This is an optimization exercise on Yosys and OpenROAD, whose aim is small area and a short achievable clock period, not a production implementation. At most, simulation tests tie the RTL to the original design; equivalence was not proved. The series may have gaps, and a smaller design here may also do less where the tests do not look. For runs 1, 2, 10 and 22, only the layout was checked, not whether the RTL still works.

===== flow/config.mk =====
export PLATFORM = sky130hd
export DESIGN_NAME = user_logic
export DESIGN_NICKNAME = user_logic
export VERILOG_FILES = /design/flow/design.v
export SDC_FILE = /design/flow/constraint.sdc
export NUM_CORES = 4
export LEC_CHECK = 0
export ABC_AREA = 1
export CAP_MARGIN = 20
export CORE_MARGIN = 2
export CORE_UTILIZATION = 40
export SETUP_SLACK_MARGIN = 4.5
export SLEW_MARGIN = 20
export SYNTH_HIERARCHICAL = 1
export SYNTH_MINIMUM_KEEP_SIZE = 0
export TNS_END_PERCENT = 5

===== flow/design.v =====
module user_logic
(
  Bus2IP_Clk,
  Bus2IP_Reset,
  Bus2IP_Data,
  Bus2IP_BE,
  Bus2IP_RdCE,
  Bus2IP_WrCE,
  IP2Bus_Data,
  IP2Bus_RdAck,
  IP2Bus_WrAck,
  IP2Bus_Error
);
parameter C_SLV_DWIDTH                   = 32;
parameter C_NUM_REG                      = 3;
input                                     Bus2IP_Clk;
input                                     Bus2IP_Reset;
input      [0 : C_SLV_DWIDTH-1]           Bus2IP_Data;
input      [0 : C_SLV_DWIDTH/8-1]         Bus2IP_BE;
input      [0 : C_NUM_REG-1]              Bus2IP_RdCE;
input      [0 : C_NUM_REG-1]              Bus2IP_WrCE;
output     [0 : C_SLV_DWIDTH-1]           IP2Bus_Data;
output                                    IP2Bus_RdAck;
output                                    IP2Bus_WrAck;
output                                    IP2Bus_Error;
  reg  [0:31] slv_reg0;
  reg  [0:31] slv_reg1;
  reg  [0:31] slv_reg2;
  reg         rst_d;
  integer     k;
  always @(posedge Bus2IP_Clk) begin
    if (Bus2IP_Reset) begin
      slv_reg0 <= 0;
      slv_reg1 <= 0;
    end else begin
      for (k = 0; k < 32; k = k + 1) begin
        if (Bus2IP_WrCE == 3'b100 && Bus2IP_BE[k/8]) slv_reg0[k] <= Bus2IP_Data[k];
        if (Bus2IP_WrCE == 3'b010 && Bus2IP_BE[k/8]) slv_reg1[k] <= Bus2IP_Data[k];
      end
    end
  end
  wire [31:0] a, b;
  genvar g;
  generate for (g = 0; g < 32; g = g + 1) begin : le
    assign a[g] = slv_reg0[31-g];
    assign b[g] = slv_reg1[31-g];
  end endgenerate
  wire neg0 = b[1];
  wire one0 = b[0] ^ 1'b0;
  wire two0 = (b[1] & ~b[0] & ~1'b0) | (~b[1] & b[0] & 1'b0);
  wire pp0_0 = one0 & a[0];
  wire nc0 = neg0 & ~(one0 & a[0]);
  wire pp0_1 = ((one0 & a[1]) | (two0 & a[0])) ^ neg0;
  wire pp0_2 = ((one0 & a[2]) | (two0 & a[1])) ^ neg0;
  wire pp0_3 = ((one0 & a[3]) | (two0 & a[2])) ^ neg0;
  wire pp0_4 = ((one0 & a[4]) | (two0 & a[3])) ^ neg0;
  wire pp0_5 = ((one0 & a[5]) | (two0 & a[4])) ^ neg0;
  wire pp0_6 = ((one0 & a[6]) | (two0 & a[5])) ^ neg0;
  wire pp0_7 = ((one0 & a[7]) | (two0 & a[6])) ^ neg0;
  wire pp0_8 = ((one0 & a[8]) | (two0 & a[7])) ^ neg0;
  wire pp0_9 = ((one0 & a[9]) | (two0 & a[8])) ^ neg0;
  wire pp0_10 = ((one0 & a[10]) | (two0 & a[9])) ^ neg0;
  wire pp0_11 = ((one0 & a[11]) | (two0 & a[10])) ^ neg0;
  wire pp0_12 = ((one0 & a[12]) | (two0 & a[11])) ^ neg0;
  wire pp0_13 = ((one0 & a[13]) | (two0 & a[12])) ^ neg0;
  wire pp0_14 = ((one0 & a[14]) | (two0 & a[13])) ^ neg0;
  wire pp0_15 = ((one0 & a[15]) | (two0 & a[14])) ^ neg0;
  wire pp0_16 = ((one0 & a[16]) | (two0 & a[15])) ^ neg0;
  wire pp0_17 = ((one0 & a[17]) | (two0 & a[16])) ^ neg0;
  wire pp0_18 = ((one0 & a[18]) | (two0 & a[17])) ^ neg0;
  wire pp0_19 = ((one0 & a[19]) | (two0 & a[18])) ^ neg0;
  wire pp0_20 = ((one0 & a[20]) | (two0 & a[19])) ^ neg0;
  wire pp0_21 = ((one0 & a[21]) | (two0 & a[20])) ^ neg0;
  wire pp0_22 = ((one0 & a[22]) | (two0 & a[21])) ^ neg0;
  wire pp0_23 = ((one0 & a[23]) | (two0 & a[22])) ^ neg0;
  wire pp0_24 = ((one0 & a[24]) | (two0 & a[23])) ^ neg0;
  wire pp0_25 = ((one0 & a[25]) | (two0 & a[24])) ^ neg0;
  wire pp0_26 = ((one0 & a[26]) | (two0 & a[25])) ^ neg0;
  wire pp0_27 = ((one0 & a[27]) | (two0 & a[26])) ^ neg0;
  wire pp0_28 = ((one0 & a[28]) | (two0 & a[27])) ^ neg0;
  wire pp0_29 = ((one0 & a[29]) | (two0 & a[28])) ^ neg0;
  wire pp0_30 = ((one0 & a[30]) | (two0 & a[29])) ^ neg0;
  wire pp0_31 = ((one0 & a[31]) | (two0 & a[30])) ^ neg0;
  wire neg1 = b[3];
  wire one1 = b[2] ^ b[1];
  wire two1 = (b[3] & ~b[2] & ~b[1]) | (~b[3] & b[2] & b[1]);
  wire pp1_0 = one1 & a[0];
  wire nc1 = neg1 & ~(one1 & a[0]);
  wire pp1_1 = ((one1 & a[1]) | (two1 & a[0])) ^ neg1;
  wire pp1_2 = ((one1 & a[2]) | (two1 & a[1])) ^ neg1;
  wire pp1_3 = ((one1 & a[3]) | (two1 & a[2])) ^ neg1;
  wire pp1_4 = ((one1 & a[4]) | (two1 & a[3])) ^ neg1;
  wire pp1_5 = ((one1 & a[5]) | (two1 & a[4])) ^ neg1;
  wire pp1_6 = ((one1 & a[6]) | (two1 & a[5])) ^ neg1;
  wire pp1_7 = ((one1 & a[7]) | (two1 & a[6])) ^ neg1;
  wire pp1_8 = ((one1 & a[8]) | (two1 & a[7])) ^ neg1;
  wire pp1_9 = ((one1 & a[9]) | (two1 & a[8])) ^ neg1;
  wire pp1_10 = ((one1 & a[10]) | (two1 & a[9])) ^ neg1;
  wire pp1_11 = ((one1 & a[11]) | (two1 & a[10])) ^ neg1;
  wire pp1_12 = ((one1 & a[12]) | (two1 & a[11])) ^ neg1;
  wire pp1_13 = ((one1 & a[13]) | (two1 & a[12])) ^ neg1;
  wire pp1_14 = ((one1 & a[14]) | (two1 & a[13])) ^ neg1;
  wire pp1_15 = ((one1 & a[15]) | (two1 & a[14])) ^ neg1;
  wire pp1_16 = ((one1 & a[16]) | (two1 & a[15])) ^ neg1;
  wire pp1_17 = ((one1 & a[17]) | (two1 & a[16])) ^ neg1;
  wire pp1_18 = ((one1 & a[18]) | (two1 & a[17])) ^ neg1;
  wire pp1_19 = ((one1 & a[19]) | (two1 & a[18])) ^ neg1;
  wire pp1_20 = ((one1 & a[20]) | (two1 & a[19])) ^ neg1;
  wire pp1_21 = ((one1 & a[21]) | (two1 & a[20])) ^ neg1;
  wire pp1_22 = ((one1 & a[22]) | (two1 & a[21])) ^ neg1;
  wire pp1_23 = ((one1 & a[23]) | (two1 & a[22])) ^ neg1;
  wire pp1_24 = ((one1 & a[24]) | (two1 & a[23])) ^ neg1;
  wire pp1_25 = ((one1 & a[25]) | (two1 & a[24])) ^ neg1;
  wire pp1_26 = ((one1 & a[26]) | (two1 & a[25])) ^ neg1;
  wire pp1_27 = ((one1 & a[27]) | (two1 & a[26])) ^ neg1;
  wire pp1_28 = ((one1 & a[28]) | (two1 & a[27])) ^ neg1;
  wire pp1_29 = ((one1 & a[29]) | (two1 & a[28])) ^ neg1;
  wire neg2 = b[5];
  wire one2 = b[4] ^ b[3];
  wire two2 = (b[5] & ~b[4] & ~b[3]) | (~b[5] & b[4] & b[3]);
  wire pp2_0 = one2 & a[0];
  wire nc2 = neg2 & ~(one2 & a[0]);
  wire pp2_1 = ((one2 & a[1]) | (two2 & a[0])) ^ neg2;
  wire pp2_2 = ((one2 & a[2]) | (two2 & a[1])) ^ neg2;
  wire pp2_3 = ((one2 & a[3]) | (two2 & a[2])) ^ neg2;
  wire pp2_4 = ((one2 & a[4]) | (two2 & a[3])) ^ neg2;
  wire pp2_5 = ((one2 & a[5]) | (two2 & a[4])) ^ neg2;
  wire pp2_6 = ((one2 & a[6]) | (two2 & a[5])) ^ neg2;
  wire pp2_7 = ((one2 & a[7]) | (two2 & a[6])) ^ neg2;
  wire pp2_8 = ((one2 & a[8]) | (two2 & a[7])) ^ neg2;
  wire pp2_9 = ((one2 & a[9]) | (two2 & a[8])) ^ neg2;
  wire pp2_10 = ((one2 & a[10]) | (two2 & a[9])) ^ neg2;
  wire pp2_11 = ((one2 & a[11]) | (two2 & a[10])) ^ neg2;
  wire pp2_12 = ((one2 & a[12]) | (two2 & a[11])) ^ neg2;
  wire pp2_13 = ((one2 & a[13]) | (two2 & a[12])) ^ neg2;
  wire pp2_14 = ((one2 & a[14]) | (two2 & a[13])) ^ neg2;
  wire pp2_15 = ((one2 & a[15]) | (two2 & a[14])) ^ neg2;
  wire pp2_16 = ((one2 & a[16]) | (two2 & a[15])) ^ neg2;
  wire pp2_17 = ((one2 & a[17]) | (two2 & a[16])) ^ neg2;
  wire pp2_18 = ((one2 & a[18]) | (two2 & a[17])) ^ neg2;
  wire pp2_19 = ((one2 & a[19]) | (two2 & a[18])) ^ neg2;
  wire pp2_20 = ((one2 & a[20]) | (two2 & a[19])) ^ neg2;
  wire pp2_21 = ((one2 & a[21]) | (two2 & a[20])) ^ neg2;
  wire pp2_22 = ((one2 & a[22]) | (two2 & a[21])) ^ neg2;
  wire pp2_23 = ((one2 & a[23]) | (two2 & a[22])) ^ neg2;
  wire pp2_24 = ((one2 & a[24]) | (two2 & a[23])) ^ neg2;
  wire pp2_25 = ((one2 & a[25]) | (two2 & a[24])) ^ neg2;
  wire pp2_26 = ((one2 & a[26]) | (two2 & a[25])) ^ neg2;
  wire pp2_27 = ((one2 & a[27]) | (two2 & a[26])) ^ neg2;
  wire neg3 = b[7];
  wire one3 = b[6] ^ b[5];
  wire two3 = (b[7] & ~b[6] & ~b[5]) | (~b[7] & b[6] & b[5]);
  wire pp3_0 = one3 & a[0];
  wire nc3 = neg3 & ~(one3 & a[0]);
  wire pp3_1 = ((one3 & a[1]) | (two3 & a[0])) ^ neg3;
  wire pp3_2 = ((one3 & a[2]) | (two3 & a[1])) ^ neg3;
  wire pp3_3 = ((one3 & a[3]) | (two3 & a[2])) ^ neg3;
  wire pp3_4 = ((one3 & a[4]) | (two3 & a[3])) ^ neg3;
  wire pp3_5 = ((one3 & a[5]) | (two3 & a[4])) ^ neg3;
  wire pp3_6 = ((one3 & a[6]) | (two3 & a[5])) ^ neg3;
  wire pp3_7 = ((one3 & a[7]) | (two3 & a[6])) ^ neg3;
  wire pp3_8 = ((one3 & a[8]) | (two3 & a[7])) ^ neg3;
  wire pp3_9 = ((one3 & a[9]) | (two3 & a[8])) ^ neg3;
  wire pp3_10 = ((one3 & a[10]) | (two3 & a[9])) ^ neg3;
  wire pp3_11 = ((one3 & a[11]) | (two3 & a[10])) ^ neg3;
  wire pp3_12 = ((one3 & a[12]) | (two3 & a[11])) ^ neg3;
  wire pp3_13 = ((one3 & a[13]) | (two3 & a[12])) ^ neg3;
  wire pp3_14 = ((one3 & a[14]) | (two3 & a[13])) ^ neg3;
  wire pp3_15 = ((one3 & a[15]) | (two3 & a[14])) ^ neg3;
  wire pp3_16 = ((one3 & a[16]) | (two3 & a[15])) ^ neg3;
  wire pp3_17 = ((one3 & a[17]) | (two3 & a[16])) ^ neg3;
  wire pp3_18 = ((one3 & a[18]) | (two3 & a[17])) ^ neg3;
  wire pp3_19 = ((one3 & a[19]) | (two3 & a[18])) ^ neg3;
  wire pp3_20 = ((one3 & a[20]) | (two3 & a[19])) ^ neg3;
  wire pp3_21 = ((one3 & a[21]) | (two3 & a[20])) ^ neg3;
  wire pp3_22 = ((one3 & a[22]) | (two3 & a[21])) ^ neg3;
  wire pp3_23 = ((one3 & a[23]) | (two3 & a[22])) ^ neg3;
  wire pp3_24 = ((one3 & a[24]) | (two3 & a[23])) ^ neg3;
  wire pp3_25 = ((one3 & a[25]) | (two3 & a[24])) ^ neg3;
  wire neg4 = b[9];
  wire one4 = b[8] ^ b[7];
  wire two4 = (b[9] & ~b[8] & ~b[7]) | (~b[9] & b[8] & b[7]);
  wire pp4_0 = one4 & a[0];
  wire nc4 = neg4 & ~(one4 & a[0]);
  wire pp4_1 = ((one4 & a[1]) | (two4 & a[0])) ^ neg4;
  wire pp4_2 = ((one4 & a[2]) | (two4 & a[1])) ^ neg4;
  wire pp4_3 = ((one4 & a[3]) | (two4 & a[2])) ^ neg4;
  wire pp4_4 = ((one4 & a[4]) | (two4 & a[3])) ^ neg4;
  wire pp4_5 = ((one4 & a[5]) | (two4 & a[4])) ^ neg4;
  wire pp4_6 = ((one4 & a[6]) | (two4 & a[5])) ^ neg4;
  wire pp4_7 = ((one4 & a[7]) | (two4 & a[6])) ^ neg4;
  wire pp4_8 = ((one4 & a[8]) | (two4 & a[7])) ^ neg4;
  wire pp4_9 = ((one4 & a[9]) | (two4 & a[8])) ^ neg4;
  wire pp4_10 = ((one4 & a[10]) | (two4 & a[9])) ^ neg4;
  wire pp4_11 = ((one4 & a[11]) | (two4 & a[10])) ^ neg4;
  wire pp4_12 = ((one4 & a[12]) | (two4 & a[11])) ^ neg4;
  wire pp4_13 = ((one4 & a[13]) | (two4 & a[12])) ^ neg4;
  wire pp4_14 = ((one4 & a[14]) | (two4 & a[13])) ^ neg4;
  wire pp4_15 = ((one4 & a[15]) | (two4 & a[14])) ^ neg4;
  wire pp4_16 = ((one4 & a[16]) | (two4 & a[15])) ^ neg4;
  wire pp4_17 = ((one4 & a[17]) | (two4 & a[16])) ^ neg4;
  wire pp4_18 = ((one4 & a[18]) | (two4 & a[17])) ^ neg4;
  wire pp4_19 = ((one4 & a[19]) | (two4 & a[18])) ^ neg4;
  wire pp4_20 = ((one4 & a[20]) | (two4 & a[19])) ^ neg4;
  wire pp4_21 = ((one4 & a[21]) | (two4 & a[20])) ^ neg4;
  wire pp4_22 = ((one4 & a[22]) | (two4 & a[21])) ^ neg4;
  wire pp4_23 = ((one4 & a[23]) | (two4 & a[22])) ^ neg4;
  wire neg5 = b[11];
  wire one5 = b[10] ^ b[9];
  wire two5 = (b[11] & ~b[10] & ~b[9]) | (~b[11] & b[10] & b[9]);
  wire pp5_0 = one5 & a[0];
  wire nc5 = neg5 & ~(one5 & a[0]);
  wire pp5_1 = ((one5 & a[1]) | (two5 & a[0])) ^ neg5;
  wire pp5_2 = ((one5 & a[2]) | (two5 & a[1])) ^ neg5;
  wire pp5_3 = ((one5 & a[3]) | (two5 & a[2])) ^ neg5;
  wire pp5_4 = ((one5 & a[4]) | (two5 & a[3])) ^ neg5;
  wire pp5_5 = ((one5 & a[5]) | (two5 & a[4])) ^ neg5;
  wire pp5_6 = ((one5 & a[6]) | (two5 & a[5])) ^ neg5;
  wire pp5_7 = ((one5 & a[7]) | (two5 & a[6])) ^ neg5;
  wire pp5_8 = ((one5 & a[8]) | (two5 & a[7])) ^ neg5;
  wire pp5_9 = ((one5 & a[9]) | (two5 & a[8])) ^ neg5;
  wire pp5_10 = ((one5 & a[10]) | (two5 & a[9])) ^ neg5;
  wire pp5_11 = ((one5 & a[11]) | (two5 & a[10])) ^ neg5;
  wire pp5_12 = ((one5 & a[12]) | (two5 & a[11])) ^ neg5;
  wire pp5_13 = ((one5 & a[13]) | (two5 & a[12])) ^ neg5;
  wire pp5_14 = ((one5 & a[14]) | (two5 & a[13])) ^ neg5;
  wire pp5_15 = ((one5 & a[15]) | (two5 & a[14])) ^ neg5;
  wire pp5_16 = ((one5 & a[16]) | (two5 & a[15])) ^ neg5;
  wire pp5_17 = ((one5 & a[17]) | (two5 & a[16])) ^ neg5;
  wire pp5_18 = ((one5 & a[18]) | (two5 & a[17])) ^ neg5;
  wire pp5_19 = ((one5 & a[19]) | (two5 & a[18])) ^ neg5;
  wire pp5_20 = ((one5 & a[20]) | (two5 & a[19])) ^ neg5;
  wire pp5_21 = ((one5 & a[21]) | (two5 & a[20])) ^ neg5;
  wire neg6 = b[13];
  wire one6 = b[12] ^ b[11];
  wire two6 = (b[13] & ~b[12] & ~b[11]) | (~b[13] & b[12] & b[11]);
  wire pp6_0 = one6 & a[0];
  wire nc6 = neg6 & ~(one6 & a[0]);
  wire pp6_1 = ((one6 & a[1]) | (two6 & a[0])) ^ neg6;
  wire pp6_2 = ((one6 & a[2]) | (two6 & a[1])) ^ neg6;
  wire pp6_3 = ((one6 & a[3]) | (two6 & a[2])) ^ neg6;
  wire pp6_4 = ((one6 & a[4]) | (two6 & a[3])) ^ neg6;
  wire pp6_5 = ((one6 & a[5]) | (two6 & a[4])) ^ neg6;
  wire pp6_6 = ((one6 & a[6]) | (two6 & a[5])) ^ neg6;
  wire pp6_7 = ((one6 & a[7]) | (two6 & a[6])) ^ neg6;
  wire pp6_8 = ((one6 & a[8]) | (two6 & a[7])) ^ neg6;
  wire pp6_9 = ((one6 & a[9]) | (two6 & a[8])) ^ neg6;
  wire pp6_10 = ((one6 & a[10]) | (two6 & a[9])) ^ neg6;
  wire pp6_11 = ((one6 & a[11]) | (two6 & a[10])) ^ neg6;
  wire pp6_12 = ((one6 & a[12]) | (two6 & a[11])) ^ neg6;
  wire pp6_13 = ((one6 & a[13]) | (two6 & a[12])) ^ neg6;
  wire pp6_14 = ((one6 & a[14]) | (two6 & a[13])) ^ neg6;
  wire pp6_15 = ((one6 & a[15]) | (two6 & a[14])) ^ neg6;
  wire pp6_16 = ((one6 & a[16]) | (two6 & a[15])) ^ neg6;
  wire pp6_17 = ((one6 & a[17]) | (two6 & a[16])) ^ neg6;
  wire pp6_18 = ((one6 & a[18]) | (two6 & a[17])) ^ neg6;
  wire pp6_19 = ((one6 & a[19]) | (two6 & a[18])) ^ neg6;
  wire neg7 = b[15];
  wire one7 = b[14] ^ b[13];
  wire two7 = (b[15] & ~b[14] & ~b[13]) | (~b[15] & b[14] & b[13]);
  wire pp7_0 = one7 & a[0];
  wire nc7 = neg7 & ~(one7 & a[0]);
  wire pp7_1 = ((one7 & a[1]) | (two7 & a[0])) ^ neg7;
  wire pp7_2 = ((one7 & a[2]) | (two7 & a[1])) ^ neg7;
  wire pp7_3 = ((one7 & a[3]) | (two7 & a[2])) ^ neg7;
  wire pp7_4 = ((one7 & a[4]) | (two7 & a[3])) ^ neg7;
  wire pp7_5 = ((one7 & a[5]) | (two7 & a[4])) ^ neg7;
  wire pp7_6 = ((one7 & a[6]) | (two7 & a[5])) ^ neg7;
  wire pp7_7 = ((one7 & a[7]) | (two7 & a[6])) ^ neg7;
  wire pp7_8 = ((one7 & a[8]) | (two7 & a[7])) ^ neg7;
  wire pp7_9 = ((one7 & a[9]) | (two7 & a[8])) ^ neg7;
  wire pp7_10 = ((one7 & a[10]) | (two7 & a[9])) ^ neg7;
  wire pp7_11 = ((one7 & a[11]) | (two7 & a[10])) ^ neg7;
  wire pp7_12 = ((one7 & a[12]) | (two7 & a[11])) ^ neg7;
  wire pp7_13 = ((one7 & a[13]) | (two7 & a[12])) ^ neg7;
  wire pp7_14 = ((one7 & a[14]) | (two7 & a[13])) ^ neg7;
  wire pp7_15 = ((one7 & a[15]) | (two7 & a[14])) ^ neg7;
  wire pp7_16 = ((one7 & a[16]) | (two7 & a[15])) ^ neg7;
  wire pp7_17 = ((one7 & a[17]) | (two7 & a[16])) ^ neg7;
  wire neg8 = b[17];
  wire one8 = b[16] ^ b[15];
  wire two8 = (b[17] & ~b[16] & ~b[15]) | (~b[17] & b[16] & b[15]);
  wire pp8_0 = one8 & a[0];
  wire nc8 = neg8 & ~(one8 & a[0]);
  wire pp8_1 = ((one8 & a[1]) | (two8 & a[0])) ^ neg8;
  wire pp8_2 = ((one8 & a[2]) | (two8 & a[1])) ^ neg8;
  wire pp8_3 = ((one8 & a[3]) | (two8 & a[2])) ^ neg8;
  wire pp8_4 = ((one8 & a[4]) | (two8 & a[3])) ^ neg8;
  wire pp8_5 = ((one8 & a[5]) | (two8 & a[4])) ^ neg8;
  wire pp8_6 = ((one8 & a[6]) | (two8 & a[5])) ^ neg8;
  wire pp8_7 = ((one8 & a[7]) | (two8 & a[6])) ^ neg8;
  wire pp8_8 = ((one8 & a[8]) | (two8 & a[7])) ^ neg8;
  wire pp8_9 = ((one8 & a[9]) | (two8 & a[8])) ^ neg8;
  wire pp8_10 = ((one8 & a[10]) | (two8 & a[9])) ^ neg8;
  wire pp8_11 = ((one8 & a[11]) | (two8 & a[10])) ^ neg8;
  wire pp8_12 = ((one8 & a[12]) | (two8 & a[11])) ^ neg8;
  wire pp8_13 = ((one8 & a[13]) | (two8 & a[12])) ^ neg8;
  wire pp8_14 = ((one8 & a[14]) | (two8 & a[13])) ^ neg8;
  wire pp8_15 = ((one8 & a[15]) | (two8 & a[14])) ^ neg8;
  wire neg9 = b[19];
  wire one9 = b[18] ^ b[17];
  wire two9 = (b[19] & ~b[18] & ~b[17]) | (~b[19] & b[18] & b[17]);
  wire pp9_0 = one9 & a[0];
  wire nc9 = neg9 & ~(one9 & a[0]);
  wire pp9_1 = ((one9 & a[1]) | (two9 & a[0])) ^ neg9;
  wire pp9_2 = ((one9 & a[2]) | (two9 & a[1])) ^ neg9;
  wire pp9_3 = ((one9 & a[3]) | (two9 & a[2])) ^ neg9;
  wire pp9_4 = ((one9 & a[4]) | (two9 & a[3])) ^ neg9;
  wire pp9_5 = ((one9 & a[5]) | (two9 & a[4])) ^ neg9;
  wire pp9_6 = ((one9 & a[6]) | (two9 & a[5])) ^ neg9;
  wire pp9_7 = ((one9 & a[7]) | (two9 & a[6])) ^ neg9;
  wire pp9_8 = ((one9 & a[8]) | (two9 & a[7])) ^ neg9;
  wire pp9_9 = ((one9 & a[9]) | (two9 & a[8])) ^ neg9;
  wire pp9_10 = ((one9 & a[10]) | (two9 & a[9])) ^ neg9;
  wire pp9_11 = ((one9 & a[11]) | (two9 & a[10])) ^ neg9;
  wire pp9_12 = ((one9 & a[12]) | (two9 & a[11])) ^ neg9;
  wire pp9_13 = ((one9 & a[13]) | (two9 & a[12])) ^ neg9;
  wire neg10 = b[21];
  wire one10 = b[20] ^ b[19];
  wire two10 = (b[21] & ~b[20] & ~b[19]) | (~b[21] & b[20] & b[19]);
  wire pp10_0 = one10 & a[0];
  wire nc10 = neg10 & ~(one10 & a[0]);
  wire pp10_1 = ((one10 & a[1]) | (two10 & a[0])) ^ neg10;
  wire pp10_2 = ((one10 & a[2]) | (two10 & a[1])) ^ neg10;
  wire pp10_3 = ((one10 & a[3]) | (two10 & a[2])) ^ neg10;
  wire pp10_4 = ((one10 & a[4]) | (two10 & a[3])) ^ neg10;
  wire pp10_5 = ((one10 & a[5]) | (two10 & a[4])) ^ neg10;
  wire pp10_6 = ((one10 & a[6]) | (two10 & a[5])) ^ neg10;
  wire pp10_7 = ((one10 & a[7]) | (two10 & a[6])) ^ neg10;
  wire pp10_8 = ((one10 & a[8]) | (two10 & a[7])) ^ neg10;
  wire pp10_9 = ((one10 & a[9]) | (two10 & a[8])) ^ neg10;
  wire pp10_10 = ((one10 & a[10]) | (two10 & a[9])) ^ neg10;
  wire pp10_11 = ((one10 & a[11]) | (two10 & a[10])) ^ neg10;
  wire neg11 = b[23];
  wire one11 = b[22] ^ b[21];
  wire two11 = (b[23] & ~b[22] & ~b[21]) | (~b[23] & b[22] & b[21]);
  wire pp11_0 = one11 & a[0];
  wire nc11 = neg11 & ~(one11 & a[0]);
  wire pp11_1 = ((one11 & a[1]) | (two11 & a[0])) ^ neg11;
  wire pp11_2 = ((one11 & a[2]) | (two11 & a[1])) ^ neg11;
  wire pp11_3 = ((one11 & a[3]) | (two11 & a[2])) ^ neg11;
  wire pp11_4 = ((one11 & a[4]) | (two11 & a[3])) ^ neg11;
  wire pp11_5 = ((one11 & a[5]) | (two11 & a[4])) ^ neg11;
  wire pp11_6 = ((one11 & a[6]) | (two11 & a[5])) ^ neg11;
  wire pp11_7 = ((one11 & a[7]) | (two11 & a[6])) ^ neg11;
  wire pp11_8 = ((one11 & a[8]) | (two11 & a[7])) ^ neg11;
  wire pp11_9 = ((one11 & a[9]) | (two11 & a[8])) ^ neg11;
  wire neg12 = b[25];
  wire one12 = b[24] ^ b[23];
  wire two12 = (b[25] & ~b[24] & ~b[23]) | (~b[25] & b[24] & b[23]);
  wire pp12_0 = one12 & a[0];
  wire nc12 = neg12 & ~(one12 & a[0]);
  wire pp12_1 = ((one12 & a[1]) | (two12 & a[0])) ^ neg12;
  wire pp12_2 = ((one12 & a[2]) | (two12 & a[1])) ^ neg12;
  wire pp12_3 = ((one12 & a[3]) | (two12 & a[2])) ^ neg12;
  wire pp12_4 = ((one12 & a[4]) | (two12 & a[3])) ^ neg12;
  wire pp12_5 = ((one12 & a[5]) | (two12 & a[4])) ^ neg12;
  wire pp12_6 = ((one12 & a[6]) | (two12 & a[5])) ^ neg12;
  wire pp12_7 = ((one12 & a[7]) | (two12 & a[6])) ^ neg12;
  wire neg13 = b[27];
  wire one13 = b[26] ^ b[25];
  wire two13 = (b[27] & ~b[26] & ~b[25]) | (~b[27] & b[26] & b[25]);
  wire pp13_0 = one13 & a[0];
  wire nc13 = neg13 & ~(one13 & a[0]);
  wire pp13_1 = ((one13 & a[1]) | (two13 & a[0])) ^ neg13;
  wire pp13_2 = ((one13 & a[2]) | (two13 & a[1])) ^ neg13;
  wire pp13_3 = ((one13 & a[3]) | (two13 & a[2])) ^ neg13;
  wire pp13_4 = ((one13 & a[4]) | (two13 & a[3])) ^ neg13;
  wire pp13_5 = ((one13 & a[5]) | (two13 & a[4])) ^ neg13;
  wire neg14 = b[29];
  wire one14 = b[28] ^ b[27];
  wire two14 = (b[29] & ~b[28] & ~b[27]) | (~b[29] & b[28] & b[27]);
  wire pp14_0 = one14 & a[0];
  wire nc14 = neg14 & ~(one14 & a[0]);
  wire pp14_1 = ((one14 & a[1]) | (two14 & a[0])) ^ neg14;
  wire pp14_2 = ((one14 & a[2]) | (two14 & a[1])) ^ neg14;
  wire pp14_3 = ((one14 & a[3]) | (two14 & a[2])) ^ neg14;
  wire neg15 = b[31];
  wire one15 = b[30] ^ b[29];
  wire two15 = (b[31] & ~b[30] & ~b[29]) | (~b[31] & b[30] & b[29]);
  wire pp15_0 = one15 & a[0];
  wire pp15_1 = (one15 & (a[1] ^ (neg15 & a[0]))) | (two15 & a[0]);
  wire s1, c2;
  fa us1 (.a(pp0_3), .b(nc1), .c(pp1_1), .s(s1), .co(c2));
  wire s3, c4;
  fa us3 (.a(pp0_4), .b(pp1_2), .c(pp2_0), .s(s3), .co(c4));
  wire s5, c6;
  fa us5 (.a(pp0_5), .b(pp1_3), .c(nc2), .s(s5), .co(c6));
  wire s7, c8;
  fa us7 (.a(pp2_1), .b(c4), .c(s5), .s(s7), .co(c8));
  wire s9, c10;
  fa us9 (.a(pp0_6), .b(pp1_4), .c(pp2_2), .s(s9), .co(c10));
  wire s11, c12;
  fa us11 (.a(pp3_0), .b(c6), .c(s9), .s(s11), .co(c12));
  wire s13, c14;
  fa us13 (.a(pp0_7), .b(pp1_5), .c(pp2_3), .s(s13), .co(c14));
  wire s15, c16;
  fa us15 (.a(nc3), .b(pp3_1), .c(c10), .s(s15), .co(c16));
  wire s17, c18;
  fa us17 (.a(s13), .b(c12), .c(s15), .s(s17), .co(c18));
  wire s19, c20;
  fa us19 (.a(pp0_8), .b(pp1_6), .c(pp2_4), .s(s19), .co(c20));
  wire s21, c22;
  fa us21 (.a(pp3_2), .b(pp4_0), .c(c14), .s(s21), .co(c22));
  wire s23, c24;
  fa us23 (.a(s19), .b(c16), .c(s21), .s(s23), .co(c24));
  wire s25, c26;
  fa us25 (.a(pp0_9), .b(pp1_7), .c(pp2_5), .s(s25), .co(c26));
  wire s27, c28;
  fa us27 (.a(pp3_3), .b(nc4), .c(pp4_1), .s(s27), .co(c28));
  wire s29, c30;
  fa us29 (.a(c20), .b(s25), .c(s27), .s(s29), .co(c30));
  wire s31, c32;
  fa us31 (.a(c22), .b(s29), .c(c24), .s(s31), .co(c32));
  wire s33, c34;
  fa us33 (.a(pp0_10), .b(pp1_8), .c(pp2_6), .s(s33), .co(c34));
  wire s35, c36;
  fa us35 (.a(pp3_4), .b(pp4_2), .c(pp5_0), .s(s35), .co(c36));
  wire s37, c38;
  fa us37 (.a(c26), .b(c28), .c(s33), .s(s37), .co(c38));
  wire s39, c40;
  fa us39 (.a(s35), .b(c30), .c(s37), .s(s39), .co(c40));
  wire s41, c42;
  fa us41 (.a(pp0_11), .b(pp1_9), .c(pp2_7), .s(s41), .co(c42));
  wire s43, c44;
  fa us43 (.a(pp3_5), .b(pp4_3), .c(nc5), .s(s43), .co(c44));
  wire s45, c46;
  fa us45 (.a(pp5_1), .b(c34), .c(c36), .s(s45), .co(c46));
  wire s47, c48;
  fa us47 (.a(s41), .b(s43), .c(c38), .s(s47), .co(c48));
  wire s49, c50;
  fa us49 (.a(s45), .b(c40), .c(s47), .s(s49), .co(c50));
  wire s51, c52;
  fa us51 (.a(pp0_12), .b(pp1_10), .c(pp2_8), .s(s51), .co(c52));
  wire s53, c54;
  fa us53 (.a(pp3_6), .b(pp4_4), .c(pp5_2), .s(s53), .co(c54));
  wire s55, c56;
  fa us55 (.a(pp6_0), .b(c42), .c(c44), .s(s55), .co(c56));
  wire s57, c58;
  fa us57 (.a(s51), .b(s53), .c(c46), .s(s57), .co(c58));
  wire s59, c60;
  fa us59 (.a(s55), .b(c48), .c(s57), .s(s59), .co(c60));
  wire s61, c62;
  fa us61 (.a(pp0_13), .b(pp1_11), .c(pp2_9), .s(s61), .co(c62));
  wire s63, c64;
  fa us63 (.a(pp3_7), .b(pp4_5), .c(pp5_3), .s(s63), .co(c64));
  wire s65, c66;
  fa us65 (.a(nc6), .b(pp6_1), .c(c52), .s(s65), .co(c66));
  wire s67, c68;
  fa us67 (.a(c54), .b(s61), .c(s63), .s(s67), .co(c68));
  wire s69, c70;
  fa us69 (.a(c56), .b(s65), .c(s67), .s(s69), .co(c70));
  wire s71, c72;
  fa us71 (.a(c58), .b(s69), .c(c60), .s(s71), .co(c72));
  wire s73, c74;
  fa us73 (.a(pp0_14), .b(pp1_12), .c(pp2_10), .s(s73), .co(c74));
  wire s75, c76;
  fa us75 (.a(pp3_8), .b(pp4_6), .c(pp5_4), .s(s75), .co(c76));
  wire s77, c78;
  fa us77 (.a(pp6_2), .b(pp7_0), .c(c62), .s(s77), .co(c78));
  wire s79, c80;
  fa us79 (.a(c64), .b(s73), .c(s75), .s(s79), .co(c80));
  wire s81, c82;
  fa us81 (.a(c66), .b(c68), .c(s77), .s(s81), .co(c82));
  wire s83, c84;
  fa us83 (.a(s79), .b(c70), .c(s81), .s(s83), .co(c84));
  wire s85, c86;
  fa us85 (.a(pp0_15), .b(pp1_13), .c(pp2_11), .s(s85), .co(c86));
  wire s87, c88;
  fa us87 (.a(pp3_9), .b(pp4_7), .c(pp5_5), .s(s87), .co(c88));
  wire s89, c90;
  fa us89 (.a(pp6_3), .b(nc7), .c(pp7_1), .s(s89), .co(c90));
  wire s91, c92;
  fa us91 (.a(c74), .b(c76), .c(s85), .s(s91), .co(c92));
  wire s93, c94;
  fa us93 (.a(s87), .b(s89), .c(c78), .s(s93), .co(c94));
  wire s95, c96;
  fa us95 (.a(c80), .b(s91), .c(c82), .s(s95), .co(c96));
  wire s97, c98;
  fa us97 (.a(s93), .b(c84), .c(s95), .s(s97), .co(c98));
  wire s99, c100;
  fa us99 (.a(pp0_16), .b(pp1_14), .c(pp2_12), .s(s99), .co(c100));
  wire s101, c102;
  fa us101 (.a(pp3_10), .b(pp4_8), .c(pp5_6), .s(s101), .co(c102));
  wire s103, c104;
  fa us103 (.a(pp6_4), .b(pp7_2), .c(pp8_0), .s(s103), .co(c104));
  wire s105, c106;
  fa us105 (.a(c86), .b(c88), .c(c90), .s(s105), .co(c106));
  wire s107, c108;
  fa us107 (.a(s99), .b(s101), .c(s103), .s(s107), .co(c108));
  wire s109, c110;
  fa us109 (.a(c92), .b(s105), .c(s107), .s(s109), .co(c110));
  wire s111, c112;
  fa us111 (.a(c94), .b(s109), .c(c96), .s(s111), .co(c112));
  wire s113, c114;
  fa us113 (.a(pp0_17), .b(pp1_15), .c(pp2_13), .s(s113), .co(c114));
  wire s115, c116;
  fa us115 (.a(pp3_11), .b(pp4_9), .c(pp5_7), .s(s115), .co(c116));
  wire s117, c118;
  fa us117 (.a(pp6_5), .b(pp7_3), .c(nc8), .s(s117), .co(c118));
  wire s119, c120;
  fa us119 (.a(pp8_1), .b(c100), .c(c102), .s(s119), .co(c120));
  wire s121, c122;
  fa us121 (.a(c104), .b(s113), .c(s115), .s(s121), .co(c122));
  wire s123, c124;
  fa us123 (.a(s117), .b(c106), .c(c108), .s(s123), .co(c124));
  wire s125, c126;
  fa us125 (.a(s119), .b(s121), .c(c110), .s(s125), .co(c126));
  wire s127, c128;
  fa us127 (.a(s123), .b(s125), .c(c112), .s(s127), .co(c128));
  wire s129, c130;
  fa us129 (.a(pp0_18), .b(pp1_16), .c(pp2_14), .s(s129), .co(c130));
  wire s131, c132;
  fa us131 (.a(pp3_12), .b(pp4_10), .c(pp5_8), .s(s131), .co(c132));
  wire s133, c134;
  fa us133 (.a(pp6_6), .b(pp7_4), .c(pp8_2), .s(s133), .co(c134));
  wire s135, c136;
  fa us135 (.a(pp9_0), .b(c114), .c(c116), .s(s135), .co(c136));
  wire s137, c138;
  fa us137 (.a(c118), .b(s129), .c(s131), .s(s137), .co(c138));
  wire s139, c140;
  fa us139 (.a(s133), .b(c120), .c(c122), .s(s139), .co(c140));
  wire s141, c142;
  fa us141 (.a(s135), .b(s137), .c(c124), .s(s141), .co(c142));
  wire s143, c144;
  fa us143 (.a(s139), .b(c126), .c(s141), .s(s143), .co(c144));
  wire s145, c146;
  fa us145 (.a(pp0_19), .b(pp1_17), .c(pp2_15), .s(s145), .co(c146));
  wire s147, c148;
  fa us147 (.a(pp3_13), .b(pp4_11), .c(pp5_9), .s(s147), .co(c148));
  wire s149, c150;
  fa us149 (.a(pp6_7), .b(pp7_5), .c(pp8_3), .s(s149), .co(c150));
  wire s151, c152;
  fa us151 (.a(nc9), .b(pp9_1), .c(c130), .s(s151), .co(c152));
  wire s153, c154;
  fa us153 (.a(c132), .b(c134), .c(s145), .s(s153), .co(c154));
  wire s155, c156;
  fa us155 (.a(s147), .b(s149), .c(c136), .s(s155), .co(c156));
  wire s157, c158;
  fa us157 (.a(c138), .b(s151), .c(s153), .s(s157), .co(c158));
  wire s159, c160;
  fa us159 (.a(c140), .b(s155), .c(s157), .s(s159), .co(c160));
  wire s161, c162;
  fa us161 (.a(c142), .b(s159), .c(c144), .s(s161), .co(c162));
  wire s163, c164;
  fa us163 (.a(pp0_20), .b(pp1_18), .c(pp2_16), .s(s163), .co(c164));
  wire s165, c166;
  fa us165 (.a(pp3_14), .b(pp4_12), .c(pp5_10), .s(s165), .co(c166));
  wire s167, c168;
  fa us167 (.a(pp6_8), .b(pp7_6), .c(pp8_4), .s(s167), .co(c168));
  wire s169, c170;
  fa us169 (.a(pp9_2), .b(pp10_0), .c(c146), .s(s169), .co(c170));
  wire s171, c172;
  fa us171 (.a(c148), .b(c150), .c(s163), .s(s171), .co(c172));
  wire s173, c174;
  fa us173 (.a(s165), .b(s167), .c(c152), .s(s173), .co(c174));
  wire s175, c176;
  fa us175 (.a(c154), .b(s169), .c(s171), .s(s175), .co(c176));
  wire s177, c178;
  fa us177 (.a(c156), .b(s173), .c(c158), .s(s177), .co(c178));
  wire s179, c180;
  fa us179 (.a(s175), .b(c160), .c(s177), .s(s179), .co(c180));
  wire s181, c182;
  fa us181 (.a(pp0_21), .b(pp1_19), .c(pp2_17), .s(s181), .co(c182));
  wire s183, c184;
  fa us183 (.a(pp3_15), .b(pp4_13), .c(pp5_11), .s(s183), .co(c184));
  wire s185, c186;
  fa us185 (.a(pp6_9), .b(pp7_7), .c(pp8_5), .s(s185), .co(c186));
  wire s187, c188;
  fa us187 (.a(pp9_3), .b(nc10), .c(pp10_1), .s(s187), .co(c188));
  wire s189, c190;
  fa us189 (.a(c164), .b(c166), .c(c168), .s(s189), .co(c190));
  wire s191, c192;
  fa us191 (.a(s181), .b(s183), .c(s185), .s(s191), .co(c192));
  wire s193, c194;
  fa us193 (.a(s187), .b(c170), .c(c172), .s(s193), .co(c194));
  wire s195, c196;
  fa us195 (.a(s189), .b(s191), .c(c174), .s(s195), .co(c196));
  wire s197, c198;
  fa us197 (.a(c176), .b(s193), .c(s195), .s(s197), .co(c198));
  wire s199, c200;
  fa us199 (.a(pp0_22), .b(pp1_20), .c(pp2_18), .s(s199), .co(c200));
  wire s201, c202;
  fa us201 (.a(pp3_16), .b(pp4_14), .c(pp5_12), .s(s201), .co(c202));
  wire s203, c204;
  fa us203 (.a(pp6_10), .b(pp7_8), .c(pp8_6), .s(s203), .co(c204));
  wire s205, c206;
  fa us205 (.a(pp9_4), .b(pp10_2), .c(pp11_0), .s(s205), .co(c206));
  wire s207, c208;
  fa us207 (.a(c182), .b(c184), .c(c186), .s(s207), .co(c208));
  wire s209, c210;
  fa us209 (.a(c188), .b(s199), .c(s201), .s(s209), .co(c210));
  wire s211, c212;
  fa us211 (.a(s203), .b(s205), .c(c190), .s(s211), .co(c212));
  wire s213, c214;
  fa us213 (.a(c192), .b(s207), .c(s209), .s(s213), .co(c214));
  wire s215, c216;
  fa us215 (.a(c194), .b(s211), .c(s213), .s(s215), .co(c216));
  wire s217, c218;
  fa us217 (.a(pp0_23), .b(pp1_21), .c(pp2_19), .s(s217), .co(c218));
  wire s219, c220;
  fa us219 (.a(pp3_17), .b(pp4_15), .c(pp5_13), .s(s219), .co(c220));
  wire s221, c222;
  fa us221 (.a(pp6_11), .b(pp7_9), .c(pp8_7), .s(s221), .co(c222));
  wire s223, c224;
  fa us223 (.a(pp9_5), .b(pp10_3), .c(nc11), .s(s223), .co(c224));
  wire s225, c226;
  fa us225 (.a(pp11_1), .b(c200), .c(c202), .s(s225), .co(c226));
  wire s227, c228;
  fa us227 (.a(c204), .b(c206), .c(s217), .s(s227), .co(c228));
  wire s229, c230;
  fa us229 (.a(s219), .b(s221), .c(s223), .s(s229), .co(c230));
  wire s231, c232;
  fa us231 (.a(c208), .b(c210), .c(s225), .s(s231), .co(c232));
  wire s233, c234;
  fa us233 (.a(s227), .b(s229), .c(c212), .s(s233), .co(c234));
  wire s235, c236;
  fa us235 (.a(c214), .b(s231), .c(s233), .s(s235), .co(c236));
  wire s237, c238;
  fa us237 (.a(pp0_24), .b(pp1_22), .c(pp2_20), .s(s237), .co(c238));
  wire s239, c240;
  fa us239 (.a(pp3_18), .b(pp4_16), .c(pp5_14), .s(s239), .co(c240));
  wire s241, c242;
  fa us241 (.a(pp6_12), .b(pp7_10), .c(pp8_8), .s(s241), .co(c242));
  wire s243, c244;
  fa us243 (.a(pp9_6), .b(pp10_4), .c(pp11_2), .s(s243), .co(c244));
  wire s245, c246;
  fa us245 (.a(pp12_0), .b(c218), .c(c220), .s(s245), .co(c246));
  wire s247, c248;
  fa us247 (.a(c222), .b(c224), .c(s237), .s(s247), .co(c248));
  wire s249, c250;
  fa us249 (.a(s239), .b(s241), .c(s243), .s(s249), .co(c250));
  wire s251, c252;
  fa us251 (.a(c226), .b(c228), .c(c230), .s(s251), .co(c252));
  wire s253, c254;
  fa us253 (.a(s245), .b(s247), .c(s249), .s(s253), .co(c254));
  wire s255, c256;
  fa us255 (.a(c232), .b(s251), .c(s253), .s(s255), .co(c256));
  wire s257, c258;
  fa us257 (.a(pp0_25), .b(pp1_23), .c(pp2_21), .s(s257), .co(c258));
  wire s259, c260;
  fa us259 (.a(pp3_19), .b(pp4_17), .c(pp5_15), .s(s259), .co(c260));
  wire s261, c262;
  fa us261 (.a(pp6_13), .b(pp7_11), .c(pp8_9), .s(s261), .co(c262));
  wire s263, c264;
  fa us263 (.a(pp9_7), .b(pp10_5), .c(pp11_3), .s(s263), .co(c264));
  wire s265, c266;
  fa us265 (.a(nc12), .b(pp12_1), .c(c238), .s(s265), .co(c266));
  wire s267, c268;
  fa us267 (.a(c240), .b(c242), .c(c244), .s(s267), .co(c268));
  wire s269, c270;
  fa us269 (.a(s257), .b(s259), .c(s261), .s(s269), .co(c270));
  wire s271, c272;
  fa us271 (.a(s263), .b(c246), .c(c248), .s(s271), .co(c272));
  wire s273, c274;
  fa us273 (.a(c250), .b(s265), .c(s267), .s(s273), .co(c274));
  wire s275, c276;
  fa us275 (.a(s269), .b(c252), .c(c254), .s(s275), .co(c276));
  wire s277, c278;
  fa us277 (.a(s271), .b(s273), .c(c256), .s(s277), .co(c278));
  wire s279, c280;
  fa us279 (.a(pp0_26), .b(pp1_24), .c(pp2_22), .s(s279), .co(c280));
  wire s281, c282;
  fa us281 (.a(pp3_20), .b(pp4_18), .c(pp5_16), .s(s281), .co(c282));
  wire s283, c284;
  fa us283 (.a(pp6_14), .b(pp7_12), .c(pp8_10), .s(s283), .co(c284));
  wire s285, c286;
  fa us285 (.a(pp9_8), .b(pp10_6), .c(pp11_4), .s(s285), .co(c286));
  wire s287, c288;
  fa us287 (.a(pp12_2), .b(pp13_0), .c(c258), .s(s287), .co(c288));
  wire s289, c290;
  fa us289 (.a(c260), .b(c262), .c(c264), .s(s289), .co(c290));
  wire s291, c292;
  fa us291 (.a(s279), .b(s281), .c(s283), .s(s291), .co(c292));
  wire s293, c294;
  fa us293 (.a(s285), .b(c266), .c(c268), .s(s293), .co(c294));
  wire s295, c296;
  fa us295 (.a(c270), .b(s287), .c(s289), .s(s295), .co(c296));
  wire s297, c298;
  fa us297 (.a(s291), .b(c272), .c(c274), .s(s297), .co(c298));
  wire s299, c300;
  fa us299 (.a(s293), .b(s295), .c(c276), .s(s299), .co(c300));
  wire s301, c302;
  fa us301 (.a(pp0_27), .b(pp1_25), .c(pp2_23), .s(s301), .co(c302));
  wire s303, c304;
  fa us303 (.a(pp3_21), .b(pp4_19), .c(pp5_17), .s(s303), .co(c304));
  wire s305, c306;
  fa us305 (.a(pp6_15), .b(pp7_13), .c(pp8_11), .s(s305), .co(c306));
  wire s307, c308;
  fa us307 (.a(pp9_9), .b(pp10_7), .c(pp11_5), .s(s307), .co(c308));
  wire s309, c310;
  fa us309 (.a(pp12_3), .b(nc13), .c(pp13_1), .s(s309), .co(c310));
  wire s311, c312;
  fa us311 (.a(c280), .b(c282), .c(c284), .s(s311), .co(c312));
  wire s313, c314;
  fa us313 (.a(c286), .b(s301), .c(s303), .s(s313), .co(c314));
  wire s315, c316;
  fa us315 (.a(s305), .b(s307), .c(s309), .s(s315), .co(c316));
  wire s317, c318;
  fa us317 (.a(c288), .b(c290), .c(c292), .s(s317), .co(c318));
  wire s319, c320;
  fa us319 (.a(s311), .b(s313), .c(s315), .s(s319), .co(c320));
  wire s321, c322;
  fa us321 (.a(c294), .b(c296), .c(s317), .s(s321), .co(c322));
  wire s323, c324;
  fa us323 (.a(s319), .b(c298), .c(s321), .s(s323), .co(c324));
  wire s325, c326;
  fa us325 (.a(pp0_28), .b(pp1_26), .c(pp2_24), .s(s325), .co(c326));
  wire s327, c328;
  fa us327 (.a(pp3_22), .b(pp4_20), .c(pp5_18), .s(s327), .co(c328));
  wire s329, c330;
  fa us329 (.a(pp6_16), .b(pp7_14), .c(pp8_12), .s(s329), .co(c330));
  wire s331, c332;
  fa us331 (.a(pp9_10), .b(pp10_8), .c(pp11_6), .s(s331), .co(c332));
  wire s333, c334;
  fa us333 (.a(pp12_4), .b(pp13_2), .c(pp14_0), .s(s333), .co(c334));
  wire s335, c336;
  fa us335 (.a(c302), .b(c304), .c(c306), .s(s335), .co(c336));
  wire s337, c338;
  fa us337 (.a(c308), .b(c310), .c(s325), .s(s337), .co(c338));
  wire s339, c340;
  fa us339 (.a(s327), .b(s329), .c(s331), .s(s339), .co(c340));
  wire s341, c342;
  fa us341 (.a(s333), .b(c312), .c(c314), .s(s341), .co(c342));
  wire s343, c344;
  fa us343 (.a(c316), .b(s335), .c(s337), .s(s343), .co(c344));
  wire s345, c346;
  fa us345 (.a(s339), .b(c318), .c(c320), .s(s345), .co(c346));
  wire s347, c348;
  fa us347 (.a(s341), .b(s343), .c(c322), .s(s347), .co(c348));
  wire s349, c350;
  fa us349 (.a(pp0_29), .b(pp1_27), .c(pp2_25), .s(s349), .co(c350));
  wire s351, c352;
  fa us351 (.a(pp3_23), .b(pp4_21), .c(pp5_19), .s(s351), .co(c352));
  wire s353, c354;
  fa us353 (.a(pp6_17), .b(pp7_15), .c(pp8_13), .s(s353), .co(c354));
  wire s355, c356;
  fa us355 (.a(pp9_11), .b(pp10_9), .c(pp11_7), .s(s355), .co(c356));
  wire s357, c358;
  fa us357 (.a(pp12_5), .b(pp13_3), .c(nc14), .s(s357), .co(c358));
  wire s359, c360;
  fa us359 (.a(pp14_1), .b(c326), .c(c328), .s(s359), .co(c360));
  wire s361, c362;
  fa us361 (.a(c330), .b(c332), .c(c334), .s(s361), .co(c362));
  wire s363, c364;
  fa us363 (.a(s349), .b(s351), .c(s353), .s(s363), .co(c364));
  wire s365, c366;
  fa us365 (.a(s355), .b(s357), .c(c336), .s(s365), .co(c366));
  wire s367, c368;
  fa us367 (.a(c338), .b(c340), .c(s359), .s(s367), .co(c368));
  wire s369, c370;
  fa us369 (.a(s361), .b(s363), .c(c342), .s(s369), .co(c370));
  wire s371, c372;
  fa us371 (.a(s365), .b(c344), .c(s367), .s(s371), .co(c372));
  wire s373, c374;
  fa us373 (.a(c346), .b(s369), .c(s371), .s(s373), .co(c374));
  wire s375, c376;
  fa us375 (.a(pp0_30), .b(pp1_28), .c(pp2_26), .s(s375), .co(c376));
  wire s377, c378;
  fa us377 (.a(pp3_24), .b(pp4_22), .c(pp5_20), .s(s377), .co(c378));
  wire s379, c380;
  fa us379 (.a(pp6_18), .b(pp7_16), .c(pp8_14), .s(s379), .co(c380));
  wire s381, c382;
  fa us381 (.a(pp9_12), .b(pp10_10), .c(pp11_8), .s(s381), .co(c382));
  wire s383, c384;
  fa us383 (.a(pp12_6), .b(pp13_4), .c(pp14_2), .s(s383), .co(c384));
  wire s385, c386;
  fa us385 (.a(pp15_0), .b(c350), .c(c352), .s(s385), .co(c386));
  wire s387, c388;
  fa us387 (.a(c354), .b(c356), .c(c358), .s(s387), .co(c388));
  wire s389, c390;
  fa us389 (.a(s375), .b(s377), .c(s379), .s(s389), .co(c390));
  wire s391, c392;
  fa us391 (.a(s381), .b(s383), .c(c360), .s(s391), .co(c392));
  wire s393, c394;
  fa us393 (.a(c362), .b(c364), .c(s385), .s(s393), .co(c394));
  wire s395, c396;
  fa us395 (.a(s387), .b(s389), .c(c366), .s(s395), .co(c396));
  wire s397, c398;
  fa us397 (.a(c368), .b(s391), .c(s393), .s(s397), .co(c398));
  wire s399, c400;
  fa us399 (.a(c370), .b(s395), .c(c372), .s(s399), .co(c400));
  wire s401;
  fa us401 (.a(pp0_31), .b(pp1_29), .c(pp2_27), .s(s401), .co());
  wire s402;
  fa us402 (.a(pp3_25), .b(pp4_23), .c(pp5_21), .s(s402), .co());
  wire s403;
  fa us403 (.a(pp6_19), .b(pp7_17), .c(pp8_15), .s(s403), .co());
  wire s404;
  fa us404 (.a(pp9_13), .b(pp10_11), .c(pp11_9), .s(s404), .co());
  wire s405;
  fa us405 (.a(pp12_7), .b(pp13_5), .c(pp14_3), .s(s405), .co());
  wire s406;
  fa us406 (.a(pp15_1), .b(c376), .c(c378), .s(s406), .co());
  wire s407;
  fa us407 (.a(c380), .b(c382), .c(c384), .s(s407), .co());
  wire s408;
  fa us408 (.a(s401), .b(s402), .c(s403), .s(s408), .co());
  wire s409;
  fa us409 (.a(s404), .b(s405), .c(c386), .s(s409), .co());
  wire s410;
  fa us410 (.a(c388), .b(c390), .c(s406), .s(s410), .co());
  wire s411;
  fa us411 (.a(s407), .b(s408), .c(c392), .s(s411), .co());
  wire s412;
  fa us412 (.a(c394), .b(s409), .c(s410), .s(s412), .co());
  wire s413;
  fa us413 (.a(c396), .b(s411), .c(c398), .s(s413), .co());
  wire x31a = s412;
  wire x31b = c400;
  wire x438 = s412 ^ c400;
  wire x439 = s413 ^ x438;
  wire x31 = x439;
  wire [31:0] rx = {x31a, s397, c348, s345, c300, s297, s275, c234, c216, c196, c178, c162, s161, c128, s127, c98, s97, c72, s71, c50, s49, c32, s31, c18, s17, c8, s7, c2, s1, pp0_2, nc0, pp0_0};
  wire [31:0] ry = {x31b, c374, s373, c324, s323, c278, s277, c236, s235, c198, c180, s179, 1'b0, s143, 1'b0, s111, 1'b0, s83, 1'b0, s59, 1'b0, s39, 1'b0, s23, 1'b0, s11, 1'b0, s3, 1'b0, pp1_0, pp0_1, 1'b0};
  wire log0_0 = pp0_0 & 1'b0;
  wire lop0 = pp0_0 ^ 1'b0;
  wire log1_1 = nc0 & pp0_1;
  wire lop1 = nc0 ^ pp0_1;
  wire log2_2 = pp0_2 & pp1_0;
  wire lop2 = pp0_2 ^ pp1_0;
  wire log3_3 = s1 & 1'b0;
  wire lop3 = s1 ^ 1'b0;
  wire log4_4 = c2 & s3;
  wire lop4 = c2 ^ s3;
  wire log5_5 = s7 & 1'b0;
  wire lop5 = s7 ^ 1'b0;
  wire log6_6 = c8 & s11;
  wire lop6 = c8 ^ s11;
  wire log7_7 = s17 & 1'b0;
  wire lop7 = s17 ^ 1'b0;
  wire log8_8 = c18 & s23;
  wire lop8 = c18 ^ s23;
  wire log9_9 = s31 & 1'b0;
  wire lop9 = s31 ^ 1'b0;
  wire log10_10 = c32 & s39;
  wire lop10 = c32 ^ s39;
  wire log11_11 = s49 & 1'b0;
  wire lop11 = s49 ^ 1'b0;
  wire log1_0 = log1_1 | (lop1 & log0_0);
  wire loP1_0 = lop1 & lop0;
  wire log2_0 = log2_2 | (lop2 & log1_0);
  wire loP2_0 = lop2 & loP1_0;
  wire log3_0 = log3_3 | (lop3 & log2_0);
  wire loP3_0 = lop3 & loP2_0;
  wire log4_0 = log4_4 | (lop4 & log3_0);
  wire loP4_0 = lop4 & loP3_0;
  wire log5_0 = log5_5 | (lop5 & log4_0);
  wire loP5_0 = lop5 & loP4_0;
  wire log6_0 = log6_6 | (lop6 & log5_0);
  wire loP6_0 = lop6 & loP5_0;
  wire log7_0 = log7_7 | (lop7 & log6_0);
  wire loP7_0 = lop7 & loP6_0;
  wire log8_0 = log8_8 | (lop8 & log7_0);
  wire loP8_0 = lop8 & loP7_0;
  wire log9_0 = log9_9 | (lop9 & log8_0);
  wire loP9_0 = lop9 & loP8_0;
  wire log10_0 = log10_10 | (lop10 & log9_0);
  wire loP10_0 = lop10 & loP9_0;
  wire log11_0 = log11_11 | (lop11 & log10_0);
  wire loP11_0 = lop11 & loP10_0;
  wire lsum0 = lop0;
  wire lsum1 = lop1 ^ log0_0;
  wire lsum2 = lop2 ^ log1_0;
  wire lsum3 = lop3 ^ log2_0;
  wire lsum4 = lop4 ^ log3_0;
  wire lsum5 = lop5 ^ log4_0;
  wire lsum6 = lop6 ^ log5_0;
  wire lsum7 = lop7 ^ log6_0;
  wire lsum8 = lop8 ^ log7_0;
  wire lsum9 = lop9 ^ log8_0;
  wire lsum10 = lop10 ^ log9_0;
  wire lsum11 = lop11 ^ log10_0;
  wire lcout = log11_0;
  reg t0_0;
  reg t1_0;
  reg t2_0;
  reg t3_0;
  reg t4_0;
  reg t5_0;
  reg t6_0;
  reg t7_0;
  reg t8_0;
  reg t9_0;
  reg t10_0;
  reg t11_0;
  reg t12_0;
  reg t12_1;
  reg t12_2;
  reg t13_0;
  reg t14_0;
  reg t14_1;
  reg t15_0;
  reg t16_0;
  reg t16_1;
  reg t17_0;
  reg t18_0;
  reg t18_1;
  reg t19_0;
  reg t20_0;
  reg t20_1;
  reg t21_0;
  reg t21_1;
  reg t21_2;
  reg t22_0;
  reg t22_1;
  reg t22_2;
  reg t23_0;
  reg t23_1;
  reg t24_0;
  reg t24_1;
  reg t24_2;
  reg t25_0;
  reg t25_1;
  reg t26_0;
  reg t26_1;
  reg t26_2;
  reg t27_0;
  reg t27_1;
  reg t28_0;
  reg t28_1;
  reg t28_2;
  reg t29_0;
  reg t29_1;
  reg t30_0;
  reg t30_1;
  reg t30_2;
  reg t31_0;
  reg t31_1;
  reg t31_2;
  always @(posedge Bus2IP_Clk) begin
    t0_0 <= lsum0;
    t1_0 <= lsum1;
    t2_0 <= lsum2;
    t3_0 <= lsum3;
    t4_0 <= lsum4;
    t5_0 <= lsum5;
    t6_0 <= lsum6;
    t7_0 <= lsum7;
    t8_0 <= lsum8;
    t9_0 <= lsum9;
    t10_0 <= lsum10;
    t11_0 <= lsum11;
    t12_0 <= c50;
    t12_1 <= s59;
    t12_2 <= lcout;
    t13_0 <= s71;
    t14_0 <= c72;
    t14_1 <= s83;
    t15_0 <= s97;
    t16_0 <= c98;
    t16_1 <= s111;
    t17_0 <= s127;
    t18_0 <= c128;
    t18_1 <= s143;
    t19_0 <= s161;
    t20_0 <= c162;
    t20_1 <= s179;
    t21_0 <= c178;
    t21_1 <= c180;
    t21_2 <= s197;
    t22_0 <= c196;
    t22_1 <= c198;
    t22_2 <= s215;
    t23_0 <= c216;
    t23_1 <= s235;
    t24_0 <= c234;
    t24_1 <= c236;
    t24_2 <= s255;
    t25_0 <= s275;
    t25_1 <= s277;
    t26_0 <= s297;
    t26_1 <= c278;
    t26_2 <= s299;
    t27_0 <= c300;
    t27_1 <= s323;
    t28_0 <= s345;
    t28_1 <= c324;
    t28_2 <= s347;
    t29_0 <= c348;
    t29_1 <= s373;
    t30_0 <= s397;
    t30_1 <= c374;
    t30_2 <= s399;
    t31_0 <= s412;
    t31_1 <= c400;
    t31_2 <= s413;
  end
  wire s414, c415;
  fa us414 (.a(t12_0), .b(t12_1), .c(t12_2), .s(s414), .co(c415));
  wire s416, c417;
  fa us416 (.a(t21_0), .b(t21_1), .c(t21_2), .s(s416), .co(c417));
  wire s418, c419;
  fa us418 (.a(t22_0), .b(t22_1), .c(t22_2), .s(s418), .co(c419));
  wire s420, c421;
  fa us420 (.a(t23_0), .b(t23_1), .c(c419), .s(s420), .co(c421));
  wire s422, c423;
  fa us422 (.a(t24_0), .b(t24_1), .c(t24_2), .s(s422), .co(c423));
  wire s424, c425;
  fa us424 (.a(t25_0), .b(t25_1), .c(c423), .s(s424), .co(c425));
  wire s426, c427;
  fa us426 (.a(t26_0), .b(t26_1), .c(t26_2), .s(s426), .co(c427));
  wire s428, c429;
  fa us428 (.a(t27_0), .b(t27_1), .c(c427), .s(s428), .co(c429));
  wire s430, c431;
  fa us430 (.a(t28_0), .b(t28_1), .c(t28_2), .s(s430), .co(c431));
  wire s432, c433;
  fa us432 (.a(t29_0), .b(t29_1), .c(c431), .s(s432), .co(c433));
  wire s434, c435;
  fa us434 (.a(t30_0), .b(t30_1), .c(t30_2), .s(s434), .co(c435));
  wire s436, c437;
  fa us436 (.a(t31_0), .b(t31_1), .c(t31_2), .s(s436), .co(c437));
  wire adg0_0 = t0_0 & 1'b0;
  wire adp0 = t0_0 ^ 1'b0;
  wire adg1_1 = t1_0 & 1'b0;
  wire adp1 = t1_0 ^ 1'b0;
  wire adg2_2 = t2_0 & 1'b0;
  wire adp2 = t2_0 ^ 1'b0;
  wire adg3_3 = t3_0 & 1'b0;
  wire adp3 = t3_0 ^ 1'b0;
  wire adg4_4 = t4_0 & 1'b0;
  wire adp4 = t4_0 ^ 1'b0;
  wire adg5_5 = t5_0 & 1'b0;
  wire adp5 = t5_0 ^ 1'b0;
  wire adg6_6 = t6_0 & 1'b0;
  wire adp6 = t6_0 ^ 1'b0;
  wire adg7_7 = t7_0 & 1'b0;
  wire adp7 = t7_0 ^ 1'b0;
  wire adg8_8 = t8_0 & 1'b0;
  wire adp8 = t8_0 ^ 1'b0;
  wire adg9_9 = t9_0 & 1'b0;
  wire adp9 = t9_0 ^ 1'b0;
  wire adg10_10 = t10_0 & 1'b0;
  wire adp10 = t10_0 ^ 1'b0;
  wire adg11_11 = t11_0 & 1'b0;
  wire adp11 = t11_0 ^ 1'b0;
  wire adg12_12 = s414 & 1'b0;
  wire adp12 = s414 ^ 1'b0;
  wire adg13_13 = t13_0 & c415;
  wire adp13 = t13_0 ^ c415;
  wire adg14_14 = t14_0 & t14_1;
  wire adp14 = t14_0 ^ t14_1;
  wire adg15_15 = t15_0 & 1'b0;
  wire adp15 = t15_0 ^ 1'b0;
  wire adg16_16 = t16_0 & t16_1;
  wire adp16 = t16_0 ^ t16_1;
  wire adg17_17 = t17_0 & 1'b0;
  wire adp17 = t17_0 ^ 1'b0;
  wire adg18_18 = t18_0 & t18_1;
  wire adp18 = t18_0 ^ t18_1;
  wire adg19_19 = t19_0 & 1'b0;
  wire adp19 = t19_0 ^ 1'b0;
  wire adg20_20 = t20_0 & t20_1;
  wire adp20 = t20_0 ^ t20_1;
  wire adg21_21 = s416 & 1'b0;
  wire adp21 = s416 ^ 1'b0;
  wire adg22_22 = c417 & s418;
  wire adp22 = c417 ^ s418;
  wire adg23_23 = s420 & 1'b0;
  wire adp23 = s420 ^ 1'b0;
  wire adg24_24 = c421 & s422;
  wire adp24 = c421 ^ s422;
  wire adg25_25 = s424 & 1'b0;
  wire adp25 = s424 ^ 1'b0;
  wire adg26_26 = c425 & s426;
  wire adp26 = c425 ^ s426;
  wire adg27_27 = s428 & 1'b0;
  wire adp27 = s428 ^ 1'b0;
  wire adg28_28 = c429 & s430;
  wire adp28 = c429 ^ s430;
  wire adg29_29 = s432 & 1'b0;
  wire adp29 = s432 ^ 1'b0;
  wire adg30_30 = c433 & s434;
  wire adp30 = c433 ^ s434;
  wire adg31_31 = c435 & s436;
  wire adp31 = c435 ^ s436;
  wire adg1_0 = adg1_1 | (adp1 & adg0_0);
  wire adP1_0 = adp1 & adp0;
  wire adg2_0 = adg2_2 | (adp2 & adg1_0);
  wire adP2_0 = adp2 & adP1_0;
  wire adg3_0 = adg3_3 | (adp3 & adg2_0);
  wire adP3_0 = adp3 & adP2_0;
  wire adg5_4 = adg5_5 | (adp5 & adg4_4);
  wire adP5_4 = adp5 & adp4;
  wire adg6_4 = adg6_6 | (adp6 & adg5_4);
  wire adP6_4 = adp6 & adP5_4;
  wire adg7_4 = adg7_7 | (adp7 & adg6_4);
  wire adP7_4 = adp7 & adP6_4;
  wire adg9_8 = adg9_9 | (adp9 & adg8_8);
  wire adP9_8 = adp9 & adp8;
  wire adg10_8 = adg10_10 | (adp10 & adg9_8);
  wire adP10_8 = adp10 & adP9_8;
  wire adg11_8 = adg11_11 | (adp11 & adg10_8);
  wire adP11_8 = adp11 & adP10_8;
  wire adg13_12 = adg13_13 | (adp13 & adg12_12);
  wire adP13_12 = adp13 & adp12;
  wire adg14_12 = adg14_14 | (adp14 & adg13_12);
  wire adP14_12 = adp14 & adP13_12;
  wire adg15_12 = adg15_15 | (adp15 & adg14_12);
  wire adP15_12 = adp15 & adP14_12;
  wire adg17_16 = adg17_17 | (adp17 & adg16_16);
  wire adP17_16 = adp17 & adp16;
  wire adg18_16 = adg18_18 | (adp18 & adg17_16);
  wire adP18_16 = adp18 & adP17_16;
  wire adg19_16 = adg19_19 | (adp19 & adg18_16);
  wire adP19_16 = adp19 & adP18_16;
  wire adg21_20 = adg21_21 | (adp21 & adg20_20);
  wire adP21_20 = adp21 & adp20;
  wire adg22_20 = adg22_22 | (adp22 & adg21_20);
  wire adP22_20 = adp22 & adP21_20;
  wire adg23_20 = adg23_23 | (adp23 & adg22_20);
  wire adP23_20 = adp23 & adP22_20;
  wire adg25_24 = adg25_25 | (adp25 & adg24_24);
  wire adP25_24 = adp25 & adp24;
  wire adg26_24 = adg26_26 | (adp26 & adg25_24);
  wire adP26_24 = adp26 & adP25_24;
  wire adg27_24 = adg27_27 | (adp27 & adg26_24);
  wire adP27_24 = adp27 & adP26_24;
  wire adg29_28 = adg29_29 | (adp29 & adg28_28);
  wire adP29_28 = adp29 & adp28;
  wire adg30_28 = adg30_30 | (adp30 & adg29_28);
  wire adP30_28 = adp30 & adP29_28;
  wire adg31_28 = adg31_31 | (adp31 & adg30_28);
  wire adP31_28 = adp31 & adP30_28;
  wire adg7_0 = adg7_4 | (adP7_4 & adg3_0);
  wire adP7_0 = adP7_4 & adP3_0;
  wire adg11_0 = adg11_8 | (adP11_8 & adg7_0);
  wire adP11_0 = adP11_8 & adP7_0;
  wire adg15_0 = adg15_12 | (adP15_12 & adg11_0);
  wire adP15_0 = adP15_12 & adP11_0;
  wire adg19_0 = adg19_16 | (adP19_16 & adg15_0);
  wire adP19_0 = adP19_16 & adP15_0;
  wire adg23_0 = adg23_20 | (adP23_20 & adg19_0);
  wire adP23_0 = adP23_20 & adP19_0;
  wire adg27_0 = adg27_24 | (adP27_24 & adg23_0);
  wire adP27_0 = adP27_24 & adP23_0;
  wire adg31_0 = adg31_28 | (adP31_28 & adg27_0);
  wire adP31_0 = adP31_28 & adP27_0;
  wire adg4_0 = adg4_4 | (adp4 & adg3_0);
  wire adP4_0 = adp4 & adP3_0;
  wire adg5_0 = adg5_4 | (adP5_4 & adg3_0);
  wire adP5_0 = adP5_4 & adP3_0;
  wire adg6_0 = adg6_4 | (adP6_4 & adg3_0);
  wire adP6_0 = adP6_4 & adP3_0;
  wire adg8_0 = adg8_8 | (adp8 & adg7_0);
  wire adP8_0 = adp8 & adP7_0;
  wire adg9_0 = adg9_8 | (adP9_8 & adg7_0);
  wire adP9_0 = adP9_8 & adP7_0;
  wire adg10_0 = adg10_8 | (adP10_8 & adg7_0);
  wire adP10_0 = adP10_8 & adP7_0;
  wire adg12_0 = adg12_12 | (adp12 & adg11_0);
  wire adP12_0 = adp12 & adP11_0;
  wire adg13_0 = adg13_12 | (adP13_12 & adg11_0);
  wire adP13_0 = adP13_12 & adP11_0;
  wire adg14_0 = adg14_12 | (adP14_12 & adg11_0);
  wire adP14_0 = adP14_12 & adP11_0;
  wire adg16_0 = adg16_16 | (adp16 & adg15_0);
  wire adP16_0 = adp16 & adP15_0;
  wire adg17_0 = adg17_16 | (adP17_16 & adg15_0);
  wire adP17_0 = adP17_16 & adP15_0;
  wire adg18_0 = adg18_16 | (adP18_16 & adg15_0);
  wire adP18_0 = adP18_16 & adP15_0;
  wire adg20_0 = adg20_20 | (adp20 & adg19_0);
  wire adP20_0 = adp20 & adP19_0;
  wire adg21_0 = adg21_20 | (adP21_20 & adg19_0);
  wire adP21_0 = adP21_20 & adP19_0;
  wire adg22_0 = adg22_20 | (adP22_20 & adg19_0);
  wire adP22_0 = adP22_20 & adP19_0;
  wire adg24_0 = adg24_24 | (adp24 & adg23_0);
  wire adP24_0 = adp24 & adP23_0;
  wire adg25_0 = adg25_24 | (adP25_24 & adg23_0);
  wire adP25_0 = adP25_24 & adP23_0;
  wire adg26_0 = adg26_24 | (adP26_24 & adg23_0);
  wire adP26_0 = adP26_24 & adP23_0;
  wire adg28_0 = adg28_28 | (adp28 & adg27_0);
  wire adP28_0 = adp28 & adP27_0;
  wire adg29_0 = adg29_28 | (adP29_28 & adg27_0);
  wire adP29_0 = adP29_28 & adP27_0;
  wire adg30_0 = adg30_28 | (adP30_28 & adg27_0);
  wire adP30_0 = adP30_28 & adP27_0;
  wire [31:0] psum = {(adp31 ^ adg30_0), (adp30 ^ adg29_0), (adp29 ^ adg28_0), (adp28 ^ adg27_0), (adp27 ^ adg26_0), (adp26 ^ adg25_0), (adp25 ^ adg24_0), (adp24 ^ adg23_0), (adp23 ^ adg22_0), (adp22 ^ adg21_0), (adp21 ^ adg20_0), (adp20 ^ adg19_0), (adp19 ^ adg18_0), (adp18 ^ adg17_0), (adp17 ^ adg16_0), (adp16 ^ adg15_0), (adp15 ^ adg14_0), (adp14 ^ adg13_0), (adp13 ^ adg12_0), (adp12 ^ adg11_0), (adp11 ^ adg10_0), (adp10 ^ adg9_0), (adp9 ^ adg8_0), (adp8 ^ adg7_0), (adp7 ^ adg6_0), (adp6 ^ adg5_0), (adp5 ^ adg4_0), (adp4 ^ adg3_0), (adp3 ^ adg2_0), (adp2 ^ adg1_0), (adp1 ^ adg0_0), (adp0)};
  wire [31:0] pnext = psum;
  reg r2z;
  always @(posedge Bus2IP_Clk) r2z <= Bus2IP_Reset | rst_d;
  always @(posedge Bus2IP_Clk) begin
    rst_d <= Bus2IP_Reset;
    for (k = 0; k < 32; k = k + 1)
      slv_reg2[k] <= pnext[31-k];
  end
  reg [0:31] rdata;
  always @(*) begin
    case (Bus2IP_RdCE)
      3'b100:  rdata = slv_reg0;
      3'b010:  rdata = slv_reg1;
      3'b001:  rdata = r2z ? 32'd0 : slv_reg2;
      default: rdata = 32'd0;
    endcase
  end
  assign IP2Bus_Data  = rdata;
  assign IP2Bus_RdAck = |Bus2IP_RdCE;
  assign IP2Bus_WrAck = |Bus2IP_WrCE;
  assign IP2Bus_Error = 1'b0;
endmodule
module fa (input a, input b, input c, output s, output co);
  assign s  = a ^ b ^ c;
  assign co = (a & b) | (a & c) | (b & c);
endmodule

===== flow/constraint.sdc =====
create_clock -name core_clock -period 8.5 [get_ports {Bus2IP_Clk}]
set_input_delay 1.7000 -clock core_clock [delete_from_list [all_inputs] [get_ports {Bus2IP_Clk}]]
set_output_delay 1.7000 -clock core_clock [all_outputs]
set_load 0.01 [all_outputs]

===== flow/run.sh =====
#!/bin/bash
# synth_recipe.tcl (not shown) runs the flow's synth.tcl, then flattens the netlist and writes it again
# the make line also repeats each setting of config.mk as NAME=value (left out here)
make -C /OpenROAD-flow-scripts/flow DESIGN_CONFIG=/design/flow/config.mk WORK_HOME=/design/flow/orfs CLKGATE_MAP_FILE= SYNTH_SCRIPT=/design/flow/synth_recipe.tcl finish

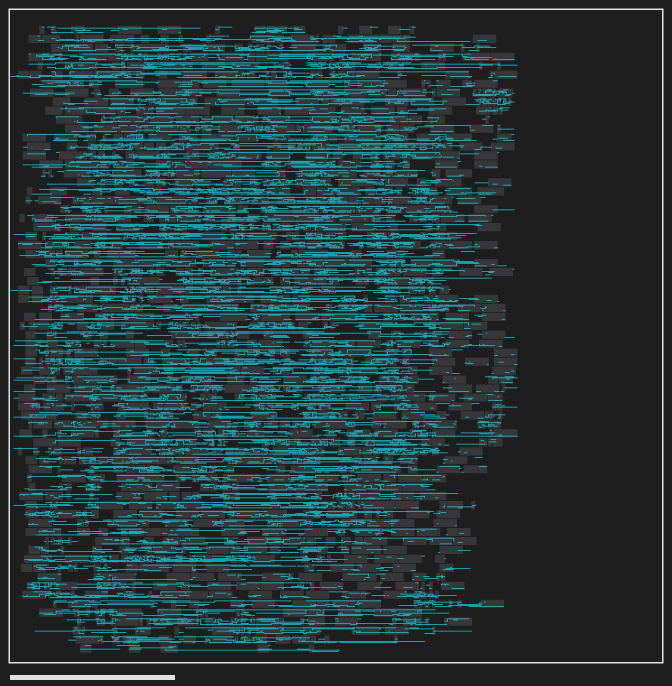
**Above:** run 1 (M1 wires).
Scale bar: 50 um. Cells faint in the background.
longest straight run = 81.4 um
main direction = horizontal

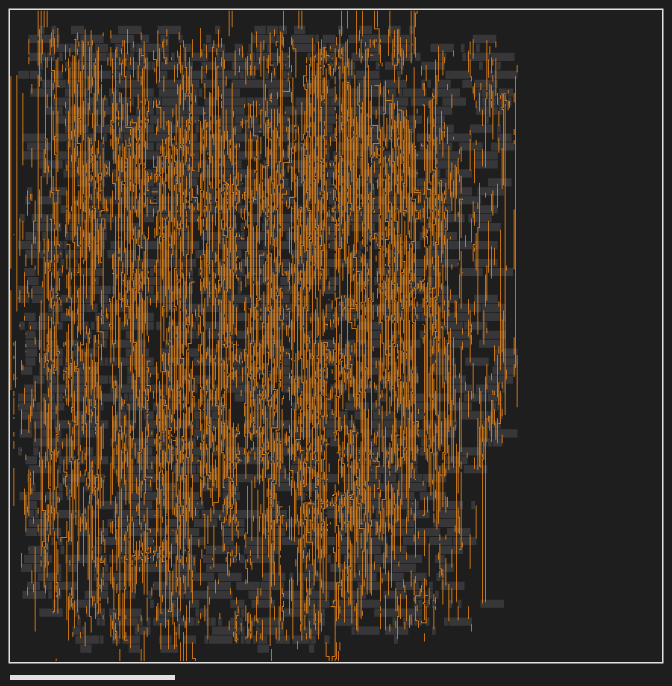
**Above:** run 1 (the metal 2 layer).
Scale bar: 50 um. Cells faint in the background.
wire length on this layer = 25.3 mm
share of all routed wire = 46%

==> impl_results.md, run 1 <==
- Status: no timing/DRC/antenna violations
- Most frequent CP cell: buf_12
- Site Rows: 70
- H-Tree Level Count: 4
- RSZ-0062 raised after global routing: yes
- Starting density of the core: 0.408
- Antenna Nets Post-Route: 0
- Area leader, netlist: fa_1
- Hold Buf Count CTS: 0
- Largest family of logic cells by synthesized area: adder cells
- WHS Endpoint: slv_reg2[21]$_DFF_P_
- First drt pass iteration count: 6
- Vias: about 13,000
- Met2 wire length: about 25 mm
- Inverters: between 100 and 150
- Max cap viols: 0
- Most common cell after layout, fill and taps aside: xor2_1
- Synth Area in Simple Gates: 0.0664
- Clock skew: between 0.01 and 0.015 ns
- Critical Path End: IP2Bus_Data[11]
- Avg WL per Cell: ~26 um
- Initial antenna violation count: 1
- Chip width: 198 um
- Total gr overflow: 0
- M1 WL: 21.2 mm
- Post-route cell area: 18,100 um^2
- Number of DRC markers in iteration 0: roughly 1,700
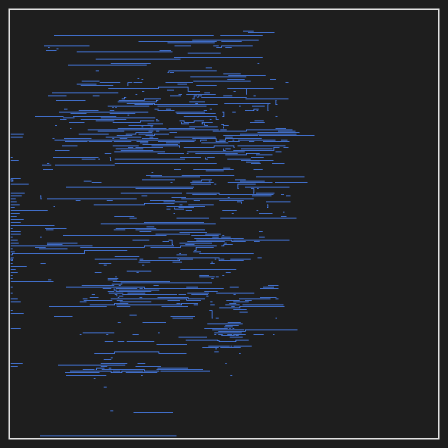
**Above:** run 1 (M3 wires).
main direction = horizontal
wire length on this layer = 5,560 um

run 1: per-module statistics from Yosys (local to each module, per instance):
module / cell area, um^2 / flip-flops and latches / cells / times used
fa: 20.0 / 0 / 1 / 225
user_logic: 10500 / 154 / 1348 / 1
run 1: worst max-delay path: cells and delay by family:
| kind | cells | cell delay (ns) |
|---|---|---|
| and+or+nand+nor | 2 | 0.27 |
| AOI/OAI and AO/OA | 1 | 0.07 |
| buffers and inverters | 4 | 0.66 |
run 1: Yosys cell counts, drive strengths merged, types with 2 or more instances:
cell / number
xor2: 261
o22ai: 255
fa: 235
nand2: 160
dfxtp: 154
inv: 108
clkbuf: 85
buf: 63
nor2: 63
a211oi: 37
o221ai: 32
a21oi: 31
o21ai: 18
ha: 16
or2: 15
mux2: 14
nand3: 10
clkinv: 8
nor3: 2
xnor2: 2
run 1: stage by stage:
stage                     hold slack (ns)  cells  worst slack [ns]   util
after floorplan                     0.310   1573              4.46      -
after global placement              0.312   1997              2.50  0.440
after detailed placement            0.313   1997              2.42  0.440
after CTS                           0.324   2051              4.09  0.467
after global routing                0.327   2118              4.04  0.493
final                               0.327   2119              4.09  0.493
**Run 1: critical path on the layout**

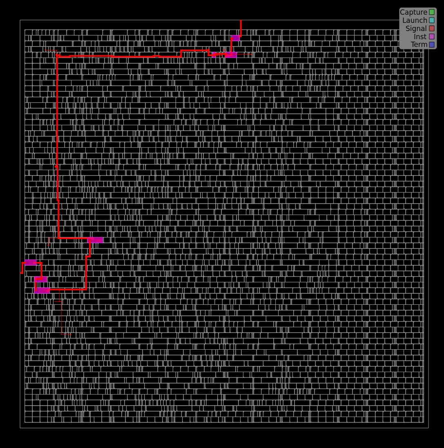

==> run 2, diff against run 1 <==
--- a/flow/config.mk
+++ b/flow/config.mk
@@ -9,7 +9,7 @@
 export CAP_MARGIN = 20
 export CORE_MARGIN = 2
 export CORE_UTILIZATION = 40
-export SETUP_SLACK_MARGIN = 4.5
+export SETUP_SLACK_MARGIN = 4
 export SLEW_MARGIN = 20
 export SYNTH_HIERARCHICAL = 1
 export SYNTH_MINIMUM_KEEP_SIZE = 0
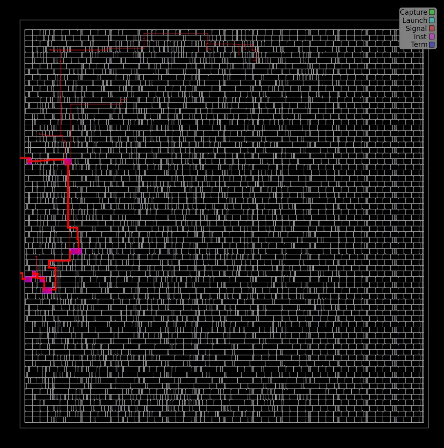
**Above:** run 2 (critical path on the layout).
final non-filler cell total: 2,048
setup ws final: 3.96 ns
Final Core Density: 0.458
crit path time final: 4.54 ns
setup TNS: 0 ns

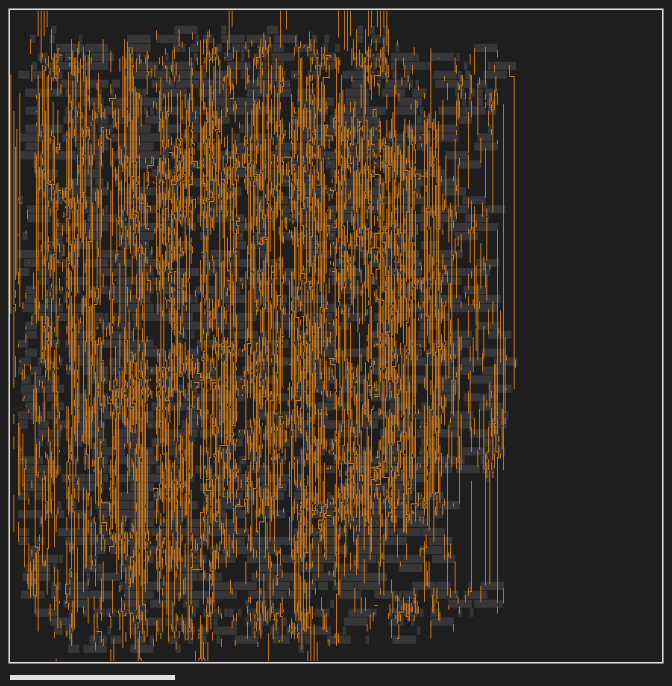
**Above:** run 2 (the metal 2 layer).
Scale bar: 50 um. Cells faint in the background.
met2 Use GR: 0.420
wirelength, routed: 51.6 mm
vias: 12,508

==> run 2 against run 1 <==
Sequential share of layout area is 1.2 points higher. Global-route usage about the same. Clock skew about the same. Worst hold slack better by 0.0030 ns. First-iteration DRC count decreased by 7.8%. Still clean. Register-to-register slack lost 0.18 ns. Setup slack worse by 0.13 ns. Utilization down 3.5 points. Critical path depth stayed put.
==> impl_results.md, run 2 <==
- Post-route cell area: 16,800 um^2 (was 18,100 um^2)
- Final hold slack: 0.330 ns (was 0.327 ns)
- Post-Place Cells: 1,995 (was 1,997)
- RSZ-0062 raised after global routing: yes (unchanged)
- M1 WL: 20.4 mm (was 21.2 mm)
- Avg WL per Cell: 25.2 um (was 25.8 um)
- ANT cells: 0 (was 1)
- TritonCTS clock tree: yes (unchanged)
- Clock skew: 0.0141 ns (was 0.0142 ns)
- Chip width: 198 um (unchanged)
- Pre-CTS WS: 2.74 ns (was 2.42 ns)
- WP buf/inv: 5 (was 4)
- Antenna Nets Post-Route: 0 (unchanged)
- Critical R2R Capture: t11_0$_DFF_P_ (unchanged)
- Most common cell after layout, fill and taps aside: xor2_1 (unchanged)
- First drt pass iteration count: 6 (unchanged)
- Dominant cell by count in the synthesized netlist: xor2_1 (unchanged)
- Hold Buf Count CTS: 0 (unchanged)
- Starting density of the core: 0.408 (unchanged)
- Area leader, netlist: fa_1 (unchanged)
- Initial antenna violation count: 0 (was 1)
- Max cap viols: 0 (unchanged)
- Synth Area in Simple Gates: 0.0664 (unchanged)
- H-Tree Level Count: 4 (unchanged)
- Status: no timing/DRC/antenna violations (unchanged)
- Met2 wire length: 23.9 mm (was 25.3 mm)
- Site Rows: 70 (unchanged)
- WHS Endpoint: slv_reg2[22]$_DFF_P_ (was slv_reg2[21]$_DFF_P_)
[run 2: worst max-delay path by stage]
stage / start / end / slack [ns] / depth (start not counted)
after detailed placement: Bus2IP_RdCE[0] / IP2Bus_Data[28] / 2.74 / 6
after global routing: slv_reg1[28]$_SDFFE_PP0P_ / t11_0$_DFF_P_ / 3.86 / 16
after floorplan: slv_reg1[30]$_SDFFE_PP0P_ / t11_0$_DFF_P_ / 4.24 / 18
after global placement: Bus2IP_RdCE[0] / IP2Bus_Data[23] / 2.82 / 6
final: Bus2IP_RdCE[0] / IP2Bus_Data[30] / 3.96 / 7
after CTS: slv_reg1[28]$_SDFFE_PP0P_ / t11_0$_DFF_P_ / 3.92 / 16
[run 2: final cells by class]
type,instances,share of cell area
Sequential cell,154,0.184
Clock buffer,18,0.0255
Tap cell,468,0.0348
Multi-Input combinational cell,1157,0.651
Inverter,116,0.0268
Timing Repair inverter,2,0.000594
Clock inverter,14,0.00936
Timing Repair Buffer,119,0.0683
**Run 2: clock nets**

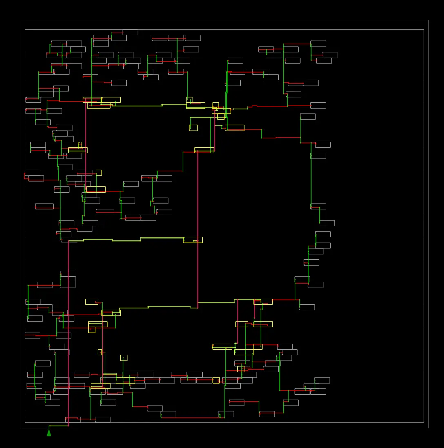

==> run 3, diff against run 2 <==
--- a/flow/design.v
+++ b/flow/design.v
@@ -507,312 +507,308 @@
   wire s125, c126;
   fa us125 (.a(s119), .b(s121), .c(c110), .s(s125), .co(c126));
   wire s127, c128;
-  fa us127 (.a(s123), .b(s125), .c(c112), .s(s127), .co(c128));
+  fa us127 (.a(pp0_18), .b(pp1_16), .c(pp2_14), .s(s127), .co(c128));
   wire s129, c130;
-  fa us129 (.a(pp0_18), .b(pp1_16), .c(pp2_14), .s(s129), .co(c130));
+  fa us129 (.a(pp3_12), .b(pp4_10), .c(pp5_8), .s(s129), .co(c130));
   wire s131, c132;
-  fa us131 (.a(pp3_12), .b(pp4_10), .c(pp5_8), .s(s131), .co(c132));
+  fa us131 (.a(pp6_6), .b(pp7_4), .c(pp8_2), .s(s131), .co(c132));
   wire s133, c134;
-  fa us133 (.a(pp6_6), .b(pp7_4), .c(pp8_2), .s(s133), .co(c134));
+  fa us133 (.a(pp9_0), .b(c114), .c(c116), .s(s133), .co(c134));
   wire s135, c136;
-  fa us135 (.a(pp9_0), .b(c114), .c(c116), .s(s135), .co(c136));
+  fa us135 (.a(c118), .b(s127), .c(s129), .s(s135), .co(c136));
   wire s137, c138;
-  fa us137 (.a(c118), .b(s129), .c(s131), .s(s137), .co(c138));
+  fa us137 (.a(s131), .b(c120), .c(c122), .s(s137), .co(c138));
   wire s139, c140;
-  fa us139 (.a(s133), .b(c120), .c(c122), .s(s139), .co(c140));
+  fa us139 (.a(s133), .b(s135), .c(c124), .s(s139), .co(c140));
   wire s141, c142;
-  fa us141 (.a(s135), .b(s137), .c(c124), .s(s141), .co(c142));
+  fa us141 (.a(s137), .b(c126), .c(s139), .s(s141), .co(c142));
   wire s143, c144;
-  fa us143 (.a(s139), .b(c126), .c(s141), .s(s143), .co(c144));
+  fa us143 (.a(pp0_19), .b(pp1_17), .c(pp2_15), .s(s143), .co(c144));
   wire s145, c146;
-  fa us145 (.a(pp0_19), .b(pp1_17), .c(pp2_15), .s(s145), .co(c146));
+  fa us145 (.a(pp3_13), .b(pp4_11), .c(pp5_9), .s(s145), .co(c146));
   wire s147, c148;
-  fa us147 (.a(pp3_13), .b(pp4_11), .c(pp5_9), .s(s147), .co(c148));
+  fa us147 (.a(pp6_7), .b(pp7_5), .c(pp8_3), .s(s147), .co(c148));
   wire s149, c150;
-  fa us149 (.a(pp6_7), .b(pp7_5), .c(pp8_3), .s(s149), .co(c150));
+  fa us149 (.a(nc9), .b(pp9_1), .c(c128), .s(s149), .co(c150));
   wire s151, c152;
-  fa us151 (.a(nc9), .b(pp9_1), .c(c130), .s(s151), .co(c152));
+  fa us151 (.a(c130), .b(c132), .c(s143), .s(s151), .co(c152));
   wire s153, c154;
-  fa us153 (.a(c132), .b(c134), .c(s145), .s(s153), .co(c154));
+  fa us153 (.a(s145), .b(s147), .c(c134), .s(s153), .co(c154));
   wire s155, c156;
-  fa us155 (.a(s147), .b(s149), .c(c136), .s(s155), .co(c156));
+  fa us155 (.a(c136), .b(s149), .c(s151), .s(s155), .co(c156));
   wire s157, c158;
-  fa us157 (.a(c138), .b(s151), .c(s153), .s(s157), .co(c158));
+  fa us157 (.a(c138), .b(s153), .c(s155), .s(s157), .co(c158));
   wire s159, c160;
-  fa us159 (.a(c140), .b(s155), .c(s157), .s(s159), .co(c160));
+  fa us159 (.a(pp0_20), .b(pp1_18), .c(pp2_16), .s(s159), .co(c160));
   wire s161, c162;
-  fa us161 (.a(c142), .b(s159), .c(c144), .s(s161), .co(c162));
+  fa us161 (.a(pp3_14), .b(pp4_12), .c(pp5_10), .s(s161), .co(c162));
   wire s163, c164;
-  fa us163 (.a(pp0_20), .b(pp1_18), .c(pp2_16), .s(s163), .co(c164));
+  fa us163 (.a(pp6_8), .b(pp7_6), .c(pp8_4), .s(s163), .co(c164));
   wire s165, c166;
-  fa us165 (.a(pp3_14), .b(pp4_12), .c(pp5_10), .s(s165), .co(c166));
+  fa us165 (.a(pp9_2), .b(pp10_0), .c(c144), .s(s165), .co(c166));
   wire s167, c168;
-  fa us167 (.a(pp6_8), .b(pp7_6), .c(pp8_4), .s(s167), .co(c168));
+  fa us167 (.a(c146), .b(c148), .c(s159), .s(s167), .co(c168));
   wire s169, c170;
-  fa us169 (.a(pp9_2), .b(pp10_0), .c(c146), .s(s169), .co(c170));
+  fa us169 (.a(s161), .b(s163), .c(c150), .s(s169), .co(c170));
   wire s171, c172;
-  fa us171 (.a(c148), .b(c150), .c(s163), .s(s171), .co(c172));
+  fa us171 (.a(c152), .b(s165), .c(s167), .s(s171), .co(c172));
   wire s173, c174;
-  fa us173 (.a(s165), .b(s167), .c(c152), .s(s173), .co(c174));
+  fa us173 (.a(c154), .b(s169), .c(c156), .s(s173), .co(c174));
   wire s175, c176;
-  fa us175 (.a(c154), .b(s169), .c(s171), .s(s175), .co(c176));
+  fa us175 (.a(s171), .b(c158), .c(s173), .s(s175), .co(c176));
   wire s177, c178;
-  fa us177 (.a(c156), .b(s173), .c(c158), .s(s177), .co(c178));
+  fa us177 (.a(pp0_21), .b(pp1_19), .c(pp2_17), .s(s177), .co(c178));
   wire s179, c180;
-  fa us179 (.a(s175), .b(c160), .c(s177), .s(s179), .co(c180));
+  fa us179 (.a(pp3_15), .b(pp4_13), .c(pp5_11), .s(s179), .co(c180));
   wire s181, c182;
-  fa us181 (.a(pp0_21), .b(pp1_19), .c(pp2_17), .s(s181), .co(c182));
+  fa us181 (.a(pp6_9), .b(pp7_7), .c(pp8_5), .s(s181), .co(c182));
   wire s183, c184;
-  fa us183 (.a(pp3_15), .b(pp4_13), .c(pp5_11), .s(s183), .co(c184));
+  fa us183 (.a(pp9_3), .b(nc10), .c(pp10_1), .s(s183), .co(c184));
   wire s185, c186;
-  fa us185 (.a(pp6_9), .b(pp7_7), .c(pp8_5), .s(s185), .co(c186));
+  fa us185 (.a(c160), .b(c162), .c(c164), .s(s185), .co(c186));
   wire s187, c188;
-  fa us187 (.a(pp9_3), .b(nc10), .c(pp10_1), .s(s187), .co(c188));
+  fa us187 (.a(s177), .b(s179), .c(s181), .s(s187), .co(c188));
   wire s189, c190;
-  fa us189 (.a(c164), .b(c166), .c(c168), .s(s189), .co(c190));
+  fa us189 (.a(s183), .b(c166), .c(c168), .s(s189), .co(c190));
   wire s191, c192;
-  fa us191 (.a(s181), .b(s183), .c(s185), .s(s191), .co(c192));
+  fa us191 (.a(s185), .b(s187), .c(c170), .s(s191), .co(c192));
   wire s193, c194;
-  fa us193 (.a(s187), .b(c170), .c(c172), .s(s193), .co(c194));
+  fa us193 (.a(c172), .b(s189), .c(s191), .s(s193), .co(c194));
   wire s195, c196;
-  fa us195 (.a(s189), .b(s191), .c(c174), .s(s195), .co(c196));
+  fa us195 (.a(pp0_22), .b(pp1_20), .c(pp2_18), .s(s195), .co(c196));
   wire s197, c198;
-  fa us197 (.a(c176), .b(s193), .c(s195), .s(s197), .co(c198));
+  fa us197 (.a(pp3_16), .b(pp4_14), .c(pp5_12), .s(s197), .co(c198));
   wire s199, c200;
-  fa us199 (.a(pp0_22), .b(pp1_20), .c(pp2_18), .s(s199), .co(c200));
+  fa us199 (.a(pp6_10), .b(pp7_8), .c(pp8_6), .s(s199), .co(c200));
   wire s201, c202;
-  fa us201 (.a(pp3_16), .b(pp4_14), .c(pp5_12), .s(s201), .co(c202));
+  fa us201 (.a(pp9_4), .b(pp10_2), .c(pp11_0), .s(s201), .co(c202));
   wire s203, c204;
-  fa us203 (.a(pp6_10), .b(pp7_8), .c(pp8_6), .s(s203), .co(c204));
+  fa us203 (.a(c178), .b(c180), .c(c182), .s(s203), .co(c204));
   wire s205, c206;
-  fa us205 (.a(pp9_4), .b(pp10_2), .c(pp11_0), .s(s205), .co(c206));
+  fa us205 (.a(c184), .b(s195), .c(s197), .s(s205), .co(c206));
   wire s207, c208;
-  fa us207 (.a(c182), .b(c184), .c(c186), .s(s207), .co(c208));
+  fa us207 (.a(s199), .b(s201), .c(c186), .s(s207), .co(c208));
   wire s209, c210;
-  fa us209 (.a(c188), .b(s199), .c(s201), .s(s209), .co(c210));
+  fa us209 (.a(c188), .b(s203), .c(s205), .s(s209), .co(c210));
   wire s211, c212;
-  fa us211 (.a(s203), .b(s205), .c(c190), .s(s211), .co(c212));
+  fa us211 (.a(c190), .b(s207), .c(s209), .s(s211), .co(c212));
   wire s213, c214;
-  fa us213 (.a(c192), .b(s207), .c(s209), .s(s213), .co(c214));
+  fa us213 (.a(pp0_23), .b(pp1_21), .c(pp2_19), .s(s213), .co(c214));
   wire s215, c216;
-  fa us215 (.a(c194), .b(s211), .c(s213), .s(s215), .co(c216));
+  fa us215 (.a(pp3_17), .b(pp4_15), .c(pp5_13), .s(s215), .co(c216));
   wire s217, c218;
-  fa us217 (.a(pp0_23), .b(pp1_21), .c(pp2_19), .s(s217), .co(c218));
+  fa us217 (.a(pp6_11), .b(pp7_9), .c(pp8_7), .s(s217), .co(c218));
   wire s219, c220;
-  fa us219 (.a(pp3_17), .b(pp4_15), .c(pp5_13), .s(s219), .co(c220));
+  fa us219 (.a(pp9_5), .b(pp10_3), .c(nc11), .s(s219), .co(c220));
   wire s221, c222;
-  fa us221 (.a(pp6_11), .b(pp7_9), .c(pp8_7), .s(s221), .co(c222));
+  fa us221 (.a(pp11_1), .b(c196), .c(c198), .s(s221), .co(c222));
   wire s223, c224;
-  fa us223 (.a(pp9_5), .b(pp10_3), .c(nc11), .s(s223), .co(c224));
+  fa us223 (.a(c200), .b(c202), .c(s213), .s(s223), .co(c224));
   wire s225, c226;
-  fa us225 (.a(pp11_1), .b(c200), .c(c202), .s(s225), .co(c226));
+  fa us225 (.a(s215), .b(s217), .c(s219), .s(s225), .co(c226));
   wire s227, c228;
-  fa us227 (.a(c204), .b(c206), .c(s217), .s(s227), .co(c228));
+  fa us227 (.a(c204), .b(c206), .c(s221), .s(s227), .co(c228));
   wire s229, c230;
-  fa us229 (.a(s219), .b(s221), .c(s223), .s(s229), .co(c230));
+  fa us229 (.a(s223), .b(s225), .c(c208), .s(s229), .co(c230));
   wire s231, c232;
-  fa us231 (.a(c208), .b(c210), .c(s225), .s(s231), .co(c232));
+  fa us231 (.a(c210), .b(s227), .c(s229), .s(s231), .co(c232));
   wire s233, c234;
-  fa us233 (.a(s227), .b(s229), .c(c212), .s(s233), .co(c234));
+  fa us233 (.a(pp0_24), .b(pp1_22), .c(pp2_20), .s(s233), .co(c234));
   wire s235, c236;
-  fa us235 (.a(c214), .b(s231), .c(s233), .s(s235), .co(c236));
+  fa us235 (.a(pp3_18), .b(pp4_16), .c(pp5_14), .s(s235), .co(c236));
   wire s237, c238;
-  fa us237 (.a(pp0_24), .b(pp1_22), .c(pp2_20), .s(s237), .co(c238));
+  fa us237 (.a(pp6_12), .b(pp7_10), .c(pp8_8), .s(s237), .co(c238));
   wire s239, c240;
-  fa us239 (.a(pp3_18), .b(pp4_16), .c(pp5_14), .s(s239), .co(c240));
+  fa us239 (.a(pp9_6), .b(pp10_4), .c(pp11_2), .s(s239), .co(c240));
   wire s241, c242;
-  fa us241 (.a(pp6_12), .b(pp7_10), .c(pp8_8), .s(s241), .co(c242));
+  fa us241 (.a(pp12_0), .b(c214), .c(c216), .s(s241), .co(c242));
   wire s243, c244;
-  fa us243 (.a(pp9_6), .b(pp10_4), .c(pp11_2), .s(s243), .co(c244));
+  fa us243 (.a(c218), .b(c220), .c(s233), .s(s243), .co(c244));
   wire s245, c246;
-  fa us245 (.a(pp12_0), .b(c218), .c(c220), .s(s245), .co(c246));
+  fa us245 (.a(s235), .b(s237), .c(s239), .s(s245), .co(c246));
   wire s247, c248;
-  fa us247 (.a(c222), .b(c224), .c(s237), .s(s247), .co(c248));
+  fa us247 (.a(c222), .b(c224), .c(c226), .s(s247), .co(c248));
   wire s249, c250;
-  fa us249 (.a(s239), .b(s241), .c(s243), .s(s249), .co(c250));
+  fa us249 (.a(s241), .b(s243), .c(s245), .s(s249), .co(c250));
   wire s251, c252;
-  fa us251 (.a(c226), .b(c228), .c(c230), .s(s251), .co(c252));
+  fa us251 (.a(c228), .b(s247), .c(s249), .s(s251), .co(c252));
   wire s253, c254;
-  fa us253 (.a(s245), .b(s247), .c(s249), .s(s253), .co(c254));
+  fa us253 (.a(pp0_25), .b(pp1_23), .c(pp2_21), .s(s253), .co(c254));
   wire s255, c256;
-  fa us255 (.a(c232), .b(s251), .c(s253), .s(s255), .co(c256));
+  fa us255 (.a(pp3_19), .b(pp4_17), .c(pp5_15), .s(s255), .co(c256));
   wire s257, c258;
-  fa us257 (.a(pp0_25), .b(pp1_23), .c(pp2_21), .s(s257), .co(c258));
+  fa us257 (.a(pp6_13), .b(pp7_11), .c(pp8_9), .s(s257), .co(c258));
   wire s259, c260;
-  fa us259 (.a(pp3_19), .b(pp4_17), .c(pp5_15), .s(s259), .co(c260));
+  fa us259 (.a(pp9_7), .b(pp10_5), .c(pp11_3), .s(s259), .co(c260));
   wire s261, c262;
-  fa us261 (.a(pp6_13), .b(pp7_11), .c(pp8_9), .s(s261), .co(c262));
+  fa us261 (.a(nc12), .b(pp12_1), .c(c234), .s(s261), .co(c262));
   wire s263, c264;
-  fa us263 (.a(pp9_7), .b(pp10_5), .c(pp11_3), .s(s263), .co(c264));
+  fa us263 (.a(c236), .b(c238), .c(c240), .s(s263), .co(c264));
   wire s265, c266;
-  fa us265 (.a(nc12), .b(pp12_1), .c(c238), .s(s265), .co(c266));
+  fa us265 (.a(s253), .b(s255), .c(s257), .s(s265), .co(c266));
   wire s267, c268;
-  fa us267 (.a(c240), .b(c242), .c(c244), .s(s267), .co(c268));
+  fa us267 (.a(s259), .b(c242), .c(c244), .s(s267), .co(c268));
   wire s269, c270;
-  fa us269 (.a(s257), .b(s259), .c(s261), .s(s269), .co(c270));
+  fa us269 (.a(c246), .b(s261), .c(s263), .s(s269), .co(c270));
   wire s271, c272;
-  fa us271 (.a(s263), .b(c246), .c(c248), .s(s271), .co(c272));
+  fa us271 (.a(s265), .b(c248), .c(c250), .s(s271), .co(c272));
   wire s273, c274;
-  fa us273 (.a(c250), .b(s265), .c(s267), .s(s273), .co(c274));
+  fa us273 (.a(s267), .b(s269), .c(c252), .s(s273), .co(c274));
   wire s275, c276;
-  fa us275 (.a(s269), .b(c252), .c(c254), .s(s275), .co(c276));
+  fa us275 (.a(pp0_26), .b(pp1_24), .c(pp2_22), .s(s275), .co(c276));
   wire s277, c278;
-  fa us277 (.a(s271), .b(s273), .c(c256), .s(s277), .co(c278));
+  fa us277 (.a(pp3_20), .b(pp4_18), .c(pp5_16), .s(s277), .co(c278));
   wire s279, c280;
-  fa us279 (.a(pp0_26), .b(pp1_24), .c(pp2_22), .s(s279), .co(c280));
+  fa us279 (.a(pp6_14), .b(pp7_12), .c(pp8_10), .s(s279), .co(c280));
   wire s281, c282;
-  fa us281 (.a(pp3_20), .b(pp4_18), .c(pp5_16), .s(s281), .co(c282));
+  fa us281 (.a(pp9_8), .b(pp10_6), .c(pp11_4), .s(s281), .co(c282));
   wire s283, c284;
-  fa us283 (.a(pp6_14), .b(pp7_12), .c(pp8_10), .s(s283), .co(c284));
+  fa us283 (.a(pp12_2), .b(pp13_0), .c(c254), .s(s283), .co(c284));
   wire s285, c286;
-  fa us285 (.a(pp9_8), .b(pp10_6), .c(pp11_4), .s(s285), .co(c286));
+  fa us285 (.a(c256), .b(c258), .c(c260), .s(s285), .co(c286));
   wire s287, c288;
-  fa us287 (.a(pp12_2), .b(pp13_0), .c(c258), .s(s287), .co(c288));
+  fa us287 (.a(s275), .b(s277), .c(s279), .s(s287), .co(c288));
   wire s289, c290;
-  fa us289 (.a(c260), .b(c262), .c(c264), .s(s289), .co(c290));
+  fa us289 (.a(s281), .b(c262), .c(c264), .s(s289), .co(c290));
   wire s291, c292;
-  fa us291 (.a(s279), .b(s281), .c(s283), .s(s291), .co(c292));
+  fa us291 (.a(c266), .b(s283), .c(s285), .s(s291), .co(c292));
   wire s293, c294;
-  fa us293 (.a(s285), .b(c266), .c(c268), .s(s293), .co(c294));
+  fa us293 (.a(s287), .b(c268), .c(c270), .s(s293), .co(c294));
   wire s295, c296;
-  fa us295 (.a(c270), .b(s287), .c(s289), .s(s295), .co(c296));
+  fa us295 (.a(s289), .b(s291), .c(c272), .s(s295), .co(c296));
   wire s297, c298;
-  fa us297 (.a(s291), .b(c272), .c(c274), .s(s297), .co(c298));
+  fa us297 (.a(pp0_27), .b(pp1_25), .c(pp2_23), .s(s297), .co(c298));
   wire s299, c300;
-  fa us299 (.a(s293), .b(s295), .c(c276), .s(s299), .co(c300));
+  fa us299 (.a(pp3_21), .b(pp4_19), .c(pp5_17), .s(s299), .co(c300));
   wire s301, c302;
-  fa us301 (.a(pp0_27), .b(pp1_25), .c(pp2_23), .s(s301), .co(c302));
+  fa us301 (.a(pp6_15), .b(pp7_13), .c(pp8_11), .s(s301), .co(c302));
   wire s303, c304;
-  fa us303 (.a(pp3_21), .b(pp4_19), .c(pp5_17), .s(s303), .co(c304));
+  fa us303 (.a(pp9_9), .b(pp10_7), .c(pp11_5), .s(s303), .co(c304));
   wire s305, c306;
-  fa us305 (.a(pp6_15), .b(pp7_13), .c(pp8_11), .s(s305), .co(c306));
+  fa us305 (.a(pp12_3), .b(nc13), .c(pp13_1), .s(s305), .co(c306));
   wire s307, c308;
-  fa us307 (.a(pp9_9), .b(pp10_7), .c(pp11_5), .s(s307), .co(c308));
+  fa us307 (.a(c276), .b(c278), .c(c280), .s(s307), .co(c308));
   wire s309, c310;
-  fa us309 (.a(pp12_3), .b(nc13), .c(pp13_1), .s(s309), .co(c310));
+  fa us309 (.a(c282), .b(s297), .c(s299), .s(s309), .co(c310));
   wire s311, c312;
-  fa us311 (.a(c280), .b(c282), .c(c284), .s(s311), .co(c312));
+  fa us311 (.a(s301), .b(s303), .c(s305), .s(s311), .co(c312));
   wire s313, c314;
-  fa us313 (.a(c286), .b(s301), .c(s303), .s(s313), .co(c314));
+  fa us313 (.a(c284), .b(c286), .c(c288), .s(s313), .co(c314));
   wire s315, c316;
-  fa us315 (.a(s305), .b(s307), .c(s309), .s(s315), .co(c316));
+  fa us315 (.a(s307), .b(s309), .c(s311), .s(s315), .co(c316));
   wire s317, c318;
-  fa us317 (.a(c288), .b(c290), .c(c292), .s(s317), .co(c318));
+  fa us317 (.a(c290), .b(c292), .c(s313), .s(s317), .co(c318));
   wire s319, c320;
-  fa us319 (.a(s311), .b(s313), .c(s315), .s(s319), .co(c320));
+  fa us319 (.a(s315), .b(c294), .c(s317), .s(s319), .co(c320));
   wire s321, c322;
-  fa us321 (.a(c294), .b(c296), .c(s317), .s(s321), .co(c322));
+  fa us321 (.a(pp0_28), .b(pp1_26), .c(pp2_24), .s(s321), .co(c322));
   wire s323, c324;
-  fa us323 (.a(s319), .b(c298), .c(s321), .s(s323), .co(c324));
+  fa us323 (.a(pp3_22), .b(pp4_20), .c(pp5_18), .s(s323), .co(c324));
   wire s325, c326;
-  fa us325 (.a(pp0_28), .b(pp1_26), .c(pp2_24), .s(s325), .co(c326));
+  fa us325 (.a(pp6_16), .b(pp7_14), .c(pp8_12), .s(s325), .co(c326));
   wire s327, c328;
-  fa us327 (.a(pp3_22), .b(pp4_20), .c(pp5_18), .s(s327), .co(c328));
+  fa us327 (.a(pp9_10), .b(pp10_8), .c(pp11_6), .s(s327), .co(c328));
   wire s329, c330;
-  fa us329 (.a(pp6_16), .b(pp7_14), .c(pp8_12), .s(s329), .co(c330));
+  fa us329 (.a(pp12_4), .b(pp13_2), .c(pp14_0), .s(s329), .co(c330));
   wire s331, c332;
-  fa us331 (.a(pp9_10), .b(pp10_8), .c(pp11_6), .s(s331), .co(c332));
+  fa us331 (.a(c298), .b(c300), .c(c302), .s(s331), .co(c332));
   wire s333, c334;
-  fa us333 (.a(pp12_4), .b(pp13_2), .c(pp14_0), .s(s333), .co(c334));
+  fa us333 (.a(c304), .b(c306), .c(s321), .s(s333), .co(c334));
   wire s335, c336;
-  fa us335 (.a(c302), .b(c304), .c(c306), .s(s335), .co(c336));
+  fa us335 (.a(s323), .b(s325), .c(s327), .s(s335), .co(c336));
   wire s337, c338;
-  fa us337 (.a(c308), .b(c310), .c(s325), .s(s337), .co(c338));
+  fa us337 (.a(s329), .b(c308), .c(c310), .s(s337), .co(c338));
   wire s339, c340;
-  fa us339 (.a(s327), .b(s329), .c(s331), .s(s339), .co(c340));
+  fa us339 (.a(c312), .b(s331), .c(s333), .s(s339), .co(c340));
   wire s341, c342;
-  fa us341 (.a(s333), .b(c312), .c(c314), .s(s341), .co(c342));
+  fa us341 (.a(s335), .b(c314), .c(c316), .s(s341), .co(c342));
   wire s343, c344;
-  fa us343 (.a(c316), .b(s335), .c(s337), .s(s343), .co(c344));
+  fa us343 (.a(s337), .b(s339), .c(c318), .s(s343), .co(c344));
   wire s345, c346;
-  fa us345 (.a(s339), .b(c318), .c(c320), .s(s345), .co(c346));
+  fa us345 (.a(pp0_29), .b(pp1_27), .c(pp2_25), .s(s345), .co(c346));
   wire s347, c348;
-  fa us347 (.a(s341), .b(s343), .c(c322), .s(s347), .co(c348));
+  fa us347 (.a(pp3_23), .b(pp4_21), .c(pp5_19), .s(s347), .co(c348));
   wire s349, c350;
-  fa us349 (.a(pp0_29), .b(pp1_27), .c(pp2_25), .s(s349), .co(c350));
+  fa us349 (.a(pp6_17), .b(pp7_15), .c(pp8_13), .s(s349), .co(c350));
   wire s351, c352;
-  fa us351 (.a(pp3_23), .b(pp4_21), .c(pp5_19), .s(s351), .co(c352));
+  fa us351 (.a(pp9_11), .b(pp10_9), .c(pp11_7), .s(s351), .co(c352));
   wire s353, c354;
-  fa us353 (.a(pp6_17), .b(pp7_15), .c(pp8_13), .s(s353), .co(c354));
+  fa us353 (.a(pp12_5), .b(pp13_3), .c(nc14), .s(s353), .co(c354));
   wire s355, c356;
-  fa us355 (.a(pp9_11), .b(pp10_9), .c(pp11_7), .s(s355), .co(c356));
+  fa us355 (.a(pp14_1), .b(c322), .c(c324), .s(s355), .co(c356));
   wire s357, c358;
-  fa us357 (.a(pp12_5), .b(pp13_3), .c(nc14), .s(s357), .co(c358));
+  fa us357 (.a(c326), .b(c328), .c(c330), .s(s357), .co(c358));
   wire s359, c360;
-  fa us359 (.a(pp14_1), .b(c326), .c(c328), .s(s359), .co(c360));
+  fa us359 (.a(s345), .b(s347), .c(s349), .s(s359), .co(c360));
   wire s361, c362;
-  fa us361 (.a(c330), .b(c332), .c(c334), .s(s361), .co(c362));
+  fa us361 (.a(s351), .b(s353), .c(c332), .s(s361), .co(c362));
   wire s363, c364;
-  fa us363 (.a(s349), .b(s351), .c(s353), .s(s363), .co(c364));
+  fa us363 (.a(c334), .b(c336), .c(s355), .s(s363), .co(c364));
   wire s365, c366;
-  fa us365 (.a(s355), .b(s357), .c(c336), .s(s365), .co(c366));
+  fa us365 (.a(s357), .b(s359), .c(c338), .s(s365), .co(c366));
   wire s367, c368;
-  fa us367 (.a(c338), .b(c340), .c(s359), .s(s367), .co(c368));
+  fa us367 (.a(s361), .b(c340), .c(s363), .s(s367), .co(c368));
   wire s369, c370;
-  fa us369 (.a(s361), .b(s363), .c(c342), .s(s369), .co(c370));
+  fa us369 (.a(c342), .b(s365), .c(s367), .s(s369), .co(c370));
   wire s371, c372;
-  fa us371 (.a(s365), .b(c344), .c(s367), .s(s371), .co(c372));
+  fa us371 (.a(pp0_30), .b(pp1_28), .c(pp2_26), .s(s371), .co(c372));
   wire s373, c374;
-  fa us373 (.a(c346), .b(s369), .c(s371), .s(s373), .co(c374));
+  fa us373 (.a(pp3_24), .b(pp4_22), .c(pp5_20), .s(s373), .co(c374));
   wire s375, c376;
-  fa us375 (.a(pp0_30), .b(pp1_28), .c(pp2_26), .s(s375), .co(c376));
+  fa us375 (.a(pp6_18), .b(pp7_16), .c(pp8_14), .s(s375), .co(c376));
   wire s377, c378;
-  fa us377 (.a(pp3_24), .b(pp4_22), .c(pp5_20), .s(s377), .co(c378));
+  fa us377 (.a(pp9_12), .b(pp10_10), .c(pp11_8), .s(s377), .co(c378));
   wire s379, c380;
-  fa us379 (.a(pp6_18), .b(pp7_16), .c(pp8_14), .s(s379), .co(c380));
+  fa us379 (.a(pp12_6), .b(pp13_4), .c(pp14_2), .s(s379), .co(c380));
   wire s381, c382;
-  fa us381 (.a(pp9_12), .b(pp10_10), .c(pp11_8), .s(s381), .co(c382));
+  fa us381 (.a(pp15_0), .b(c346), .c(c348), .s(s381), .co(c382));
   wire s383, c384;
-  fa us383 (.a(pp12_6), .b(pp13_4), .c(pp14_2), .s(s383), .co(c384));
+  fa us383 (.a(c350), .b(c352), .c(c354), .s(s383), .co(c384));
   wire s385, c386;
-  fa us385 (.a(pp15_0), .b(c350), .c(c352), .s(s385), .co(c386));
+  fa us385 (.a(s371), .b(s373), .c(s375), .s(s385), .co(c386));
   wire s387, c388;
-  fa us387 (.a(c354), .b(c356), .c(c358), .s(s387), .co(c388));
+  fa us387 (.a(s377), .b(s379), .c(c356), .s(s387), .co(c388));
   wire s389, c390;
-  fa us389 (.a(s375), .b(s377), .c(s379), .s(s389), .co(c390));
+  fa us389 (.a(c358), .b(c360), .c(s381), .s(s389), .co(c390));
   wire s391, c392;
-  fa us391 (.a(s381), .b(s383), .c(c360), .s(s391), .co(c392));
+  fa us391 (.a(s383), .b(s385), .c(c362), .s(s391), .co(c392));
   wire s393, c394;
-  fa us393 (.a(c362), .b(c364), .c(s385), .s(s393), .co(c394));
+  fa us393 (.a(c364), .b(s387), .c(s389), .s(s393), .co(c394));
   wire s395, c396;
-  fa us395 (.a(s387), .b(s389), .c(c366), .s(s395), .co(c396));
-  wire s397, c398;
-  fa us397 (.a(c368), .b(s391), .c(s393), .s(s397), .co(c398));
-  wire s399, c400;
-  fa us399 (.a(c370), .b(s395), .c(c372), .s(s399), .co(c400));
+  fa us395 (.a(c366), .b(s391), .c(c368), .s(s395), .co(c396));
+  wire s397;
+  fa us397 (.a(pp0_31), .b(pp1_29), .c(pp2_27), .s(s397), .co());
+  wire s398;
+  fa us398 (.a(pp3_25), .b(pp4_23), .c(pp5_21), .s(s398), .co());
+  wire s399;
+  fa us399 (.a(pp6_19), .b(pp7_17), .c(pp8_15), .s(s399), .co());
+  wire s400;
+  fa us400 (.a(pp9_13), .b(pp10_11), .c(pp11_9), .s(s400), .co());
   wire s401;
-  fa us401 (.a(pp0_31), .b(pp1_29), .c(pp2_27), .s(s401), .co());
+  fa us401 (.a(pp12_7), .b(pp13_5), .c(pp14_3), .s(s401), .co());
   wire s402;
-  fa us402 (.a(pp3_25), .b(pp4_23), .c(pp5_21), .s(s402), .co());
+  fa us402 (.a(pp15_1), .b(c372), .c(c374), .s(s402), .co());
   wire s403;
-  fa us403 (.a(pp6_19), .b(pp7_17), .c(pp8_15), .s(s403), .co());
+  fa us403 (.a(c376), .b(c378), .c(c380), .s(s403), .co());
   wire s404;
-  fa us404 (.a(pp9_13), .b(pp10_11), .c(pp11_9), .s(s404), .co());
+  fa us404 (.a(s397), .b(s398), .c(s399), .s(s404), .co());
   wire s405;
-  fa us405 (.a(pp12_7), .b(pp13_5), .c(pp14_3), .s(s405), .co());
+  fa us405 (.a(s400), .b(s401), .c(c382), .s(s405), .co());
   wire s406;
-  fa us406 (.a(pp15_1), .b(c376), .c(c378), .s(s406), .co());
+  fa us406 (.a(c384), .b(c386), .c(s402), .s(s406), .co());
   wire s407;
-  fa us407 (.a(c380), .b(c382), .c(c384), .s(s407), .co());
+  fa us407 (.a(s403), .b(s404), .c(c388), .s(s407), .co());
   wire s408;
-  fa us408 (.a(s401), .b(s402), .c(s403), .s(s408), .co());
+  fa us408 (.a(c390), .b(s405), .c(s406), .s(s408), .co());
   wire s409;
-  fa us409 (.a(s404), .b(s405), .c(c386), .s(s409), .co());
-  wire s410;
-  fa us410 (.a(c388), .b(c390), .c(s406), .s(s410), .co());
-  wire s411;
-  fa us411 (.a(s407), .b(s408), .c(c392), .s(s411), .co());
-  wire s412;
-  fa us412 (.a(c394), .b(s409), .c(s410), .s(s412), .co());
-  wire s413;
-  fa us413 (.a(c396), .b(s411), .c(c398), .s(s413), .co());
-  wire x31a = s412;
-  wire x31b = c400;
-  wire x438 = s412 ^ c400;
-  wire x439 = s413 ^ x438;
+  fa us409 (.a(c392), .b(s407), .c(c394), .s(s409), .co());
+  wire x31a = s408;
+  wire x31b = c396;
+  wire x438 = s408 ^ c396;
+  wire x439 = s409 ^ x438;
   wire x31 = x439;
-  wire [31:0] rx = {x31a, s397, c348, s345, c300, s297, s275, c234, c216, c196, c178, c162, s161, c128, s127, c98, s97, c72, s71, c50, s49, c32, s31, c18, s17, c8, s7, c2, s1, pp0_2, nc0, pp0_0};
-  wire [31:0] ry = {x31b, c374, s373, c324, s323, c278, s277, c236, s235, c198, c180, s179, 1'b0, s143, 1'b0, s111, 1'b0, s83, 1'b0, s59, 1'b0, s39, 1'b0, s23, 1'b0, s11, 1'b0, s3, 1'b0, pp1_0, pp0_1, 1'b0};
+  wire [31:0] rx = {x31a, s393, c344, s341, c296, s293, s271, c230, c212, c192, c174, s175, c140, s141, s123, c98, s97, c72, s71, c50, s49, c32, s31, c18, s17, c8, s7, c2, s1, pp0_2, nc0, pp0_0};
+  wire [31:0] ry = {x31b, c370, s369, c320, s319, c274, s273, s251, s231, s211, s193, 1'b0, s157, 1'b0, s125, s111, 1'b0, s83, 1'b0, s59, 1'b0, s39, 1'b0, s23, 1'b0, s11, 1'b0, s3, 1'b0, pp1_0, pp0_1, 1'b0};
   wire log0_0 = pp0_0 & 1'b0;
   wire lop0 = pp0_0 ^ 1'b0;
   wire log1_1 = nc0 & pp0_1;
@@ -829,14 +825,6 @@
   wire lop6 = c8 ^ s11;
   wire log7_7 = s17 & 1'b0;
   wire lop7 = s17 ^ 1'b0;
-  wire log8_8 = c18 & s23;
-  wire lop8 = c18 ^ s23;
-  wire log9_9 = s31 & 1'b0;
-  wire lop9 = s31 ^ 1'b0;
-  wire log10_10 = c32 & s39;
-  wire lop10 = c32 ^ s39;
-  wire log11_11 = s49 & 1'b0;
-  wire lop11 = s49 ^ 1'b0;
   wire log1_0 = log1_1 | (lop1 & log0_0);
   wire loP1_0 = lop1 & lop0;
   wire log2_0 = log2_2 | (lop2 & log1_0);
@@ -851,14 +839,6 @@
   wire loP6_0 = lop6 & loP5_0;
   wire log7_0 = log7_7 | (lop7 & log6_0);
   wire loP7_0 = lop7 & loP6_0;
-  wire log8_0 = log8_8 | (lop8 & log7_0);
-  wire loP8_0 = lop8 & loP7_0;
-  wire log9_0 = log9_9 | (lop9 & log8_0);
-  wire loP9_0 = lop9 & loP8_0;
-  wire log10_0 = log10_10 | (lop10 & log9_0);
-  wire loP10_0 = lop10 & loP9_0;
-  wire log11_0 = log11_11 | (lop11 & log10_0);
-  wire loP11_0 = lop11 & loP10_0;
   wire lsum0 = lop0;
   wire lsum1 = lop1 ^ log0_0;
   wire lsum2 = lop2 ^ log1_0;
@@ -867,11 +847,7 @@
   wire lsum5 = lop5 ^ log4_0;
   wire lsum6 = lop6 ^ log5_0;
   wire lsum7 = lop7 ^ log6_0;
-  wire lsum8 = lop8 ^ log7_0;
-  wire lsum9 = lop9 ^ log8_0;
-  wire lsum10 = lop10 ^ log9_0;
-  wire lsum11 = lop11 ^ log10_0;
-  wire lcout = log11_0;
+  wire lcout = log7_0;
   reg t0_0;
   reg t1_0;
   reg t2_0;
@@ -881,12 +857,14 @@
   reg t6_0;
   reg t7_0;
   reg t8_0;
+  reg t8_1;
+  reg t8_2;
   reg t9_0;
   reg t10_0;
+  reg t10_1;
   reg t11_0;
   reg t12_0;
   reg t12_1;
-  reg t12_2;
   reg t13_0;
   reg t14_0;
   reg t14_1;
@@ -894,11 +872,13 @@
   reg t16_0;
   reg t16_1;
   reg t17_0;
+  reg t17_1;
+  reg t17_2;
   reg t18_0;
-  reg t18_1;
   reg t19_0;
+  reg t19_1;
+  reg t19_2;
   reg t20_0;
-  reg t20_1;
   reg t21_0;
   reg t21_1;
   reg t21_2;
@@ -937,57 +917,65 @@
     t5_0 <= lsum5;
     t6_0 <= lsum6;
     t7_0 <= lsum7;
-    t8_0 <= lsum8;
-    t9_0 <= lsum9;
-    t10_0 <= lsum10;
-    t11_0 <= lsum11;
+    t8_0 <= c18;
+    t8_1 <= s23;
+    t8_2 <= lcout;
+    t9_0 <= s31;
+    t10_0 <= c32;
+    t10_1 <= s39;
+    t11_0 <= s49;
     t12_0 <= c50;
     t12_1 <= s59;
-    t12_2 <= lcout;
     t13_0 <= s71;
     t14_0 <= c72;
     t14_1 <= s83;
     t15_0 <= s97;
     t16_0 <= c98;
     t16_1 <= s111;
-    t17_0 <= s127;
-    t18_0 <= c128;
-    t18_1 <= s143;
-    t19_0 <= s161;
-    t20_0 <= c162;
-    t20_1 <= s179;
-    t21_0 <= c178;
-    t21_1 <= c180;
-    t21_2 <= s197;
-    t22_0 <= c196;
-    t22_1 <= c198;
-    t22_2 <= s215;
-    t23_0 <= c216;
-    t23_1 <= s235;
-    t24_0 <= c234;
-    t24_1 <= c236;
-    t24_2 <= s255;
-    t25_0 <= s275;
-    t25_1 <= s277;
-    t26_0 <= s297;
-    t26_1 <= c278;
-    t26_2 <= s299;
-    t27_0 <= c300;
-    t27_1 <= s323;
-    t28_0 <= s345;
-    t28_1 <= c324;
-    t28_2 <= s347;
-    t29_0 <= c348;
-    t29_1 <= s373;
-    t30_0 <= s397;
-    t30_1 <= c374;
-    t30_2 <= s399;
-    t31_0 <= s412;
-    t31_1 <= c400;
-    t31_2 <= s413;
+    t17_0 <= s123;
+    t17_1 <= s125;
+    t17_2 <= c112;
+    t18_0 <= s141;
+    t19_0 <= c140;
+    t19_1 <= s157;
+    t19_2 <= c142;
+    t20_0 <= s175;
+    t21_0 <= c174;
+    t21_1 <= s193;
+    t21_2 <= c176;
+    t22_0 <= c192;
+    t22_1 <= s211;
+    t22_2 <= c194;
+    t23_0 <= c212;
+    t23_1 <= s231;
+    t24_0 <= c230;
+    t24_1 <= s251;
+    t24_2 <= c232;
+    t25_0 <= s271;
+    t25_1 <= s273;
+    t26_0 <= s293;
+    t26_1 <= c274;
+    t26_2 <= s295;
+    t27_0 <= c296;
+    t27_1 <= s319;
+    t28_0 <= s341;
+    t28_1 <= c320;
+    t28_2 <= s343;
+    t29_0 <= c344;
+    t29_1 <= s369;
+    t30_0 <= s393;
+    t30_1 <= c370;
+    t30_2 <= s395;
+    t31_0 <= s408;
+    t31_1 <= c396;
+    t31_2 <= s409;
   end
+  wire s410, c411;
+  fa us410 (.a(t8_0), .b(t8_1), .c(t8_2), .s(s410), .co(c411));
+  wire s412, c413;
+  fa us412 (.a(t17_0), .b(t17_1), .c(t17_2), .s(s412), .co(c413));
   wire s414, c415;
-  fa us414 (.a(t12_0), .b(t12_1), .c(t12_2), .s(s414), .co(c415));
+  fa us414 (.a(t19_0), .b(t19_1), .c(t19_2), .s(s414), .co(c415));
   wire s416, c417;
   fa us416 (.a(t21_0), .b(t21_1), .c(t21_2), .s(s416), .co(c417));
   wire s418, c419;
@@ -1026,32 +1014,32 @@
   wire adp6 = t6_0 ^ 1'b0;
   wire adg7_7 = t7_0 & 1'b0;
   wire adp7 = t7_0 ^ 1'b0;
-  wire adg8_8 = t8_0 & 1'b0;
-  wire adp8 = t8_0 ^ 1'b0;
-  wire adg9_9 = t9_0 & 1'b0;
-  wire adp9 = t9_0 ^ 1'b0;
-  wire adg10_10 = t10_0 & 1'b0;
-  wire adp10 = t10_0 ^ 1'b0;
+  wire adg8_8 = s410 & 1'b0;
+  wire adp8 = s410 ^ 1'b0;
+  wire adg9_9 = t9_0 & c411;
+  wire adp9 = t9_0 ^ c411;
+  wire adg10_10 = t10_0 & t10_1;
+  wire adp10 = t10_0 ^ t10_1;
   wire adg11_11 = t11_0 & 1'b0;
   wire adp11 = t11_0 ^ 1'b0;
-  wire adg12_12 = s414 & 1'b0;
-  wire adp12 = s414 ^ 1'b0;
-  wire adg13_13 = t13_0 & c415;
-  wire adp13 = t13_0 ^ c415;
+  wire adg12_12 = t12_0 & t12_1;
+  wire adp12 = t12_0 ^ t12_1;
+  wire adg13_13 = t13_0 & 1'b0;
+  wire adp13 = t13_0 ^ 1'b0;
   wire adg14_14 = t14_0 & t14_1;
   wire adp14 = t14_0 ^ t14_1;
   wire adg15_15 = t15_0 & 1'b0;
   wire adp15 = t15_0 ^ 1'b0;
   wire adg16_16 = t16_0 & t16_1;
   wire adp16 = t16_0 ^ t16_1;
-  wire adg17_17 = t17_0 & 1'b0;
-  wire adp17 = t17_0 ^ 1'b0;
-  wire adg18_18 = t18_0 & t18_1;
-  wire adp18 = t18_0 ^ t18_1;
-  wire adg19_19 = t19_0 & 1'b0;
-  wire adp19 = t19_0 ^ 1'b0;
-  wire adg20_20 = t20_0 & t20_1;
-  wire adp20 = t20_0 ^ t20_1;
+  wire adg17_17 = s412 & 1'b0;
+  wire adp17 = s412 ^ 1'b0;
+  wire adg18_18 = t18_0 & c413;
+  wire adp18 = t18_0 ^ c413;
+  wire adg19_19 = s414 & 1'b0;
+  wire adp19 = s414 ^ 1'b0;
+  wire adg20_20 = t20_0 & c415;
+  wire adp20 = t20_0 ^ c415;
   wire adg21_21 = s416 & 1'b0;
   wire adp21 = s416 ^ 1'b0;
   wire adg22_22 = c417 & s418;
==> flow/flow/run.sh (new file) <==
#!/bin/bash
# The standard layout, with every input and output port buffered by
# sky130_fd_sc_hd__buf_4 (buffer_ports' -buffer_cell) instead of the cell
# buffer_ports picks by itself. Everything else is the standard flow.
set -euo pipefail
bash standard.sh "BUFFER_PORTS_ARGS=-buffer_cell sky130_fd_sc_hd__buf_4" finish > standard.log 2>&1
==> flow/standard.sh (new file) <==
#!/bin/bash
# synth_recipe.tcl (not shown) runs the flow's synth.tcl, then flattens the netlist and writes it again
# the make line also repeats each setting of config.mk as NAME=value (left out here)
make -C /OpenROAD-flow-scripts/flow DESIGN_CONFIG=/design/flow/config.mk WORK_HOME=/design/flow/orfs CLKGATE_MAP_FILE= SYNTH_SCRIPT=/design/flow/synth_recipe.tcl "${@:-finish}"
removed: flow/run.sh
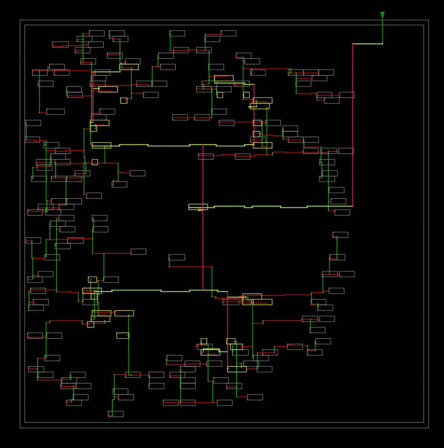
**Above:** run 3 (clock nets).
clock skew: 0.0127 ns
clk sinks: 158
Skew-Pair Late Insertion Delay: 0.46 ns
number of flip-flops and latches: 158

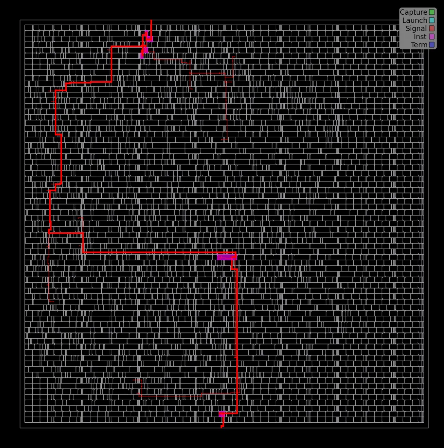
**Above:** run 3 (critical path on the layout).
Final Core Density: 0.449
final non-filler cell total: 2,098
setup ws final: 3.99 ns
crit path time final: 4.51 ns

==> run 3 against run 2 <==
Sequential share of layout area increased by 0.52 points. Final cell count increased by 2.4%. Largest cell class unchanged.
==> impl_results.md, run 3 <==
- Post-Place Cells: 2,059 (was 1,995)
- Area leader, netlist: fa_1 (unchanged)
- Chip width: 198 um (about the same)
- Site Rows: 71 (was 70)
- WHS Endpoint: slv_reg2[31]$_DFF_P_ (was slv_reg2[22]$_DFF_P_)
- Synth Area in Simple Gates: 0.0740 (was 0.0664)
- Setup TNS: 0 ns (unchanged)
- Most frequent CP cell: buf_4
- Dominant cell by count in the synthesized netlist: xor2_1 (unchanged)
- ANT cells: 0 (unchanged)
- Crit. Startpoint: Bus2IP_RdCE[2] (was Bus2IP_RdCE[0])
- Max cap viols: 0 (unchanged)
- Wirelength, routed: 49.0 mm (was 51.6 mm)
- Critical R2R Capture: t29_1$_DFF_P_ (was t11_0$_DFF_P_)
- Initial antenna violation count: 0 (unchanged)
- Antenna Nets Post-Route: 0 (unchanged)
- Post-route cell area: 16,800 um^2 (about the same)
- Largest family of logic cells by synthesized area: adder cells (unchanged)
- TritonCTS clock tree: yes (unchanged)
- Final hold slack: 0.330 ns (about the same)
- CP top delay family: buffers and inverters (unchanged)
- Commonest cells post-synth: 259 x xor2_1, 254 x o22ai_1, 234 x fa_1 (was 261 x xor2_1, 245 x o22ai_1, 235 x fa_1)
- WP buf/inv: 3 (was 5)
- H-Tree Level Count: 4 (unchanged)
- Vias: 12,206 (was 12,508)
- First drt pass iteration count: 7 (was 6)
- Pre-CTS WS: 3.76 ns (was 2.74 ns)
- Status: no timing/DRC/antenna violations (unchanged)
- RSZ-0062 raised after global routing: yes (unchanged)
-- run 3: cell types whose count changed after synthesis, moves of 8 or more --
cell / delta
nor2_1: +31
a211oi_1: +30
a21oi_1: -29
buf_2: +24
clkbuf_1: -12
inv_2: +11
buf_1: -10
mux2_2: -9
o22ai_1: +9
o22ai_2: -9
inv_1: -8
nand2_1: -8
-- run 3: kinds of logic after synthesis --
kind of cell / after synthesis
flip-flops: 158
other: 1
adder cells (fa/ha/maj): 250
AND/OR/NAND/NOR: 274
XOR/XNOR: 265
AO/OA/AOI/OAI: 378
buffers and inverters: 268
-- run 3: area by class of cell --
type | count | area, um^2 | share of cell area
Clock buffer | 17 | 425 | 0.0253
Clock inverter | 15 | 151 | 0.00902
Inverter | 120 | 455 | 0.0271
Multi-Input combinational cell | 1168 | 11000 | 0.655
Sequential cell | 158 | 3170 | 0.189
Tap cell | 511 | 639 | 0.0381
Timing Repair Buffer | 109 | 942 | 0.0561
-- run 3: routing by layer --
metal,track usage,routed length (um)
met2,0.409,22700
met5,0,0
met4,0.0916,1610
met1,0.348,20400
met3,0.0528,4230
**Run 3: M1 wires**

Scale bar: 50 um. Cells faint in the background.
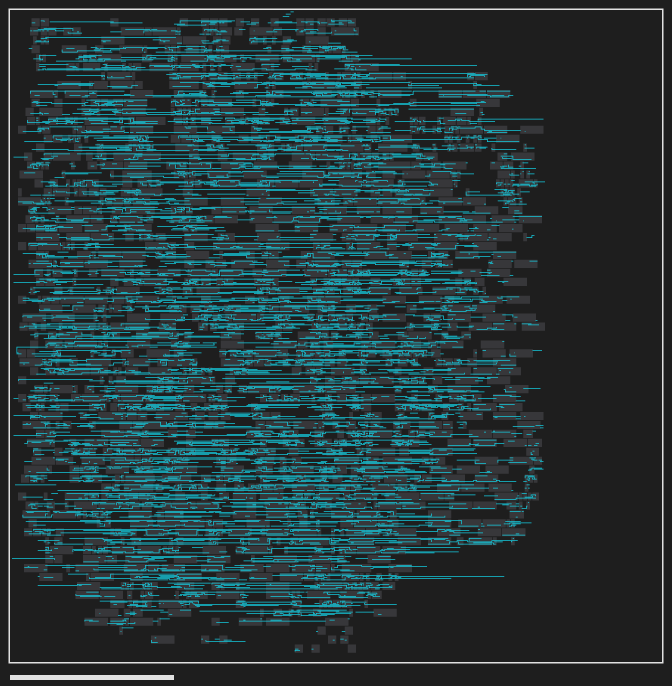

==> run 4, diff against run 3 <==
==> flow/flow/run.sh (replaced) <==
#!/bin/bash
# The standard layout, with every input and output port buffered by
# sky130_fd_sc_hd__buf_2 (buffer_ports' -buffer_cell) instead of the cell
# buffer_ports picks by itself. Everything else is the standard flow.
set -euo pipefail
bash standard.sh "BUFFER_PORTS_ARGS=-buffer_cell sky130_fd_sc_hd__buf_2" finish > standard.log 2>&1
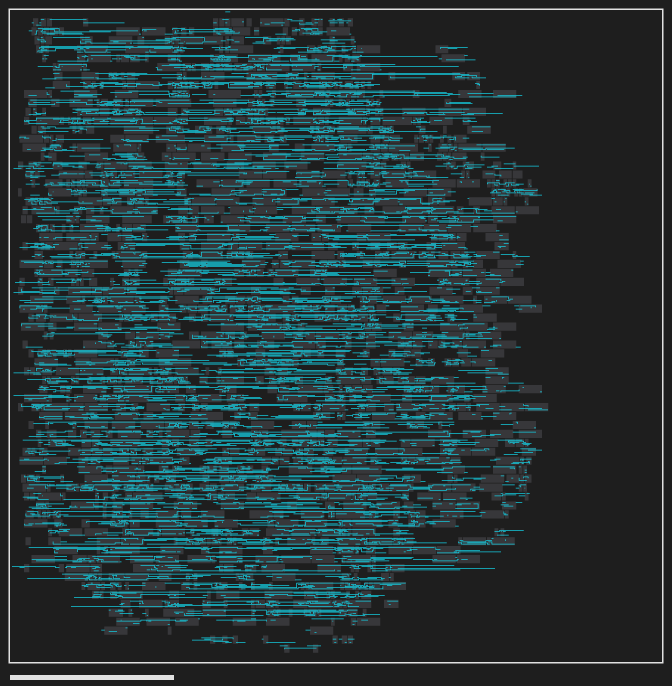
**Above:** run 4 (M1 wires).
Scale bar: 50 um. Cells faint in the background.
longest straight run = 75.0 um
share of all routed wire = 41%
wire length on this layer = 20,000 um

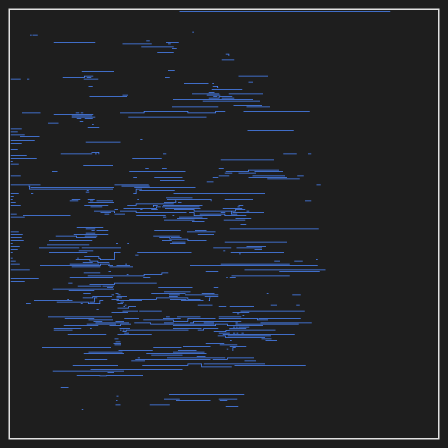
**Above:** run 4 (M3 wires).
GRT met3 Usage: 0.0465
wirelength, routed: 48.7 mm

==> run 4 against run 3 <==
Still clean on timing, DRC and antenna. Non-clock buffer count rose by 2. Setup slack improved by 0.013 ns. Worst hold slack lost 0.00072 ns. Final cell count is essentially flat. Cell area shrank 0.22%. Largest cell class unchanged. Highest routed layer unchanged.
==> impl_results.md, run 4 <==
- Met3 WL post-DR: 4.22 mm (was 4.23 mm)
- Setup TNS: 0 ns (unchanged)
- Pre-CTS WS: 3.55 ns (was 3.76 ns)
- Max cap viols: 0 (unchanged)
- Post-Place Cells: 2,060 (was 2,059)
- Commonest cells post-synth: 259 x xor2_1, 254 x o22ai_1, 234 x fa_1 (unchanged)
- Count of multi-input gates: 1,168 (unchanged)
- Vias: 12,394 (was 12,206)
- Clk sinks: 158 (unchanged)
- Dominant cell by count in the synthesized netlist: xor2_1 (unchanged)
- First drt pass iteration count: 6 (was 7)
- Number of well taps: 511 (unchanged)
- Clkbuf count: 20 (was 17)
- Non-CTS buffers: 111 (was 109)
- RSZ-0062 raised after global routing: yes (unchanged)
- Non-clock buffers, area share: 0.0480 (was 0.0561)
- Inverters: 120 (unchanged)
- Clock skew: 0.0143 ns (was 0.0127 ns)
- Met2 Use GR: 0.408 (was 0.409)
- Most common cell after layout, fill and taps aside: xor2_1 (unchanged)
- Starting density of the core: 0.404 (unchanged)
- Status: no timing/DRC/antenna violations (unchanged)
- Site Rows: 71 (unchanged)
- Critical R2R Capture: t29_1$_DFF_P_ (unchanged)
- Biggest regs: slv_reg0 x32, slv_reg1 x32, slv_reg2 x32 (unchanged)
- Fraction of area in registers: 0.190 (was 0.189)
- Placer Congestion: 0.872 (was 0.933)
- Crit. Startpoint: Bus2IP_RdCE[0] (was Bus2IP_RdCE[2])
- Avg WL per Cell: 23.2 um (was 23.3 um)
- Multi-input combinational area share: 0.662 (was 0.655)
- Met2 wire length: 23.0 mm (was 22.7 mm)
- Share of cells above drive strength 1: 0.138 (was 0.132)
- Highest metal used: met4 (unchanged)
- Number of DRC markers in iteration 0: 1,451 (was 1,226)
- Initial antenna violation count: 0 (unchanged)
- Setup ws final: 4.00 ns (was 3.99 ns)
- Crit path time final: 4.50 ns (was 4.51 ns)
- M1 WL: 20.0 mm (was 20.4 mm)
- WHS Endpoint: slv_reg2[31]$_DFF_P_ (unchanged)
- GRT busiest layer: met2 (unchanged)
- Chip width: 198 um (unchanged)
- Multi-input gate area: 11,100 um^2 (was 11,000 um^2)
- Post-synth EDFFs: 0 (unchanged)
- Register area: 3180 um^2 (was 3170 um^2)
- Hold Buf Count CTS: 0 (unchanged)
- Antenna Nets Post-Route: 0 (unchanged)
- Area leader, netlist: fa_1 (unchanged)
- Leading cell kind: multi-input combinational cells (unchanged)
- TritonCTS clock tree: yes (unchanged)
- H-Tree Level Count: 4 (unchanged)
- ANT cells: 0 (unchanged)
- Number of flip-flops and latches: 158 (unchanged)
- Critical Path End: IP2Bus_Data[29] (was IP2Bus_Data[14])
## run 4: cell types whose count changed in the layout (fill, tap and decap cells not counted), moves of 3 or more
cell / change
buf_2: +75
buf_4: -76
clkinv_2: +3
clkinvlp_4: -3
inv_6: -3
inv_8: -3
nand2_1: -9
nand2_4: +6
## run 4: critical path, delay by kind of cell
family | cells | cell delay, ns
AOI/OAI and AO/OA | 1 | 0.06
buffers and inverters | 6 | 0.75
and+or+nand+nor | 3 | 0.27
## run 4: through the flow
step           utilization  instance area, um^2  hold slack [ns]
6_report             0.448                16800            0.329
5_1_grt              0.448                16800            0.336
4_1_cts              0.445                16700            0.330
3_5_place_dp         0.419                15700            0.313
3_3_place_gp         0.419                15700            0.311
2_1_floorplan            -                15100            0.310
## run 4: cells by family after synthesis
group | synth area share
other | 0.000248
flip-flops | 0.210
buffers and inverters | 0.0727
AND/OR/NAND/NOR | 0.0740
adder cells (fa/ha/maj) | 0.324
AO/OA/AOI/OAI | 0.166
XOR/XNOR | 0.154
**Run 4: the metal 2 layer**

Scale bar: 50 um. Cells faint in the background.
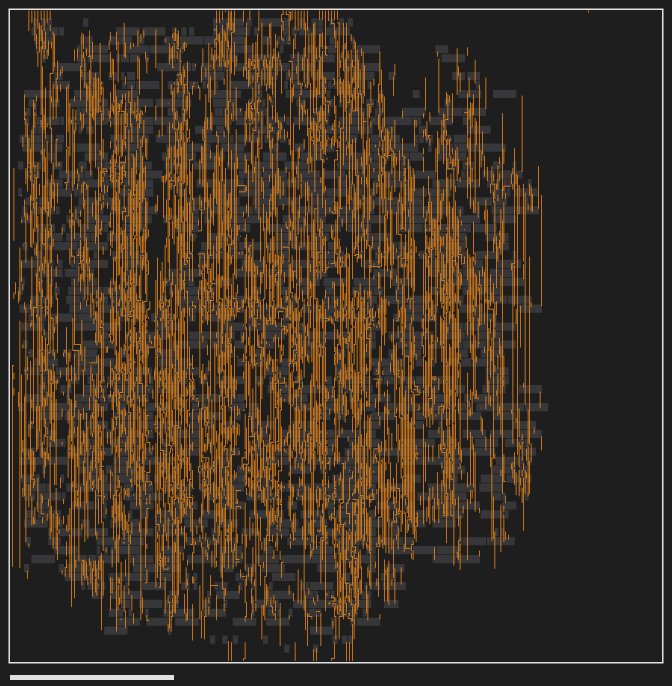

==> run 5, diff against run 4 <==
--- a/flow/config.mk
+++ b/flow/config.mk
@@ -9,7 +9,7 @@
 export CAP_MARGIN = 20
 export CORE_MARGIN = 2
 export CORE_UTILIZATION = 40
-export SETUP_SLACK_MARGIN = 4
+export SETUP_SLACK_MARGIN = 4.3
 export SLEW_MARGIN = 20
 export SYNTH_HIERARCHICAL = 1
 export SYNTH_MINIMUM_KEEP_SIZE = 0
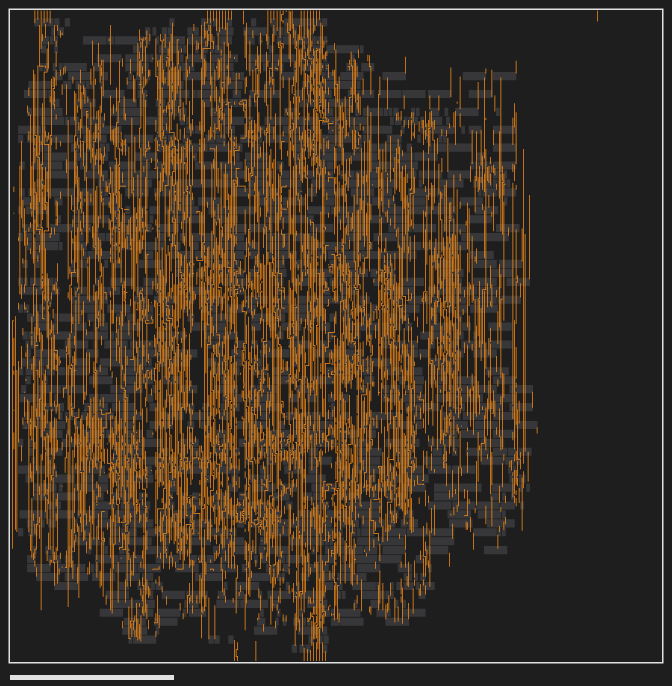
**Above:** run 5 (the metal 2 layer).
Scale bar: 50 um. Cells faint in the background.
share of all routed wire = 47%
nets with wire on the layer = 1,589
longest straight run = 95.5 um
wire length on this layer = 23.0 mm
main direction = vertical

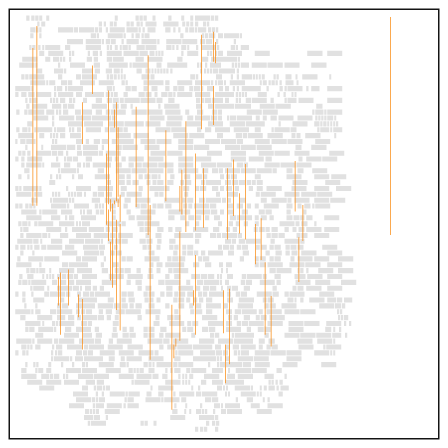
**Above:** run 5 (the metal 4 layer).
Cells faint in the background.
wire length on this layer = 1,690 um
main direction = vertical

==> run 5 against run 4 <==
Utilization shrank 0.15 points. Synthesized cell count is the same. Sequential share of layout area is essentially flat. Critical path depth shrank 1. Non-clock buffer count grew 1. Wire length grew 1.1%. Clock-buffer cell count shrank 1. Global-route usage shrank 0.18 points. Critical path type unchanged. Largest cell class unchanged.
==> impl_results.md, run 5 <==
- GRT busiest layer: met2 (unchanged)
- Largest net degree at the start of global routing: 67 (unchanged)
- M1 WL: 20.2 mm (was 20.0 mm)
- Critical R2R Capture: t29_1$_DFF_P_ (unchanged)
- Skew-Pair Late Insertion Delay: 0.45 ns (was 0.46 ns)
- Largest family of logic cells by synthesized area: adder cells (unchanged)
- Hold Buf Count CTS: 0 (unchanged)
- Met2 Use GR: 0.395 (was 0.408)
- TritonCTS clock tree: yes (unchanged)
- Crit. path cell count: 9 (was 10)
- Post-DP HPWL: 32.8 mm (was 32.3 mm)
- Crit. Startpoint: Bus2IP_RdCE[0] (unchanged)
- Chip width: 198 um (unchanged)
- GRT met3 Usage: 0.0441 (was 0.0465)
- Largest cells by area after synthesis: fa_1 31%, dfxtp_1 21%, xor2_1 15% (unchanged)
- Status: no timing/DRC/antenna violations (unchanged)
- CP top delay family: buffers and inverters (unchanged)
- Max cap viols: 0 (unchanged)
- ANT cells: 0 (unchanged)
- Placer Congestion: 0.870 (was 0.872)
- Yosys cell types: 34 (unchanged)
- Starting density of the core: 0.404 (unchanged)
- Total gr overflow: 0 (unchanged)
- Site Rows: 71 (unchanged)
- Crit path time final: 4.48 ns (was 4.50 ns)
- Synth Area in Simple Gates: 0.0740 (unchanged)
- Commonest cells post-synth: 259 x xor2_1, 254 x o22ai_1, 234 x fa_1 (unchanged)
- WHS Endpoint: slv_reg2[24]$_DFF_P_ (was slv_reg2[31]$_DFF_P_)
- RSZ-0062 raised after global routing: yes (unchanged)
- Met3 WL post-DR: 4.37 mm (was 4.22 mm)
- Share of cells above drive strength 1: 0.135 (was 0.138)
- Avg WL per Cell: 23.4 um (was 23.2 um)
- First drt pass iteration count: 6 (unchanged)
- Met2 wire length: 23.0 mm (about the same)
- Vias: 12,457 (was 12,394)
- Highest metal used: met4 (unchanged)
- H-Tree Level Count: 4 (unchanged)
- FMAX: 223 MHz (was 222 MHz)
- Pre-CTS WS: 3.80 ns (was 3.55 ns)
- Core area: 37,400 um^2 (unchanged)
- Number of DRC markers in iteration 0: 1,191 (was 1,451)
- Synthesized-area fraction occupied by adder cells: 0.324 (unchanged)
- Antenna Nets Post-Route: 0 (unchanged)
- Setup ws final: 4.02 ns (was 4.00 ns)
- Wirelength, routed: 49.2 mm (was 48.7 mm)
- Clk sinks: 158 (unchanged)
- Grt met1 use: 0.345 (was 0.342)
- Initial antenna violation count: 0 (unchanged)
- Dominant cell by count in the synthesized netlist: xor2_1 (unchanged)
- Most frequent CP cell: nand2_4
- Hold depth: 0 (unchanged)
- Setup TNS: 0 ns (unchanged)
## run 5: timing repair
action / in CTS / in global routing
cloned: 0 / 3
buffers inserted: 0 / 2
pin swaps: 0 / 3
setup endpoints to repair: 67 / 54
resized for setup: 29 / 44
## run 5: cell type report
cell class / count / area [um^2]
Multi-Input combinational cell: 1168 / 11100
Clock inverter: 13 / 154
Tap cell: 511 / 639
Timing Repair Buffer: 112 / 766
Fill cell: 3588 / 20700
Clock buffer: 19 / 453
Sequential cell: 158 / 3170
Inverter: 120 / 458
## run 5: stage by stage
step	area (um^2)	utilization	std cells	hold slack [ns]
after floorplan	15100	-	1594	0.310
after global placement	15700	0.420	2064	0.312
after global routing	16700	0.447	2101	0.337
after CTS	16400	0.439	2096	0.332
final	16700	0.447	2101	0.331
after detailed placement	15700	0.420	2064	0.314
**Run 5: M3 wires**

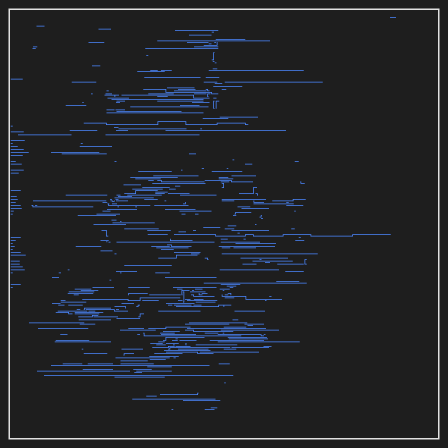

==> run 6, diff against run 5 <==
--- a/flow/config.mk
+++ b/flow/config.mk
@@ -9,7 +9,7 @@
 export CAP_MARGIN = 20
 export CORE_MARGIN = 2
 export CORE_UTILIZATION = 40
-export SETUP_SLACK_MARGIN = 4.3
+export SETUP_SLACK_MARGIN = 4.6
 export SLEW_MARGIN = 20
 export SYNTH_HIERARCHICAL = 1
 export SYNTH_MINIMUM_KEEP_SIZE = 0
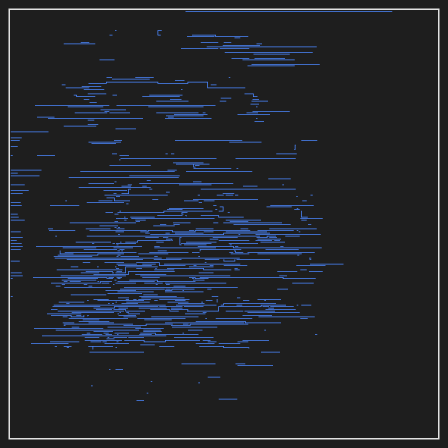
**Above:** run 6 (M3 wires).
GRT met3 Usage: 0.0472
vias: 13,195
wirelength, routed: 54.8 mm

==> run 6 against run 5 <==
Still clean. Clock skew is 0.0061 ns higher. Non-clock buffer count is 55 higher.
==> impl_results.md, run 6 <==
- Post-route cell area: 18,200 um^2 (was 16,700 um^2)
- Hold depth: 0 (unchanged)
- Fraction of area in registers: 0.176 (was 0.190)
- Status: no timing/DRC/antenna violations (unchanged)
- WHS Endpoint: slv_reg2[26]$_DFF_P_ (was slv_reg2[24]$_DFF_P_)
- Clk sinks: 158 (unchanged)
- Final non-filler cell total: 2,169 (was 2,101)
- Final Core Density: 0.488 (was 0.447)
- RSZ-0062 raised after global routing: yes (unchanged)
- Register area: 3200 um^2 (was 3170 um^2)
- Multi-input combinational area share: 0.642 (was 0.662)
- WP buf/inv: 6 (was 5)
- Commonest cells post-synth: 259 x xor2_1, 254 x o22ai_1, 234 x fa_1 (unchanged)
- Setup ws final: 4.02 ns (about the same)
- Number of DRC markers in iteration 0: 1,751 (was 1,191)
- H-Tree Level Count: 4 (unchanged)
- Post-synth EDFFs: 0 (unchanged)
- Post-Place Cells: 2,059 (was 2,064)
- Setup Buffers After CTS: 5 (was 0)
- Hold Buf Count CTS: 0 (unchanged)
- Dominant cell by count in the synthesized netlist: xor2_1 (unchanged)
- Largest cells by area after synthesis: fa_1 31%, dfxtp_1 21%, xor2_1 15% (unchanged)
- Crit. path cell count: 10 (was 9)
- Antenna Nets Post-Route: 0 (unchanged)
- First drt pass iteration count: 6 (unchanged)
- Setup TNS: 0 ns (unchanged)
- Leading cell kind: multi-input combinational cells (unchanged)
- Site Rows: 71 (unchanged)
- Final hold slack: 0.332 ns (was 0.331 ns)
- Count of multi-input gates: 1,178 (was 1,168)
- Non-CTS buffers: 167 (was 112)
- Share of cells above drive strength 1: 0.231 (was 0.135)
- Yosys cell types: 34 (unchanged)
- Initial antenna violation count: 0 (unchanged)
- Multi-input gate area: 11,700 um^2 (was 11,100 um^2)
- Number of flip-flops and latches: 158 (unchanged)
- Avg WL per Cell: 25.3 um (was 23.4 um)
- TritonCTS clock tree: yes (unchanged)
- Inverters: 124 (was 120)
- Placer Congestion: 0.878 (was 0.870)
- Most frequent CP cell: buf_6 (was nand2_4)
- Clock skew: 0.0154 ns (was 0.00936 ns)
- FMAX: 223 MHz (about the same)
- Pre-CTS WS: 3.50 ns (was 3.80 ns)
- Number of well taps: 511 (unchanged)
- CP top delay family: buffers and inverters (unchanged)
- Chip width: 198 um (unchanged)
- Post-DP HPWL: 33.1 mm (was 32.8 mm)
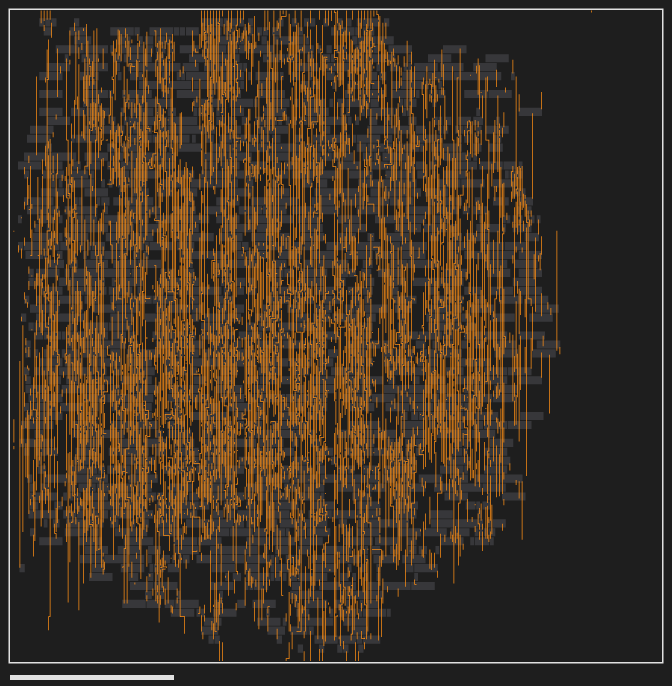
**Above:** run 6 (the metal 2 layer).
Scale bar: 50 um. Cells faint in the background.
nets with wire on the layer = 1,665
share of all routed wire = 46%
longest straight run = 79.0 um
main direction = vertical

==> run 6: cell types whose count changed in the layout (fill, tap and decap cells not counted), sizes merged <==
cell | previous run | this run
buf | 110 | 158
clkinvlp | 5 | 15
nand2 | 164 | 174
clkbuf | 21 | 26
inv | 117 | 114
clkinv | 9 | 7
==> run 6: routing by layer <==
metal / global-route usage / vias up / part of all wire
li1: - / 5493 / -
met1: 0.337 / 6532 / 0.38
met2: 0.406 / 969 / 0.46
met3: 0.0472 / 201 / 0.11
met4: 0.114 / 0 / 0.048
met5: 0 / - / 0
==> run 6: worst max path at each step <==
stage,slack (ns),from,to
CTS,4.04,Bus2IP_RdCE[0],IP2Bus_Data[1]
global placement,3.56,Bus2IP_RdCE[0],IP2Bus_Data[15]
global route,4.00,Bus2IP_RdCE[0],IP2Bus_Data[4]
finish,4.02,Bus2IP_RdCE[0],IP2Bus_Data[4]
detailed placement,3.50,Bus2IP_RdCE[0],IP2Bus_Data[31]
floorplan,4.46,Bus2IP_RdCE[0],IP2Bus_Data[0]
==> run 6: cells by family after synthesis <==
kind of cell    synth area share
compound gates             0.166
xor+xnor                   0.154
fa+ha+maj                  0.324
buf+inv                   0.0727
flops                      0.210
other cells             0.000248
simple gates              0.0740
**Run 6: the metal 4 layer**

Cells faint in the background.
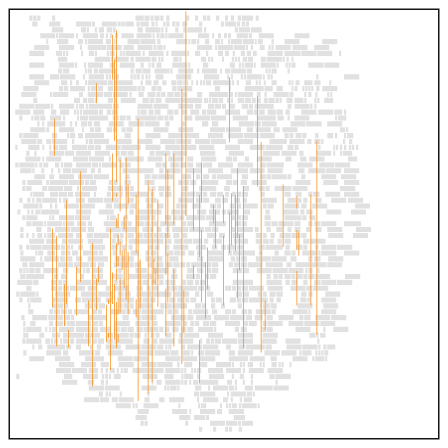

==> run 7, diff against run 6 <==
==> flow/run.sh (new file) <==
#!/bin/bash
# synth_recipe.tcl (not shown) runs the flow's synth.tcl, then flattens the netlist and writes it again
# the make line also repeats each setting of config.mk as NAME=value (left out here)
make -C /OpenROAD-flow-scripts/flow DESIGN_CONFIG=/design/flow/config.mk WORK_HOME=/design/flow/orfs CLKGATE_MAP_FILE= SYNTH_SCRIPT=/design/flow/synth_recipe.tcl finish
--- a/flow/config.mk
+++ b/flow/config.mk
@@ -9,7 +9,7 @@
 export CAP_MARGIN = 20
 export CORE_MARGIN = 2
 export CORE_UTILIZATION = 40
-export SETUP_SLACK_MARGIN = 4.6
+export SETUP_SLACK_MARGIN = 4
 export SLEW_MARGIN = 20
 export SYNTH_HIERARCHICAL = 1
 export SYNTH_MINIMUM_KEEP_SIZE = 0
removed: flow/flow/run.sh
removed: flow/standard.sh
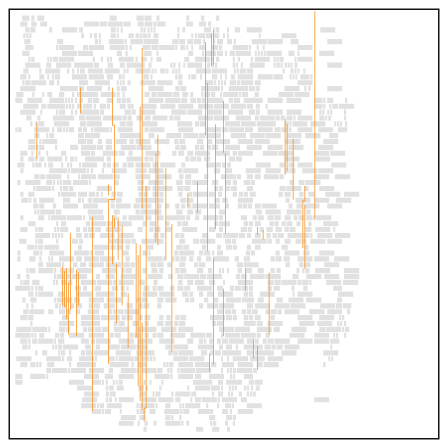
**Above:** run 7 (the metal 4 layer).
Cells faint in the background.
vias: 12,280
wirelength, routed: 49.5 mm

==> run 7 against run 6 <==
Sequential cell count did not move. Sequential share of layout area rose by 1.4 points. Critical endpoint is now IP2Bus_Data[10]. Die area did not move. Area after synthesis did not move. Clock skew barely moved. Cell area fell by 8.0%. Critical path depth did not move.
==> impl_results.md, run 7 <==
- Crit path time final: 4.54 ns (was 4.48 ns)
- WP buf/inv: 6 (unchanged)
- Non-clock buffers, area share: 0.0592 (was 0.0852)
- TritonCTS clock tree: yes (unchanged)
- Core area: 37,400 um^2 (unchanged)
- H-Tree Level Count: 4 (unchanged)
- Starting density of the core: 0.404 (unchanged)
- Placer Congestion: 0.882 (was 0.878)
- Count of multi-input gates: 1,168 (was 1,178)
- ANT cells: 0 (unchanged)
- Skew-Pair Late Insertion Delay: 0.46 ns (was 0.45 ns)
- Number of flip-flops and latches: 158 (unchanged)
- Commonest cells post-synth: 259 x xor2_1, 254 x o22ai_1, 234 x fa_1 (unchanged)
- Hold Buf Count CTS: 0 (unchanged)
- Synth Area in Simple Gates: 0.0740 (unchanged)
- Multi-input combinational area share: 0.650 (was 0.642)
- Setup TNS: 0 ns (unchanged)
- Dominant cell by count in the synthesized netlist: xor2_1 (unchanged)
- Final non-filler cell total: 2,100 (was 2,169)
- Largest cells by area after synthesis: fa_1 31%, dfxtp_1 21%, xor2_1 15% (unchanged)
- Site Rows: 71 (unchanged)
- Synthesized-area fraction occupied by adder cells: 0.324 (unchanged)
- Leading cell kind: multi-input combinational cells (unchanged)
- Clock-cell share of area: 0.0365 (was 0.0328)
- Chip width: 198 um (unchanged)
- XOR/XNOR share of the synthesized area: 0.154 (unchanged)
- Largest net degree at the start of global routing: 67 (unchanged)
- Most common cell after layout, fill and taps aside: xor2_1 (unchanged)
- Clk sinks: 158 (unchanged)
- Pre-CTS WS: 3.18 ns (was 3.50 ns)
- Number of DRC markers in iteration 0: 1,325 (was 1,751)
- Setup ws final: 3.96 ns (was 4.02 ns)
- Non-CTS buffers: 111 (was 167)
- Share of cells above drive strength 1: 0.0957 (was 0.231)
- Max cap viols: 0 (unchanged)
- FMAX: 220 MHz (was 223 MHz)
- Number of well taps: 511 (unchanged)
- Area leader, netlist: fa_1 (unchanged)
- Register area: 3180 um^2 (was 3200 um^2)
- Status: no timing/DRC/antenna violations (unchanged)
- FILL cells: 3,541 (was 3,417)
- Biggest regs: slv_reg0 x32, slv_reg1 x32, slv_reg2 x32 (unchanged)
- Multiplexer area fraction after synthesis: 0 (unchanged)
- Inverters: 120 (was 124)
- Fraction of area in registers: 0.189 (was 0.176)
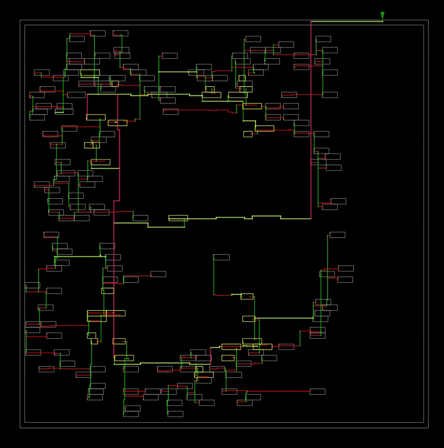
**Above:** run 7 (clock nets).
clock skew: 0.0151 ns
CTS buffer count: 17
clkbuf count: 17

-- run 7: metrics by stage --
step	util	cell area [um^2]
floorplan	-	15100
global placement	0.429	16000
detailed placement	0.429	16100
CTS	0.446	16700
global route	0.449	16800
finish	0.449	16800
-- run 7: routing by layer --
layer | global-route usage | up-vias | wire [um]
met5 | 0 | - | 12
met4 | 0.111 | 2 | 1820
met3 | 0.0506 | 122 | 3860
met2 | 0.414 | 672 | 23400
met1 | 0.339 | 6156 | 20400
li1 | - | 5328 | -
-- run 7: worst paths after layout --
check / end / slack [ns] / depth (start not counted)
max reg2reg: t29_1$_DFF_P_ / 4.04 / 10
min reg2reg: slv_reg2[26]$_DFF_P_ / 0.33 / 0
max: IP2Bus_Data[10] / 3.96 / 10
min: slv_reg2[26]$_DFF_P_ / 0.33 / 0
-- run 7: per-module statistics from Yosys (local to each module, per instance) --
module      cells  flip-flops and latches  copies in the design
fa              1                       0                   225
user_logic   1369                     158                     1
-- run 7: what timing repair did --
action,in CTS,in global routing
hold endpoints to repair,0,0
setup buffers,4,2
endpoints found under the setup margin,78,55
pin swaps,2,0
cloned,3,0
gates resized for setup,167,10
**Run 7: critical path on the layout**

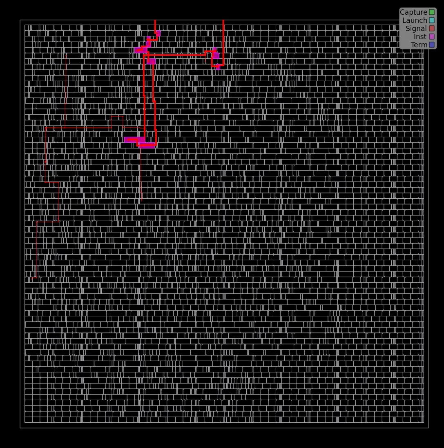

==> run 8, diff against run 7 <==
==> flow/flow/run.sh (new file) <==
#!/bin/bash
# The standard layout, with every input and output port buffered by
# sky130_fd_sc_hd__buf_2 (buffer_ports' -buffer_cell) instead of the cell
# buffer_ports picks by itself, and the buffers ABC put in at synthesis
# removed at floorplan (REMOVE_ABC_BUFFERS) so repair_design re-buffers only
# where needed. Everything else is the standard flow.
set -euo pipefail
bash standard.sh "BUFFER_PORTS_ARGS=-buffer_cell sky130_fd_sc_hd__buf_2" REMOVE_ABC_BUFFERS=1 finish > standard.log 2>&1
==> flow/standard.sh (new file) <==
#!/bin/bash
# synth_recipe.tcl (not shown) runs the flow's synth.tcl, then flattens the netlist and writes it again
# the make line also repeats each setting of config.mk as NAME=value (left out here)
make -C /OpenROAD-flow-scripts/flow DESIGN_CONFIG=/design/flow/config.mk WORK_HOME=/design/flow/orfs CLKGATE_MAP_FILE= SYNTH_SCRIPT=/design/flow/synth_recipe.tcl "${@:-finish}"
removed: flow/run.sh
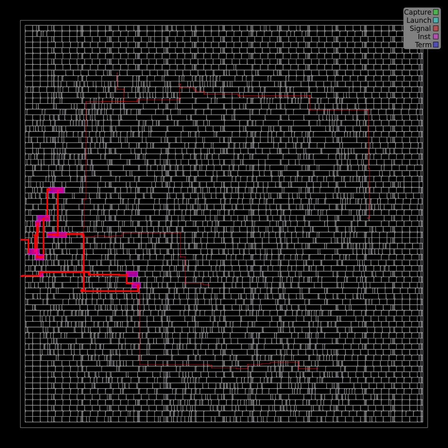
**Above:** run 8 (critical path on the layout).
crit path time final: 4.53 ns
Final Core Density: 0.442
final non-filler cell total: 2,092

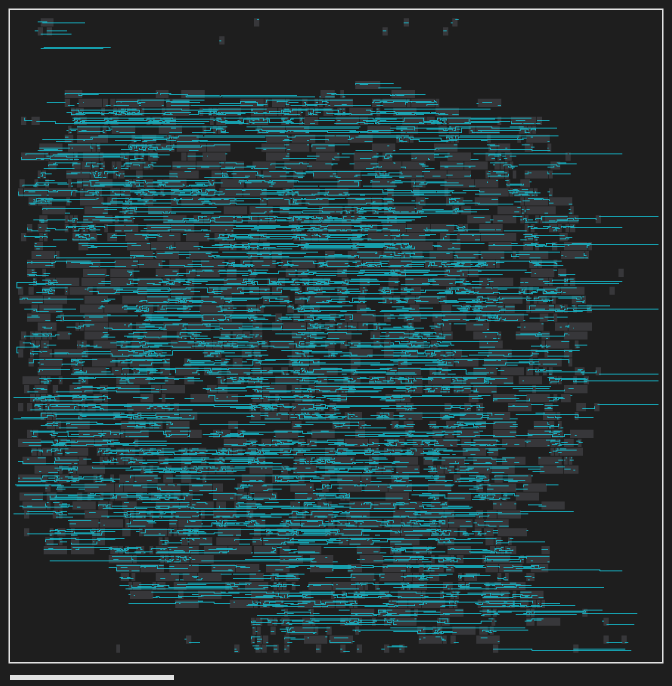
**Above:** run 8 (M1 wires).
Scale bar: 50 um. Cells faint in the background.
wire length on this layer = 20.3 mm
main direction = horizontal

==> run 8 against run 7 <==
Clock skew shrank 0.0052 ns. Clock-buffer cell count grew 5. Largest cell class unchanged. Setup slack gained 0.0059 ns. Worst hold slack lost 0.011 ns. Register-to-register slack gained 0.12 ns. Area after synthesis is the same. Synthesized cell count is the same. Maximum frequency grew 0.13%.
==> impl_results.md, run 8 <==
- Status: no timing/DRC/antenna violations (unchanged)
- Multi-input gate area: 11,100 um^2 (was 10,900 um^2)
- Total gr overflow: 0 (unchanged)
- Number of flip-flops and latches: 158 (unchanged)
- Post-synth EDFFs: 0 (unchanged)
- Largest family of logic cells by synthesized area: adder cells (unchanged)
- Number of well taps: 511 (unchanged)
- Synthesized-area fraction occupied by adder cells: 0.324 (unchanged)
- Highest metal used: met4 (was met5)
- Starting density of the core: 0.404 (unchanged)
- Met2 wire length: 21.7 mm (was 23.4 mm)
- GRT met3 Usage: 0.0581 (was 0.0506)
- Fraction of area in registers: 0.192 (was 0.189)
- Dominant cell by count in the synthesized netlist: xor2_1 (unchanged)
- Largest net degree at the start of global routing: 67 (unchanged)
- Post-Place Cells: 2,057 (was 2,059)
- First drt pass iteration count: 5 (unchanged)
- Synth Area in Simple Gates: 0.0740 (unchanged)
- Inverters: 120 (unchanged)
- Clk sinks: 158 (unchanged)
- Post-route cell area: 16,500 um^2 (was 16,800 um^2)
- Antenna Nets Post-Route: 0 (unchanged)
- Non-clock buffers, area share: 0.0408 (was 0.0592)
- Initial antenna violation count: 0 (was 1)
- CP top delay family: buffers and inverters (unchanged)
- Largest cells by area after synthesis: fa_1 31%, dfxtp_1 21%, xor2_1 15% (unchanged)
- Biggest regs: slv_reg0 x32, slv_reg1 x32, slv_reg2 x32 (unchanged)
- Met3 WL post-DR: 3.58 mm (was 3.86 mm)
- Final hold slack: 0.320 ns (was 0.331 ns)
- Setup TNS: 0 ns (unchanged)
- Register area: 3170 um^2 (was 3180 um^2)
- FMAX: 221 MHz (was 220 MHz)
- Compound-cell area share of the yosys netlist: 0.166 (unchanged)
- RSZ-0062 raised after global routing: yes (unchanged)
- Area leader, netlist: fa_1 (unchanged)
- Hold Buf Count CTS: 0 (unchanged)
- Placer Congestion: 0.882 (about the same)
- Yosys cell types: 34 (unchanged)
- Vias: 12,130 (was 12,280)
- M1 WL: 20.3 mm (was 20.4 mm)
- Most frequent CP cell: nand2_4 (was buf_2)
- Chip width: 198 um (unchanged)
- Clock skew: 0.00988 ns (was 0.0151 ns)
- Count of multi-input gates: 1,168 (unchanged)
[run 8: worst register-to-register path: stages (launching register included)]
cell	delay [ns]
dfxtp_1	0.32
buf_6	0.33
inv_1	0.19
nand2_1	0.18
nand2_1	0.11
nand2_4	0.28
o22ai_1	0.16
xor2_1	0.24
fa_1	0.48
fa_1	0.48
fa_1	0.50
fa_1	0.52
fa_1	0.42
[run 8: repair_timing]
| item | 4_1_cts | 5_1_grt |
|---|---|---|
| cloned | 0 | 2 |
| endpoints found under the setup margin | 82 | 47 |
| pin swaps | 0 | 2 |
| resized for setup | 18 | 55 |
| setup buffers | 0 | 1 |
[run 8: path summary, 6_finish.rpt]
check                         end  slack [ns]  cells past startpoint
max               IP2Bus_Data[31]        3.97                      9
min          slv_reg2[28]$_DFF_P_        0.32                      0
max reg2reg         t29_1$_DFF_P_        4.16                     12
min reg2reg  slv_reg2[28]$_DFF_P_        0.32                      0
[run 8: per-module statistics from Yosys (local to each module, per instance)]
module / flops+latches / times used
fa: 0 / 225
user_logic: 158 / 1
**Run 8: clock nets**

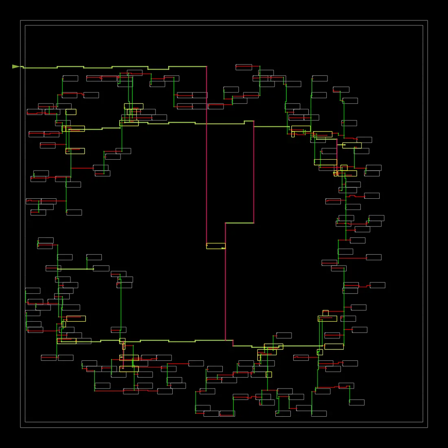

==> run 9, diff against run 8 <==
--- a/flow/config.mk
+++ b/flow/config.mk
@@ -9,7 +9,7 @@
 export CAP_MARGIN = 20
 export CORE_MARGIN = 2
 export CORE_UTILIZATION = 40
-export SETUP_SLACK_MARGIN = 4
+export SETUP_SLACK_MARGIN = 4.3
 export SLEW_MARGIN = 20
 export SYNTH_HIERARCHICAL = 1
 export SYNTH_MINIMUM_KEEP_SIZE = 0
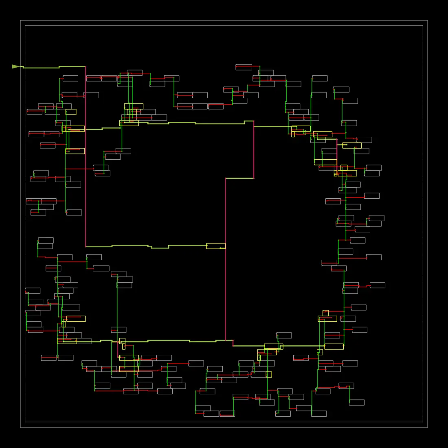
**Above:** run 9 (clock nets).
Skew-Pair Late Insertion Delay: 0.45 ns
clock skew: 0.0103 ns
clkbuf count: 22

==> run 9 against run 8 <==
Still clean on timing, DRC and antenna. Via count rose by 0.33%. Sequential cell count did not move. Utilization rose by 0.25 points. Non-clock buffer count rose by 2. Global-route usage barely moved. Register-to-register slack improved by 0.03 ns. Maximum frequency rose by 0.91%.
==> impl_results.md, run 9 <==
- CTS buffer count: 17 (unchanged)
- Share of cells above drive strength 1: 0.132 (was 0.126)
- Clock-cell share of area: 0.0328 (was 0.0330)
- M1 WL: 20.1 mm (was 20.3 mm)
- Area leader, netlist: fa_1 (unchanged)
- Largest cells by area after synthesis: fa_1 31%, dfxtp_1 21%, xor2_1 15% (unchanged)
- Non-CTS buffers: 105 (was 103)
- Non-clock buffers, area share: 0.0431 (was 0.0408)
- Synthesized-area fraction occupied by adder cells: 0.324 (unchanged)
- Status: no timing/DRC/antenna violations (unchanged)
- First drt pass iteration count: 5 (unchanged)
- Number of flip-flops and latches: 158 (unchanged)
- Compound-cell area share of the yosys netlist: 0.166 (unchanged)
- Starting density of the core: 0.404 (unchanged)
- Post-DP HPWL: 31.1 mm (unchanged)
- ANT cells: 0 (unchanged)
- Antenna Nets Post-Route: 0 (unchanged)
- Vias: 12,170 (was 12,130)
- Setup ws final: 4.01 ns (was 3.97 ns)
- H-Tree Level Count: 4 (unchanged)
- Placer Congestion: 0.882 (unchanged)
- Chip width: 198 um (unchanged)
- Commonest cells post-synth: 259 x xor2_1, 254 x o22ai_1, 234 x fa_1 (unchanged)
- Largest family of logic cells by synthesized area: adder cells (unchanged)
- Number of well taps: 511 (unchanged)
- Site Rows: 71 (unchanged)
- CP top delay family: buffers and inverters (unchanged)
- Met2 Use GR: 0.386 (was 0.384)
- Post-Place Cell Area: 15,700 um^2 (unchanged)
- Largest net degree at the start of global routing: 67 (unchanged)
- Crit path time final: 4.49 ns (was 4.53 ns)
- XOR/XNOR share of the synthesized area: 0.154 (unchanged)
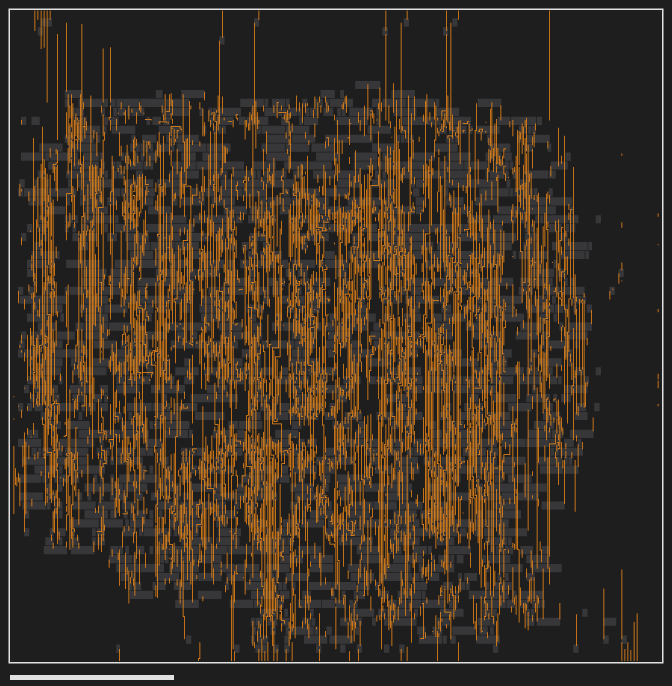
**Above:** run 9 (the metal 2 layer).
Scale bar: 50 um. Cells faint in the background.
main direction = vertical
nets with wire on the layer = 1,559
wire length on this layer = 21.6 mm
share of all routed wire = 46%

[run 9: changes by cell type in the layout (fill, tap and decap cells not counted), sizes merged]
cell,before,now
buf,102,103
clkbuf,23,24
[run 9: timing repair]
action                     4_1_cts  5_1_grt
pin swaps                        0        2
gates cloned                     0        3
resized for setup               36       54
setup endpoints to repair       89       58
setup buffers                    0        2
[run 9: stage by stage]
stage	cells
final	2094
after global routing	2094
after CTS	2089
after detailed placement	2057
after global placement	2057
after floorplan	1446
[run 9: worst paths after layout]
| check | end | depth (start not counted) | slack [ns] | startpoint |
|---|---|---|---|---|
| worst max register to register | t29_1$_DFF_P_ | 8 | 4.19 | slv_reg0[23]$_SDFFE_PP0P_ |
| worst min-delay path | slv_reg2[28]$_DFF_P_ | 0 | 0.32 | t3_0$_DFF_P_ |
| worst min register to register | slv_reg2[28]$_DFF_P_ | 0 | 0.32 | t3_0$_DFF_P_ |
| worst max-delay path | IP2Bus_Data[31] | 9 | 4.01 | Bus2IP_RdCE[0] |
**Run 9: M1 wires**

Scale bar: 50 um. Cells faint in the background.
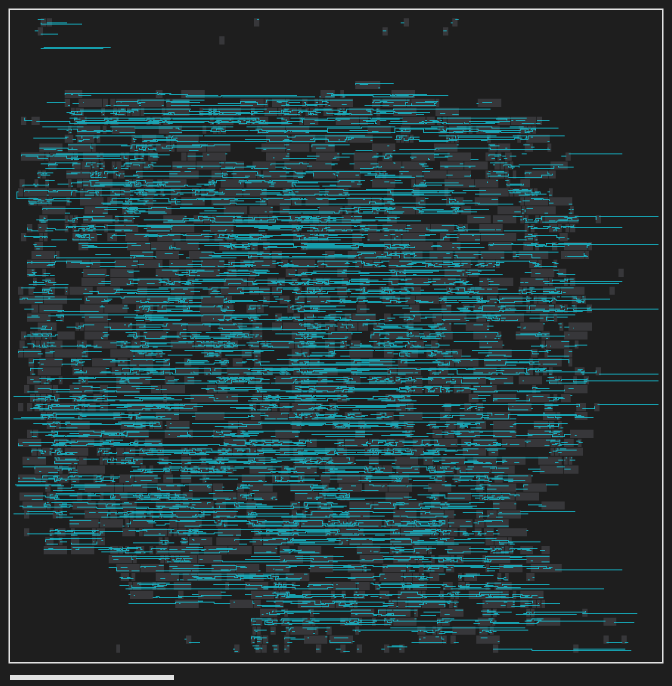

==> run 10, diff against run 9 <==
--- a/flow/design.v
+++ b/flow/design.v
@@ -1175,15 +1175,14 @@
     for (k = 0; k < 32; k = k + 1)
       slv_reg2[k] <= pnext[31-k];
   end
-  reg [0:31] rdata;
-  always @(*) begin
-    case (Bus2IP_RdCE)
-      3'b100:  rdata = slv_reg0;
-      3'b010:  rdata = slv_reg1;
-      3'b001:  rdata = r2z ? 32'd0 : slv_reg2;
-      default: rdata = 32'd0;
-    endcase
-  end
+  wire [0:3] rs0, rs1, rs2;
+  reg  [0:31] rdata;
+  generate for (g = 0; g < 4; g = g + 1) begin : rdd
+    rddec u (.rd(Bus2IP_RdCE), .z2(r2z), .s0(rs0[g]), .s1(rs1[g]), .s2(rs2[g]));
+  end endgenerate
+  always @(*)
+    for (k = 0; k < 32; k = k + 1)
+      rdata[k] = (rs0[k/8] & slv_reg0[k]) | (rs1[k/8] & slv_reg1[k]) | (rs2[k/8] & slv_reg2[k]);
   assign IP2Bus_Data  = rdata;
   assign IP2Bus_RdAck = |Bus2IP_RdCE;
   assign IP2Bus_WrAck = |Bus2IP_WrCE;
@@ -1193,3 +1192,8 @@
   assign s  = a ^ b ^ c;
   assign co = (a & b) | (a & c) | (b & c);
 endmodule
+module rddec (input [0:2] rd, input z2, output s0, output s1, output s2);
+  assign s0 = rd == 3'b100;
+  assign s1 = rd == 3'b010;
+  assign s2 = rd == 3'b001 && !z2;
+endmodule
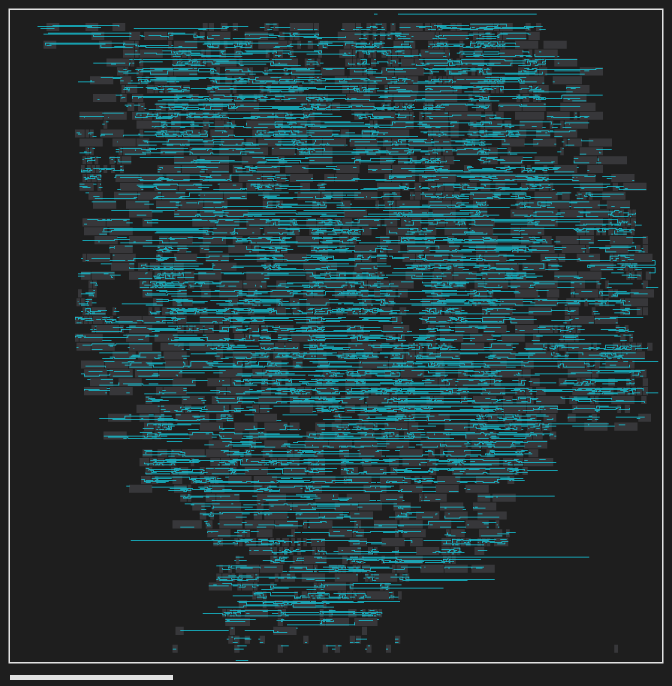
**Above:** run 10 (M1 wires).
Scale bar: 50 um. Cells faint in the background.
share of all routed wire = 41%
main direction = horizontal

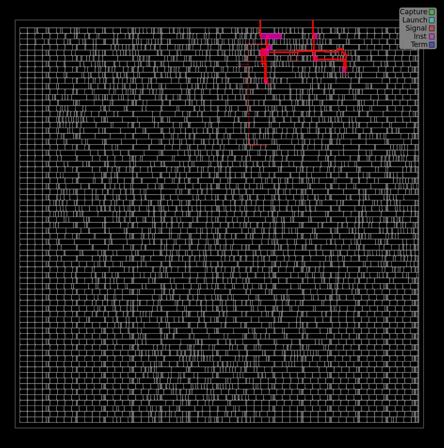
**Above:** run 10 (critical path on the layout).
final non-filler cell total: 2,189
Final Core Density: 0.466

==> run 10 against run 9 <==
Clock skew is 0.0065 ns higher. First-iteration DRC count up 39%. Clock-buffer cell count is 1 lower. Register-to-register slack improved by 0.13 ns. Critical path depth down 2. Largest cell class unchanged.
==> impl_results.md, run 10 <==
- Compound-cell area share of the yosys netlist: 0.145 (was 0.166)
- First drt pass iteration count: 5 (unchanged)
- Synth Area in Simple Gates: 0.0988 (was 0.0740)
- Highest metal used: met4 (unchanged)
- Share of cells above drive strength 1: 0.172 (was 0.132)
- Grt met1 use: 0.334 (was 0.328)
- Leading cell kind: multi-input combinational cells (unchanged)
- Yosys cell types: 31 (was 34)
- FILL cells: 3,590 (was 3,573)
- Multi-input gate area: 11,600 um^2 (was 11,100 um^2)
- Largest family of logic cells by synthesized area: adder cells (unchanged)
- M1 WL: 20.1 mm (about the same)
- Met2 wire length: 23.2 mm (was 21.6 mm)
- Largest net degree at the start of global routing: 67 (unchanged)
- H-Tree Level Count: 4 (unchanged)
- Register area: 3180 um^2 (was 3170 um^2)
- Antenna Nets Post-Route: 0 (unchanged)
- Synthesized-area fraction occupied by adder cells: 0.319 (was 0.324)
- FMAX: 236 MHz (was 223 MHz)
- Clkbuf count: 21 (was 22)
- GRT met3 Usage: 0.0417 (was 0.0562)
- Setup TNS: 0 ns (unchanged)
- Post-Place Cells: 2,127 (was 2,057)
- CTS buffer count: 17 (unchanged)
- Total gr overflow: 0 (unchanged)
- Number of DRC markers in iteration 0: 1,593 (was 1,148)
- Status: no timing/DRC/antenna violations (unchanged)
- Post-Place Cell Area: 15,900 um^2 (was 15,700 um^2)
- Number of flip-flops and latches: 158 (unchanged)
- Most frequent CP cell: nand2_1
- Biggest regs: slv_reg0 x32, slv_reg1 x32, slv_reg2 x32 (unchanged)
- Clk sinks: 158 (unchanged)
[run 10: cell count changes after synthesis, moves of 24 or more]
cell and delta:
a211oi_1 -29, nand2_1 +90, nand3_1 +31, buf_2 -24, a21oi_1 +29, o221ai_1 -31
[run 10: Yosys stat by module (local to each module, per instance)]
module / cell area (um^2) / flip-flops and latches / cells inside
fa: 20.0 / 0 / 1
user_logic: 10700 / 158 / 1400
rddec: 37.5 / 0 / 10
[run 10: path summary, 6_finish.rpt]
| check | from | end | slack (ns) | cells after the start |
|---|---|---|---|---|
| hold reg to reg | t3_0$_DFF_P_ | slv_reg2[28]$_DFF_P_ | 0.33 | 0 |
| setup reg to reg | slv_reg1[16]$_SDFFE_PP0P_ | t29_1$_DFF_P_ | 4.32 | 10 |
| setup / recovery | Bus2IP_RdCE[1] | IP2Bus_Data[27] | 4.26 | 7 |
| hold / removal | t3_0$_DFF_P_ | slv_reg2[28]$_DFF_P_ | 0.33 | 0 |
[run 10: timing repair]
action                     in CTS  in global routing
gates resized for setup       112                 60
hold buffers                    0                  0
pin swaps                      43                 40
cloned                          2                  8
setup buffers                   9                 11
setup endpoints to repair      82                 50
**Run 10: M3 wires**

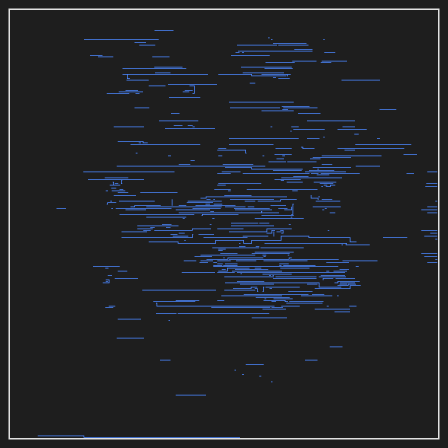

==> run 11, diff against run 10 <==
--- a/flow/design.v
+++ b/flow/design.v
@@ -1175,14 +1175,10 @@
     for (k = 0; k < 32; k = k + 1)
       slv_reg2[k] <= pnext[31-k];
   end
-  wire [0:3] rs0, rs1, rs2;
-  reg  [0:31] rdata;
-  generate for (g = 0; g < 4; g = g + 1) begin : rdd
-    rddec u (.rd(Bus2IP_RdCE), .z2(r2z), .s0(rs0[g]), .s1(rs1[g]), .s2(rs2[g]));
+  wire [0:31] rdata;
+  generate for (g = 0; g < 4; g = g + 1) begin : rdm
+    rdmux8 u (.rd(Bus2IP_RdCE), .r0(slv_reg0[g*8 +: 8]), .r1(slv_reg1[g*8 +: 8]), .r2(slv_reg2[g*8 +: 8]), .z2(r2z), .o(rdata[g*8 +: 8]));
   end endgenerate
-  always @(*)
-    for (k = 0; k < 32; k = k + 1)
-      rdata[k] = (rs0[k/8] & slv_reg0[k]) | (rs1[k/8] & slv_reg1[k]) | (rs2[k/8] & slv_reg2[k]);
   assign IP2Bus_Data  = rdata;
   assign IP2Bus_RdAck = |Bus2IP_RdCE;
   assign IP2Bus_WrAck = |Bus2IP_WrCE;
@@ -1192,8 +1188,9 @@
   assign s  = a ^ b ^ c;
   assign co = (a & b) | (a & c) | (b & c);
 endmodule
-module rddec (input [0:2] rd, input z2, output s0, output s1, output s2);
-  assign s0 = rd == 3'b100;
-  assign s1 = rd == 3'b010;
-  assign s2 = rd == 3'b001 && !z2;
+module rdmux8 (input [0:2] rd, input [0:7] r0, input [0:7] r1, input [0:7] r2, input z2, output [0:7] o);
+  wire s0 = rd == 3'b100;
+  wire s1 = rd == 3'b010;
+  wire s2 = rd == 3'b001 && !z2;
+  assign o = ({8{s0}} & r0) | ({8{s1}} & r1) | ({8{s2}} & r2);
 endmodule
--- a/flow/config.mk
+++ b/flow/config.mk
@@ -9,7 +9,7 @@
 export CAP_MARGIN = 20
 export CORE_MARGIN = 2
 export CORE_UTILIZATION = 40
-export SETUP_SLACK_MARGIN = 4.3
+export SETUP_SLACK_MARGIN = 4.5
 export SLEW_MARGIN = 20
 export SYNTH_HIERARCHICAL = 1
 export SYNTH_MINIMUM_KEEP_SIZE = 0
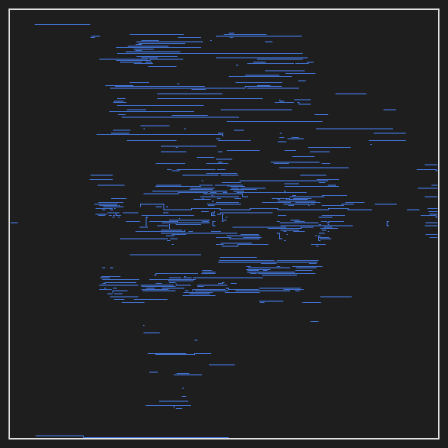
**Above:** run 11 (M3 wires).
nets with wire on the layer = 201
share of all routed wire = 8.6%
longest straight run = 86.9 um
wire length on this layer = 4,260 um
main direction = horizontal

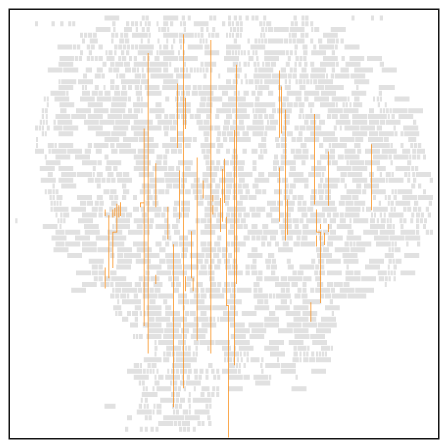
**Above:** run 11 (the metal 4 layer).
Cells faint in the background.
nets with wire on the layer = 36
wire length on this layer = 1,660 um
longest straight run = 166 um
main direction = vertical
share of all routed wire = 3.4%

==> run 11 against run 10 <==
First-iteration DRC count fell by 2.3%. Maximum frequency fell by 1.6%. Synthesized cell count fell by 1.5%. Sequential cell count did not move. Cell area fell by 1.1%. Non-clock buffer count did not move. Worst hold slack improved by 0.0012 ns. Die area rose by 1.3%.
==> impl_results.md, run 11 <==
- Status: no timing/DRC/antenna violations (unchanged)
- CP top delay family: buffers and inverters (was simple AND/OR/NAND/NOR gates)
- Post-Place Cell Area: 16,000 um^2 (was 15,900 um^2)
- ANT cells: 0 (unchanged)
- Hold depth: 0 (unchanged)
- Setup ws final: 4.19 ns (was 4.26 ns)
- Clock skew: 0.0212 ns (was 0.0168 ns)
- Chip width: 201 um (was 200 um)
- Most common cell after layout, fill and taps aside: xor2_1 (unchanged)
- Worst r2r path cells: 8 (was 10)
- Worst R2R Start: slv_reg1[31]$_SDFFE_PP0P_ (was slv_reg1[16]$_SDFFE_PP0P_)
- Wirelength, routed: 49.3 mm (was 49.4 mm)
- Max cap viols: 0 (unchanged)
- WP buf/inv: 3 (unchanged)
- Critical R2R Capture: t15_0$_DFF_P_ (was t29_1$_DFF_P_)
- Area leader, netlist: fa_1 (unchanged)
- Commonest cells post-synth: 259 x xor2_1, 241 x o22ai_1, 234 x fa_1 (was 259 x xor2_1, 243 x o22ai_1, 242 x nand2_1)
- Site Rows: 72 (was 71)
- Avg WL per Cell: 22.7 um (was 22.6 um)
- Largest net degree at the start of global routing: 67 (unchanged)
- First drt pass iteration count: 6 (was 5)
- FILL cells: 3,660 (was 3,590)
- Critical Path End: IP2Bus_Data[0] (was IP2Bus_Data[27])
- FMAX: 232 MHz (was 236 MHz)
- Placer Congestion: 0.876 (was 0.899)
- Share of cells above drive strength 1: 0.151 (was 0.172)
- Worst hold start: t4_0$_DFF_P_ (was t3_0$_DFF_P_)
- RSZ-0062 raised after global routing: yes (unchanged)
- Yosys cell types: 34 (was 31)
- Starting density of the core: 0.403 (was 0.407)
- Post-Place Cells: 2,111 (was 2,127)
- Initial antenna violation count: 0 (unchanged)
- Hold Buf Count CTS: 0 (unchanged)
- Post-DP HPWL: 32.9 mm (was 31.8 mm)
- Skew-Pair Late Insertion Delay: 0.47 ns (about the same)
- CTS buffer count: 17 (unchanged)
- Biggest regs: slv_reg0 x32, slv_reg1 x32, slv_reg2 x32 (unchanged)
- H-Tree Level Count: 4 (unchanged)
- TritonCTS clock tree: yes (unchanged)
- Vias: 12,868 (was 12,723)
## run 11: cell types whose count changed after synthesis, moves of 7 or more
cell / delta
nand3_1: +64
buf_6: +7
nor2_1: -12
nand2_1: -113
inv_1: -8
nand4_1: +32
buf_2: +9
clkbuf_1: -17
nor2_2: +8
## run 11: timing repair
item,CTS,global route
cloned,8,2
setup endpoints to repair,89,59
gates resized for setup,74,16
hold endpoints to repair,0,0
pin swaps,9,6
setup buffers,20,3
## run 11: metal layers
layer  vias to the layer above  track usage  part of all wire
met5                         -            0                 0
met4                         0        0.102             0.034
met3                        99       0.0412             0.086
met2                       728        0.388              0.47
met1                      6451        0.325              0.41
li1                       5590            -                 -
## run 11: layout make-up
class,count,area share
Multi-Input combinational cell,1243,0.664
Timing Repair Buffer,122,0.0587
Clock buffer,18,0.0253
Clock inverter,13,0.00750
Inverter,102,0.0233
Sequential cell,158,0.184
Timing Repair inverter,1,0.000289
Tap cell,518,0.0374
## run 11: cells by family after synthesis
group,synth area share
simple gates,0.107
compound gates,0.144
xor+xnor,0.150
fa+ha+maj,0.315
buf+inv,0.0683
flops,0.204
mux,0.0114
other cells,0.000242
**Run 11: critical path on the layout**

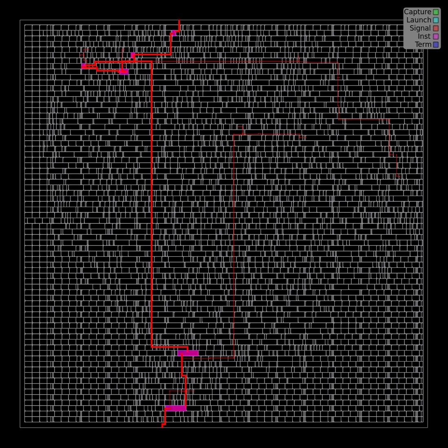

==> run 12, diff against run 11 <==
--- a/flow/config.mk
+++ b/flow/config.mk
@@ -9,7 +9,7 @@
 export CAP_MARGIN = 20
 export CORE_MARGIN = 2
 export CORE_UTILIZATION = 40
-export SETUP_SLACK_MARGIN = 4.5
+export SETUP_SLACK_MARGIN = 4.3
 export SLEW_MARGIN = 20
 export SYNTH_HIERARCHICAL = 1
 export SYNTH_MINIMUM_KEEP_SIZE = 0
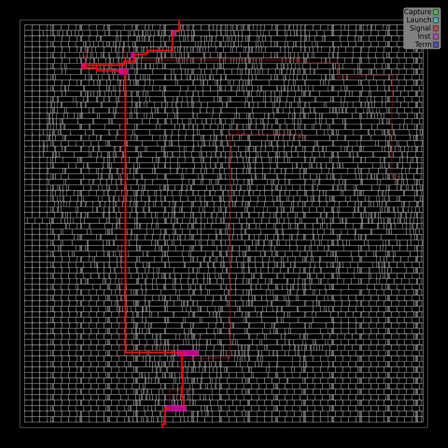
**Above:** run 12 (critical path on the layout).
final non-filler cell total: 2,156
setup ws final: 4.20 ns
crit path time final: 4.30 ns
Final Core Density: 0.442

==> run 12 against run 11 <==
Clock-buffer cell count unchanged. Worst hold slack about the same. Final cell count down 0.87%. Synthesized cell count unchanged. Largest cell class unchanged.
==> impl_results.md, run 12 <==
- Skew-Pair Late Insertion Delay: 0.47 ns (about the same)
- Clkbuf count: 18 (unchanged)
- Post-synth EDFFs: 0 (unchanged)
- Highest metal used: met4 (unchanged)
- Area leader, netlist: fa_1 (unchanged)
- Register area: 3180 um^2 (about the same)
- Fraction of area in registers: 0.187 (was 0.184)
- ANT cells: 0 (unchanged)
- Synth Area in Simple Gates: 0.107 (unchanged)
- WP buf/inv: 3 (unchanged)
- Post-Place Cells: 2,111 (unchanged)
- WHS Endpoint: slv_reg2[27]$_DFF_P_ (unchanged)
- Core area: 38,500 um^2 (unchanged)
- Clock-cell share of area: 0.0335 (was 0.0328)
- Yosys cell types: 34 (unchanged)
- FMAX: 233 MHz (was 232 MHz)
- Number of flip-flops and latches: 158 (unchanged)
- Antenna Nets Post-Route: 0 (unchanged)
- H-Tree Level Count: 4 (unchanged)
- Grt met1 use: 0.312 (was 0.325)
- Worst R2R Start: slv_reg1[28]$_SDFFE_PP0P_ (was slv_reg1[31]$_SDFFE_PP0P_)
- Placer Congestion: 0.876 (unchanged)
- M1 WL: 19.7 mm (was 20.2 mm)
- GRT busiest layer: met2 (unchanged)
- Biggest regs: slv_reg0 x32, slv_reg1 x32, slv_reg2 x32 (unchanged)
- Largest net degree at the start of global routing: 67 (unchanged)
- Vias: 12,569 (was 12,868)
- Count of multi-input gates: 1,238 (was 1,243)
- Most common cell after layout, fill and taps aside: xor2_1 (unchanged)
- Initial antenna violation count: 0 (unchanged)
- Status: no timing/DRC/antenna violations (unchanged)
- Share of cells above drive strength 1: 0.131 (was 0.151)
- Number of DRC markers in iteration 0: 1,505 (was 1,556)
- Compound-cell area share of the yosys netlist: 0.144 (unchanged)
- Synthesized-area fraction occupied by adder cells: 0.315 (unchanged)
- CTS buffer count: 17 (unchanged)
- Multiplexer area fraction after synthesis: 0.0114 (unchanged)
- GRT met3 Usage: 0.0396 (was 0.0412)
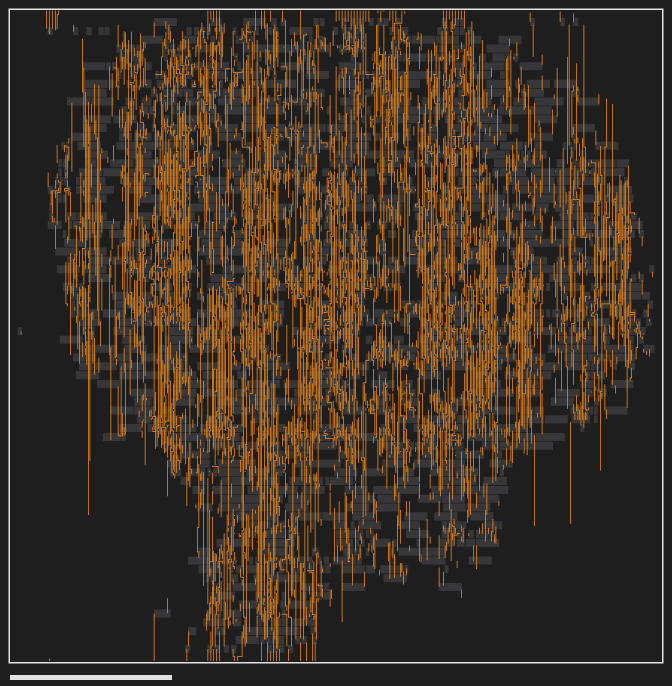
**Above:** run 12 (the metal 2 layer).
Scale bar: 50 um. Cells faint in the background.
main direction = vertical
share of all routed wire = 47%
nets with wire on the layer = 1,619

[run 12: worst max-delay path by stage]
stage	slack (ns)	end	cells after the start	start
2_1_floorplan	3.51	t27_1$_DFF_P_	8	slv_reg1[30]$_SDFFE_PP0P_
3_3_place_gp	3.38	t27_1$_DFF_P_	9	slv_reg1[31]$_SDFFE_PP0P_
3_5_place_dp	3.23	t27_1$_DFF_P_	9	slv_reg1[31]$_SDFFE_PP0P_
4_1_cts	4.14	IP2Bus_Data[3]	6	Bus2IP_RdCE[0]
5_1_grt	4.16	IP2Bus_Data[30]	6	Bus2IP_RdCE[0]
6_report	4.20	IP2Bus_Data[0]	6	Bus2IP_RdCE[0]
[run 12: through the flow]
stage          instance area [um^2]  utilization  worst slack (ns)  hold WS [ns]
6_report                      17000        0.442              4.20         0.329
5_1_grt                       17000        0.442              4.16         0.334
4_1_cts                       16800        0.437              4.14         0.332
3_3_place_gp                  16000        0.416              3.38         0.312
2_1_floorplan                 14800            -              3.51         0.310
3_5_place_dp                  16000        0.416              3.23         0.316
**Run 12: clock nets**

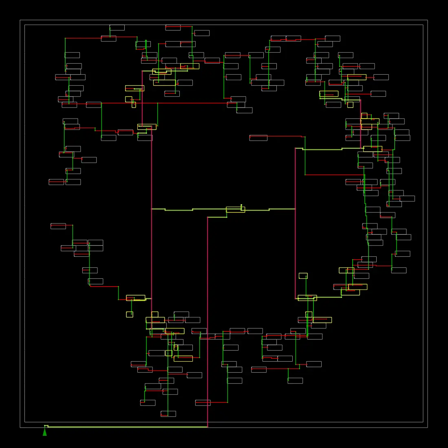

==> run 13, diff against run 12 <==
--- a/flow/config.mk
+++ b/flow/config.mk
@@ -9,6 +9,7 @@
 export CAP_MARGIN = 20
 export CORE_MARGIN = 2
 export CORE_UTILIZATION = 40
+export PLACE_DENSITY = 0.7
 export SETUP_SLACK_MARGIN = 4.3
 export SLEW_MARGIN = 20
 export SYNTH_HIERARCHICAL = 1
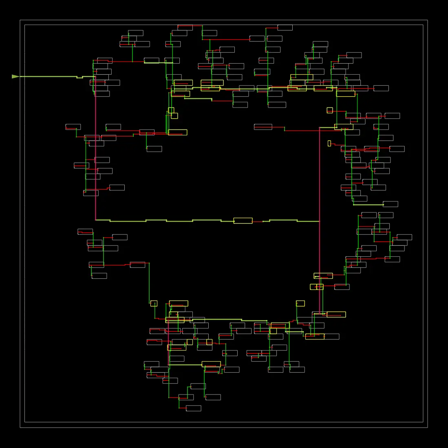
**Above:** run 13 (clock nets).
clock skew: 0.0153 ns

==> run 13 against run 12 <==
Non-clock buffer count grew 12. Utilization increased by 1.3 points. Still clean. Clock-buffer cell count stayed put. Global-route usage up 0.48 points.
==> impl_results.md, run 13 <==
- Placer Congestion: 0.923 (was 0.876)
- CP top delay family: simple AND/OR/NAND/NOR gates (unchanged)
- Post-synth EDFFs: 0 (unchanged)
- Post-DP HPWL: 32.6 mm (was 32.9 mm)
- Status: no timing/DRC/antenna violations (unchanged)
- Multi-input gate area: 11,600 um^2 (was 11,400 um^2)
- Post-route cell area: 17,500 um^2 (was 17,000 um^2)
- First drt pass iteration count: 8 (was 6)
- Clock-cell share of area: 0.0334 (was 0.0335)
- Clk sinks: 158 (unchanged)
- Hold Buf Count CTS: 0 (unchanged)
- CTS buffer count: 17 (unchanged)
- Inverters: 103 (unchanged)
- Starting density of the core: 0.403 (unchanged)
- Setup TNS: 0 ns (unchanged)
- Largest cells by area after synthesis: fa_1 30%, dfxtp_1 20%, xor2_1 15% (unchanged)
- Core area: 38,500 um^2 (unchanged)
- Yosys cell types: 34 (unchanged)
- Commonest cells post-synth: 259 x xor2_1, 241 x o22ai_1, 234 x fa_1 (unchanged)
- Most common cell after layout, fill and taps aside: xor2_1 (unchanged)
- Share of cells above drive strength 1: 0.160 (was 0.131)
- Wirelength, routed: 50.1 mm (was 47.9 mm)
- Skew-Pair Late Insertion Delay: 0.45 ns (was 0.47 ns)
- Clkbuf count: 18 (unchanged)
- Synth Area in Simple Gates: 0.107 (unchanged)
- Register area: 3180 um^2 (about the same)
- FMAX: 235 MHz (was 233 MHz)
- Crit path time final: 4.26 ns (was 4.30 ns)
- M1 WL: 18.4 mm (was 19.7 mm)
- Avg WL per Cell: 23.1 um (was 22.2 um)
- Compound-cell area share of the yosys netlist: 0.144 (unchanged)
- Synthesized-area fraction occupied by adder cells: 0.315 (unchanged)
- Post-Place Cells: 2,112 (was 2,111)
- Post-Place Cell Area: 16,000 um^2 (about the same)
- Antenna Nets Post-Route: 0 (unchanged)
- Largest family of logic cells by synthesized area: adder cells (unchanged)
- Biggest regs: slv_reg0 x32, slv_reg1 x32, slv_reg2 x32 (unchanged)
- Vias: 13,120 (was 12,569)
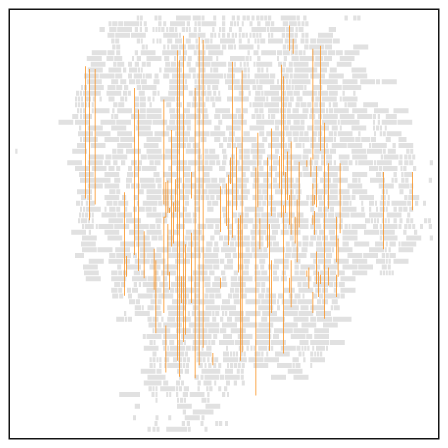
**Above:** run 13 (the metal 4 layer).
Cells faint in the background.
share of all routed wire = 6.7%
nets with wire on the layer = 73

-- run 13: cell counts after synthesis --
Identical to the previous run, type by type.
-- run 13: worst paths after layout --
| path | depth (start not counted) | to | slack, ns | start |
|---|---|---|---|---|
| worst max register to register | 11 | t31_2$_DFF_P_ | 4.31 | slv_reg1[18]$_SDFFE_PP0P_ |
| worst max-delay path | 6 | IP2Bus_Data[30] | 4.24 | Bus2IP_RdCE[2] |
| worst min-delay path | 0 | slv_reg2[24]$_DFF_P_ | 0.33 | t7_0$_DFF_P_ |
| worst min register to register | 0 | slv_reg2[24]$_DFF_P_ | 0.33 | t7_0$_DFF_P_ |
-- run 13: metal layers --
layer	vias to the layer above	global-route usage
met5	-	0
met4	0	0.143
met3	198	0.0495
met2	913	0.382
met1	6424	0.301
li1	5585	-
**Run 13: critical path on the layout**

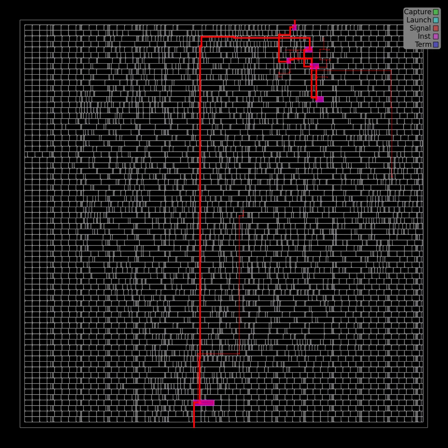

==> run 14, diff against run 13 <==
--- a/flow/config.mk
+++ b/flow/config.mk
@@ -8,8 +8,7 @@
 export ABC_AREA = 1
 export CAP_MARGIN = 20
 export CORE_MARGIN = 2
-export CORE_UTILIZATION = 40
-export PLACE_DENSITY = 0.7
+export CORE_UTILIZATION = 30
 export SETUP_SLACK_MARGIN = 4.3
 export SLEW_MARGIN = 20
 export SYNTH_HIERARCHICAL = 1
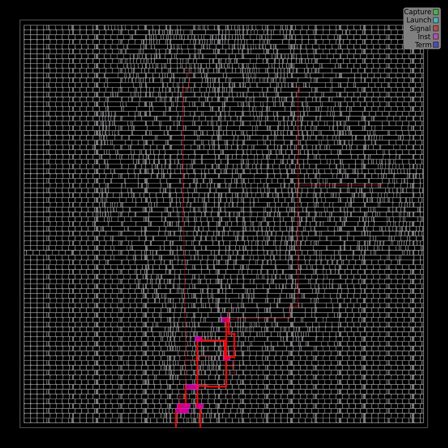
**Above:** run 14 (critical path on the layout).
final non-filler cell total: 2,320
setup ws final: 4.07 ns
Final Core Density: 0.338
crit path time final: 4.43 ns

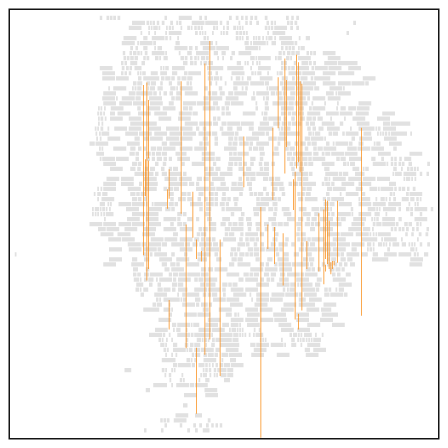
**Above:** run 14 (the metal 4 layer).
Cells faint in the background.
wire length on this layer = 2,050 um
share of all routed wire = 4.1%

==> run 14 against run 13 <==
Still clean. Global-route usage is 5.4 points lower. Area after synthesis stayed put. Final cell count is 6.9% higher. Non-clock buffer count is 11 lower. Largest cell class unchanged.
==> impl_results.md, run 14 <==
- Inverters: 103 (unchanged)
- Crit. path cell count: 7 (was 6)
- Clock-cell share of area: 0.0365 (was 0.0334)
- Avg WL per Cell: 21.7 um (was 23.1 um)
- Status: no timing/DRC/antenna violations (unchanged)
- Met2 Use GR: 0.314 (was 0.382)
- Initial antenna violation count: 0 (unchanged)
- Area leader, netlist: fa_1 (unchanged)
- Number of well taps: 680 (was 518)
- Hold Buf Count CTS: 0 (unchanged)
- First drt pass iteration count: 5 (was 8)
- WHS Endpoint: slv_reg2[25]$_DFF_P_ (was slv_reg2[24]$_DFF_P_)
- Wirelength, routed: 50.4 mm (was 50.1 mm)
- Post-synth EDFFs: 0 (unchanged)
- Worst r2r path cells: 9 (was 11)
- Starting density of the core: 0.303 (was 0.403)
- Commonest cells post-synth: 259 x xor2_1, 241 x o22ai_1, 234 x fa_1 (unchanged)
- Chip width: 231 um (was 201 um)
- Leading cell kind: multi-input combinational cells (unchanged)
- FMAX: 226 MHz (was 235 MHz)
- Clk sinks: 158 (unchanged)
- Post-CTS Resized: 39 (was 59)
- Clock skew: 0.0115 ns (was 0.0153 ns)
- Number of flip-flops and latches: 158 (unchanged)
- Skew-Pair Late Insertion Delay: 0.47 ns (was 0.45 ns)
run 14: changes by cell type in the layout (fill, tap and decap cells not counted), moves of 3 or more:
| cell | change |
|---|---|
| buf_8 | -4 |
| buf_2 | +6 |
| nor2_2 | +3 |
| nor2_4 | -3 |
| nand3_1 | +14 |
| nand3_2 | -13 |
| inv_2 | +3 |
| clkinvlp_4 | -3 |
| buf_4 | -7 |
| buf_16 | -3 |
run 14: logic make-up (layout without fill, tap and decap cells):
kind of cell / Yosys count / after routing / synth area share
AO/OA/AOI/OAI: 346 / 346 / 0.144
XOR/XNOR: 265 / 265 / 0.150
adder cells (fa/ha/maj): 250 / 250 / 0.315
buffers and inverters: 244 / 244 / 0.0683
flip-flops: 158 / 158 / 0.204
multiplexers: 14 / 14 / 0.0114
other: 1 / 1 / 0.000242
AND/OR/NAND/NOR: 362 / 362 / 0.107
**Run 14: M3 wires**

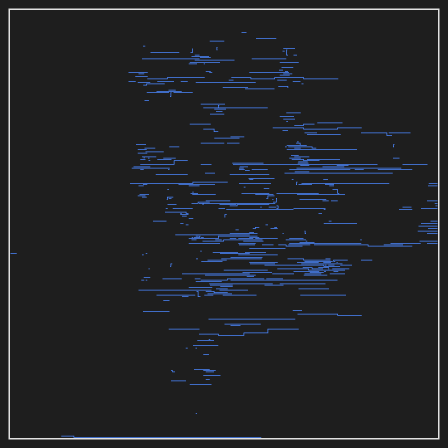

==> run 15, diff against run 14 <==
--- a/flow/config.mk
+++ b/flow/config.mk
@@ -8,7 +8,8 @@
 export ABC_AREA = 1
 export CAP_MARGIN = 20
 export CORE_MARGIN = 2
-export CORE_UTILIZATION = 30
+export CORE_UTILIZATION = 40
+export CTS_BUF_LIST = sky130_fd_sc_hd__clkbuf_4 sky130_fd_sc_hd__clkbuf_8
 export SETUP_SLACK_MARGIN = 4.3
 export SLEW_MARGIN = 20
 export SYNTH_HIERARCHICAL = 1
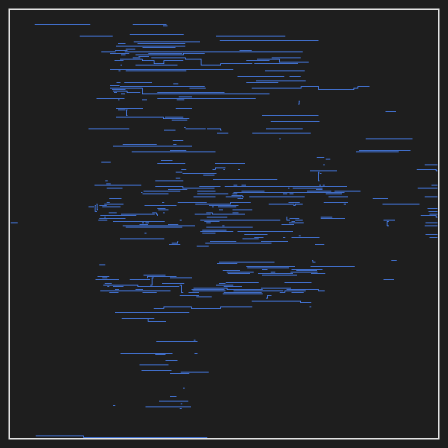
**Above:** run 15 (M3 wires).
main direction = horizontal
nets with wire on the layer = 168
wire length on this layer = 3,750 um
share of all routed wire = 7.9%

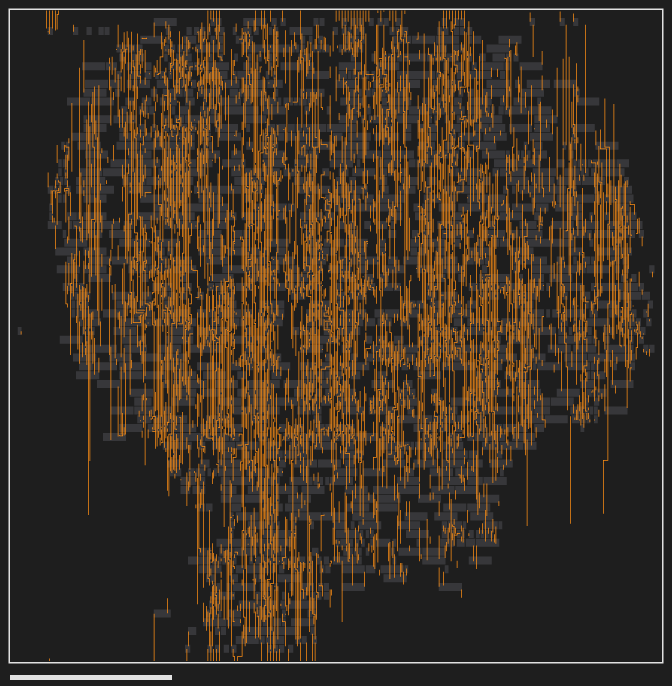
**Above:** run 15 (the metal 2 layer).
Scale bar: 50 um. Cells faint in the background.
met2 Use GR: 0.378
wirelength, routed: 47.5 mm

==> run 15 against run 14 <==
Still clean on timing, DRC and antenna. Final cell count shrank 7.2%. Maximum frequency grew 3.2%. Worst hold slack gained 0.0049 ns. Clock skew grew 0.020 ns. First-iteration DRC count grew 30%. Utilization grew 9.9 points. Non-clock buffer count shrank 4. Via count shrank 1.1%. Critical path depth shrank 1. Register-to-register slack is essentially flat. Critical path type unchanged. Critical endpoint is now IP2Bus_Data[1].
==> impl_results.md, run 15 <==
- Multi-input gate area: 11,400 um^2 (about the same)
- RSZ-0062 raised after global routing: yes (unchanged)
- Worst hold start: t2_0$_DFF_P_ (was t6_0$_DFF_P_)
- Register area: 3180 um^2 (unchanged)
- Most common cell after layout, fill and taps aside: xor2_1 (unchanged)
- M1 WL: 19.8 mm (was 19.9 mm)
- Crit. Startpoint: Bus2IP_RdCE[0] (unchanged)
- Final non-filler cell total: 2,153 (was 2,320)
- First drt pass iteration count: 6 (was 5)
- Setup ws final: 4.21 ns (was 4.07 ns)
- TritonCTS clock tree: yes (unchanged)
- Largest cells by area after synthesis: fa_1 30%, dfxtp_1 20%, xor2_1 15% (unchanged)
- Setup TNS: 0 ns (unchanged)
- Total gr overflow: 0 (unchanged)
- Setup Buffers After CTS: 2 (was 5)
- CP top delay family: buffers and inverters (was simple AND/OR/NAND/NOR gates)
- Post-DP HPWL: 32.9 mm (was 34.1 mm)
- Status: no timing/DRC/antenna violations (unchanged)
- WP buf/inv: 3 (was 4)
- Site Rows: 72 (was 83)
- Placer Congestion: 0.876 (was 0.875)
- FMAX: 233 MHz (was 226 MHz)
- Hold Buf Count CTS: 0 (unchanged)
- Number of DRC markers in iteration 0: 1,512 (was 1,161)
- Pre-CTS WS: 3.23 ns (was 3.18 ns)
- Met2 wire length: 22.5 mm (was 24.7 mm)
- ANT cells: 0 (unchanged)
- Clk sinks: 158 (unchanged)
- CTS buffer count: 17 (unchanged)
- Vias: 12,540 (was 12,681)
- Antenna Nets Post-Route: 0 (unchanged)
- Post-CTS Resized: 41 (was 39)
- Share of cells above drive strength 1: 0.131 (was 0.141)
- Multiplexer area fraction after synthesis: 0.0114 (unchanged)
- Core area: 38,500 um^2 (was 51,200 um^2)
- Skew-Pair Late Insertion Delay: 0.52 ns (was 0.47 ns)
- Highest metal used: met4 (unchanged)
- Post-synth EDFFs: 0 (unchanged)
- Initial antenna violation count: 0 (unchanged)
- XOR/XNOR share of the synthesized area: 0.150 (unchanged)
- Crit path time final: 4.29 ns (was 4.43 ns)
-- run 15: cell counts after synthesis --
Identical to the previous run, type by type.
-- run 15: final timing paths --
check | to | slack [ns] | depth (start not counted)
min reg2reg | slv_reg2[29]$_DFF_P_ | 0.33 | 0
max reg2reg | t27_1$_DFF_P_ | 4.26 | 9
min | slv_reg2[29]$_DFF_P_ | 0.33 | 0
max | IP2Bus_Data[1] | 4.21 | 6
-- run 15: area by class of cell --
type                            count  share of cell area
Inverter                          102              0.0238
Clock inverter                     13             0.00774
Timing Repair inverter              1            0.000298
Multi-Input combinational cell   1238               0.679
Tap cell                          518              0.0386
Sequential cell                   158               0.189
Clock buffer                       18              0.0147
Timing Repair Buffer              105              0.0470
-- run 15: per-module statistics from Yosys (local to each module, per instance) --
module,area [um^2],flops+latches
user_logic,10100,158
rdmux8,224,0
fa,20.0,0
==> run 16, diff against run 15 <==
--- a/flow/config.mk
+++ b/flow/config.mk
@@ -10,6 +10,7 @@
 export CORE_MARGIN = 2
 export CORE_UTILIZATION = 40
 export CTS_BUF_LIST = sky130_fd_sc_hd__clkbuf_4 sky130_fd_sc_hd__clkbuf_8
+export CTS_CLUSTER_SIZE = 30
 export SETUP_SLACK_MARGIN = 4.3
 export SLEW_MARGIN = 20
 export SYNTH_HIERARCHICAL = 1
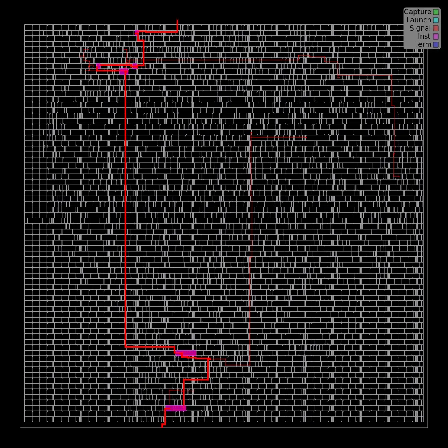
**Above:** run 16 (critical path on the layout).
final non-filler cell total: 2,153
Final Core Density: 0.437
crit path time final: 4.29 ns

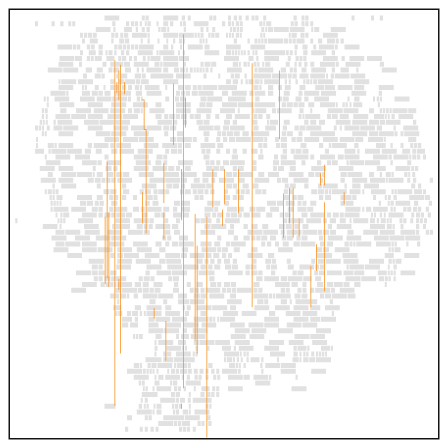
**Above:** run 16 (the metal 4 layer).
Cells faint in the background.
main direction = vertical
wire length on this layer = 1,390 um

==> run 16 against run 15 <==
Critical path depth stayed put. Largest cell class unchanged. Non-clock buffer count unchanged. Via count is the same. Cell area did not move. Register-to-register slack about the same.
==> impl_results.md, run 16 <==
- Register area: 3180 um^2 (unchanged)
- Post-synth EDFFs: 0 (unchanged)
- Largest cells by area after synthesis: fa_1 30%, dfxtp_1 20%, xor2_1 15% (unchanged)
- Placer Congestion: 0.876 (unchanged)
- Post-route cell area: 16,800 um^2 (unchanged)
- Total gr overflow: 0 (unchanged)
- Initial antenna violation count: 0 (unchanged)
- Max cap viols: 0 (unchanged)
- Critical Path End: IP2Bus_Data[1] (unchanged)
- FMAX: 233 MHz (unchanged)
- Setup TNS: 0 ns (unchanged)
- Number of DRC markers in iteration 0: 1,512 (unchanged)
- Hold Buf Count CTS: 0 (unchanged)
- Clkbuf count: 18 (unchanged)
- Starting density of the core: 0.403 (unchanged)
- Wirelength, routed: 47.5 mm (unchanged)
- Dominant cell by count in the synthesized netlist: xor2_1 (unchanged)
- Vias: 12,540 (unchanged)
- Biggest regs: slv_reg0 x32, slv_reg1 x32, slv_reg2 x32 (unchanged)
- Non-CTS buffers: 105 (unchanged)
- Crit. path cell count: 6 (unchanged)
- Status: no timing/DRC/antenna violations (unchanged)
- First drt pass iteration count: 6 (unchanged)
- Commonest cells post-synth: 259 x xor2_1, 241 x o22ai_1, 234 x fa_1 (unchanged)
- Area leader, netlist: fa_1 (unchanged)
- WHS Endpoint: slv_reg2[29]$_DFF_P_ (unchanged)
- WP buf/inv: 3 (unchanged)
- Post-Place Cell Area: 16,000 um^2 (unchanged)
- Critical R2R Capture: t27_1$_DFF_P_ (unchanged)
- Skew-Pair Late Insertion Delay: 0.52 ns (about the same)
- Pre-CTS WS: 3.23 ns (unchanged)
- FILL cells: 3,717 (unchanged)
- Inverters: 103 (unchanged)
- Multi-input gate area: 11,400 um^2 (unchanged)
- Final hold slack: 0.335 ns (unchanged)
- Site Rows: 72 (unchanged)
- Core area: 38,500 um^2 (unchanged)
- RSZ-0062 raised after global routing: yes (unchanged)
- Count of multi-input gates: 1,238 (unchanged)
- Number of well taps: 518 (unchanged)
- Post-Place Cells: 2,111 (unchanged)
- Chip width: 201 um (unchanged)
- Clk sinks: 158 (unchanged)
- Setup ws final: 4.21 ns (unchanged)
- Worst r2r path cells: 9 (unchanged)
- Most common cell after layout, fill and taps aside: xor2_1 (unchanged)
- Clock-cell share of area: 0.0225 (unchanged)
- Crit. Startpoint: Bus2IP_RdCE[0] (unchanged)
- Fraction of area in registers: 0.189 (unchanged)
- H-Tree Level Count: 4 (unchanged)
- Antenna Nets Post-Route: 0 (unchanged)
- Hold depth: 0 (unchanged)
-- run 16: cell counts in the layout (fill, tap and decap cells not counted) --
No cell type changed its count.
-- run 16: per-layer routing --
layer / vias to the layer above / wire (um) / GRT usage
met1: 6316 / 19800 / 0.313
met4: 0 / 1390 / 0.0873
met2: 601 / 22500 / 0.378
met5: - / 0 / 0
li1: 5533 / - / -
met3: 90 / 3750 / 0.0401
-- run 16: what timing repair did --
| action | in CTS | in global routing |
|---|---|---|
| cloned | 2 | 2 |
| setup endpoints to repair | 87 | 55 |
| hold endpoints to repair | 0 | 0 |
| resized for setup | 41 | 22 |
| pin swaps | 0 | 14 |
| setup buffers | 2 | 5 |
-- run 16: logic make-up after synthesis --
group	after synthesis	share of synthesized area
flip-flops	158	0.204
adder cells (fa/ha/maj)	250	0.315
other	1	0.000242
AO/OA/AOI/OAI	346	0.144
multiplexers	14	0.0114
AND/OR/NAND/NOR	362	0.107
XOR/XNOR	265	0.150
buffers and inverters	244	0.0683
**Run 16: M1 wires**

Scale bar: 50 um. Cells faint in the background.
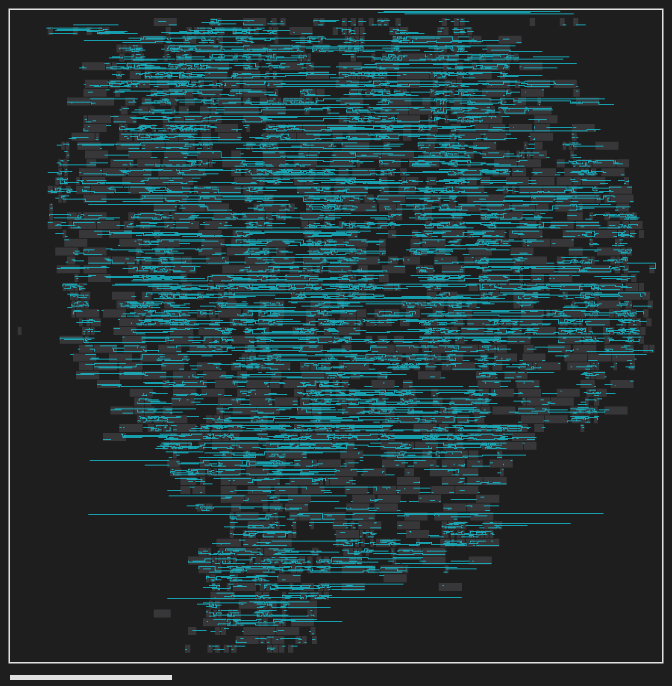

==> run 17, diff against run 16 <==
--- a/flow/config.mk
+++ b/flow/config.mk
@@ -10,8 +10,7 @@
 export CORE_MARGIN = 2
 export CORE_UTILIZATION = 40
 export CTS_BUF_LIST = sky130_fd_sc_hd__clkbuf_4 sky130_fd_sc_hd__clkbuf_8
-export CTS_CLUSTER_SIZE = 30
-export SETUP_SLACK_MARGIN = 4.3
+export SETUP_SLACK_MARGIN = 4.2
 export SLEW_MARGIN = 20
 export SYNTH_HIERARCHICAL = 1
 export SYNTH_MINIMUM_KEEP_SIZE = 0
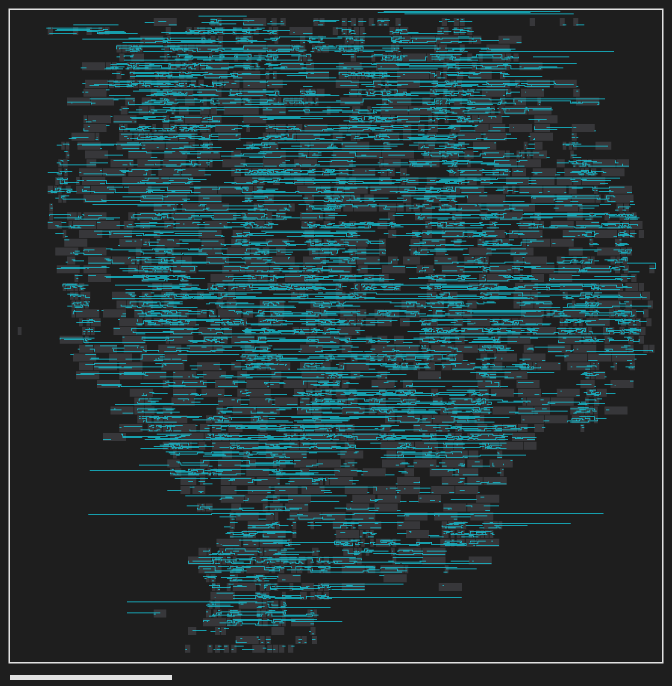
**Above:** run 17 (M1 wires).
Scale bar: 50 um. Cells faint in the background.
longest straight run = 76.8 um
nets with wire on the layer = 1,743
share of all routed wire = 42%
wire length on this layer = 19,800 um

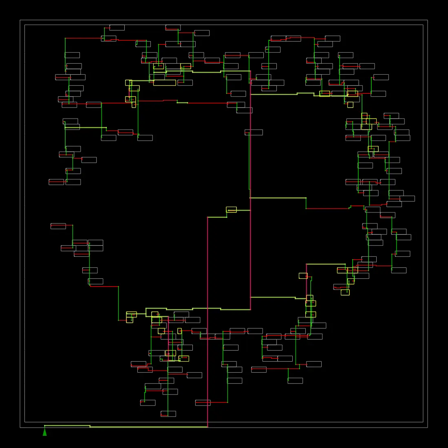
**Above:** run 17 (clock nets).
Skew-Pair Late Insertion Delay: 0.52 ns
clkbuf count: 18
clock skew: 0.0290 ns

==> run 17 against run 16 <==
Still clean. Setup slack got worse by 0.11 ns. Synthesized cell count did not move. Utilization fell by 0.33 points. Sequential share of layout area rose by 0.14 points. Non-clock buffer count fell by 1. Critical path depth fell by 1. Maximum frequency fell by 2.5%. Critical path type unchanged. Highest routed layer unchanged.
==> impl_results.md, run 17 <==
- Worst hold start: t2_0$_DFF_P_ (unchanged)
- Compound-cell area share of the yosys netlist: 0.144 (unchanged)
- Synth Area in Simple Gates: 0.107 (unchanged)
- Wirelength, routed: 47.1 mm (was 47.5 mm)
- Register area: 3180 um^2 (unchanged)
- TritonCTS clock tree: yes (unchanged)
- Setup TNS: 0 ns (unchanged)
- Met2 Use GR: 0.379 (was 0.378)
- WHS Endpoint: slv_reg2[29]$_DFF_P_ (unchanged)
- Chip width: 201 um (unchanged)
- Crit path time final: 4.40 ns (was 4.29 ns)
- Multi-input combinational area share: 0.681 (was 0.679)
- Grt met1 use: 0.311 (was 0.313)
- FILL cells: 3,739 (was 3,717)
- Antenna Nets Post-Route: 0 (unchanged)
- Crit. Startpoint: Bus2IP_RdCE[1] (was Bus2IP_RdCE[0])
- Largest cells by area after synthesis: fa_1 30%, dfxtp_1 20%, xor2_1 15% (unchanged)
- Largest family of logic cells by synthesized area: adder cells (unchanged)
- Placer Congestion: 0.876 (unchanged)
- Worst R2R Setup Slack: 4.24 ns (was 4.26 ns)
- Critical Path End: IP2Bus_Data[3] (was IP2Bus_Data[1])
- Vias: 12,478 (was 12,540)
- Met3 WL post-DR: 3.43 mm (was 3.75 mm)
- Non-clock buffers, area share: 0.0433 (was 0.0470)
- Number of DRC markers in iteration 0: 1,525 (was 1,512)
- Multiplexer area fraction after synthesis: 0.0114 (unchanged)
- Max cap viols: 0 (unchanged)
- Number of well taps: 518 (unchanged)
- Critical R2R Capture: t29_1$_DFF_P_ (was t27_1$_DFF_P_)
- Commonest cells post-synth: 259 x xor2_1, 241 x o22ai_1, 234 x fa_1 (unchanged)
- Fraction of area in registers: 0.191 (was 0.189)
- Post-synth EDFFs: 0 (unchanged)
- Multi-input gate area: 11,400 um^2 (about the same)
- Highest metal used: met4 (unchanged)
- ANT cells: 0 (unchanged)
- Avg WL per Cell: 21.9 um (was 22.1 um)
- Area leader, netlist: fa_1 (unchanged)
- Number of flip-flops and latches: 158 (unchanged)
- Dominant cell by count in the synthesized netlist: xor2_1 (unchanged)
- Status: no timing/DRC/antenna violations (unchanged)
- Final hold slack: 0.335 ns (about the same)
[run 17: changes by cell type in the layout (fill, tap and decap cells not counted), sizes merged]
cell      before  now
inv           97   99
clkinvlp       6    4
clkbuf        20   19
[run 17: per-stage QoR]
stage | setup WS [ns] | cells | cell area, um^2 | utilization
finish | 4.10 | 2152 | 16700 | 0.434
global route | 4.07 | 2152 | 16700 | 0.434
CTS | 4.14 | 2145 | 16600 | 0.431
detailed placement | 3.23 | 2111 | 16000 | 0.416
global placement | 3.38 | 2111 | 16000 | 0.416
floorplan | 3.51 | 1498 | 14800 | -
[run 17: worst max-delay path, stage by stage]
cell and delay (ns):
buf_6 0.20, nor2_2 0.31, nand3_1 0.14, nand3_1 0.14, buf_2 0.15
[run 17: timing repair]
item	CTS	global route
endpoints found under the setup margin	84	51
endpoints found under the hold margin	0	0
resized for setup	32	10
setup buffers	2	6
cloned	1	1
pin swaps	0	0
**Run 17: critical path on the layout**

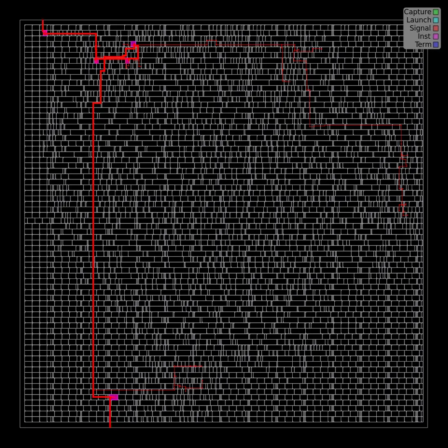

==> run 18, diff against run 17 <==
--- a/flow/config.mk
+++ b/flow/config.mk
@@ -10,7 +10,7 @@
 export CORE_MARGIN = 2
 export CORE_UTILIZATION = 40
 export CTS_BUF_LIST = sky130_fd_sc_hd__clkbuf_4 sky130_fd_sc_hd__clkbuf_8
-export SETUP_SLACK_MARGIN = 4.2
+export SETUP_SLACK_MARGIN = 4.4
 export SLEW_MARGIN = 20
 export SYNTH_HIERARCHICAL = 1
 export SYNTH_MINIMUM_KEEP_SIZE = 0
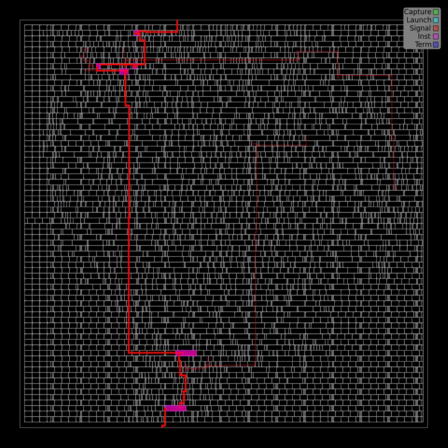
**Above:** run 18 (critical path on the layout).
setup ws final: 4.19 ns
final non-filler cell total: 2,159

==> run 18 against run 17 <==
Critical endpoint is now IP2Bus_Data[1]. Utilization increased by 0.61 points. Sequential cell count unchanged. Still clean. Final cell count increased by 0.33%. Worst hold slack about the same.
==> impl_results.md, run 18 <==
- Yosys cell types: 34 (unchanged)
- Met3 WL post-DR: 4.03 mm (was 3.43 mm)
- TritonCTS clock tree: yes (unchanged)
- Post-DP HPWL: 32.9 mm (unchanged)
- Crit. Startpoint: Bus2IP_RdCE[0] (was Bus2IP_RdCE[1])
- Most common cell after layout, fill and taps aside: xor2_1 (unchanged)
- H-Tree Level Count: 4 (unchanged)
- Status: no timing/DRC/antenna violations (unchanged)
- Total gr overflow: 0 (unchanged)
- Placer Congestion: 0.876 (unchanged)
- M1 WL: 19.7 mm (was 19.8 mm)
- Starting density of the core: 0.403 (unchanged)
- Highest metal used: met4 (unchanged)
- XOR/XNOR share of the synthesized area: 0.150 (unchanged)
- Share of cells above drive strength 1: 0.137 (was 0.128)
- Met2 wire length: 22.7 mm (was 22.5 mm)
- FILL cells: 3,714 (was 3,739)
- CP max stage delay: 0.19 ns (was 0.31 ns)
- CP top delay family: buffers and inverters (was simple AND/OR/NAND/NOR gates)
- Worst R2R Setup Slack: 4.34 ns (was 4.24 ns)
- Post-synth EDFFs: 0 (unchanged)
- Final hold slack: 0.335 ns (about the same)
- Hold Buf Count CTS: 0 (unchanged)
- Critical R2R Capture: t27_1$_DFF_P_ (was t29_1$_DFF_P_)
- Multiplexer area fraction after synthesis: 0.0114 (unchanged)
- Clock skew: 0.0304 ns (was 0.0290 ns)
- Setup TNS: 0 ns (unchanged)
- Wirelength, routed: 47.9 mm (was 47.1 mm)
- Compound-cell area share of the yosys netlist: 0.144 (unchanged)
- Largest cells by area after synthesis: fa_1 30%, dfxtp_1 20%, xor2_1 15% (unchanged)
- Number of DRC markers in iteration 0: 1,575 (was 1,525)
- Max cap viols: 0 (unchanged)
- Skew-Pair Late Insertion Delay: 0.51 ns (was 0.52 ns)
- CTS buffer count: 17 (unchanged)
- Setup Buffers After CTS: 9 (was 2)
- Critical Path End: IP2Bus_Data[1] (was IP2Bus_Data[3])
- Crit path time final: 4.31 ns (was 4.40 ns)
- Vias: 12,652 (was 12,478)
- Largest net degree at the start of global routing: 67 (unchanged)
- RSZ-0062 raised after global routing: yes (unchanged)
- Largest family of logic cells by synthesized area: adder cells (unchanged)
- Area leader, netlist: fa_1 (unchanged)
- Site Rows: 72 (unchanged)
- Worst r2r path cells: 9 (was 10)
- Clk sinks: 158 (unchanged)
- Post-CTS Resized: 53 (was 32)
- First drt pass iteration count: 5 (was 7)
- Initial antenna violation count: 0 (unchanged)
- Core area: 38,500 um^2 (unchanged)
- Hold depth: 0 (unchanged)
- Synthesized-area fraction occupied by adder cells: 0.315 (unchanged)
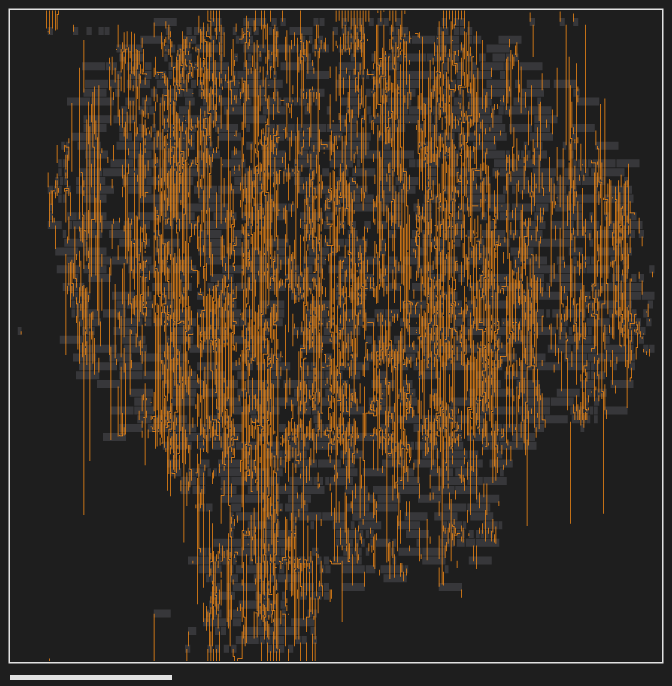
**Above:** run 18 (the metal 2 layer).
Scale bar: 50 um. Cells faint in the background.
main direction = vertical
share of all routed wire = 47%

run 18: modules after synthesis, one instance, submodules excluded:
module / times used / cells inside / flip-flops and latches / cell area, um^2
fa: 225 / 1 / 0 / 20.0
user_logic: 1 / 1259 / 158 / 10100
rdmux8: 4 / 39 / 0 / 224
run 18: per-stage QoR:
stage / cell area, um^2 / setup WS (ns) / utilization
floorplan: 14800 / 3.51 / -
global placement: 16000 / 3.38 / 0.416
detailed placement: 16000 / 3.23 / 0.416
CTS: 16800 / 4.14 / 0.436
global route: 16900 / 4.17 / 0.440
finish: 16900 / 4.19 / 0.440
run 18: per-layer routing:
| layer | GRT usage | vias up |
|---|---|---|
| li1 | - | 5554 |
| met1 | 0.318 | 6351 |
| met2 | 0.383 | 646 |
| met3 | 0.0412 | 101 |
| met4 | 0.0857 | 0 |
| met5 | 0 | - |
run 18: final cells by class:
cell class / instances / area [um^2] / share of cell area
flip-flops and latches: 158 / 3180 / 0.188
clock inverters: 13 / 130 / 0.00769
well taps: 518 / 648 / 0.0383
inverters: 102 / 404 / 0.0239
clock buffers: 18 / 248 / 0.0146
repair inverters: 1 / 5.00 / 0.000296
multi-input cells: 1240 / 11400 / 0.676
repair buffers: 109 / 861 / 0.0509
**Run 18: M3 wires**

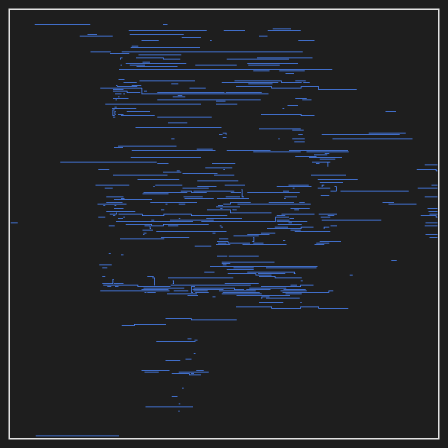

==> run 19, diff against run 18 <==
--- a/flow/config.mk
+++ b/flow/config.mk
@@ -10,8 +10,8 @@
 export CORE_MARGIN = 2
 export CORE_UTILIZATION = 40
 export CTS_BUF_LIST = sky130_fd_sc_hd__clkbuf_4 sky130_fd_sc_hd__clkbuf_8
-export SETUP_SLACK_MARGIN = 4.4
+export SETUP_SLACK_MARGIN = 4.3
 export SLEW_MARGIN = 20
 export SYNTH_HIERARCHICAL = 1
 export SYNTH_MINIMUM_KEEP_SIZE = 0
-export TNS_END_PERCENT = 5
+export TNS_END_PERCENT = 20
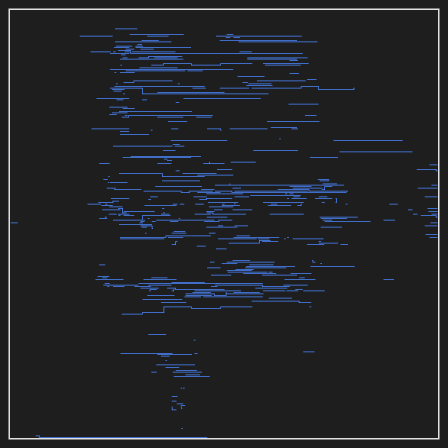
**Above:** run 19 (M3 wires).
longest straight run = 80.7 um
main direction = horizontal
share of all routed wire = 8.2%

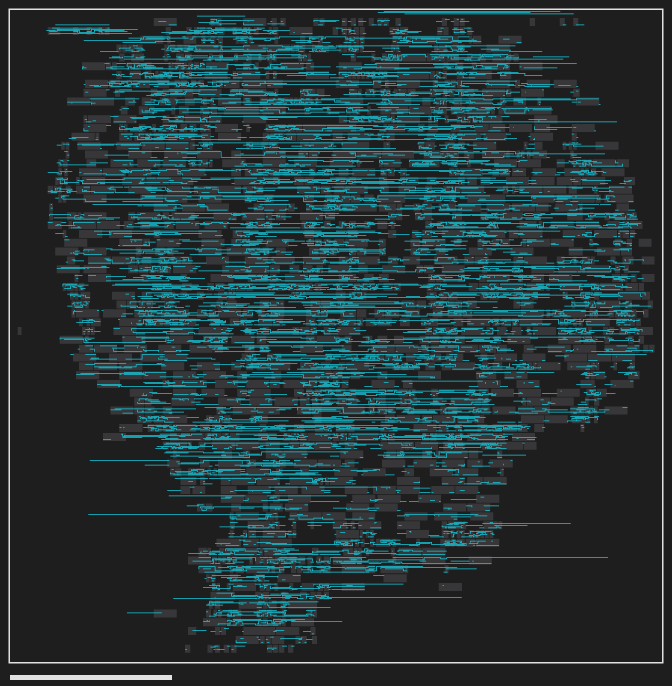
**Above:** run 19 (M1 wires).
Scale bar: 50 um. Cells faint in the background.
wire length on this layer = 19,500 um
nets with wire on the layer = 1,739

==> run 19 against run 18 <==
Sequential share of layout area barely moved. Clock-buffer cell count did not move. Largest cell class unchanged.
==> impl_results.md, run 19 <==
- CTS buffer count: 17 (unchanged)
- Setup Buffers After CTS: 4 (was 9)
- Highest metal used: met4 (unchanged)
- CP max stage delay: 0.19 ns (about the same)
- Max cap viols: 0 (unchanged)
- Post-Place Cells: 2,111 (unchanged)
- Avg WL per Cell: 22.1 um (was 22.2 um)
- Met3 WL post-DR: 3.91 mm (was 4.03 mm)
- Grt met1 use: 0.313 (was 0.318)
- Largest net degree at the start of global routing: 67 (unchanged)
- Post-synth EDFFs: 0 (unchanged)
- Placer Congestion: 0.876 (unchanged)
- Core area: 38,500 um^2 (unchanged)
- Setup TNS: 0 ns (unchanged)
- Antenna Nets Post-Route: 0 (unchanged)
- Clock skew: 0.0304 ns (about the same)
- Largest cells by area after synthesis: fa_1 30%, dfxtp_1 20%, xor2_1 15% (unchanged)
- Number of DRC markers in iteration 0: 1,472 (was 1,575)
- TritonCTS clock tree: yes (unchanged)
- Status: no timing/DRC/antenna violations (unchanged)
- Final Core Density: 0.439 (was 0.440)
- CP top delay family: buffers and inverters (unchanged)
- Biggest regs: slv_reg0 x32, slv_reg1 x32, slv_reg2 x32 (unchanged)
- Met2 Use GR: 0.379 (was 0.383)
- Post-CTS Resized: 41 (was 53)
- First drt pass iteration count: 6 (was 5)
- Crit path time final: 4.29 ns (was 4.31 ns)
- Clk sinks: 158 (unchanged)
- Commonest cells post-synth: 259 x xor2_1, 241 x o22ai_1, 234 x fa_1 (unchanged)
- Pre-CTS WS: 3.23 ns (unchanged)
- Vias: 12,578 (was 12,652)
- GRT met3 Usage: 0.0403 (was 0.0412)
- Site Rows: 72 (unchanged)
- Starting density of the core: 0.403 (unchanged)
- Worst R2R Setup Slack: 4.27 ns (was 4.34 ns)
- GRT busiest layer: met2 (unchanged)
- Critical R2R Capture: t27_1$_DFF_P_ (unchanged)
- Share of cells above drive strength 1: 0.137 (about the same)
- WHS Endpoint: slv_reg2[29]$_DFF_P_ (was slv_reg2[30]$_DFF_P_)
- Area leader, netlist: fa_1 (unchanged)
- Met2 wire length: 22.9 mm (was 22.7 mm)
- Skew-Pair Late Insertion Delay: 0.52 ns (was 0.51 ns)
- Critical path's slowest cell: nor2_4 (unchanged)
- Most common cell after layout, fill and taps aside: xor2_1 (unchanged)
- Initial antenna violation count: 0 (unchanged)
- Crit. Startpoint: Bus2IP_RdCE[0] (unchanged)
## run 19: cell counts after synthesis
Identical to the previous run, type by type.
## run 19: logic make-up after synthesis
kind of cell | count (synthesis) | share of synthesized area
xor gates and xnor gates | 265 | 0.150
muxes | 14 | 0.0114
adders and majority gates | 250 | 0.315
other | 1 | 0.000242
buffers and inverters | 244 | 0.0683
AOI/OAI and AO/OA | 346 | 0.144
DFF | 158 | 0.204
and+or+nand+nor | 362 | 0.107
## run 19: area by class of cell
class | instances | area (um^2) | area share
Clock inverter | 13 | 130 | 0.00771
Tap cell | 518 | 648 | 0.0384
Timing Repair inverter | 1 | 5.00 | 0.000296
Inverter | 102 | 404 | 0.0239
Sequential cell | 158 | 3180 | 0.188
Multi-Input combinational cell | 1238 | 11500 | 0.678
Clock buffer | 18 | 248 | 0.0147
Timing Repair Buffer | 104 | 820 | 0.0485
## run 19: metrics by stage
stage	cell area, um^2	hold WS, ns
finish	16900	0.335
global route	16900	0.341
CTS	16600	0.338
detailed placement	16000	0.316
global placement	16000	0.312
floorplan	14800	0.310
**Run 19: clock nets**

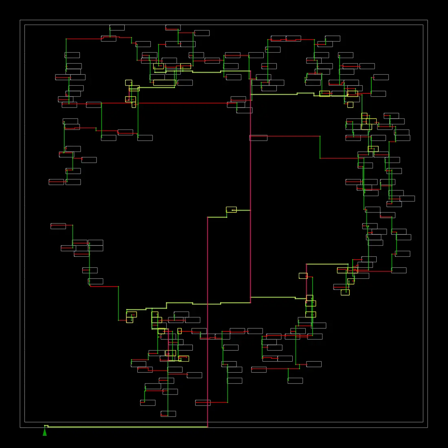

==> run 20, diff against run 19 <==
--- a/flow/config.mk
+++ b/flow/config.mk
@@ -10,8 +10,9 @@
 export CORE_MARGIN = 2
 export CORE_UTILIZATION = 40
 export CTS_BUF_LIST = sky130_fd_sc_hd__clkbuf_4 sky130_fd_sc_hd__clkbuf_8
+export GPL_ROUTABILITY_DRIVEN = 0
 export SETUP_SLACK_MARGIN = 4.3
 export SLEW_MARGIN = 20
 export SYNTH_HIERARCHICAL = 1
 export SYNTH_MINIMUM_KEEP_SIZE = 0
-export TNS_END_PERCENT = 20
+export TNS_END_PERCENT = 5
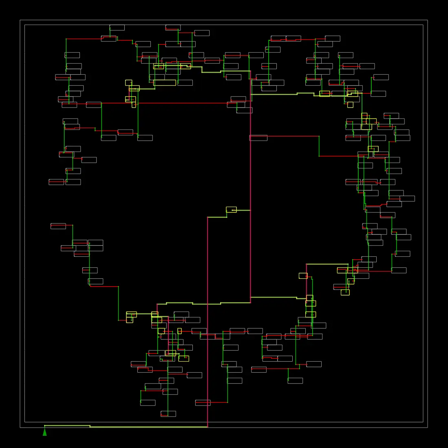
**Above:** run 20 (clock nets).
clock skew: 0.0315 ns

==> run 20 against run 19 <==
Still clean on timing, DRC and antenna. Final cell count barely moved. Cell area fell by 0.46%. First-iteration DRC count rose by 2.7%. Register-to-register slack barely moved. Synthesized cell count did not move. Worst hold slack barely moved. Maximum frequency barely moved. Clock-buffer cell count did not move. Die area did not move.
==> impl_results.md, run 20 <==
- Status: no timing/DRC/antenna violations (unchanged)
- Count of multi-input gates: 1,238 (unchanged)
- WP buf/inv: 3 (unchanged)
- Most common cell after layout, fill and taps aside: xor2_1 (unchanged)
- Share of cells above drive strength 1: 0.131 (was 0.137)
- Leading cell kind: multi-input combinational cells (unchanged)
- Initial antenna violation count: 0 (unchanged)
- Synth Area in Simple Gates: 0.107 (unchanged)
- Worst R2R Setup Slack: 4.26 ns (was 4.27 ns)
- Skew-Pair Late Insertion Delay: 0.52 ns (about the same)
- Critical path's slowest cell: nor2_4 (unchanged)
- Starting density of the core: 0.403 (unchanged)
- H-Tree Level Count: 4 (unchanged)
- Number of flip-flops and latches: 158 (unchanged)
- Setup TNS: 0 ns (unchanged)
- Yosys cell types: 34 (unchanged)
- FMAX: 233 MHz (about the same)
- FILL cells: 3,717 (was 3,710)
- ANT cells: 0 (unchanged)
- Largest family of logic cells by synthesized area: adder cells (unchanged)
- Post-synth EDFFs: 0 (unchanged)
- M1 WL: 19.8 mm (was 19.5 mm)
- Largest net degree at the start of global routing: 67 (unchanged)
- Non-clock buffers, area share: 0.0470 (was 0.0485)
- Clkbuf count: 18 (unchanged)
- Biggest regs: slv_reg0 x32, slv_reg1 x32, slv_reg2 x32 (unchanged)
- TritonCTS clock tree: yes (unchanged)
- Post-Place Cell Area: 16,000 um^2 (unchanged)
- Clk sinks: 158 (unchanged)
- Number of well taps: 518 (unchanged)
- Area leader, netlist: fa_1 (unchanged)
- Largest cells by area after synthesis: fa_1 30%, dfxtp_1 20%, xor2_1 15% (unchanged)
- Met2 wire length: 22.5 mm (was 22.9 mm)
- Crit-path cells: buf_16 -> buf_16 -> nor2_4 -> nand3_1 -> nand3_1 -> buf_2 (was buf_16 -> buf_16 -> nor2_4 -> nand3_2 -> nand3_1 -> buf_2)
- Number of DRC markers in iteration 0: 1,512 (was 1,472)
- Site Rows: 72 (unchanged)
- Crit path time final: 4.29 ns (about the same)
- Hold Buf Count CTS: 0 (unchanged)
- Grt met1 use: 0.313 (about the same)
- RSZ-0062 raised after global routing: yes (unchanged)
-- run 20: cell counts after synthesis --
No cell type changed its count.
-- run 20: per-stage QoR --
stage / worst slack (ns) / std cells / util / hold WS [ns]
finish: 4.21 / 2153 / 0.437 / 0.335
global route: 4.17 / 2153 / 0.437 / 0.341
CTS: 4.14 / 2146 / 0.432 / 0.338
detailed placement: 3.23 / 2111 / 0.416 / 0.316
global placement: 3.38 / 2111 / 0.416 / 0.312
floorplan: 3.51 / 1498 / - / 0.310
-- run 20: final timing paths --
path	to	cells after the start	from
worst min register to register	slv_reg2[29]$_DFF_P_	0	t2_0$_DFF_P_
worst min-delay path	slv_reg2[29]$_DFF_P_	0	t2_0$_DFF_P_
worst max-delay path	IP2Bus_Data[1]	6	Bus2IP_RdCE[0]
worst max register to register	t27_1$_DFF_P_	9	slv_reg1[31]$_SDFFE_PP0P_
-- run 20: Yosys stat by module, one instance, submodules excluded --
module	cells	flip-flops and latches
rdmux8	39	0
fa	1	0
user_logic	1259	158
==> run 21, diff against run 20 <==
==> flow/flow/run.sh (replaced) <==
#!/bin/bash
# The standard layout, with every input and output port buffered by
# sky130_fd_sc_hd__buf_1 (buffer_ports' -buffer_cell) instead of the cell
# buffer_ports picks by itself, and the buffers ABC put in at synthesis
# removed at floorplan (REMOVE_ABC_BUFFERS) so repair_design re-buffers only
# where needed. Everything else is the standard flow.
set -euo pipefail
bash standard.sh "BUFFER_PORTS_ARGS=-buffer_cell sky130_fd_sc_hd__buf_1" REMOVE_ABC_BUFFERS=1 finish > standard.log 2>&1
--- a/flow/config.mk
+++ b/flow/config.mk
@@ -10,7 +10,6 @@
 export CORE_MARGIN = 2
 export CORE_UTILIZATION = 40
 export CTS_BUF_LIST = sky130_fd_sc_hd__clkbuf_4 sky130_fd_sc_hd__clkbuf_8
-export GPL_ROUTABILITY_DRIVEN = 0
 export SETUP_SLACK_MARGIN = 4.3
 export SLEW_MARGIN = 20
 export SYNTH_HIERARCHICAL = 1
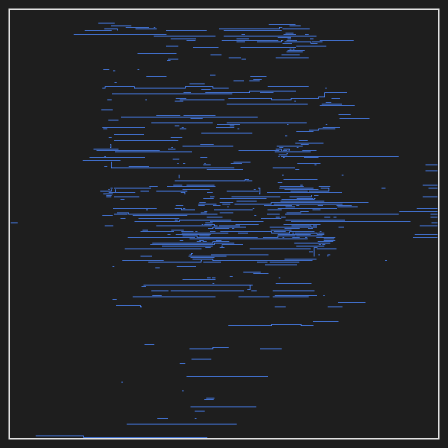
**Above:** run 21 (M3 wires).
share of all routed wire = 8.8%
nets with wire on the layer = 201
wire length on this layer = 4,440 um

==> run 21 against run 20 <==
Still clean on timing, DRC and antenna. Clock skew decreased by 0.0046 ns. Wire length increased by 5.8%. Maximum frequency decreased by 2.5%. Non-clock buffer count increased by 29. Area after synthesis unchanged. Utilization increased by 1.6 points. First-iteration DRC count increased by 2.5%. Cell area increased by 3.6%. Sequential share of layout area decreased by 0.64 points. Final cell count increased by 1.5%. Critical endpoint is now IP2Bus_Data[9].
==> impl_results.md, run 21 <==
- XOR/XNOR share of the synthesized area: 0.150 (unchanged)
- Avg WL per Cell: 23.0 um (was 22.1 um)
- Antenna Nets Post-Route: 0 (unchanged)
- CTS buffer count: 17 (unchanged)
- Crit-path cells: clkbuf_16 -> buf_12 -> buf_12 -> nor2_4 -> nand3_1 -> nand3_1 -> buf_1 (was buf_16 -> buf_16 -> nor2_4 -> nand3_1 -> nand3_1 -> buf_2)
- Chip width: 201 um (unchanged)
- Largest net degree at the start of global routing: 67 (unchanged)
- CP max stage delay: 0.17 ns (was 0.19 ns)
- H-Tree Level Count: 4 (unchanged)
- CP top delay family: buffers and inverters (unchanged)
- Met3 WL post-DR: 4.44 mm (was 3.75 mm)
- Setup TNS: 0 ns (unchanged)
- TritonCTS clock tree: yes (unchanged)
- WP buf/inv: 4 (was 3)
- Skew-Pair Late Insertion Delay: 0.50 ns (was 0.52 ns)
- Biggest regs: slv_reg0 x32, slv_reg1 x32, slv_reg2 x32 (unchanged)
- Site Rows: 72 (unchanged)
- Status: no timing/DRC/antenna violations (unchanged)
- Compound-cell area share of the yosys netlist: 0.144 (unchanged)
- Crit path time final: 4.40 ns (was 4.29 ns)
- Most common cell after layout, fill and taps aside: xor2_1 (unchanged)
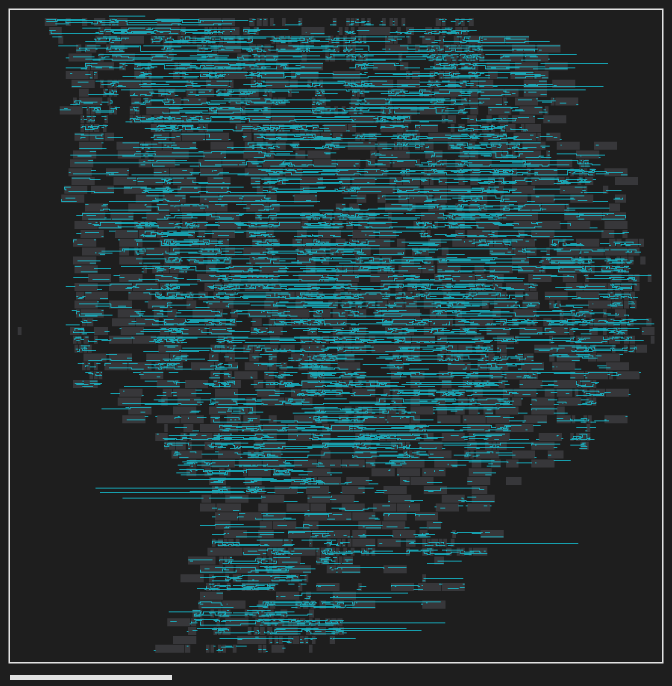
**Above:** run 21 (M1 wires).
Scale bar: 50 um. Cells faint in the background.
grt met1 use: 0.314
wirelength, routed: 50.2 mm
vias: 12,835

run 21: cell counts after synthesis:
Identical to the previous run, type by type.
run 21: layout make-up:
cell class	count	area [um^2]
fill	3661	21100
multi-input combinational	1244	11700
sequential	158	3180
timing repair buffer	134	1070
tap	518	648
inverter	102	390
clock buffer	19	255
clock inverter	11	158
run 21: timing repair:
item | 4_1_cts | 5_1_grt
gates cloned | 3 | 6
gates resized for setup | 65 | 84
buffers inserted | 7 | 23
pin swaps | 6 | 16
setup endpoints to repair | 78 | 60
run 21: worst min-delay path by stage:
stage                       startpoint  cells after the start                   end
after floorplan           t7_0$_DFF_P_                      0  slv_reg2[24]$_DFF_P_
after global placement    t0_0$_DFF_P_                      0  slv_reg2[31]$_DFF_P_
after detailed placement  t3_0$_DFF_P_                      0  slv_reg2[28]$_DFF_P_
after CTS                 t3_0$_DFF_P_                      0  slv_reg2[28]$_DFF_P_
after global routing      t7_0$_DFF_P_                      0  slv_reg2[24]$_DFF_P_
final                     t7_0$_DFF_P_                      0  slv_reg2[24]$_DFF_P_
**Run 21: clock nets**

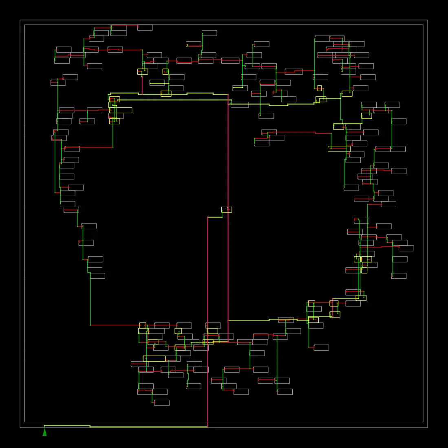

==> run 22: too many edits to list; what changed since run 21 <==
flow/design.v: 1196 -> 1224 lines; modules unchanged: 2
  user_logic: edited, 1186 -> 1214 lines
==> flow/flow/run.sh (replaced) <==
#!/bin/bash
# The standard layout, with every input and output port buffered by
# sky130_fd_sc_hd__buf_2 (buffer_ports' -buffer_cell) instead of the cell
# buffer_ports picks by itself, and the buffers ABC put in at synthesis
# removed at floorplan (REMOVE_ABC_BUFFERS) so repair_design re-buffers only
# where needed. Everything else is the standard flow.
set -euo pipefail
bash standard.sh "BUFFER_PORTS_ARGS=-buffer_cell sky130_fd_sc_hd__buf_2" REMOVE_ABC_BUFFERS=1 finish > standard.log 2>&1
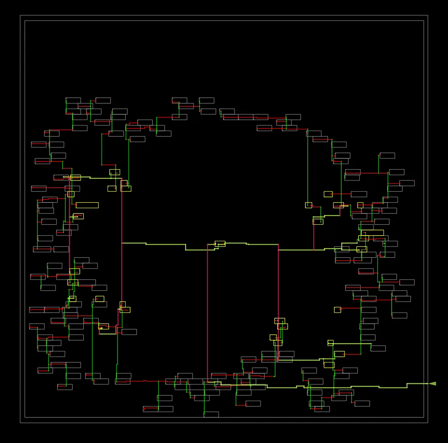
**Above:** run 22 (clock nets).
number of flip-flops and latches: 156
clk sinks: 156

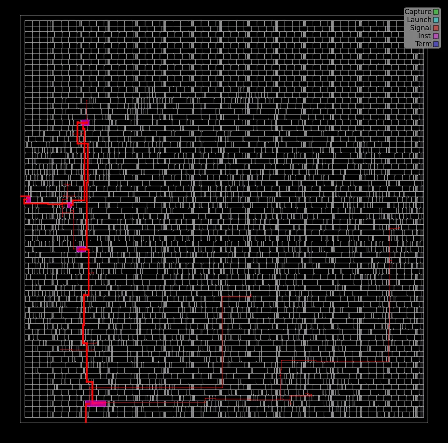
**Above:** run 22 (critical path on the layout).
final non-filler cell total: 2,164
setup ws final: 4.26 ns
crit path time final: 4.24 ns
Final Core Density: 0.442

==> run 22 against run 21 <==
Via count up 0.86%. Worst hold slack got worse by 0.0030 ns. Utilization decreased by 1.1 points. Setup slack improved by 0.16 ns. Critical path type unchanged. Wire length rose by 0.45%. Area after synthesis is 0.27% higher.
==> impl_results.md, run 22 <==
- Hold Buf Count CTS: 0 (unchanged)
- Multiplexer area fraction after synthesis: 0.0113 (was 0.0114)
- Critical path's slowest cell: nor2_4 (unchanged)
- Initial antenna violation count: 0 (unchanged)
- Wirelength, routed: 50.4 mm (was 50.2 mm)
- H-Tree Level Count: 4 (unchanged)
- Number of DRC markers in iteration 0: 1,566 (was 1,550)
- Largest cells by area after synthesis: fa_1 30%, dfxtp_1 20%, xor2_1 15% (unchanged)
- Yosys cell types: 34 (unchanged)
- CTS buffer count: 17 (unchanged)
- Post-route cell area: 17,000 um^2 (was 17,400 um^2)
- Largest family of logic cells by synthesized area: adder cells (unchanged)
- Pre-CTS WS: 3.26 ns (was 3.51 ns)
- Post-DP HPWL: 33.2 mm (was 33.1 mm)
- Setup TNS: 0 ns (unchanged)
- Biggest regs: slv_reg0 x32, slv_reg1 x32, slv_reg2 x32 (unchanged)
- Post-Place Cell Area: 16,000 um^2 (about the same)
- GRT busiest layer: met2 (unchanged)
- Worst R2R Setup Slack: 4.32 ns (was 4.29 ns)
- Worst r2r path cells: 10 (was 11)
- Met2 wire length: 22.4 mm (was 23.3 mm)
- Avg WL per Cell: 23.3 um (was 23.0 um)
- Site Rows: 72 (unchanged)
- Critical R2R Capture: t29_1$_DFF_P_ (was t20_0$_DFF_P_)
- Total gr overflow: 0 (unchanged)
- Worst R2R Start: slv_reg1[22]$_SDFFE_PP0P_ (was slv_reg1[30]$_SDFFE_PP0P_)
- Antenna Nets Post-Route: 0 (unchanged)
- First drt pass iteration count: 6 (was 9)
- Final hold slack: 0.332 ns (was 0.335 ns)
- FMAX: 236 MHz (was 227 MHz)
- Post-Place Cells: 2,110 (was 2,117)
- Synthesized-area fraction occupied by adder cells: 0.313 (was 0.315)
- Share of cells above drive strength 1: 0.148 (was 0.141)
- Hold depth: 0 (unchanged)
- Core area: 38,600 um^2 (was 38,500 um^2)
- Met2 Use GR: 0.372 (was 0.388)
- Skew-Pair Late Insertion Delay: 0.52 ns (was 0.50 ns)
- Status: no timing/DRC/antenna violations (unchanged)
[run 22: repair_timing]
item                       4_1_cts  5_1_grt
setup endpoints to repair       86       51
gates cloned                     1        6
gates resized for setup         48       40
buffers inserted                 5        9
pin swaps                        3       11
[run 22: worst max-delay path by stage]
stage,start,endpoint,slack (ns),depth (start not counted)
final,Bus2IP_RdCE[0],IP2Bus_Data[0],4.26,5
after global routing,slv_reg1[22]$_SDFFE_PP0P_,t29_1$_DFF_P_,4.22,10
after CTS,Bus2IP_RdCE[1],IP2Bus_Data[10],4.21,5
after detailed placement,slv_reg1[31]$_SDFFE_PP0P_,t27_1$_DFF_P_,3.26,9
after global placement,slv_reg1[31]$_SDFFE_PP0P_,t27_1$_DFF_P_,3.36,9
after floorplan,slv_reg1[30]$_SDFFE_PP0P_,t27_1$_DFF_P_,3.51,8
[run 22: area by class of cell]
cell class	count	area (um^2)
fill	3808	21500
multi-input combinational	1251	11600
sequential	156	3140
clock buffer	17	234
antenna	1	2.50
clock inverter	15	180
inverter	95	375
tap	518	648
timing repair buffer	110	841
timing repair inverter	1	7.51

==> screenshots <==
M1 wires.
Scale bar: 50 um. Cells faint in the background.
picture 1
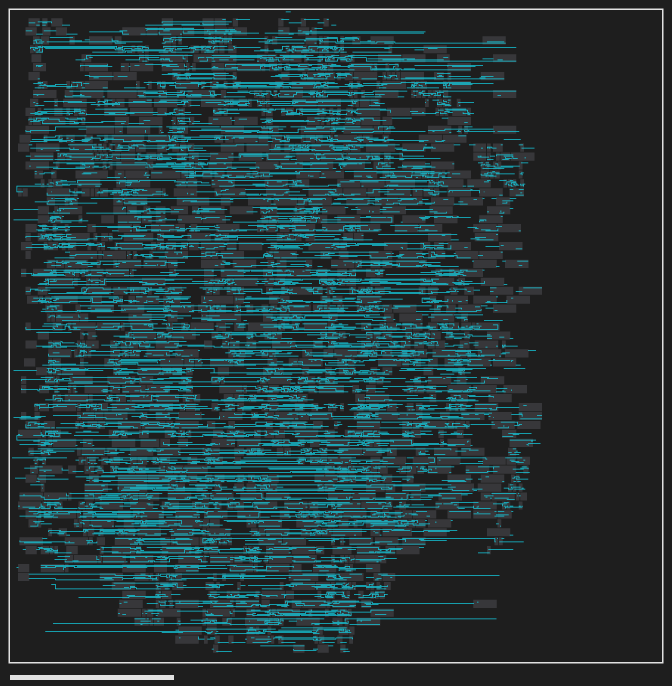
picture 2
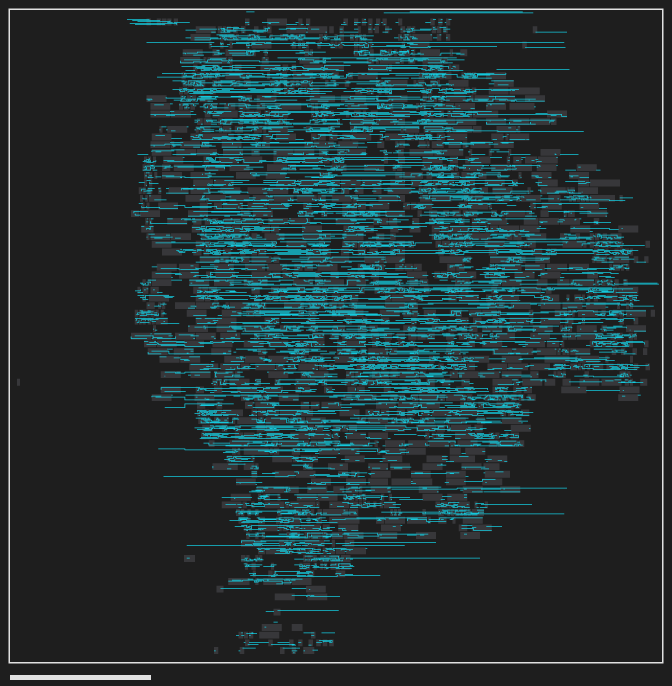
picture 3
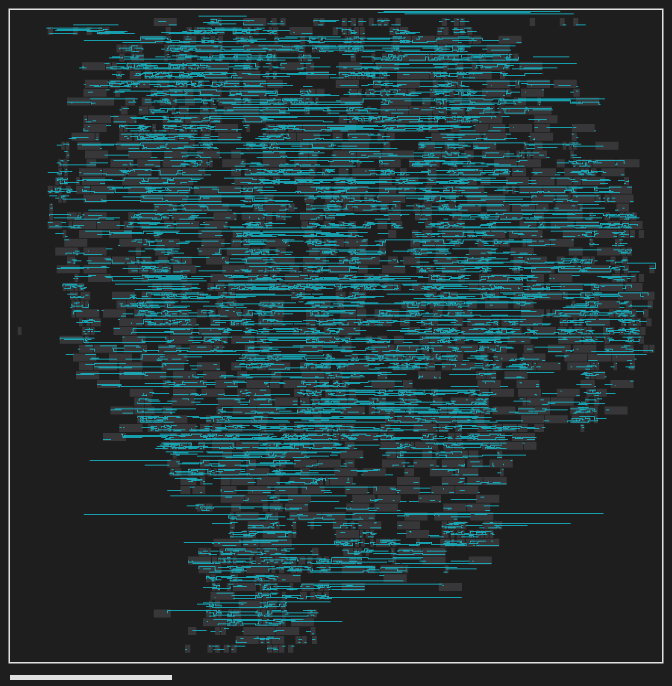
picture 4
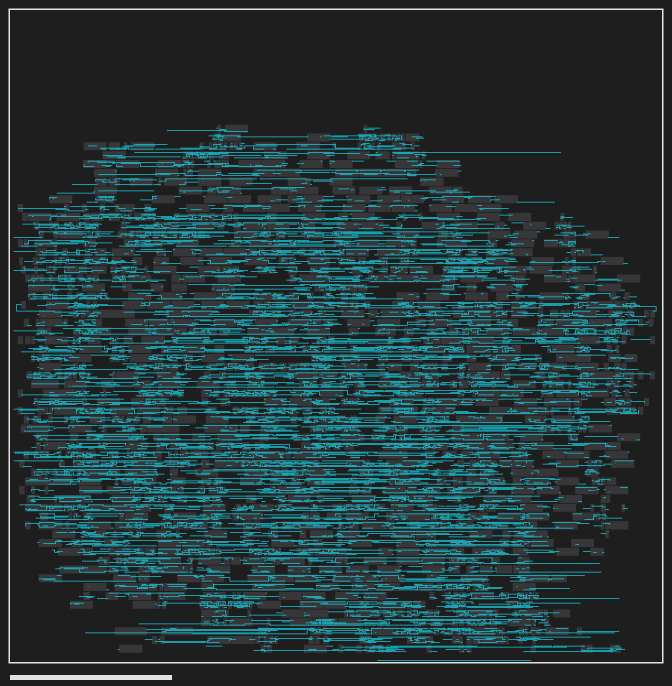
The one with the largest die is picture 2.
picture 4 -> run 22
picture 2 -> run 14
picture 3 -> run 18
picture 1 -> run 7


==> screenshots <==
Clock nets.
Plate I
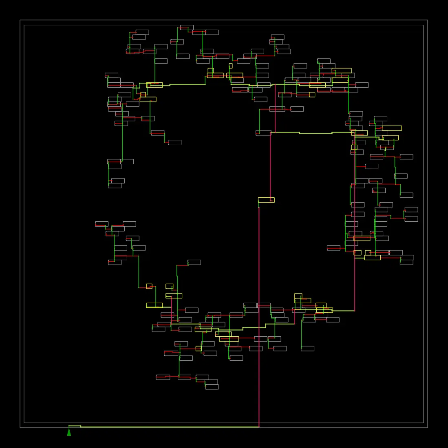
Plate II
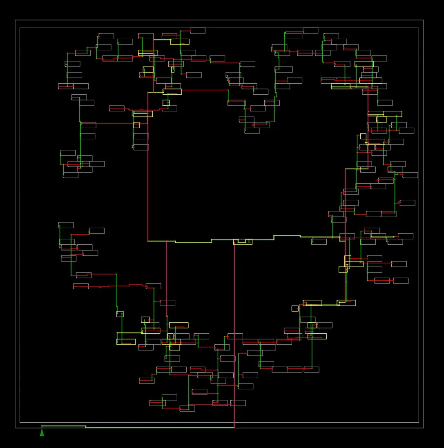
Plate III
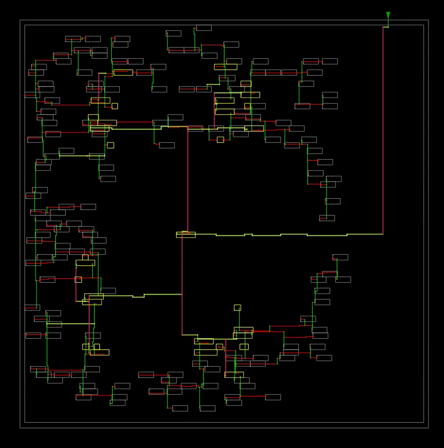
Plate IV
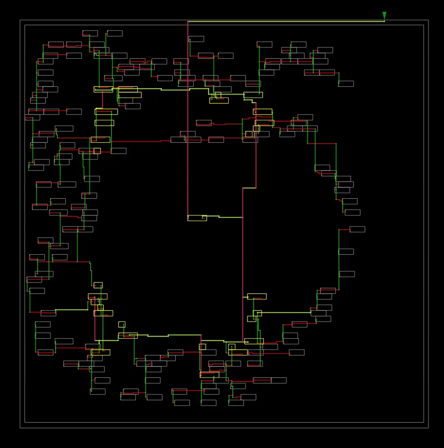
Plate V
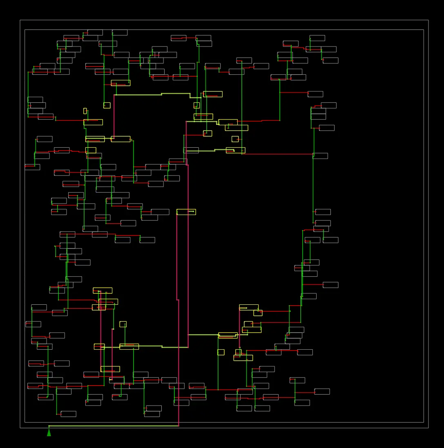
| picture | from |
|---|---|
| Plate I | run 14 |
| Plate III | run 5 |
| Plate II | run 10 |
| Plate V | run 1 |
| Plate IV | run 6 |

==> static timing again, ports no longer ideal <==
In the flow no input, the clock included, has a driving cell. The finished layouts below were timed again as built, in two steps. Step 1 (the two cells are an assumption about what drives the block):
set clk [get_ports {Bus2IP_Clk}]
set_driving_cell -lib_cell sky130_fd_sc_hd__clkbuf_16 $clk
set_driving_cell -lib_cell sky130_fd_sc_hd__buf_2 [delete_from_list [all_inputs] $clk]
Step 2 times the ports against the registers' clock, not the clock port: input delays grow and output delays shrink by t, the midpoint of the rising clock arrivals with the driver on. Slacks: no drivers / after step 1 / after step 2; pairs: no drivers / after step 1.
run | t (ns) | setup slack, ns | cell pins on the clock port's net
run 1 | 0.499 | 4.089 / 4.046 / 4.046 | 1
run 2 | 0.507 | 3.959 / 3.941 / 3.941 | 1
run 3 | 0.506 | 3.988 / 3.961 / 3.961 | 1
run 4 | 0.500 | 4.001 / 3.960 / 3.960 | 1
run 5 | 0.501 | 4.024 / 3.985 / 3.985 | 1
run 6 | 0.497 | 4.021 / 3.966 / 3.966 | 1
run 7 | 0.508 | 3.963 / 3.942 / 3.942 | 1
run 8 | 0.501 | 3.969 / 3.929 / 3.929 | 1
run 9 | 0.505 | 4.010 / 3.971 / 3.971 | 1
run 10 | 0.506 | 4.263 / 4.155 / 4.155 | 1
run 11 | 0.505 | 4.194 / 4.062 / 4.062 | 1
run 12 | 0.508 | 4.202 / 4.072 / 4.072 | 1
run 13 | 0.494 | 4.240 / 4.025 / 4.025 | 1
run 14 | 0.514 | 4.074 / 4.026 / 4.026 | 1
run 15 | 0.550 | 4.213 / 4.092 / 4.092 | 1
run 16 | 0.550 | 4.213 / 4.092 / 4.092 | 1
run 17 | 0.550 | 4.104 / 4.070 / 4.070 | 1
run 18 | 0.542 | 4.192 / 4.116 / 4.116 | 1
run 19 | 0.551 | 4.213 / 4.081 / 4.081 | 1
run 20 | 0.550 | 4.213 / 4.092 / 4.092 | 1
run 21 | 0.536 | 4.103 / 4.064 / 4.064 | 1
run 22 | 0.568 | 4.261 / 4.045 / 4.045 | 1
After both steps setup and hold are still met in every run listed. For run 22, which loses most, drivers alone change the setup slack by -0.216 ns; drivers and shift together by -0.216 ns.
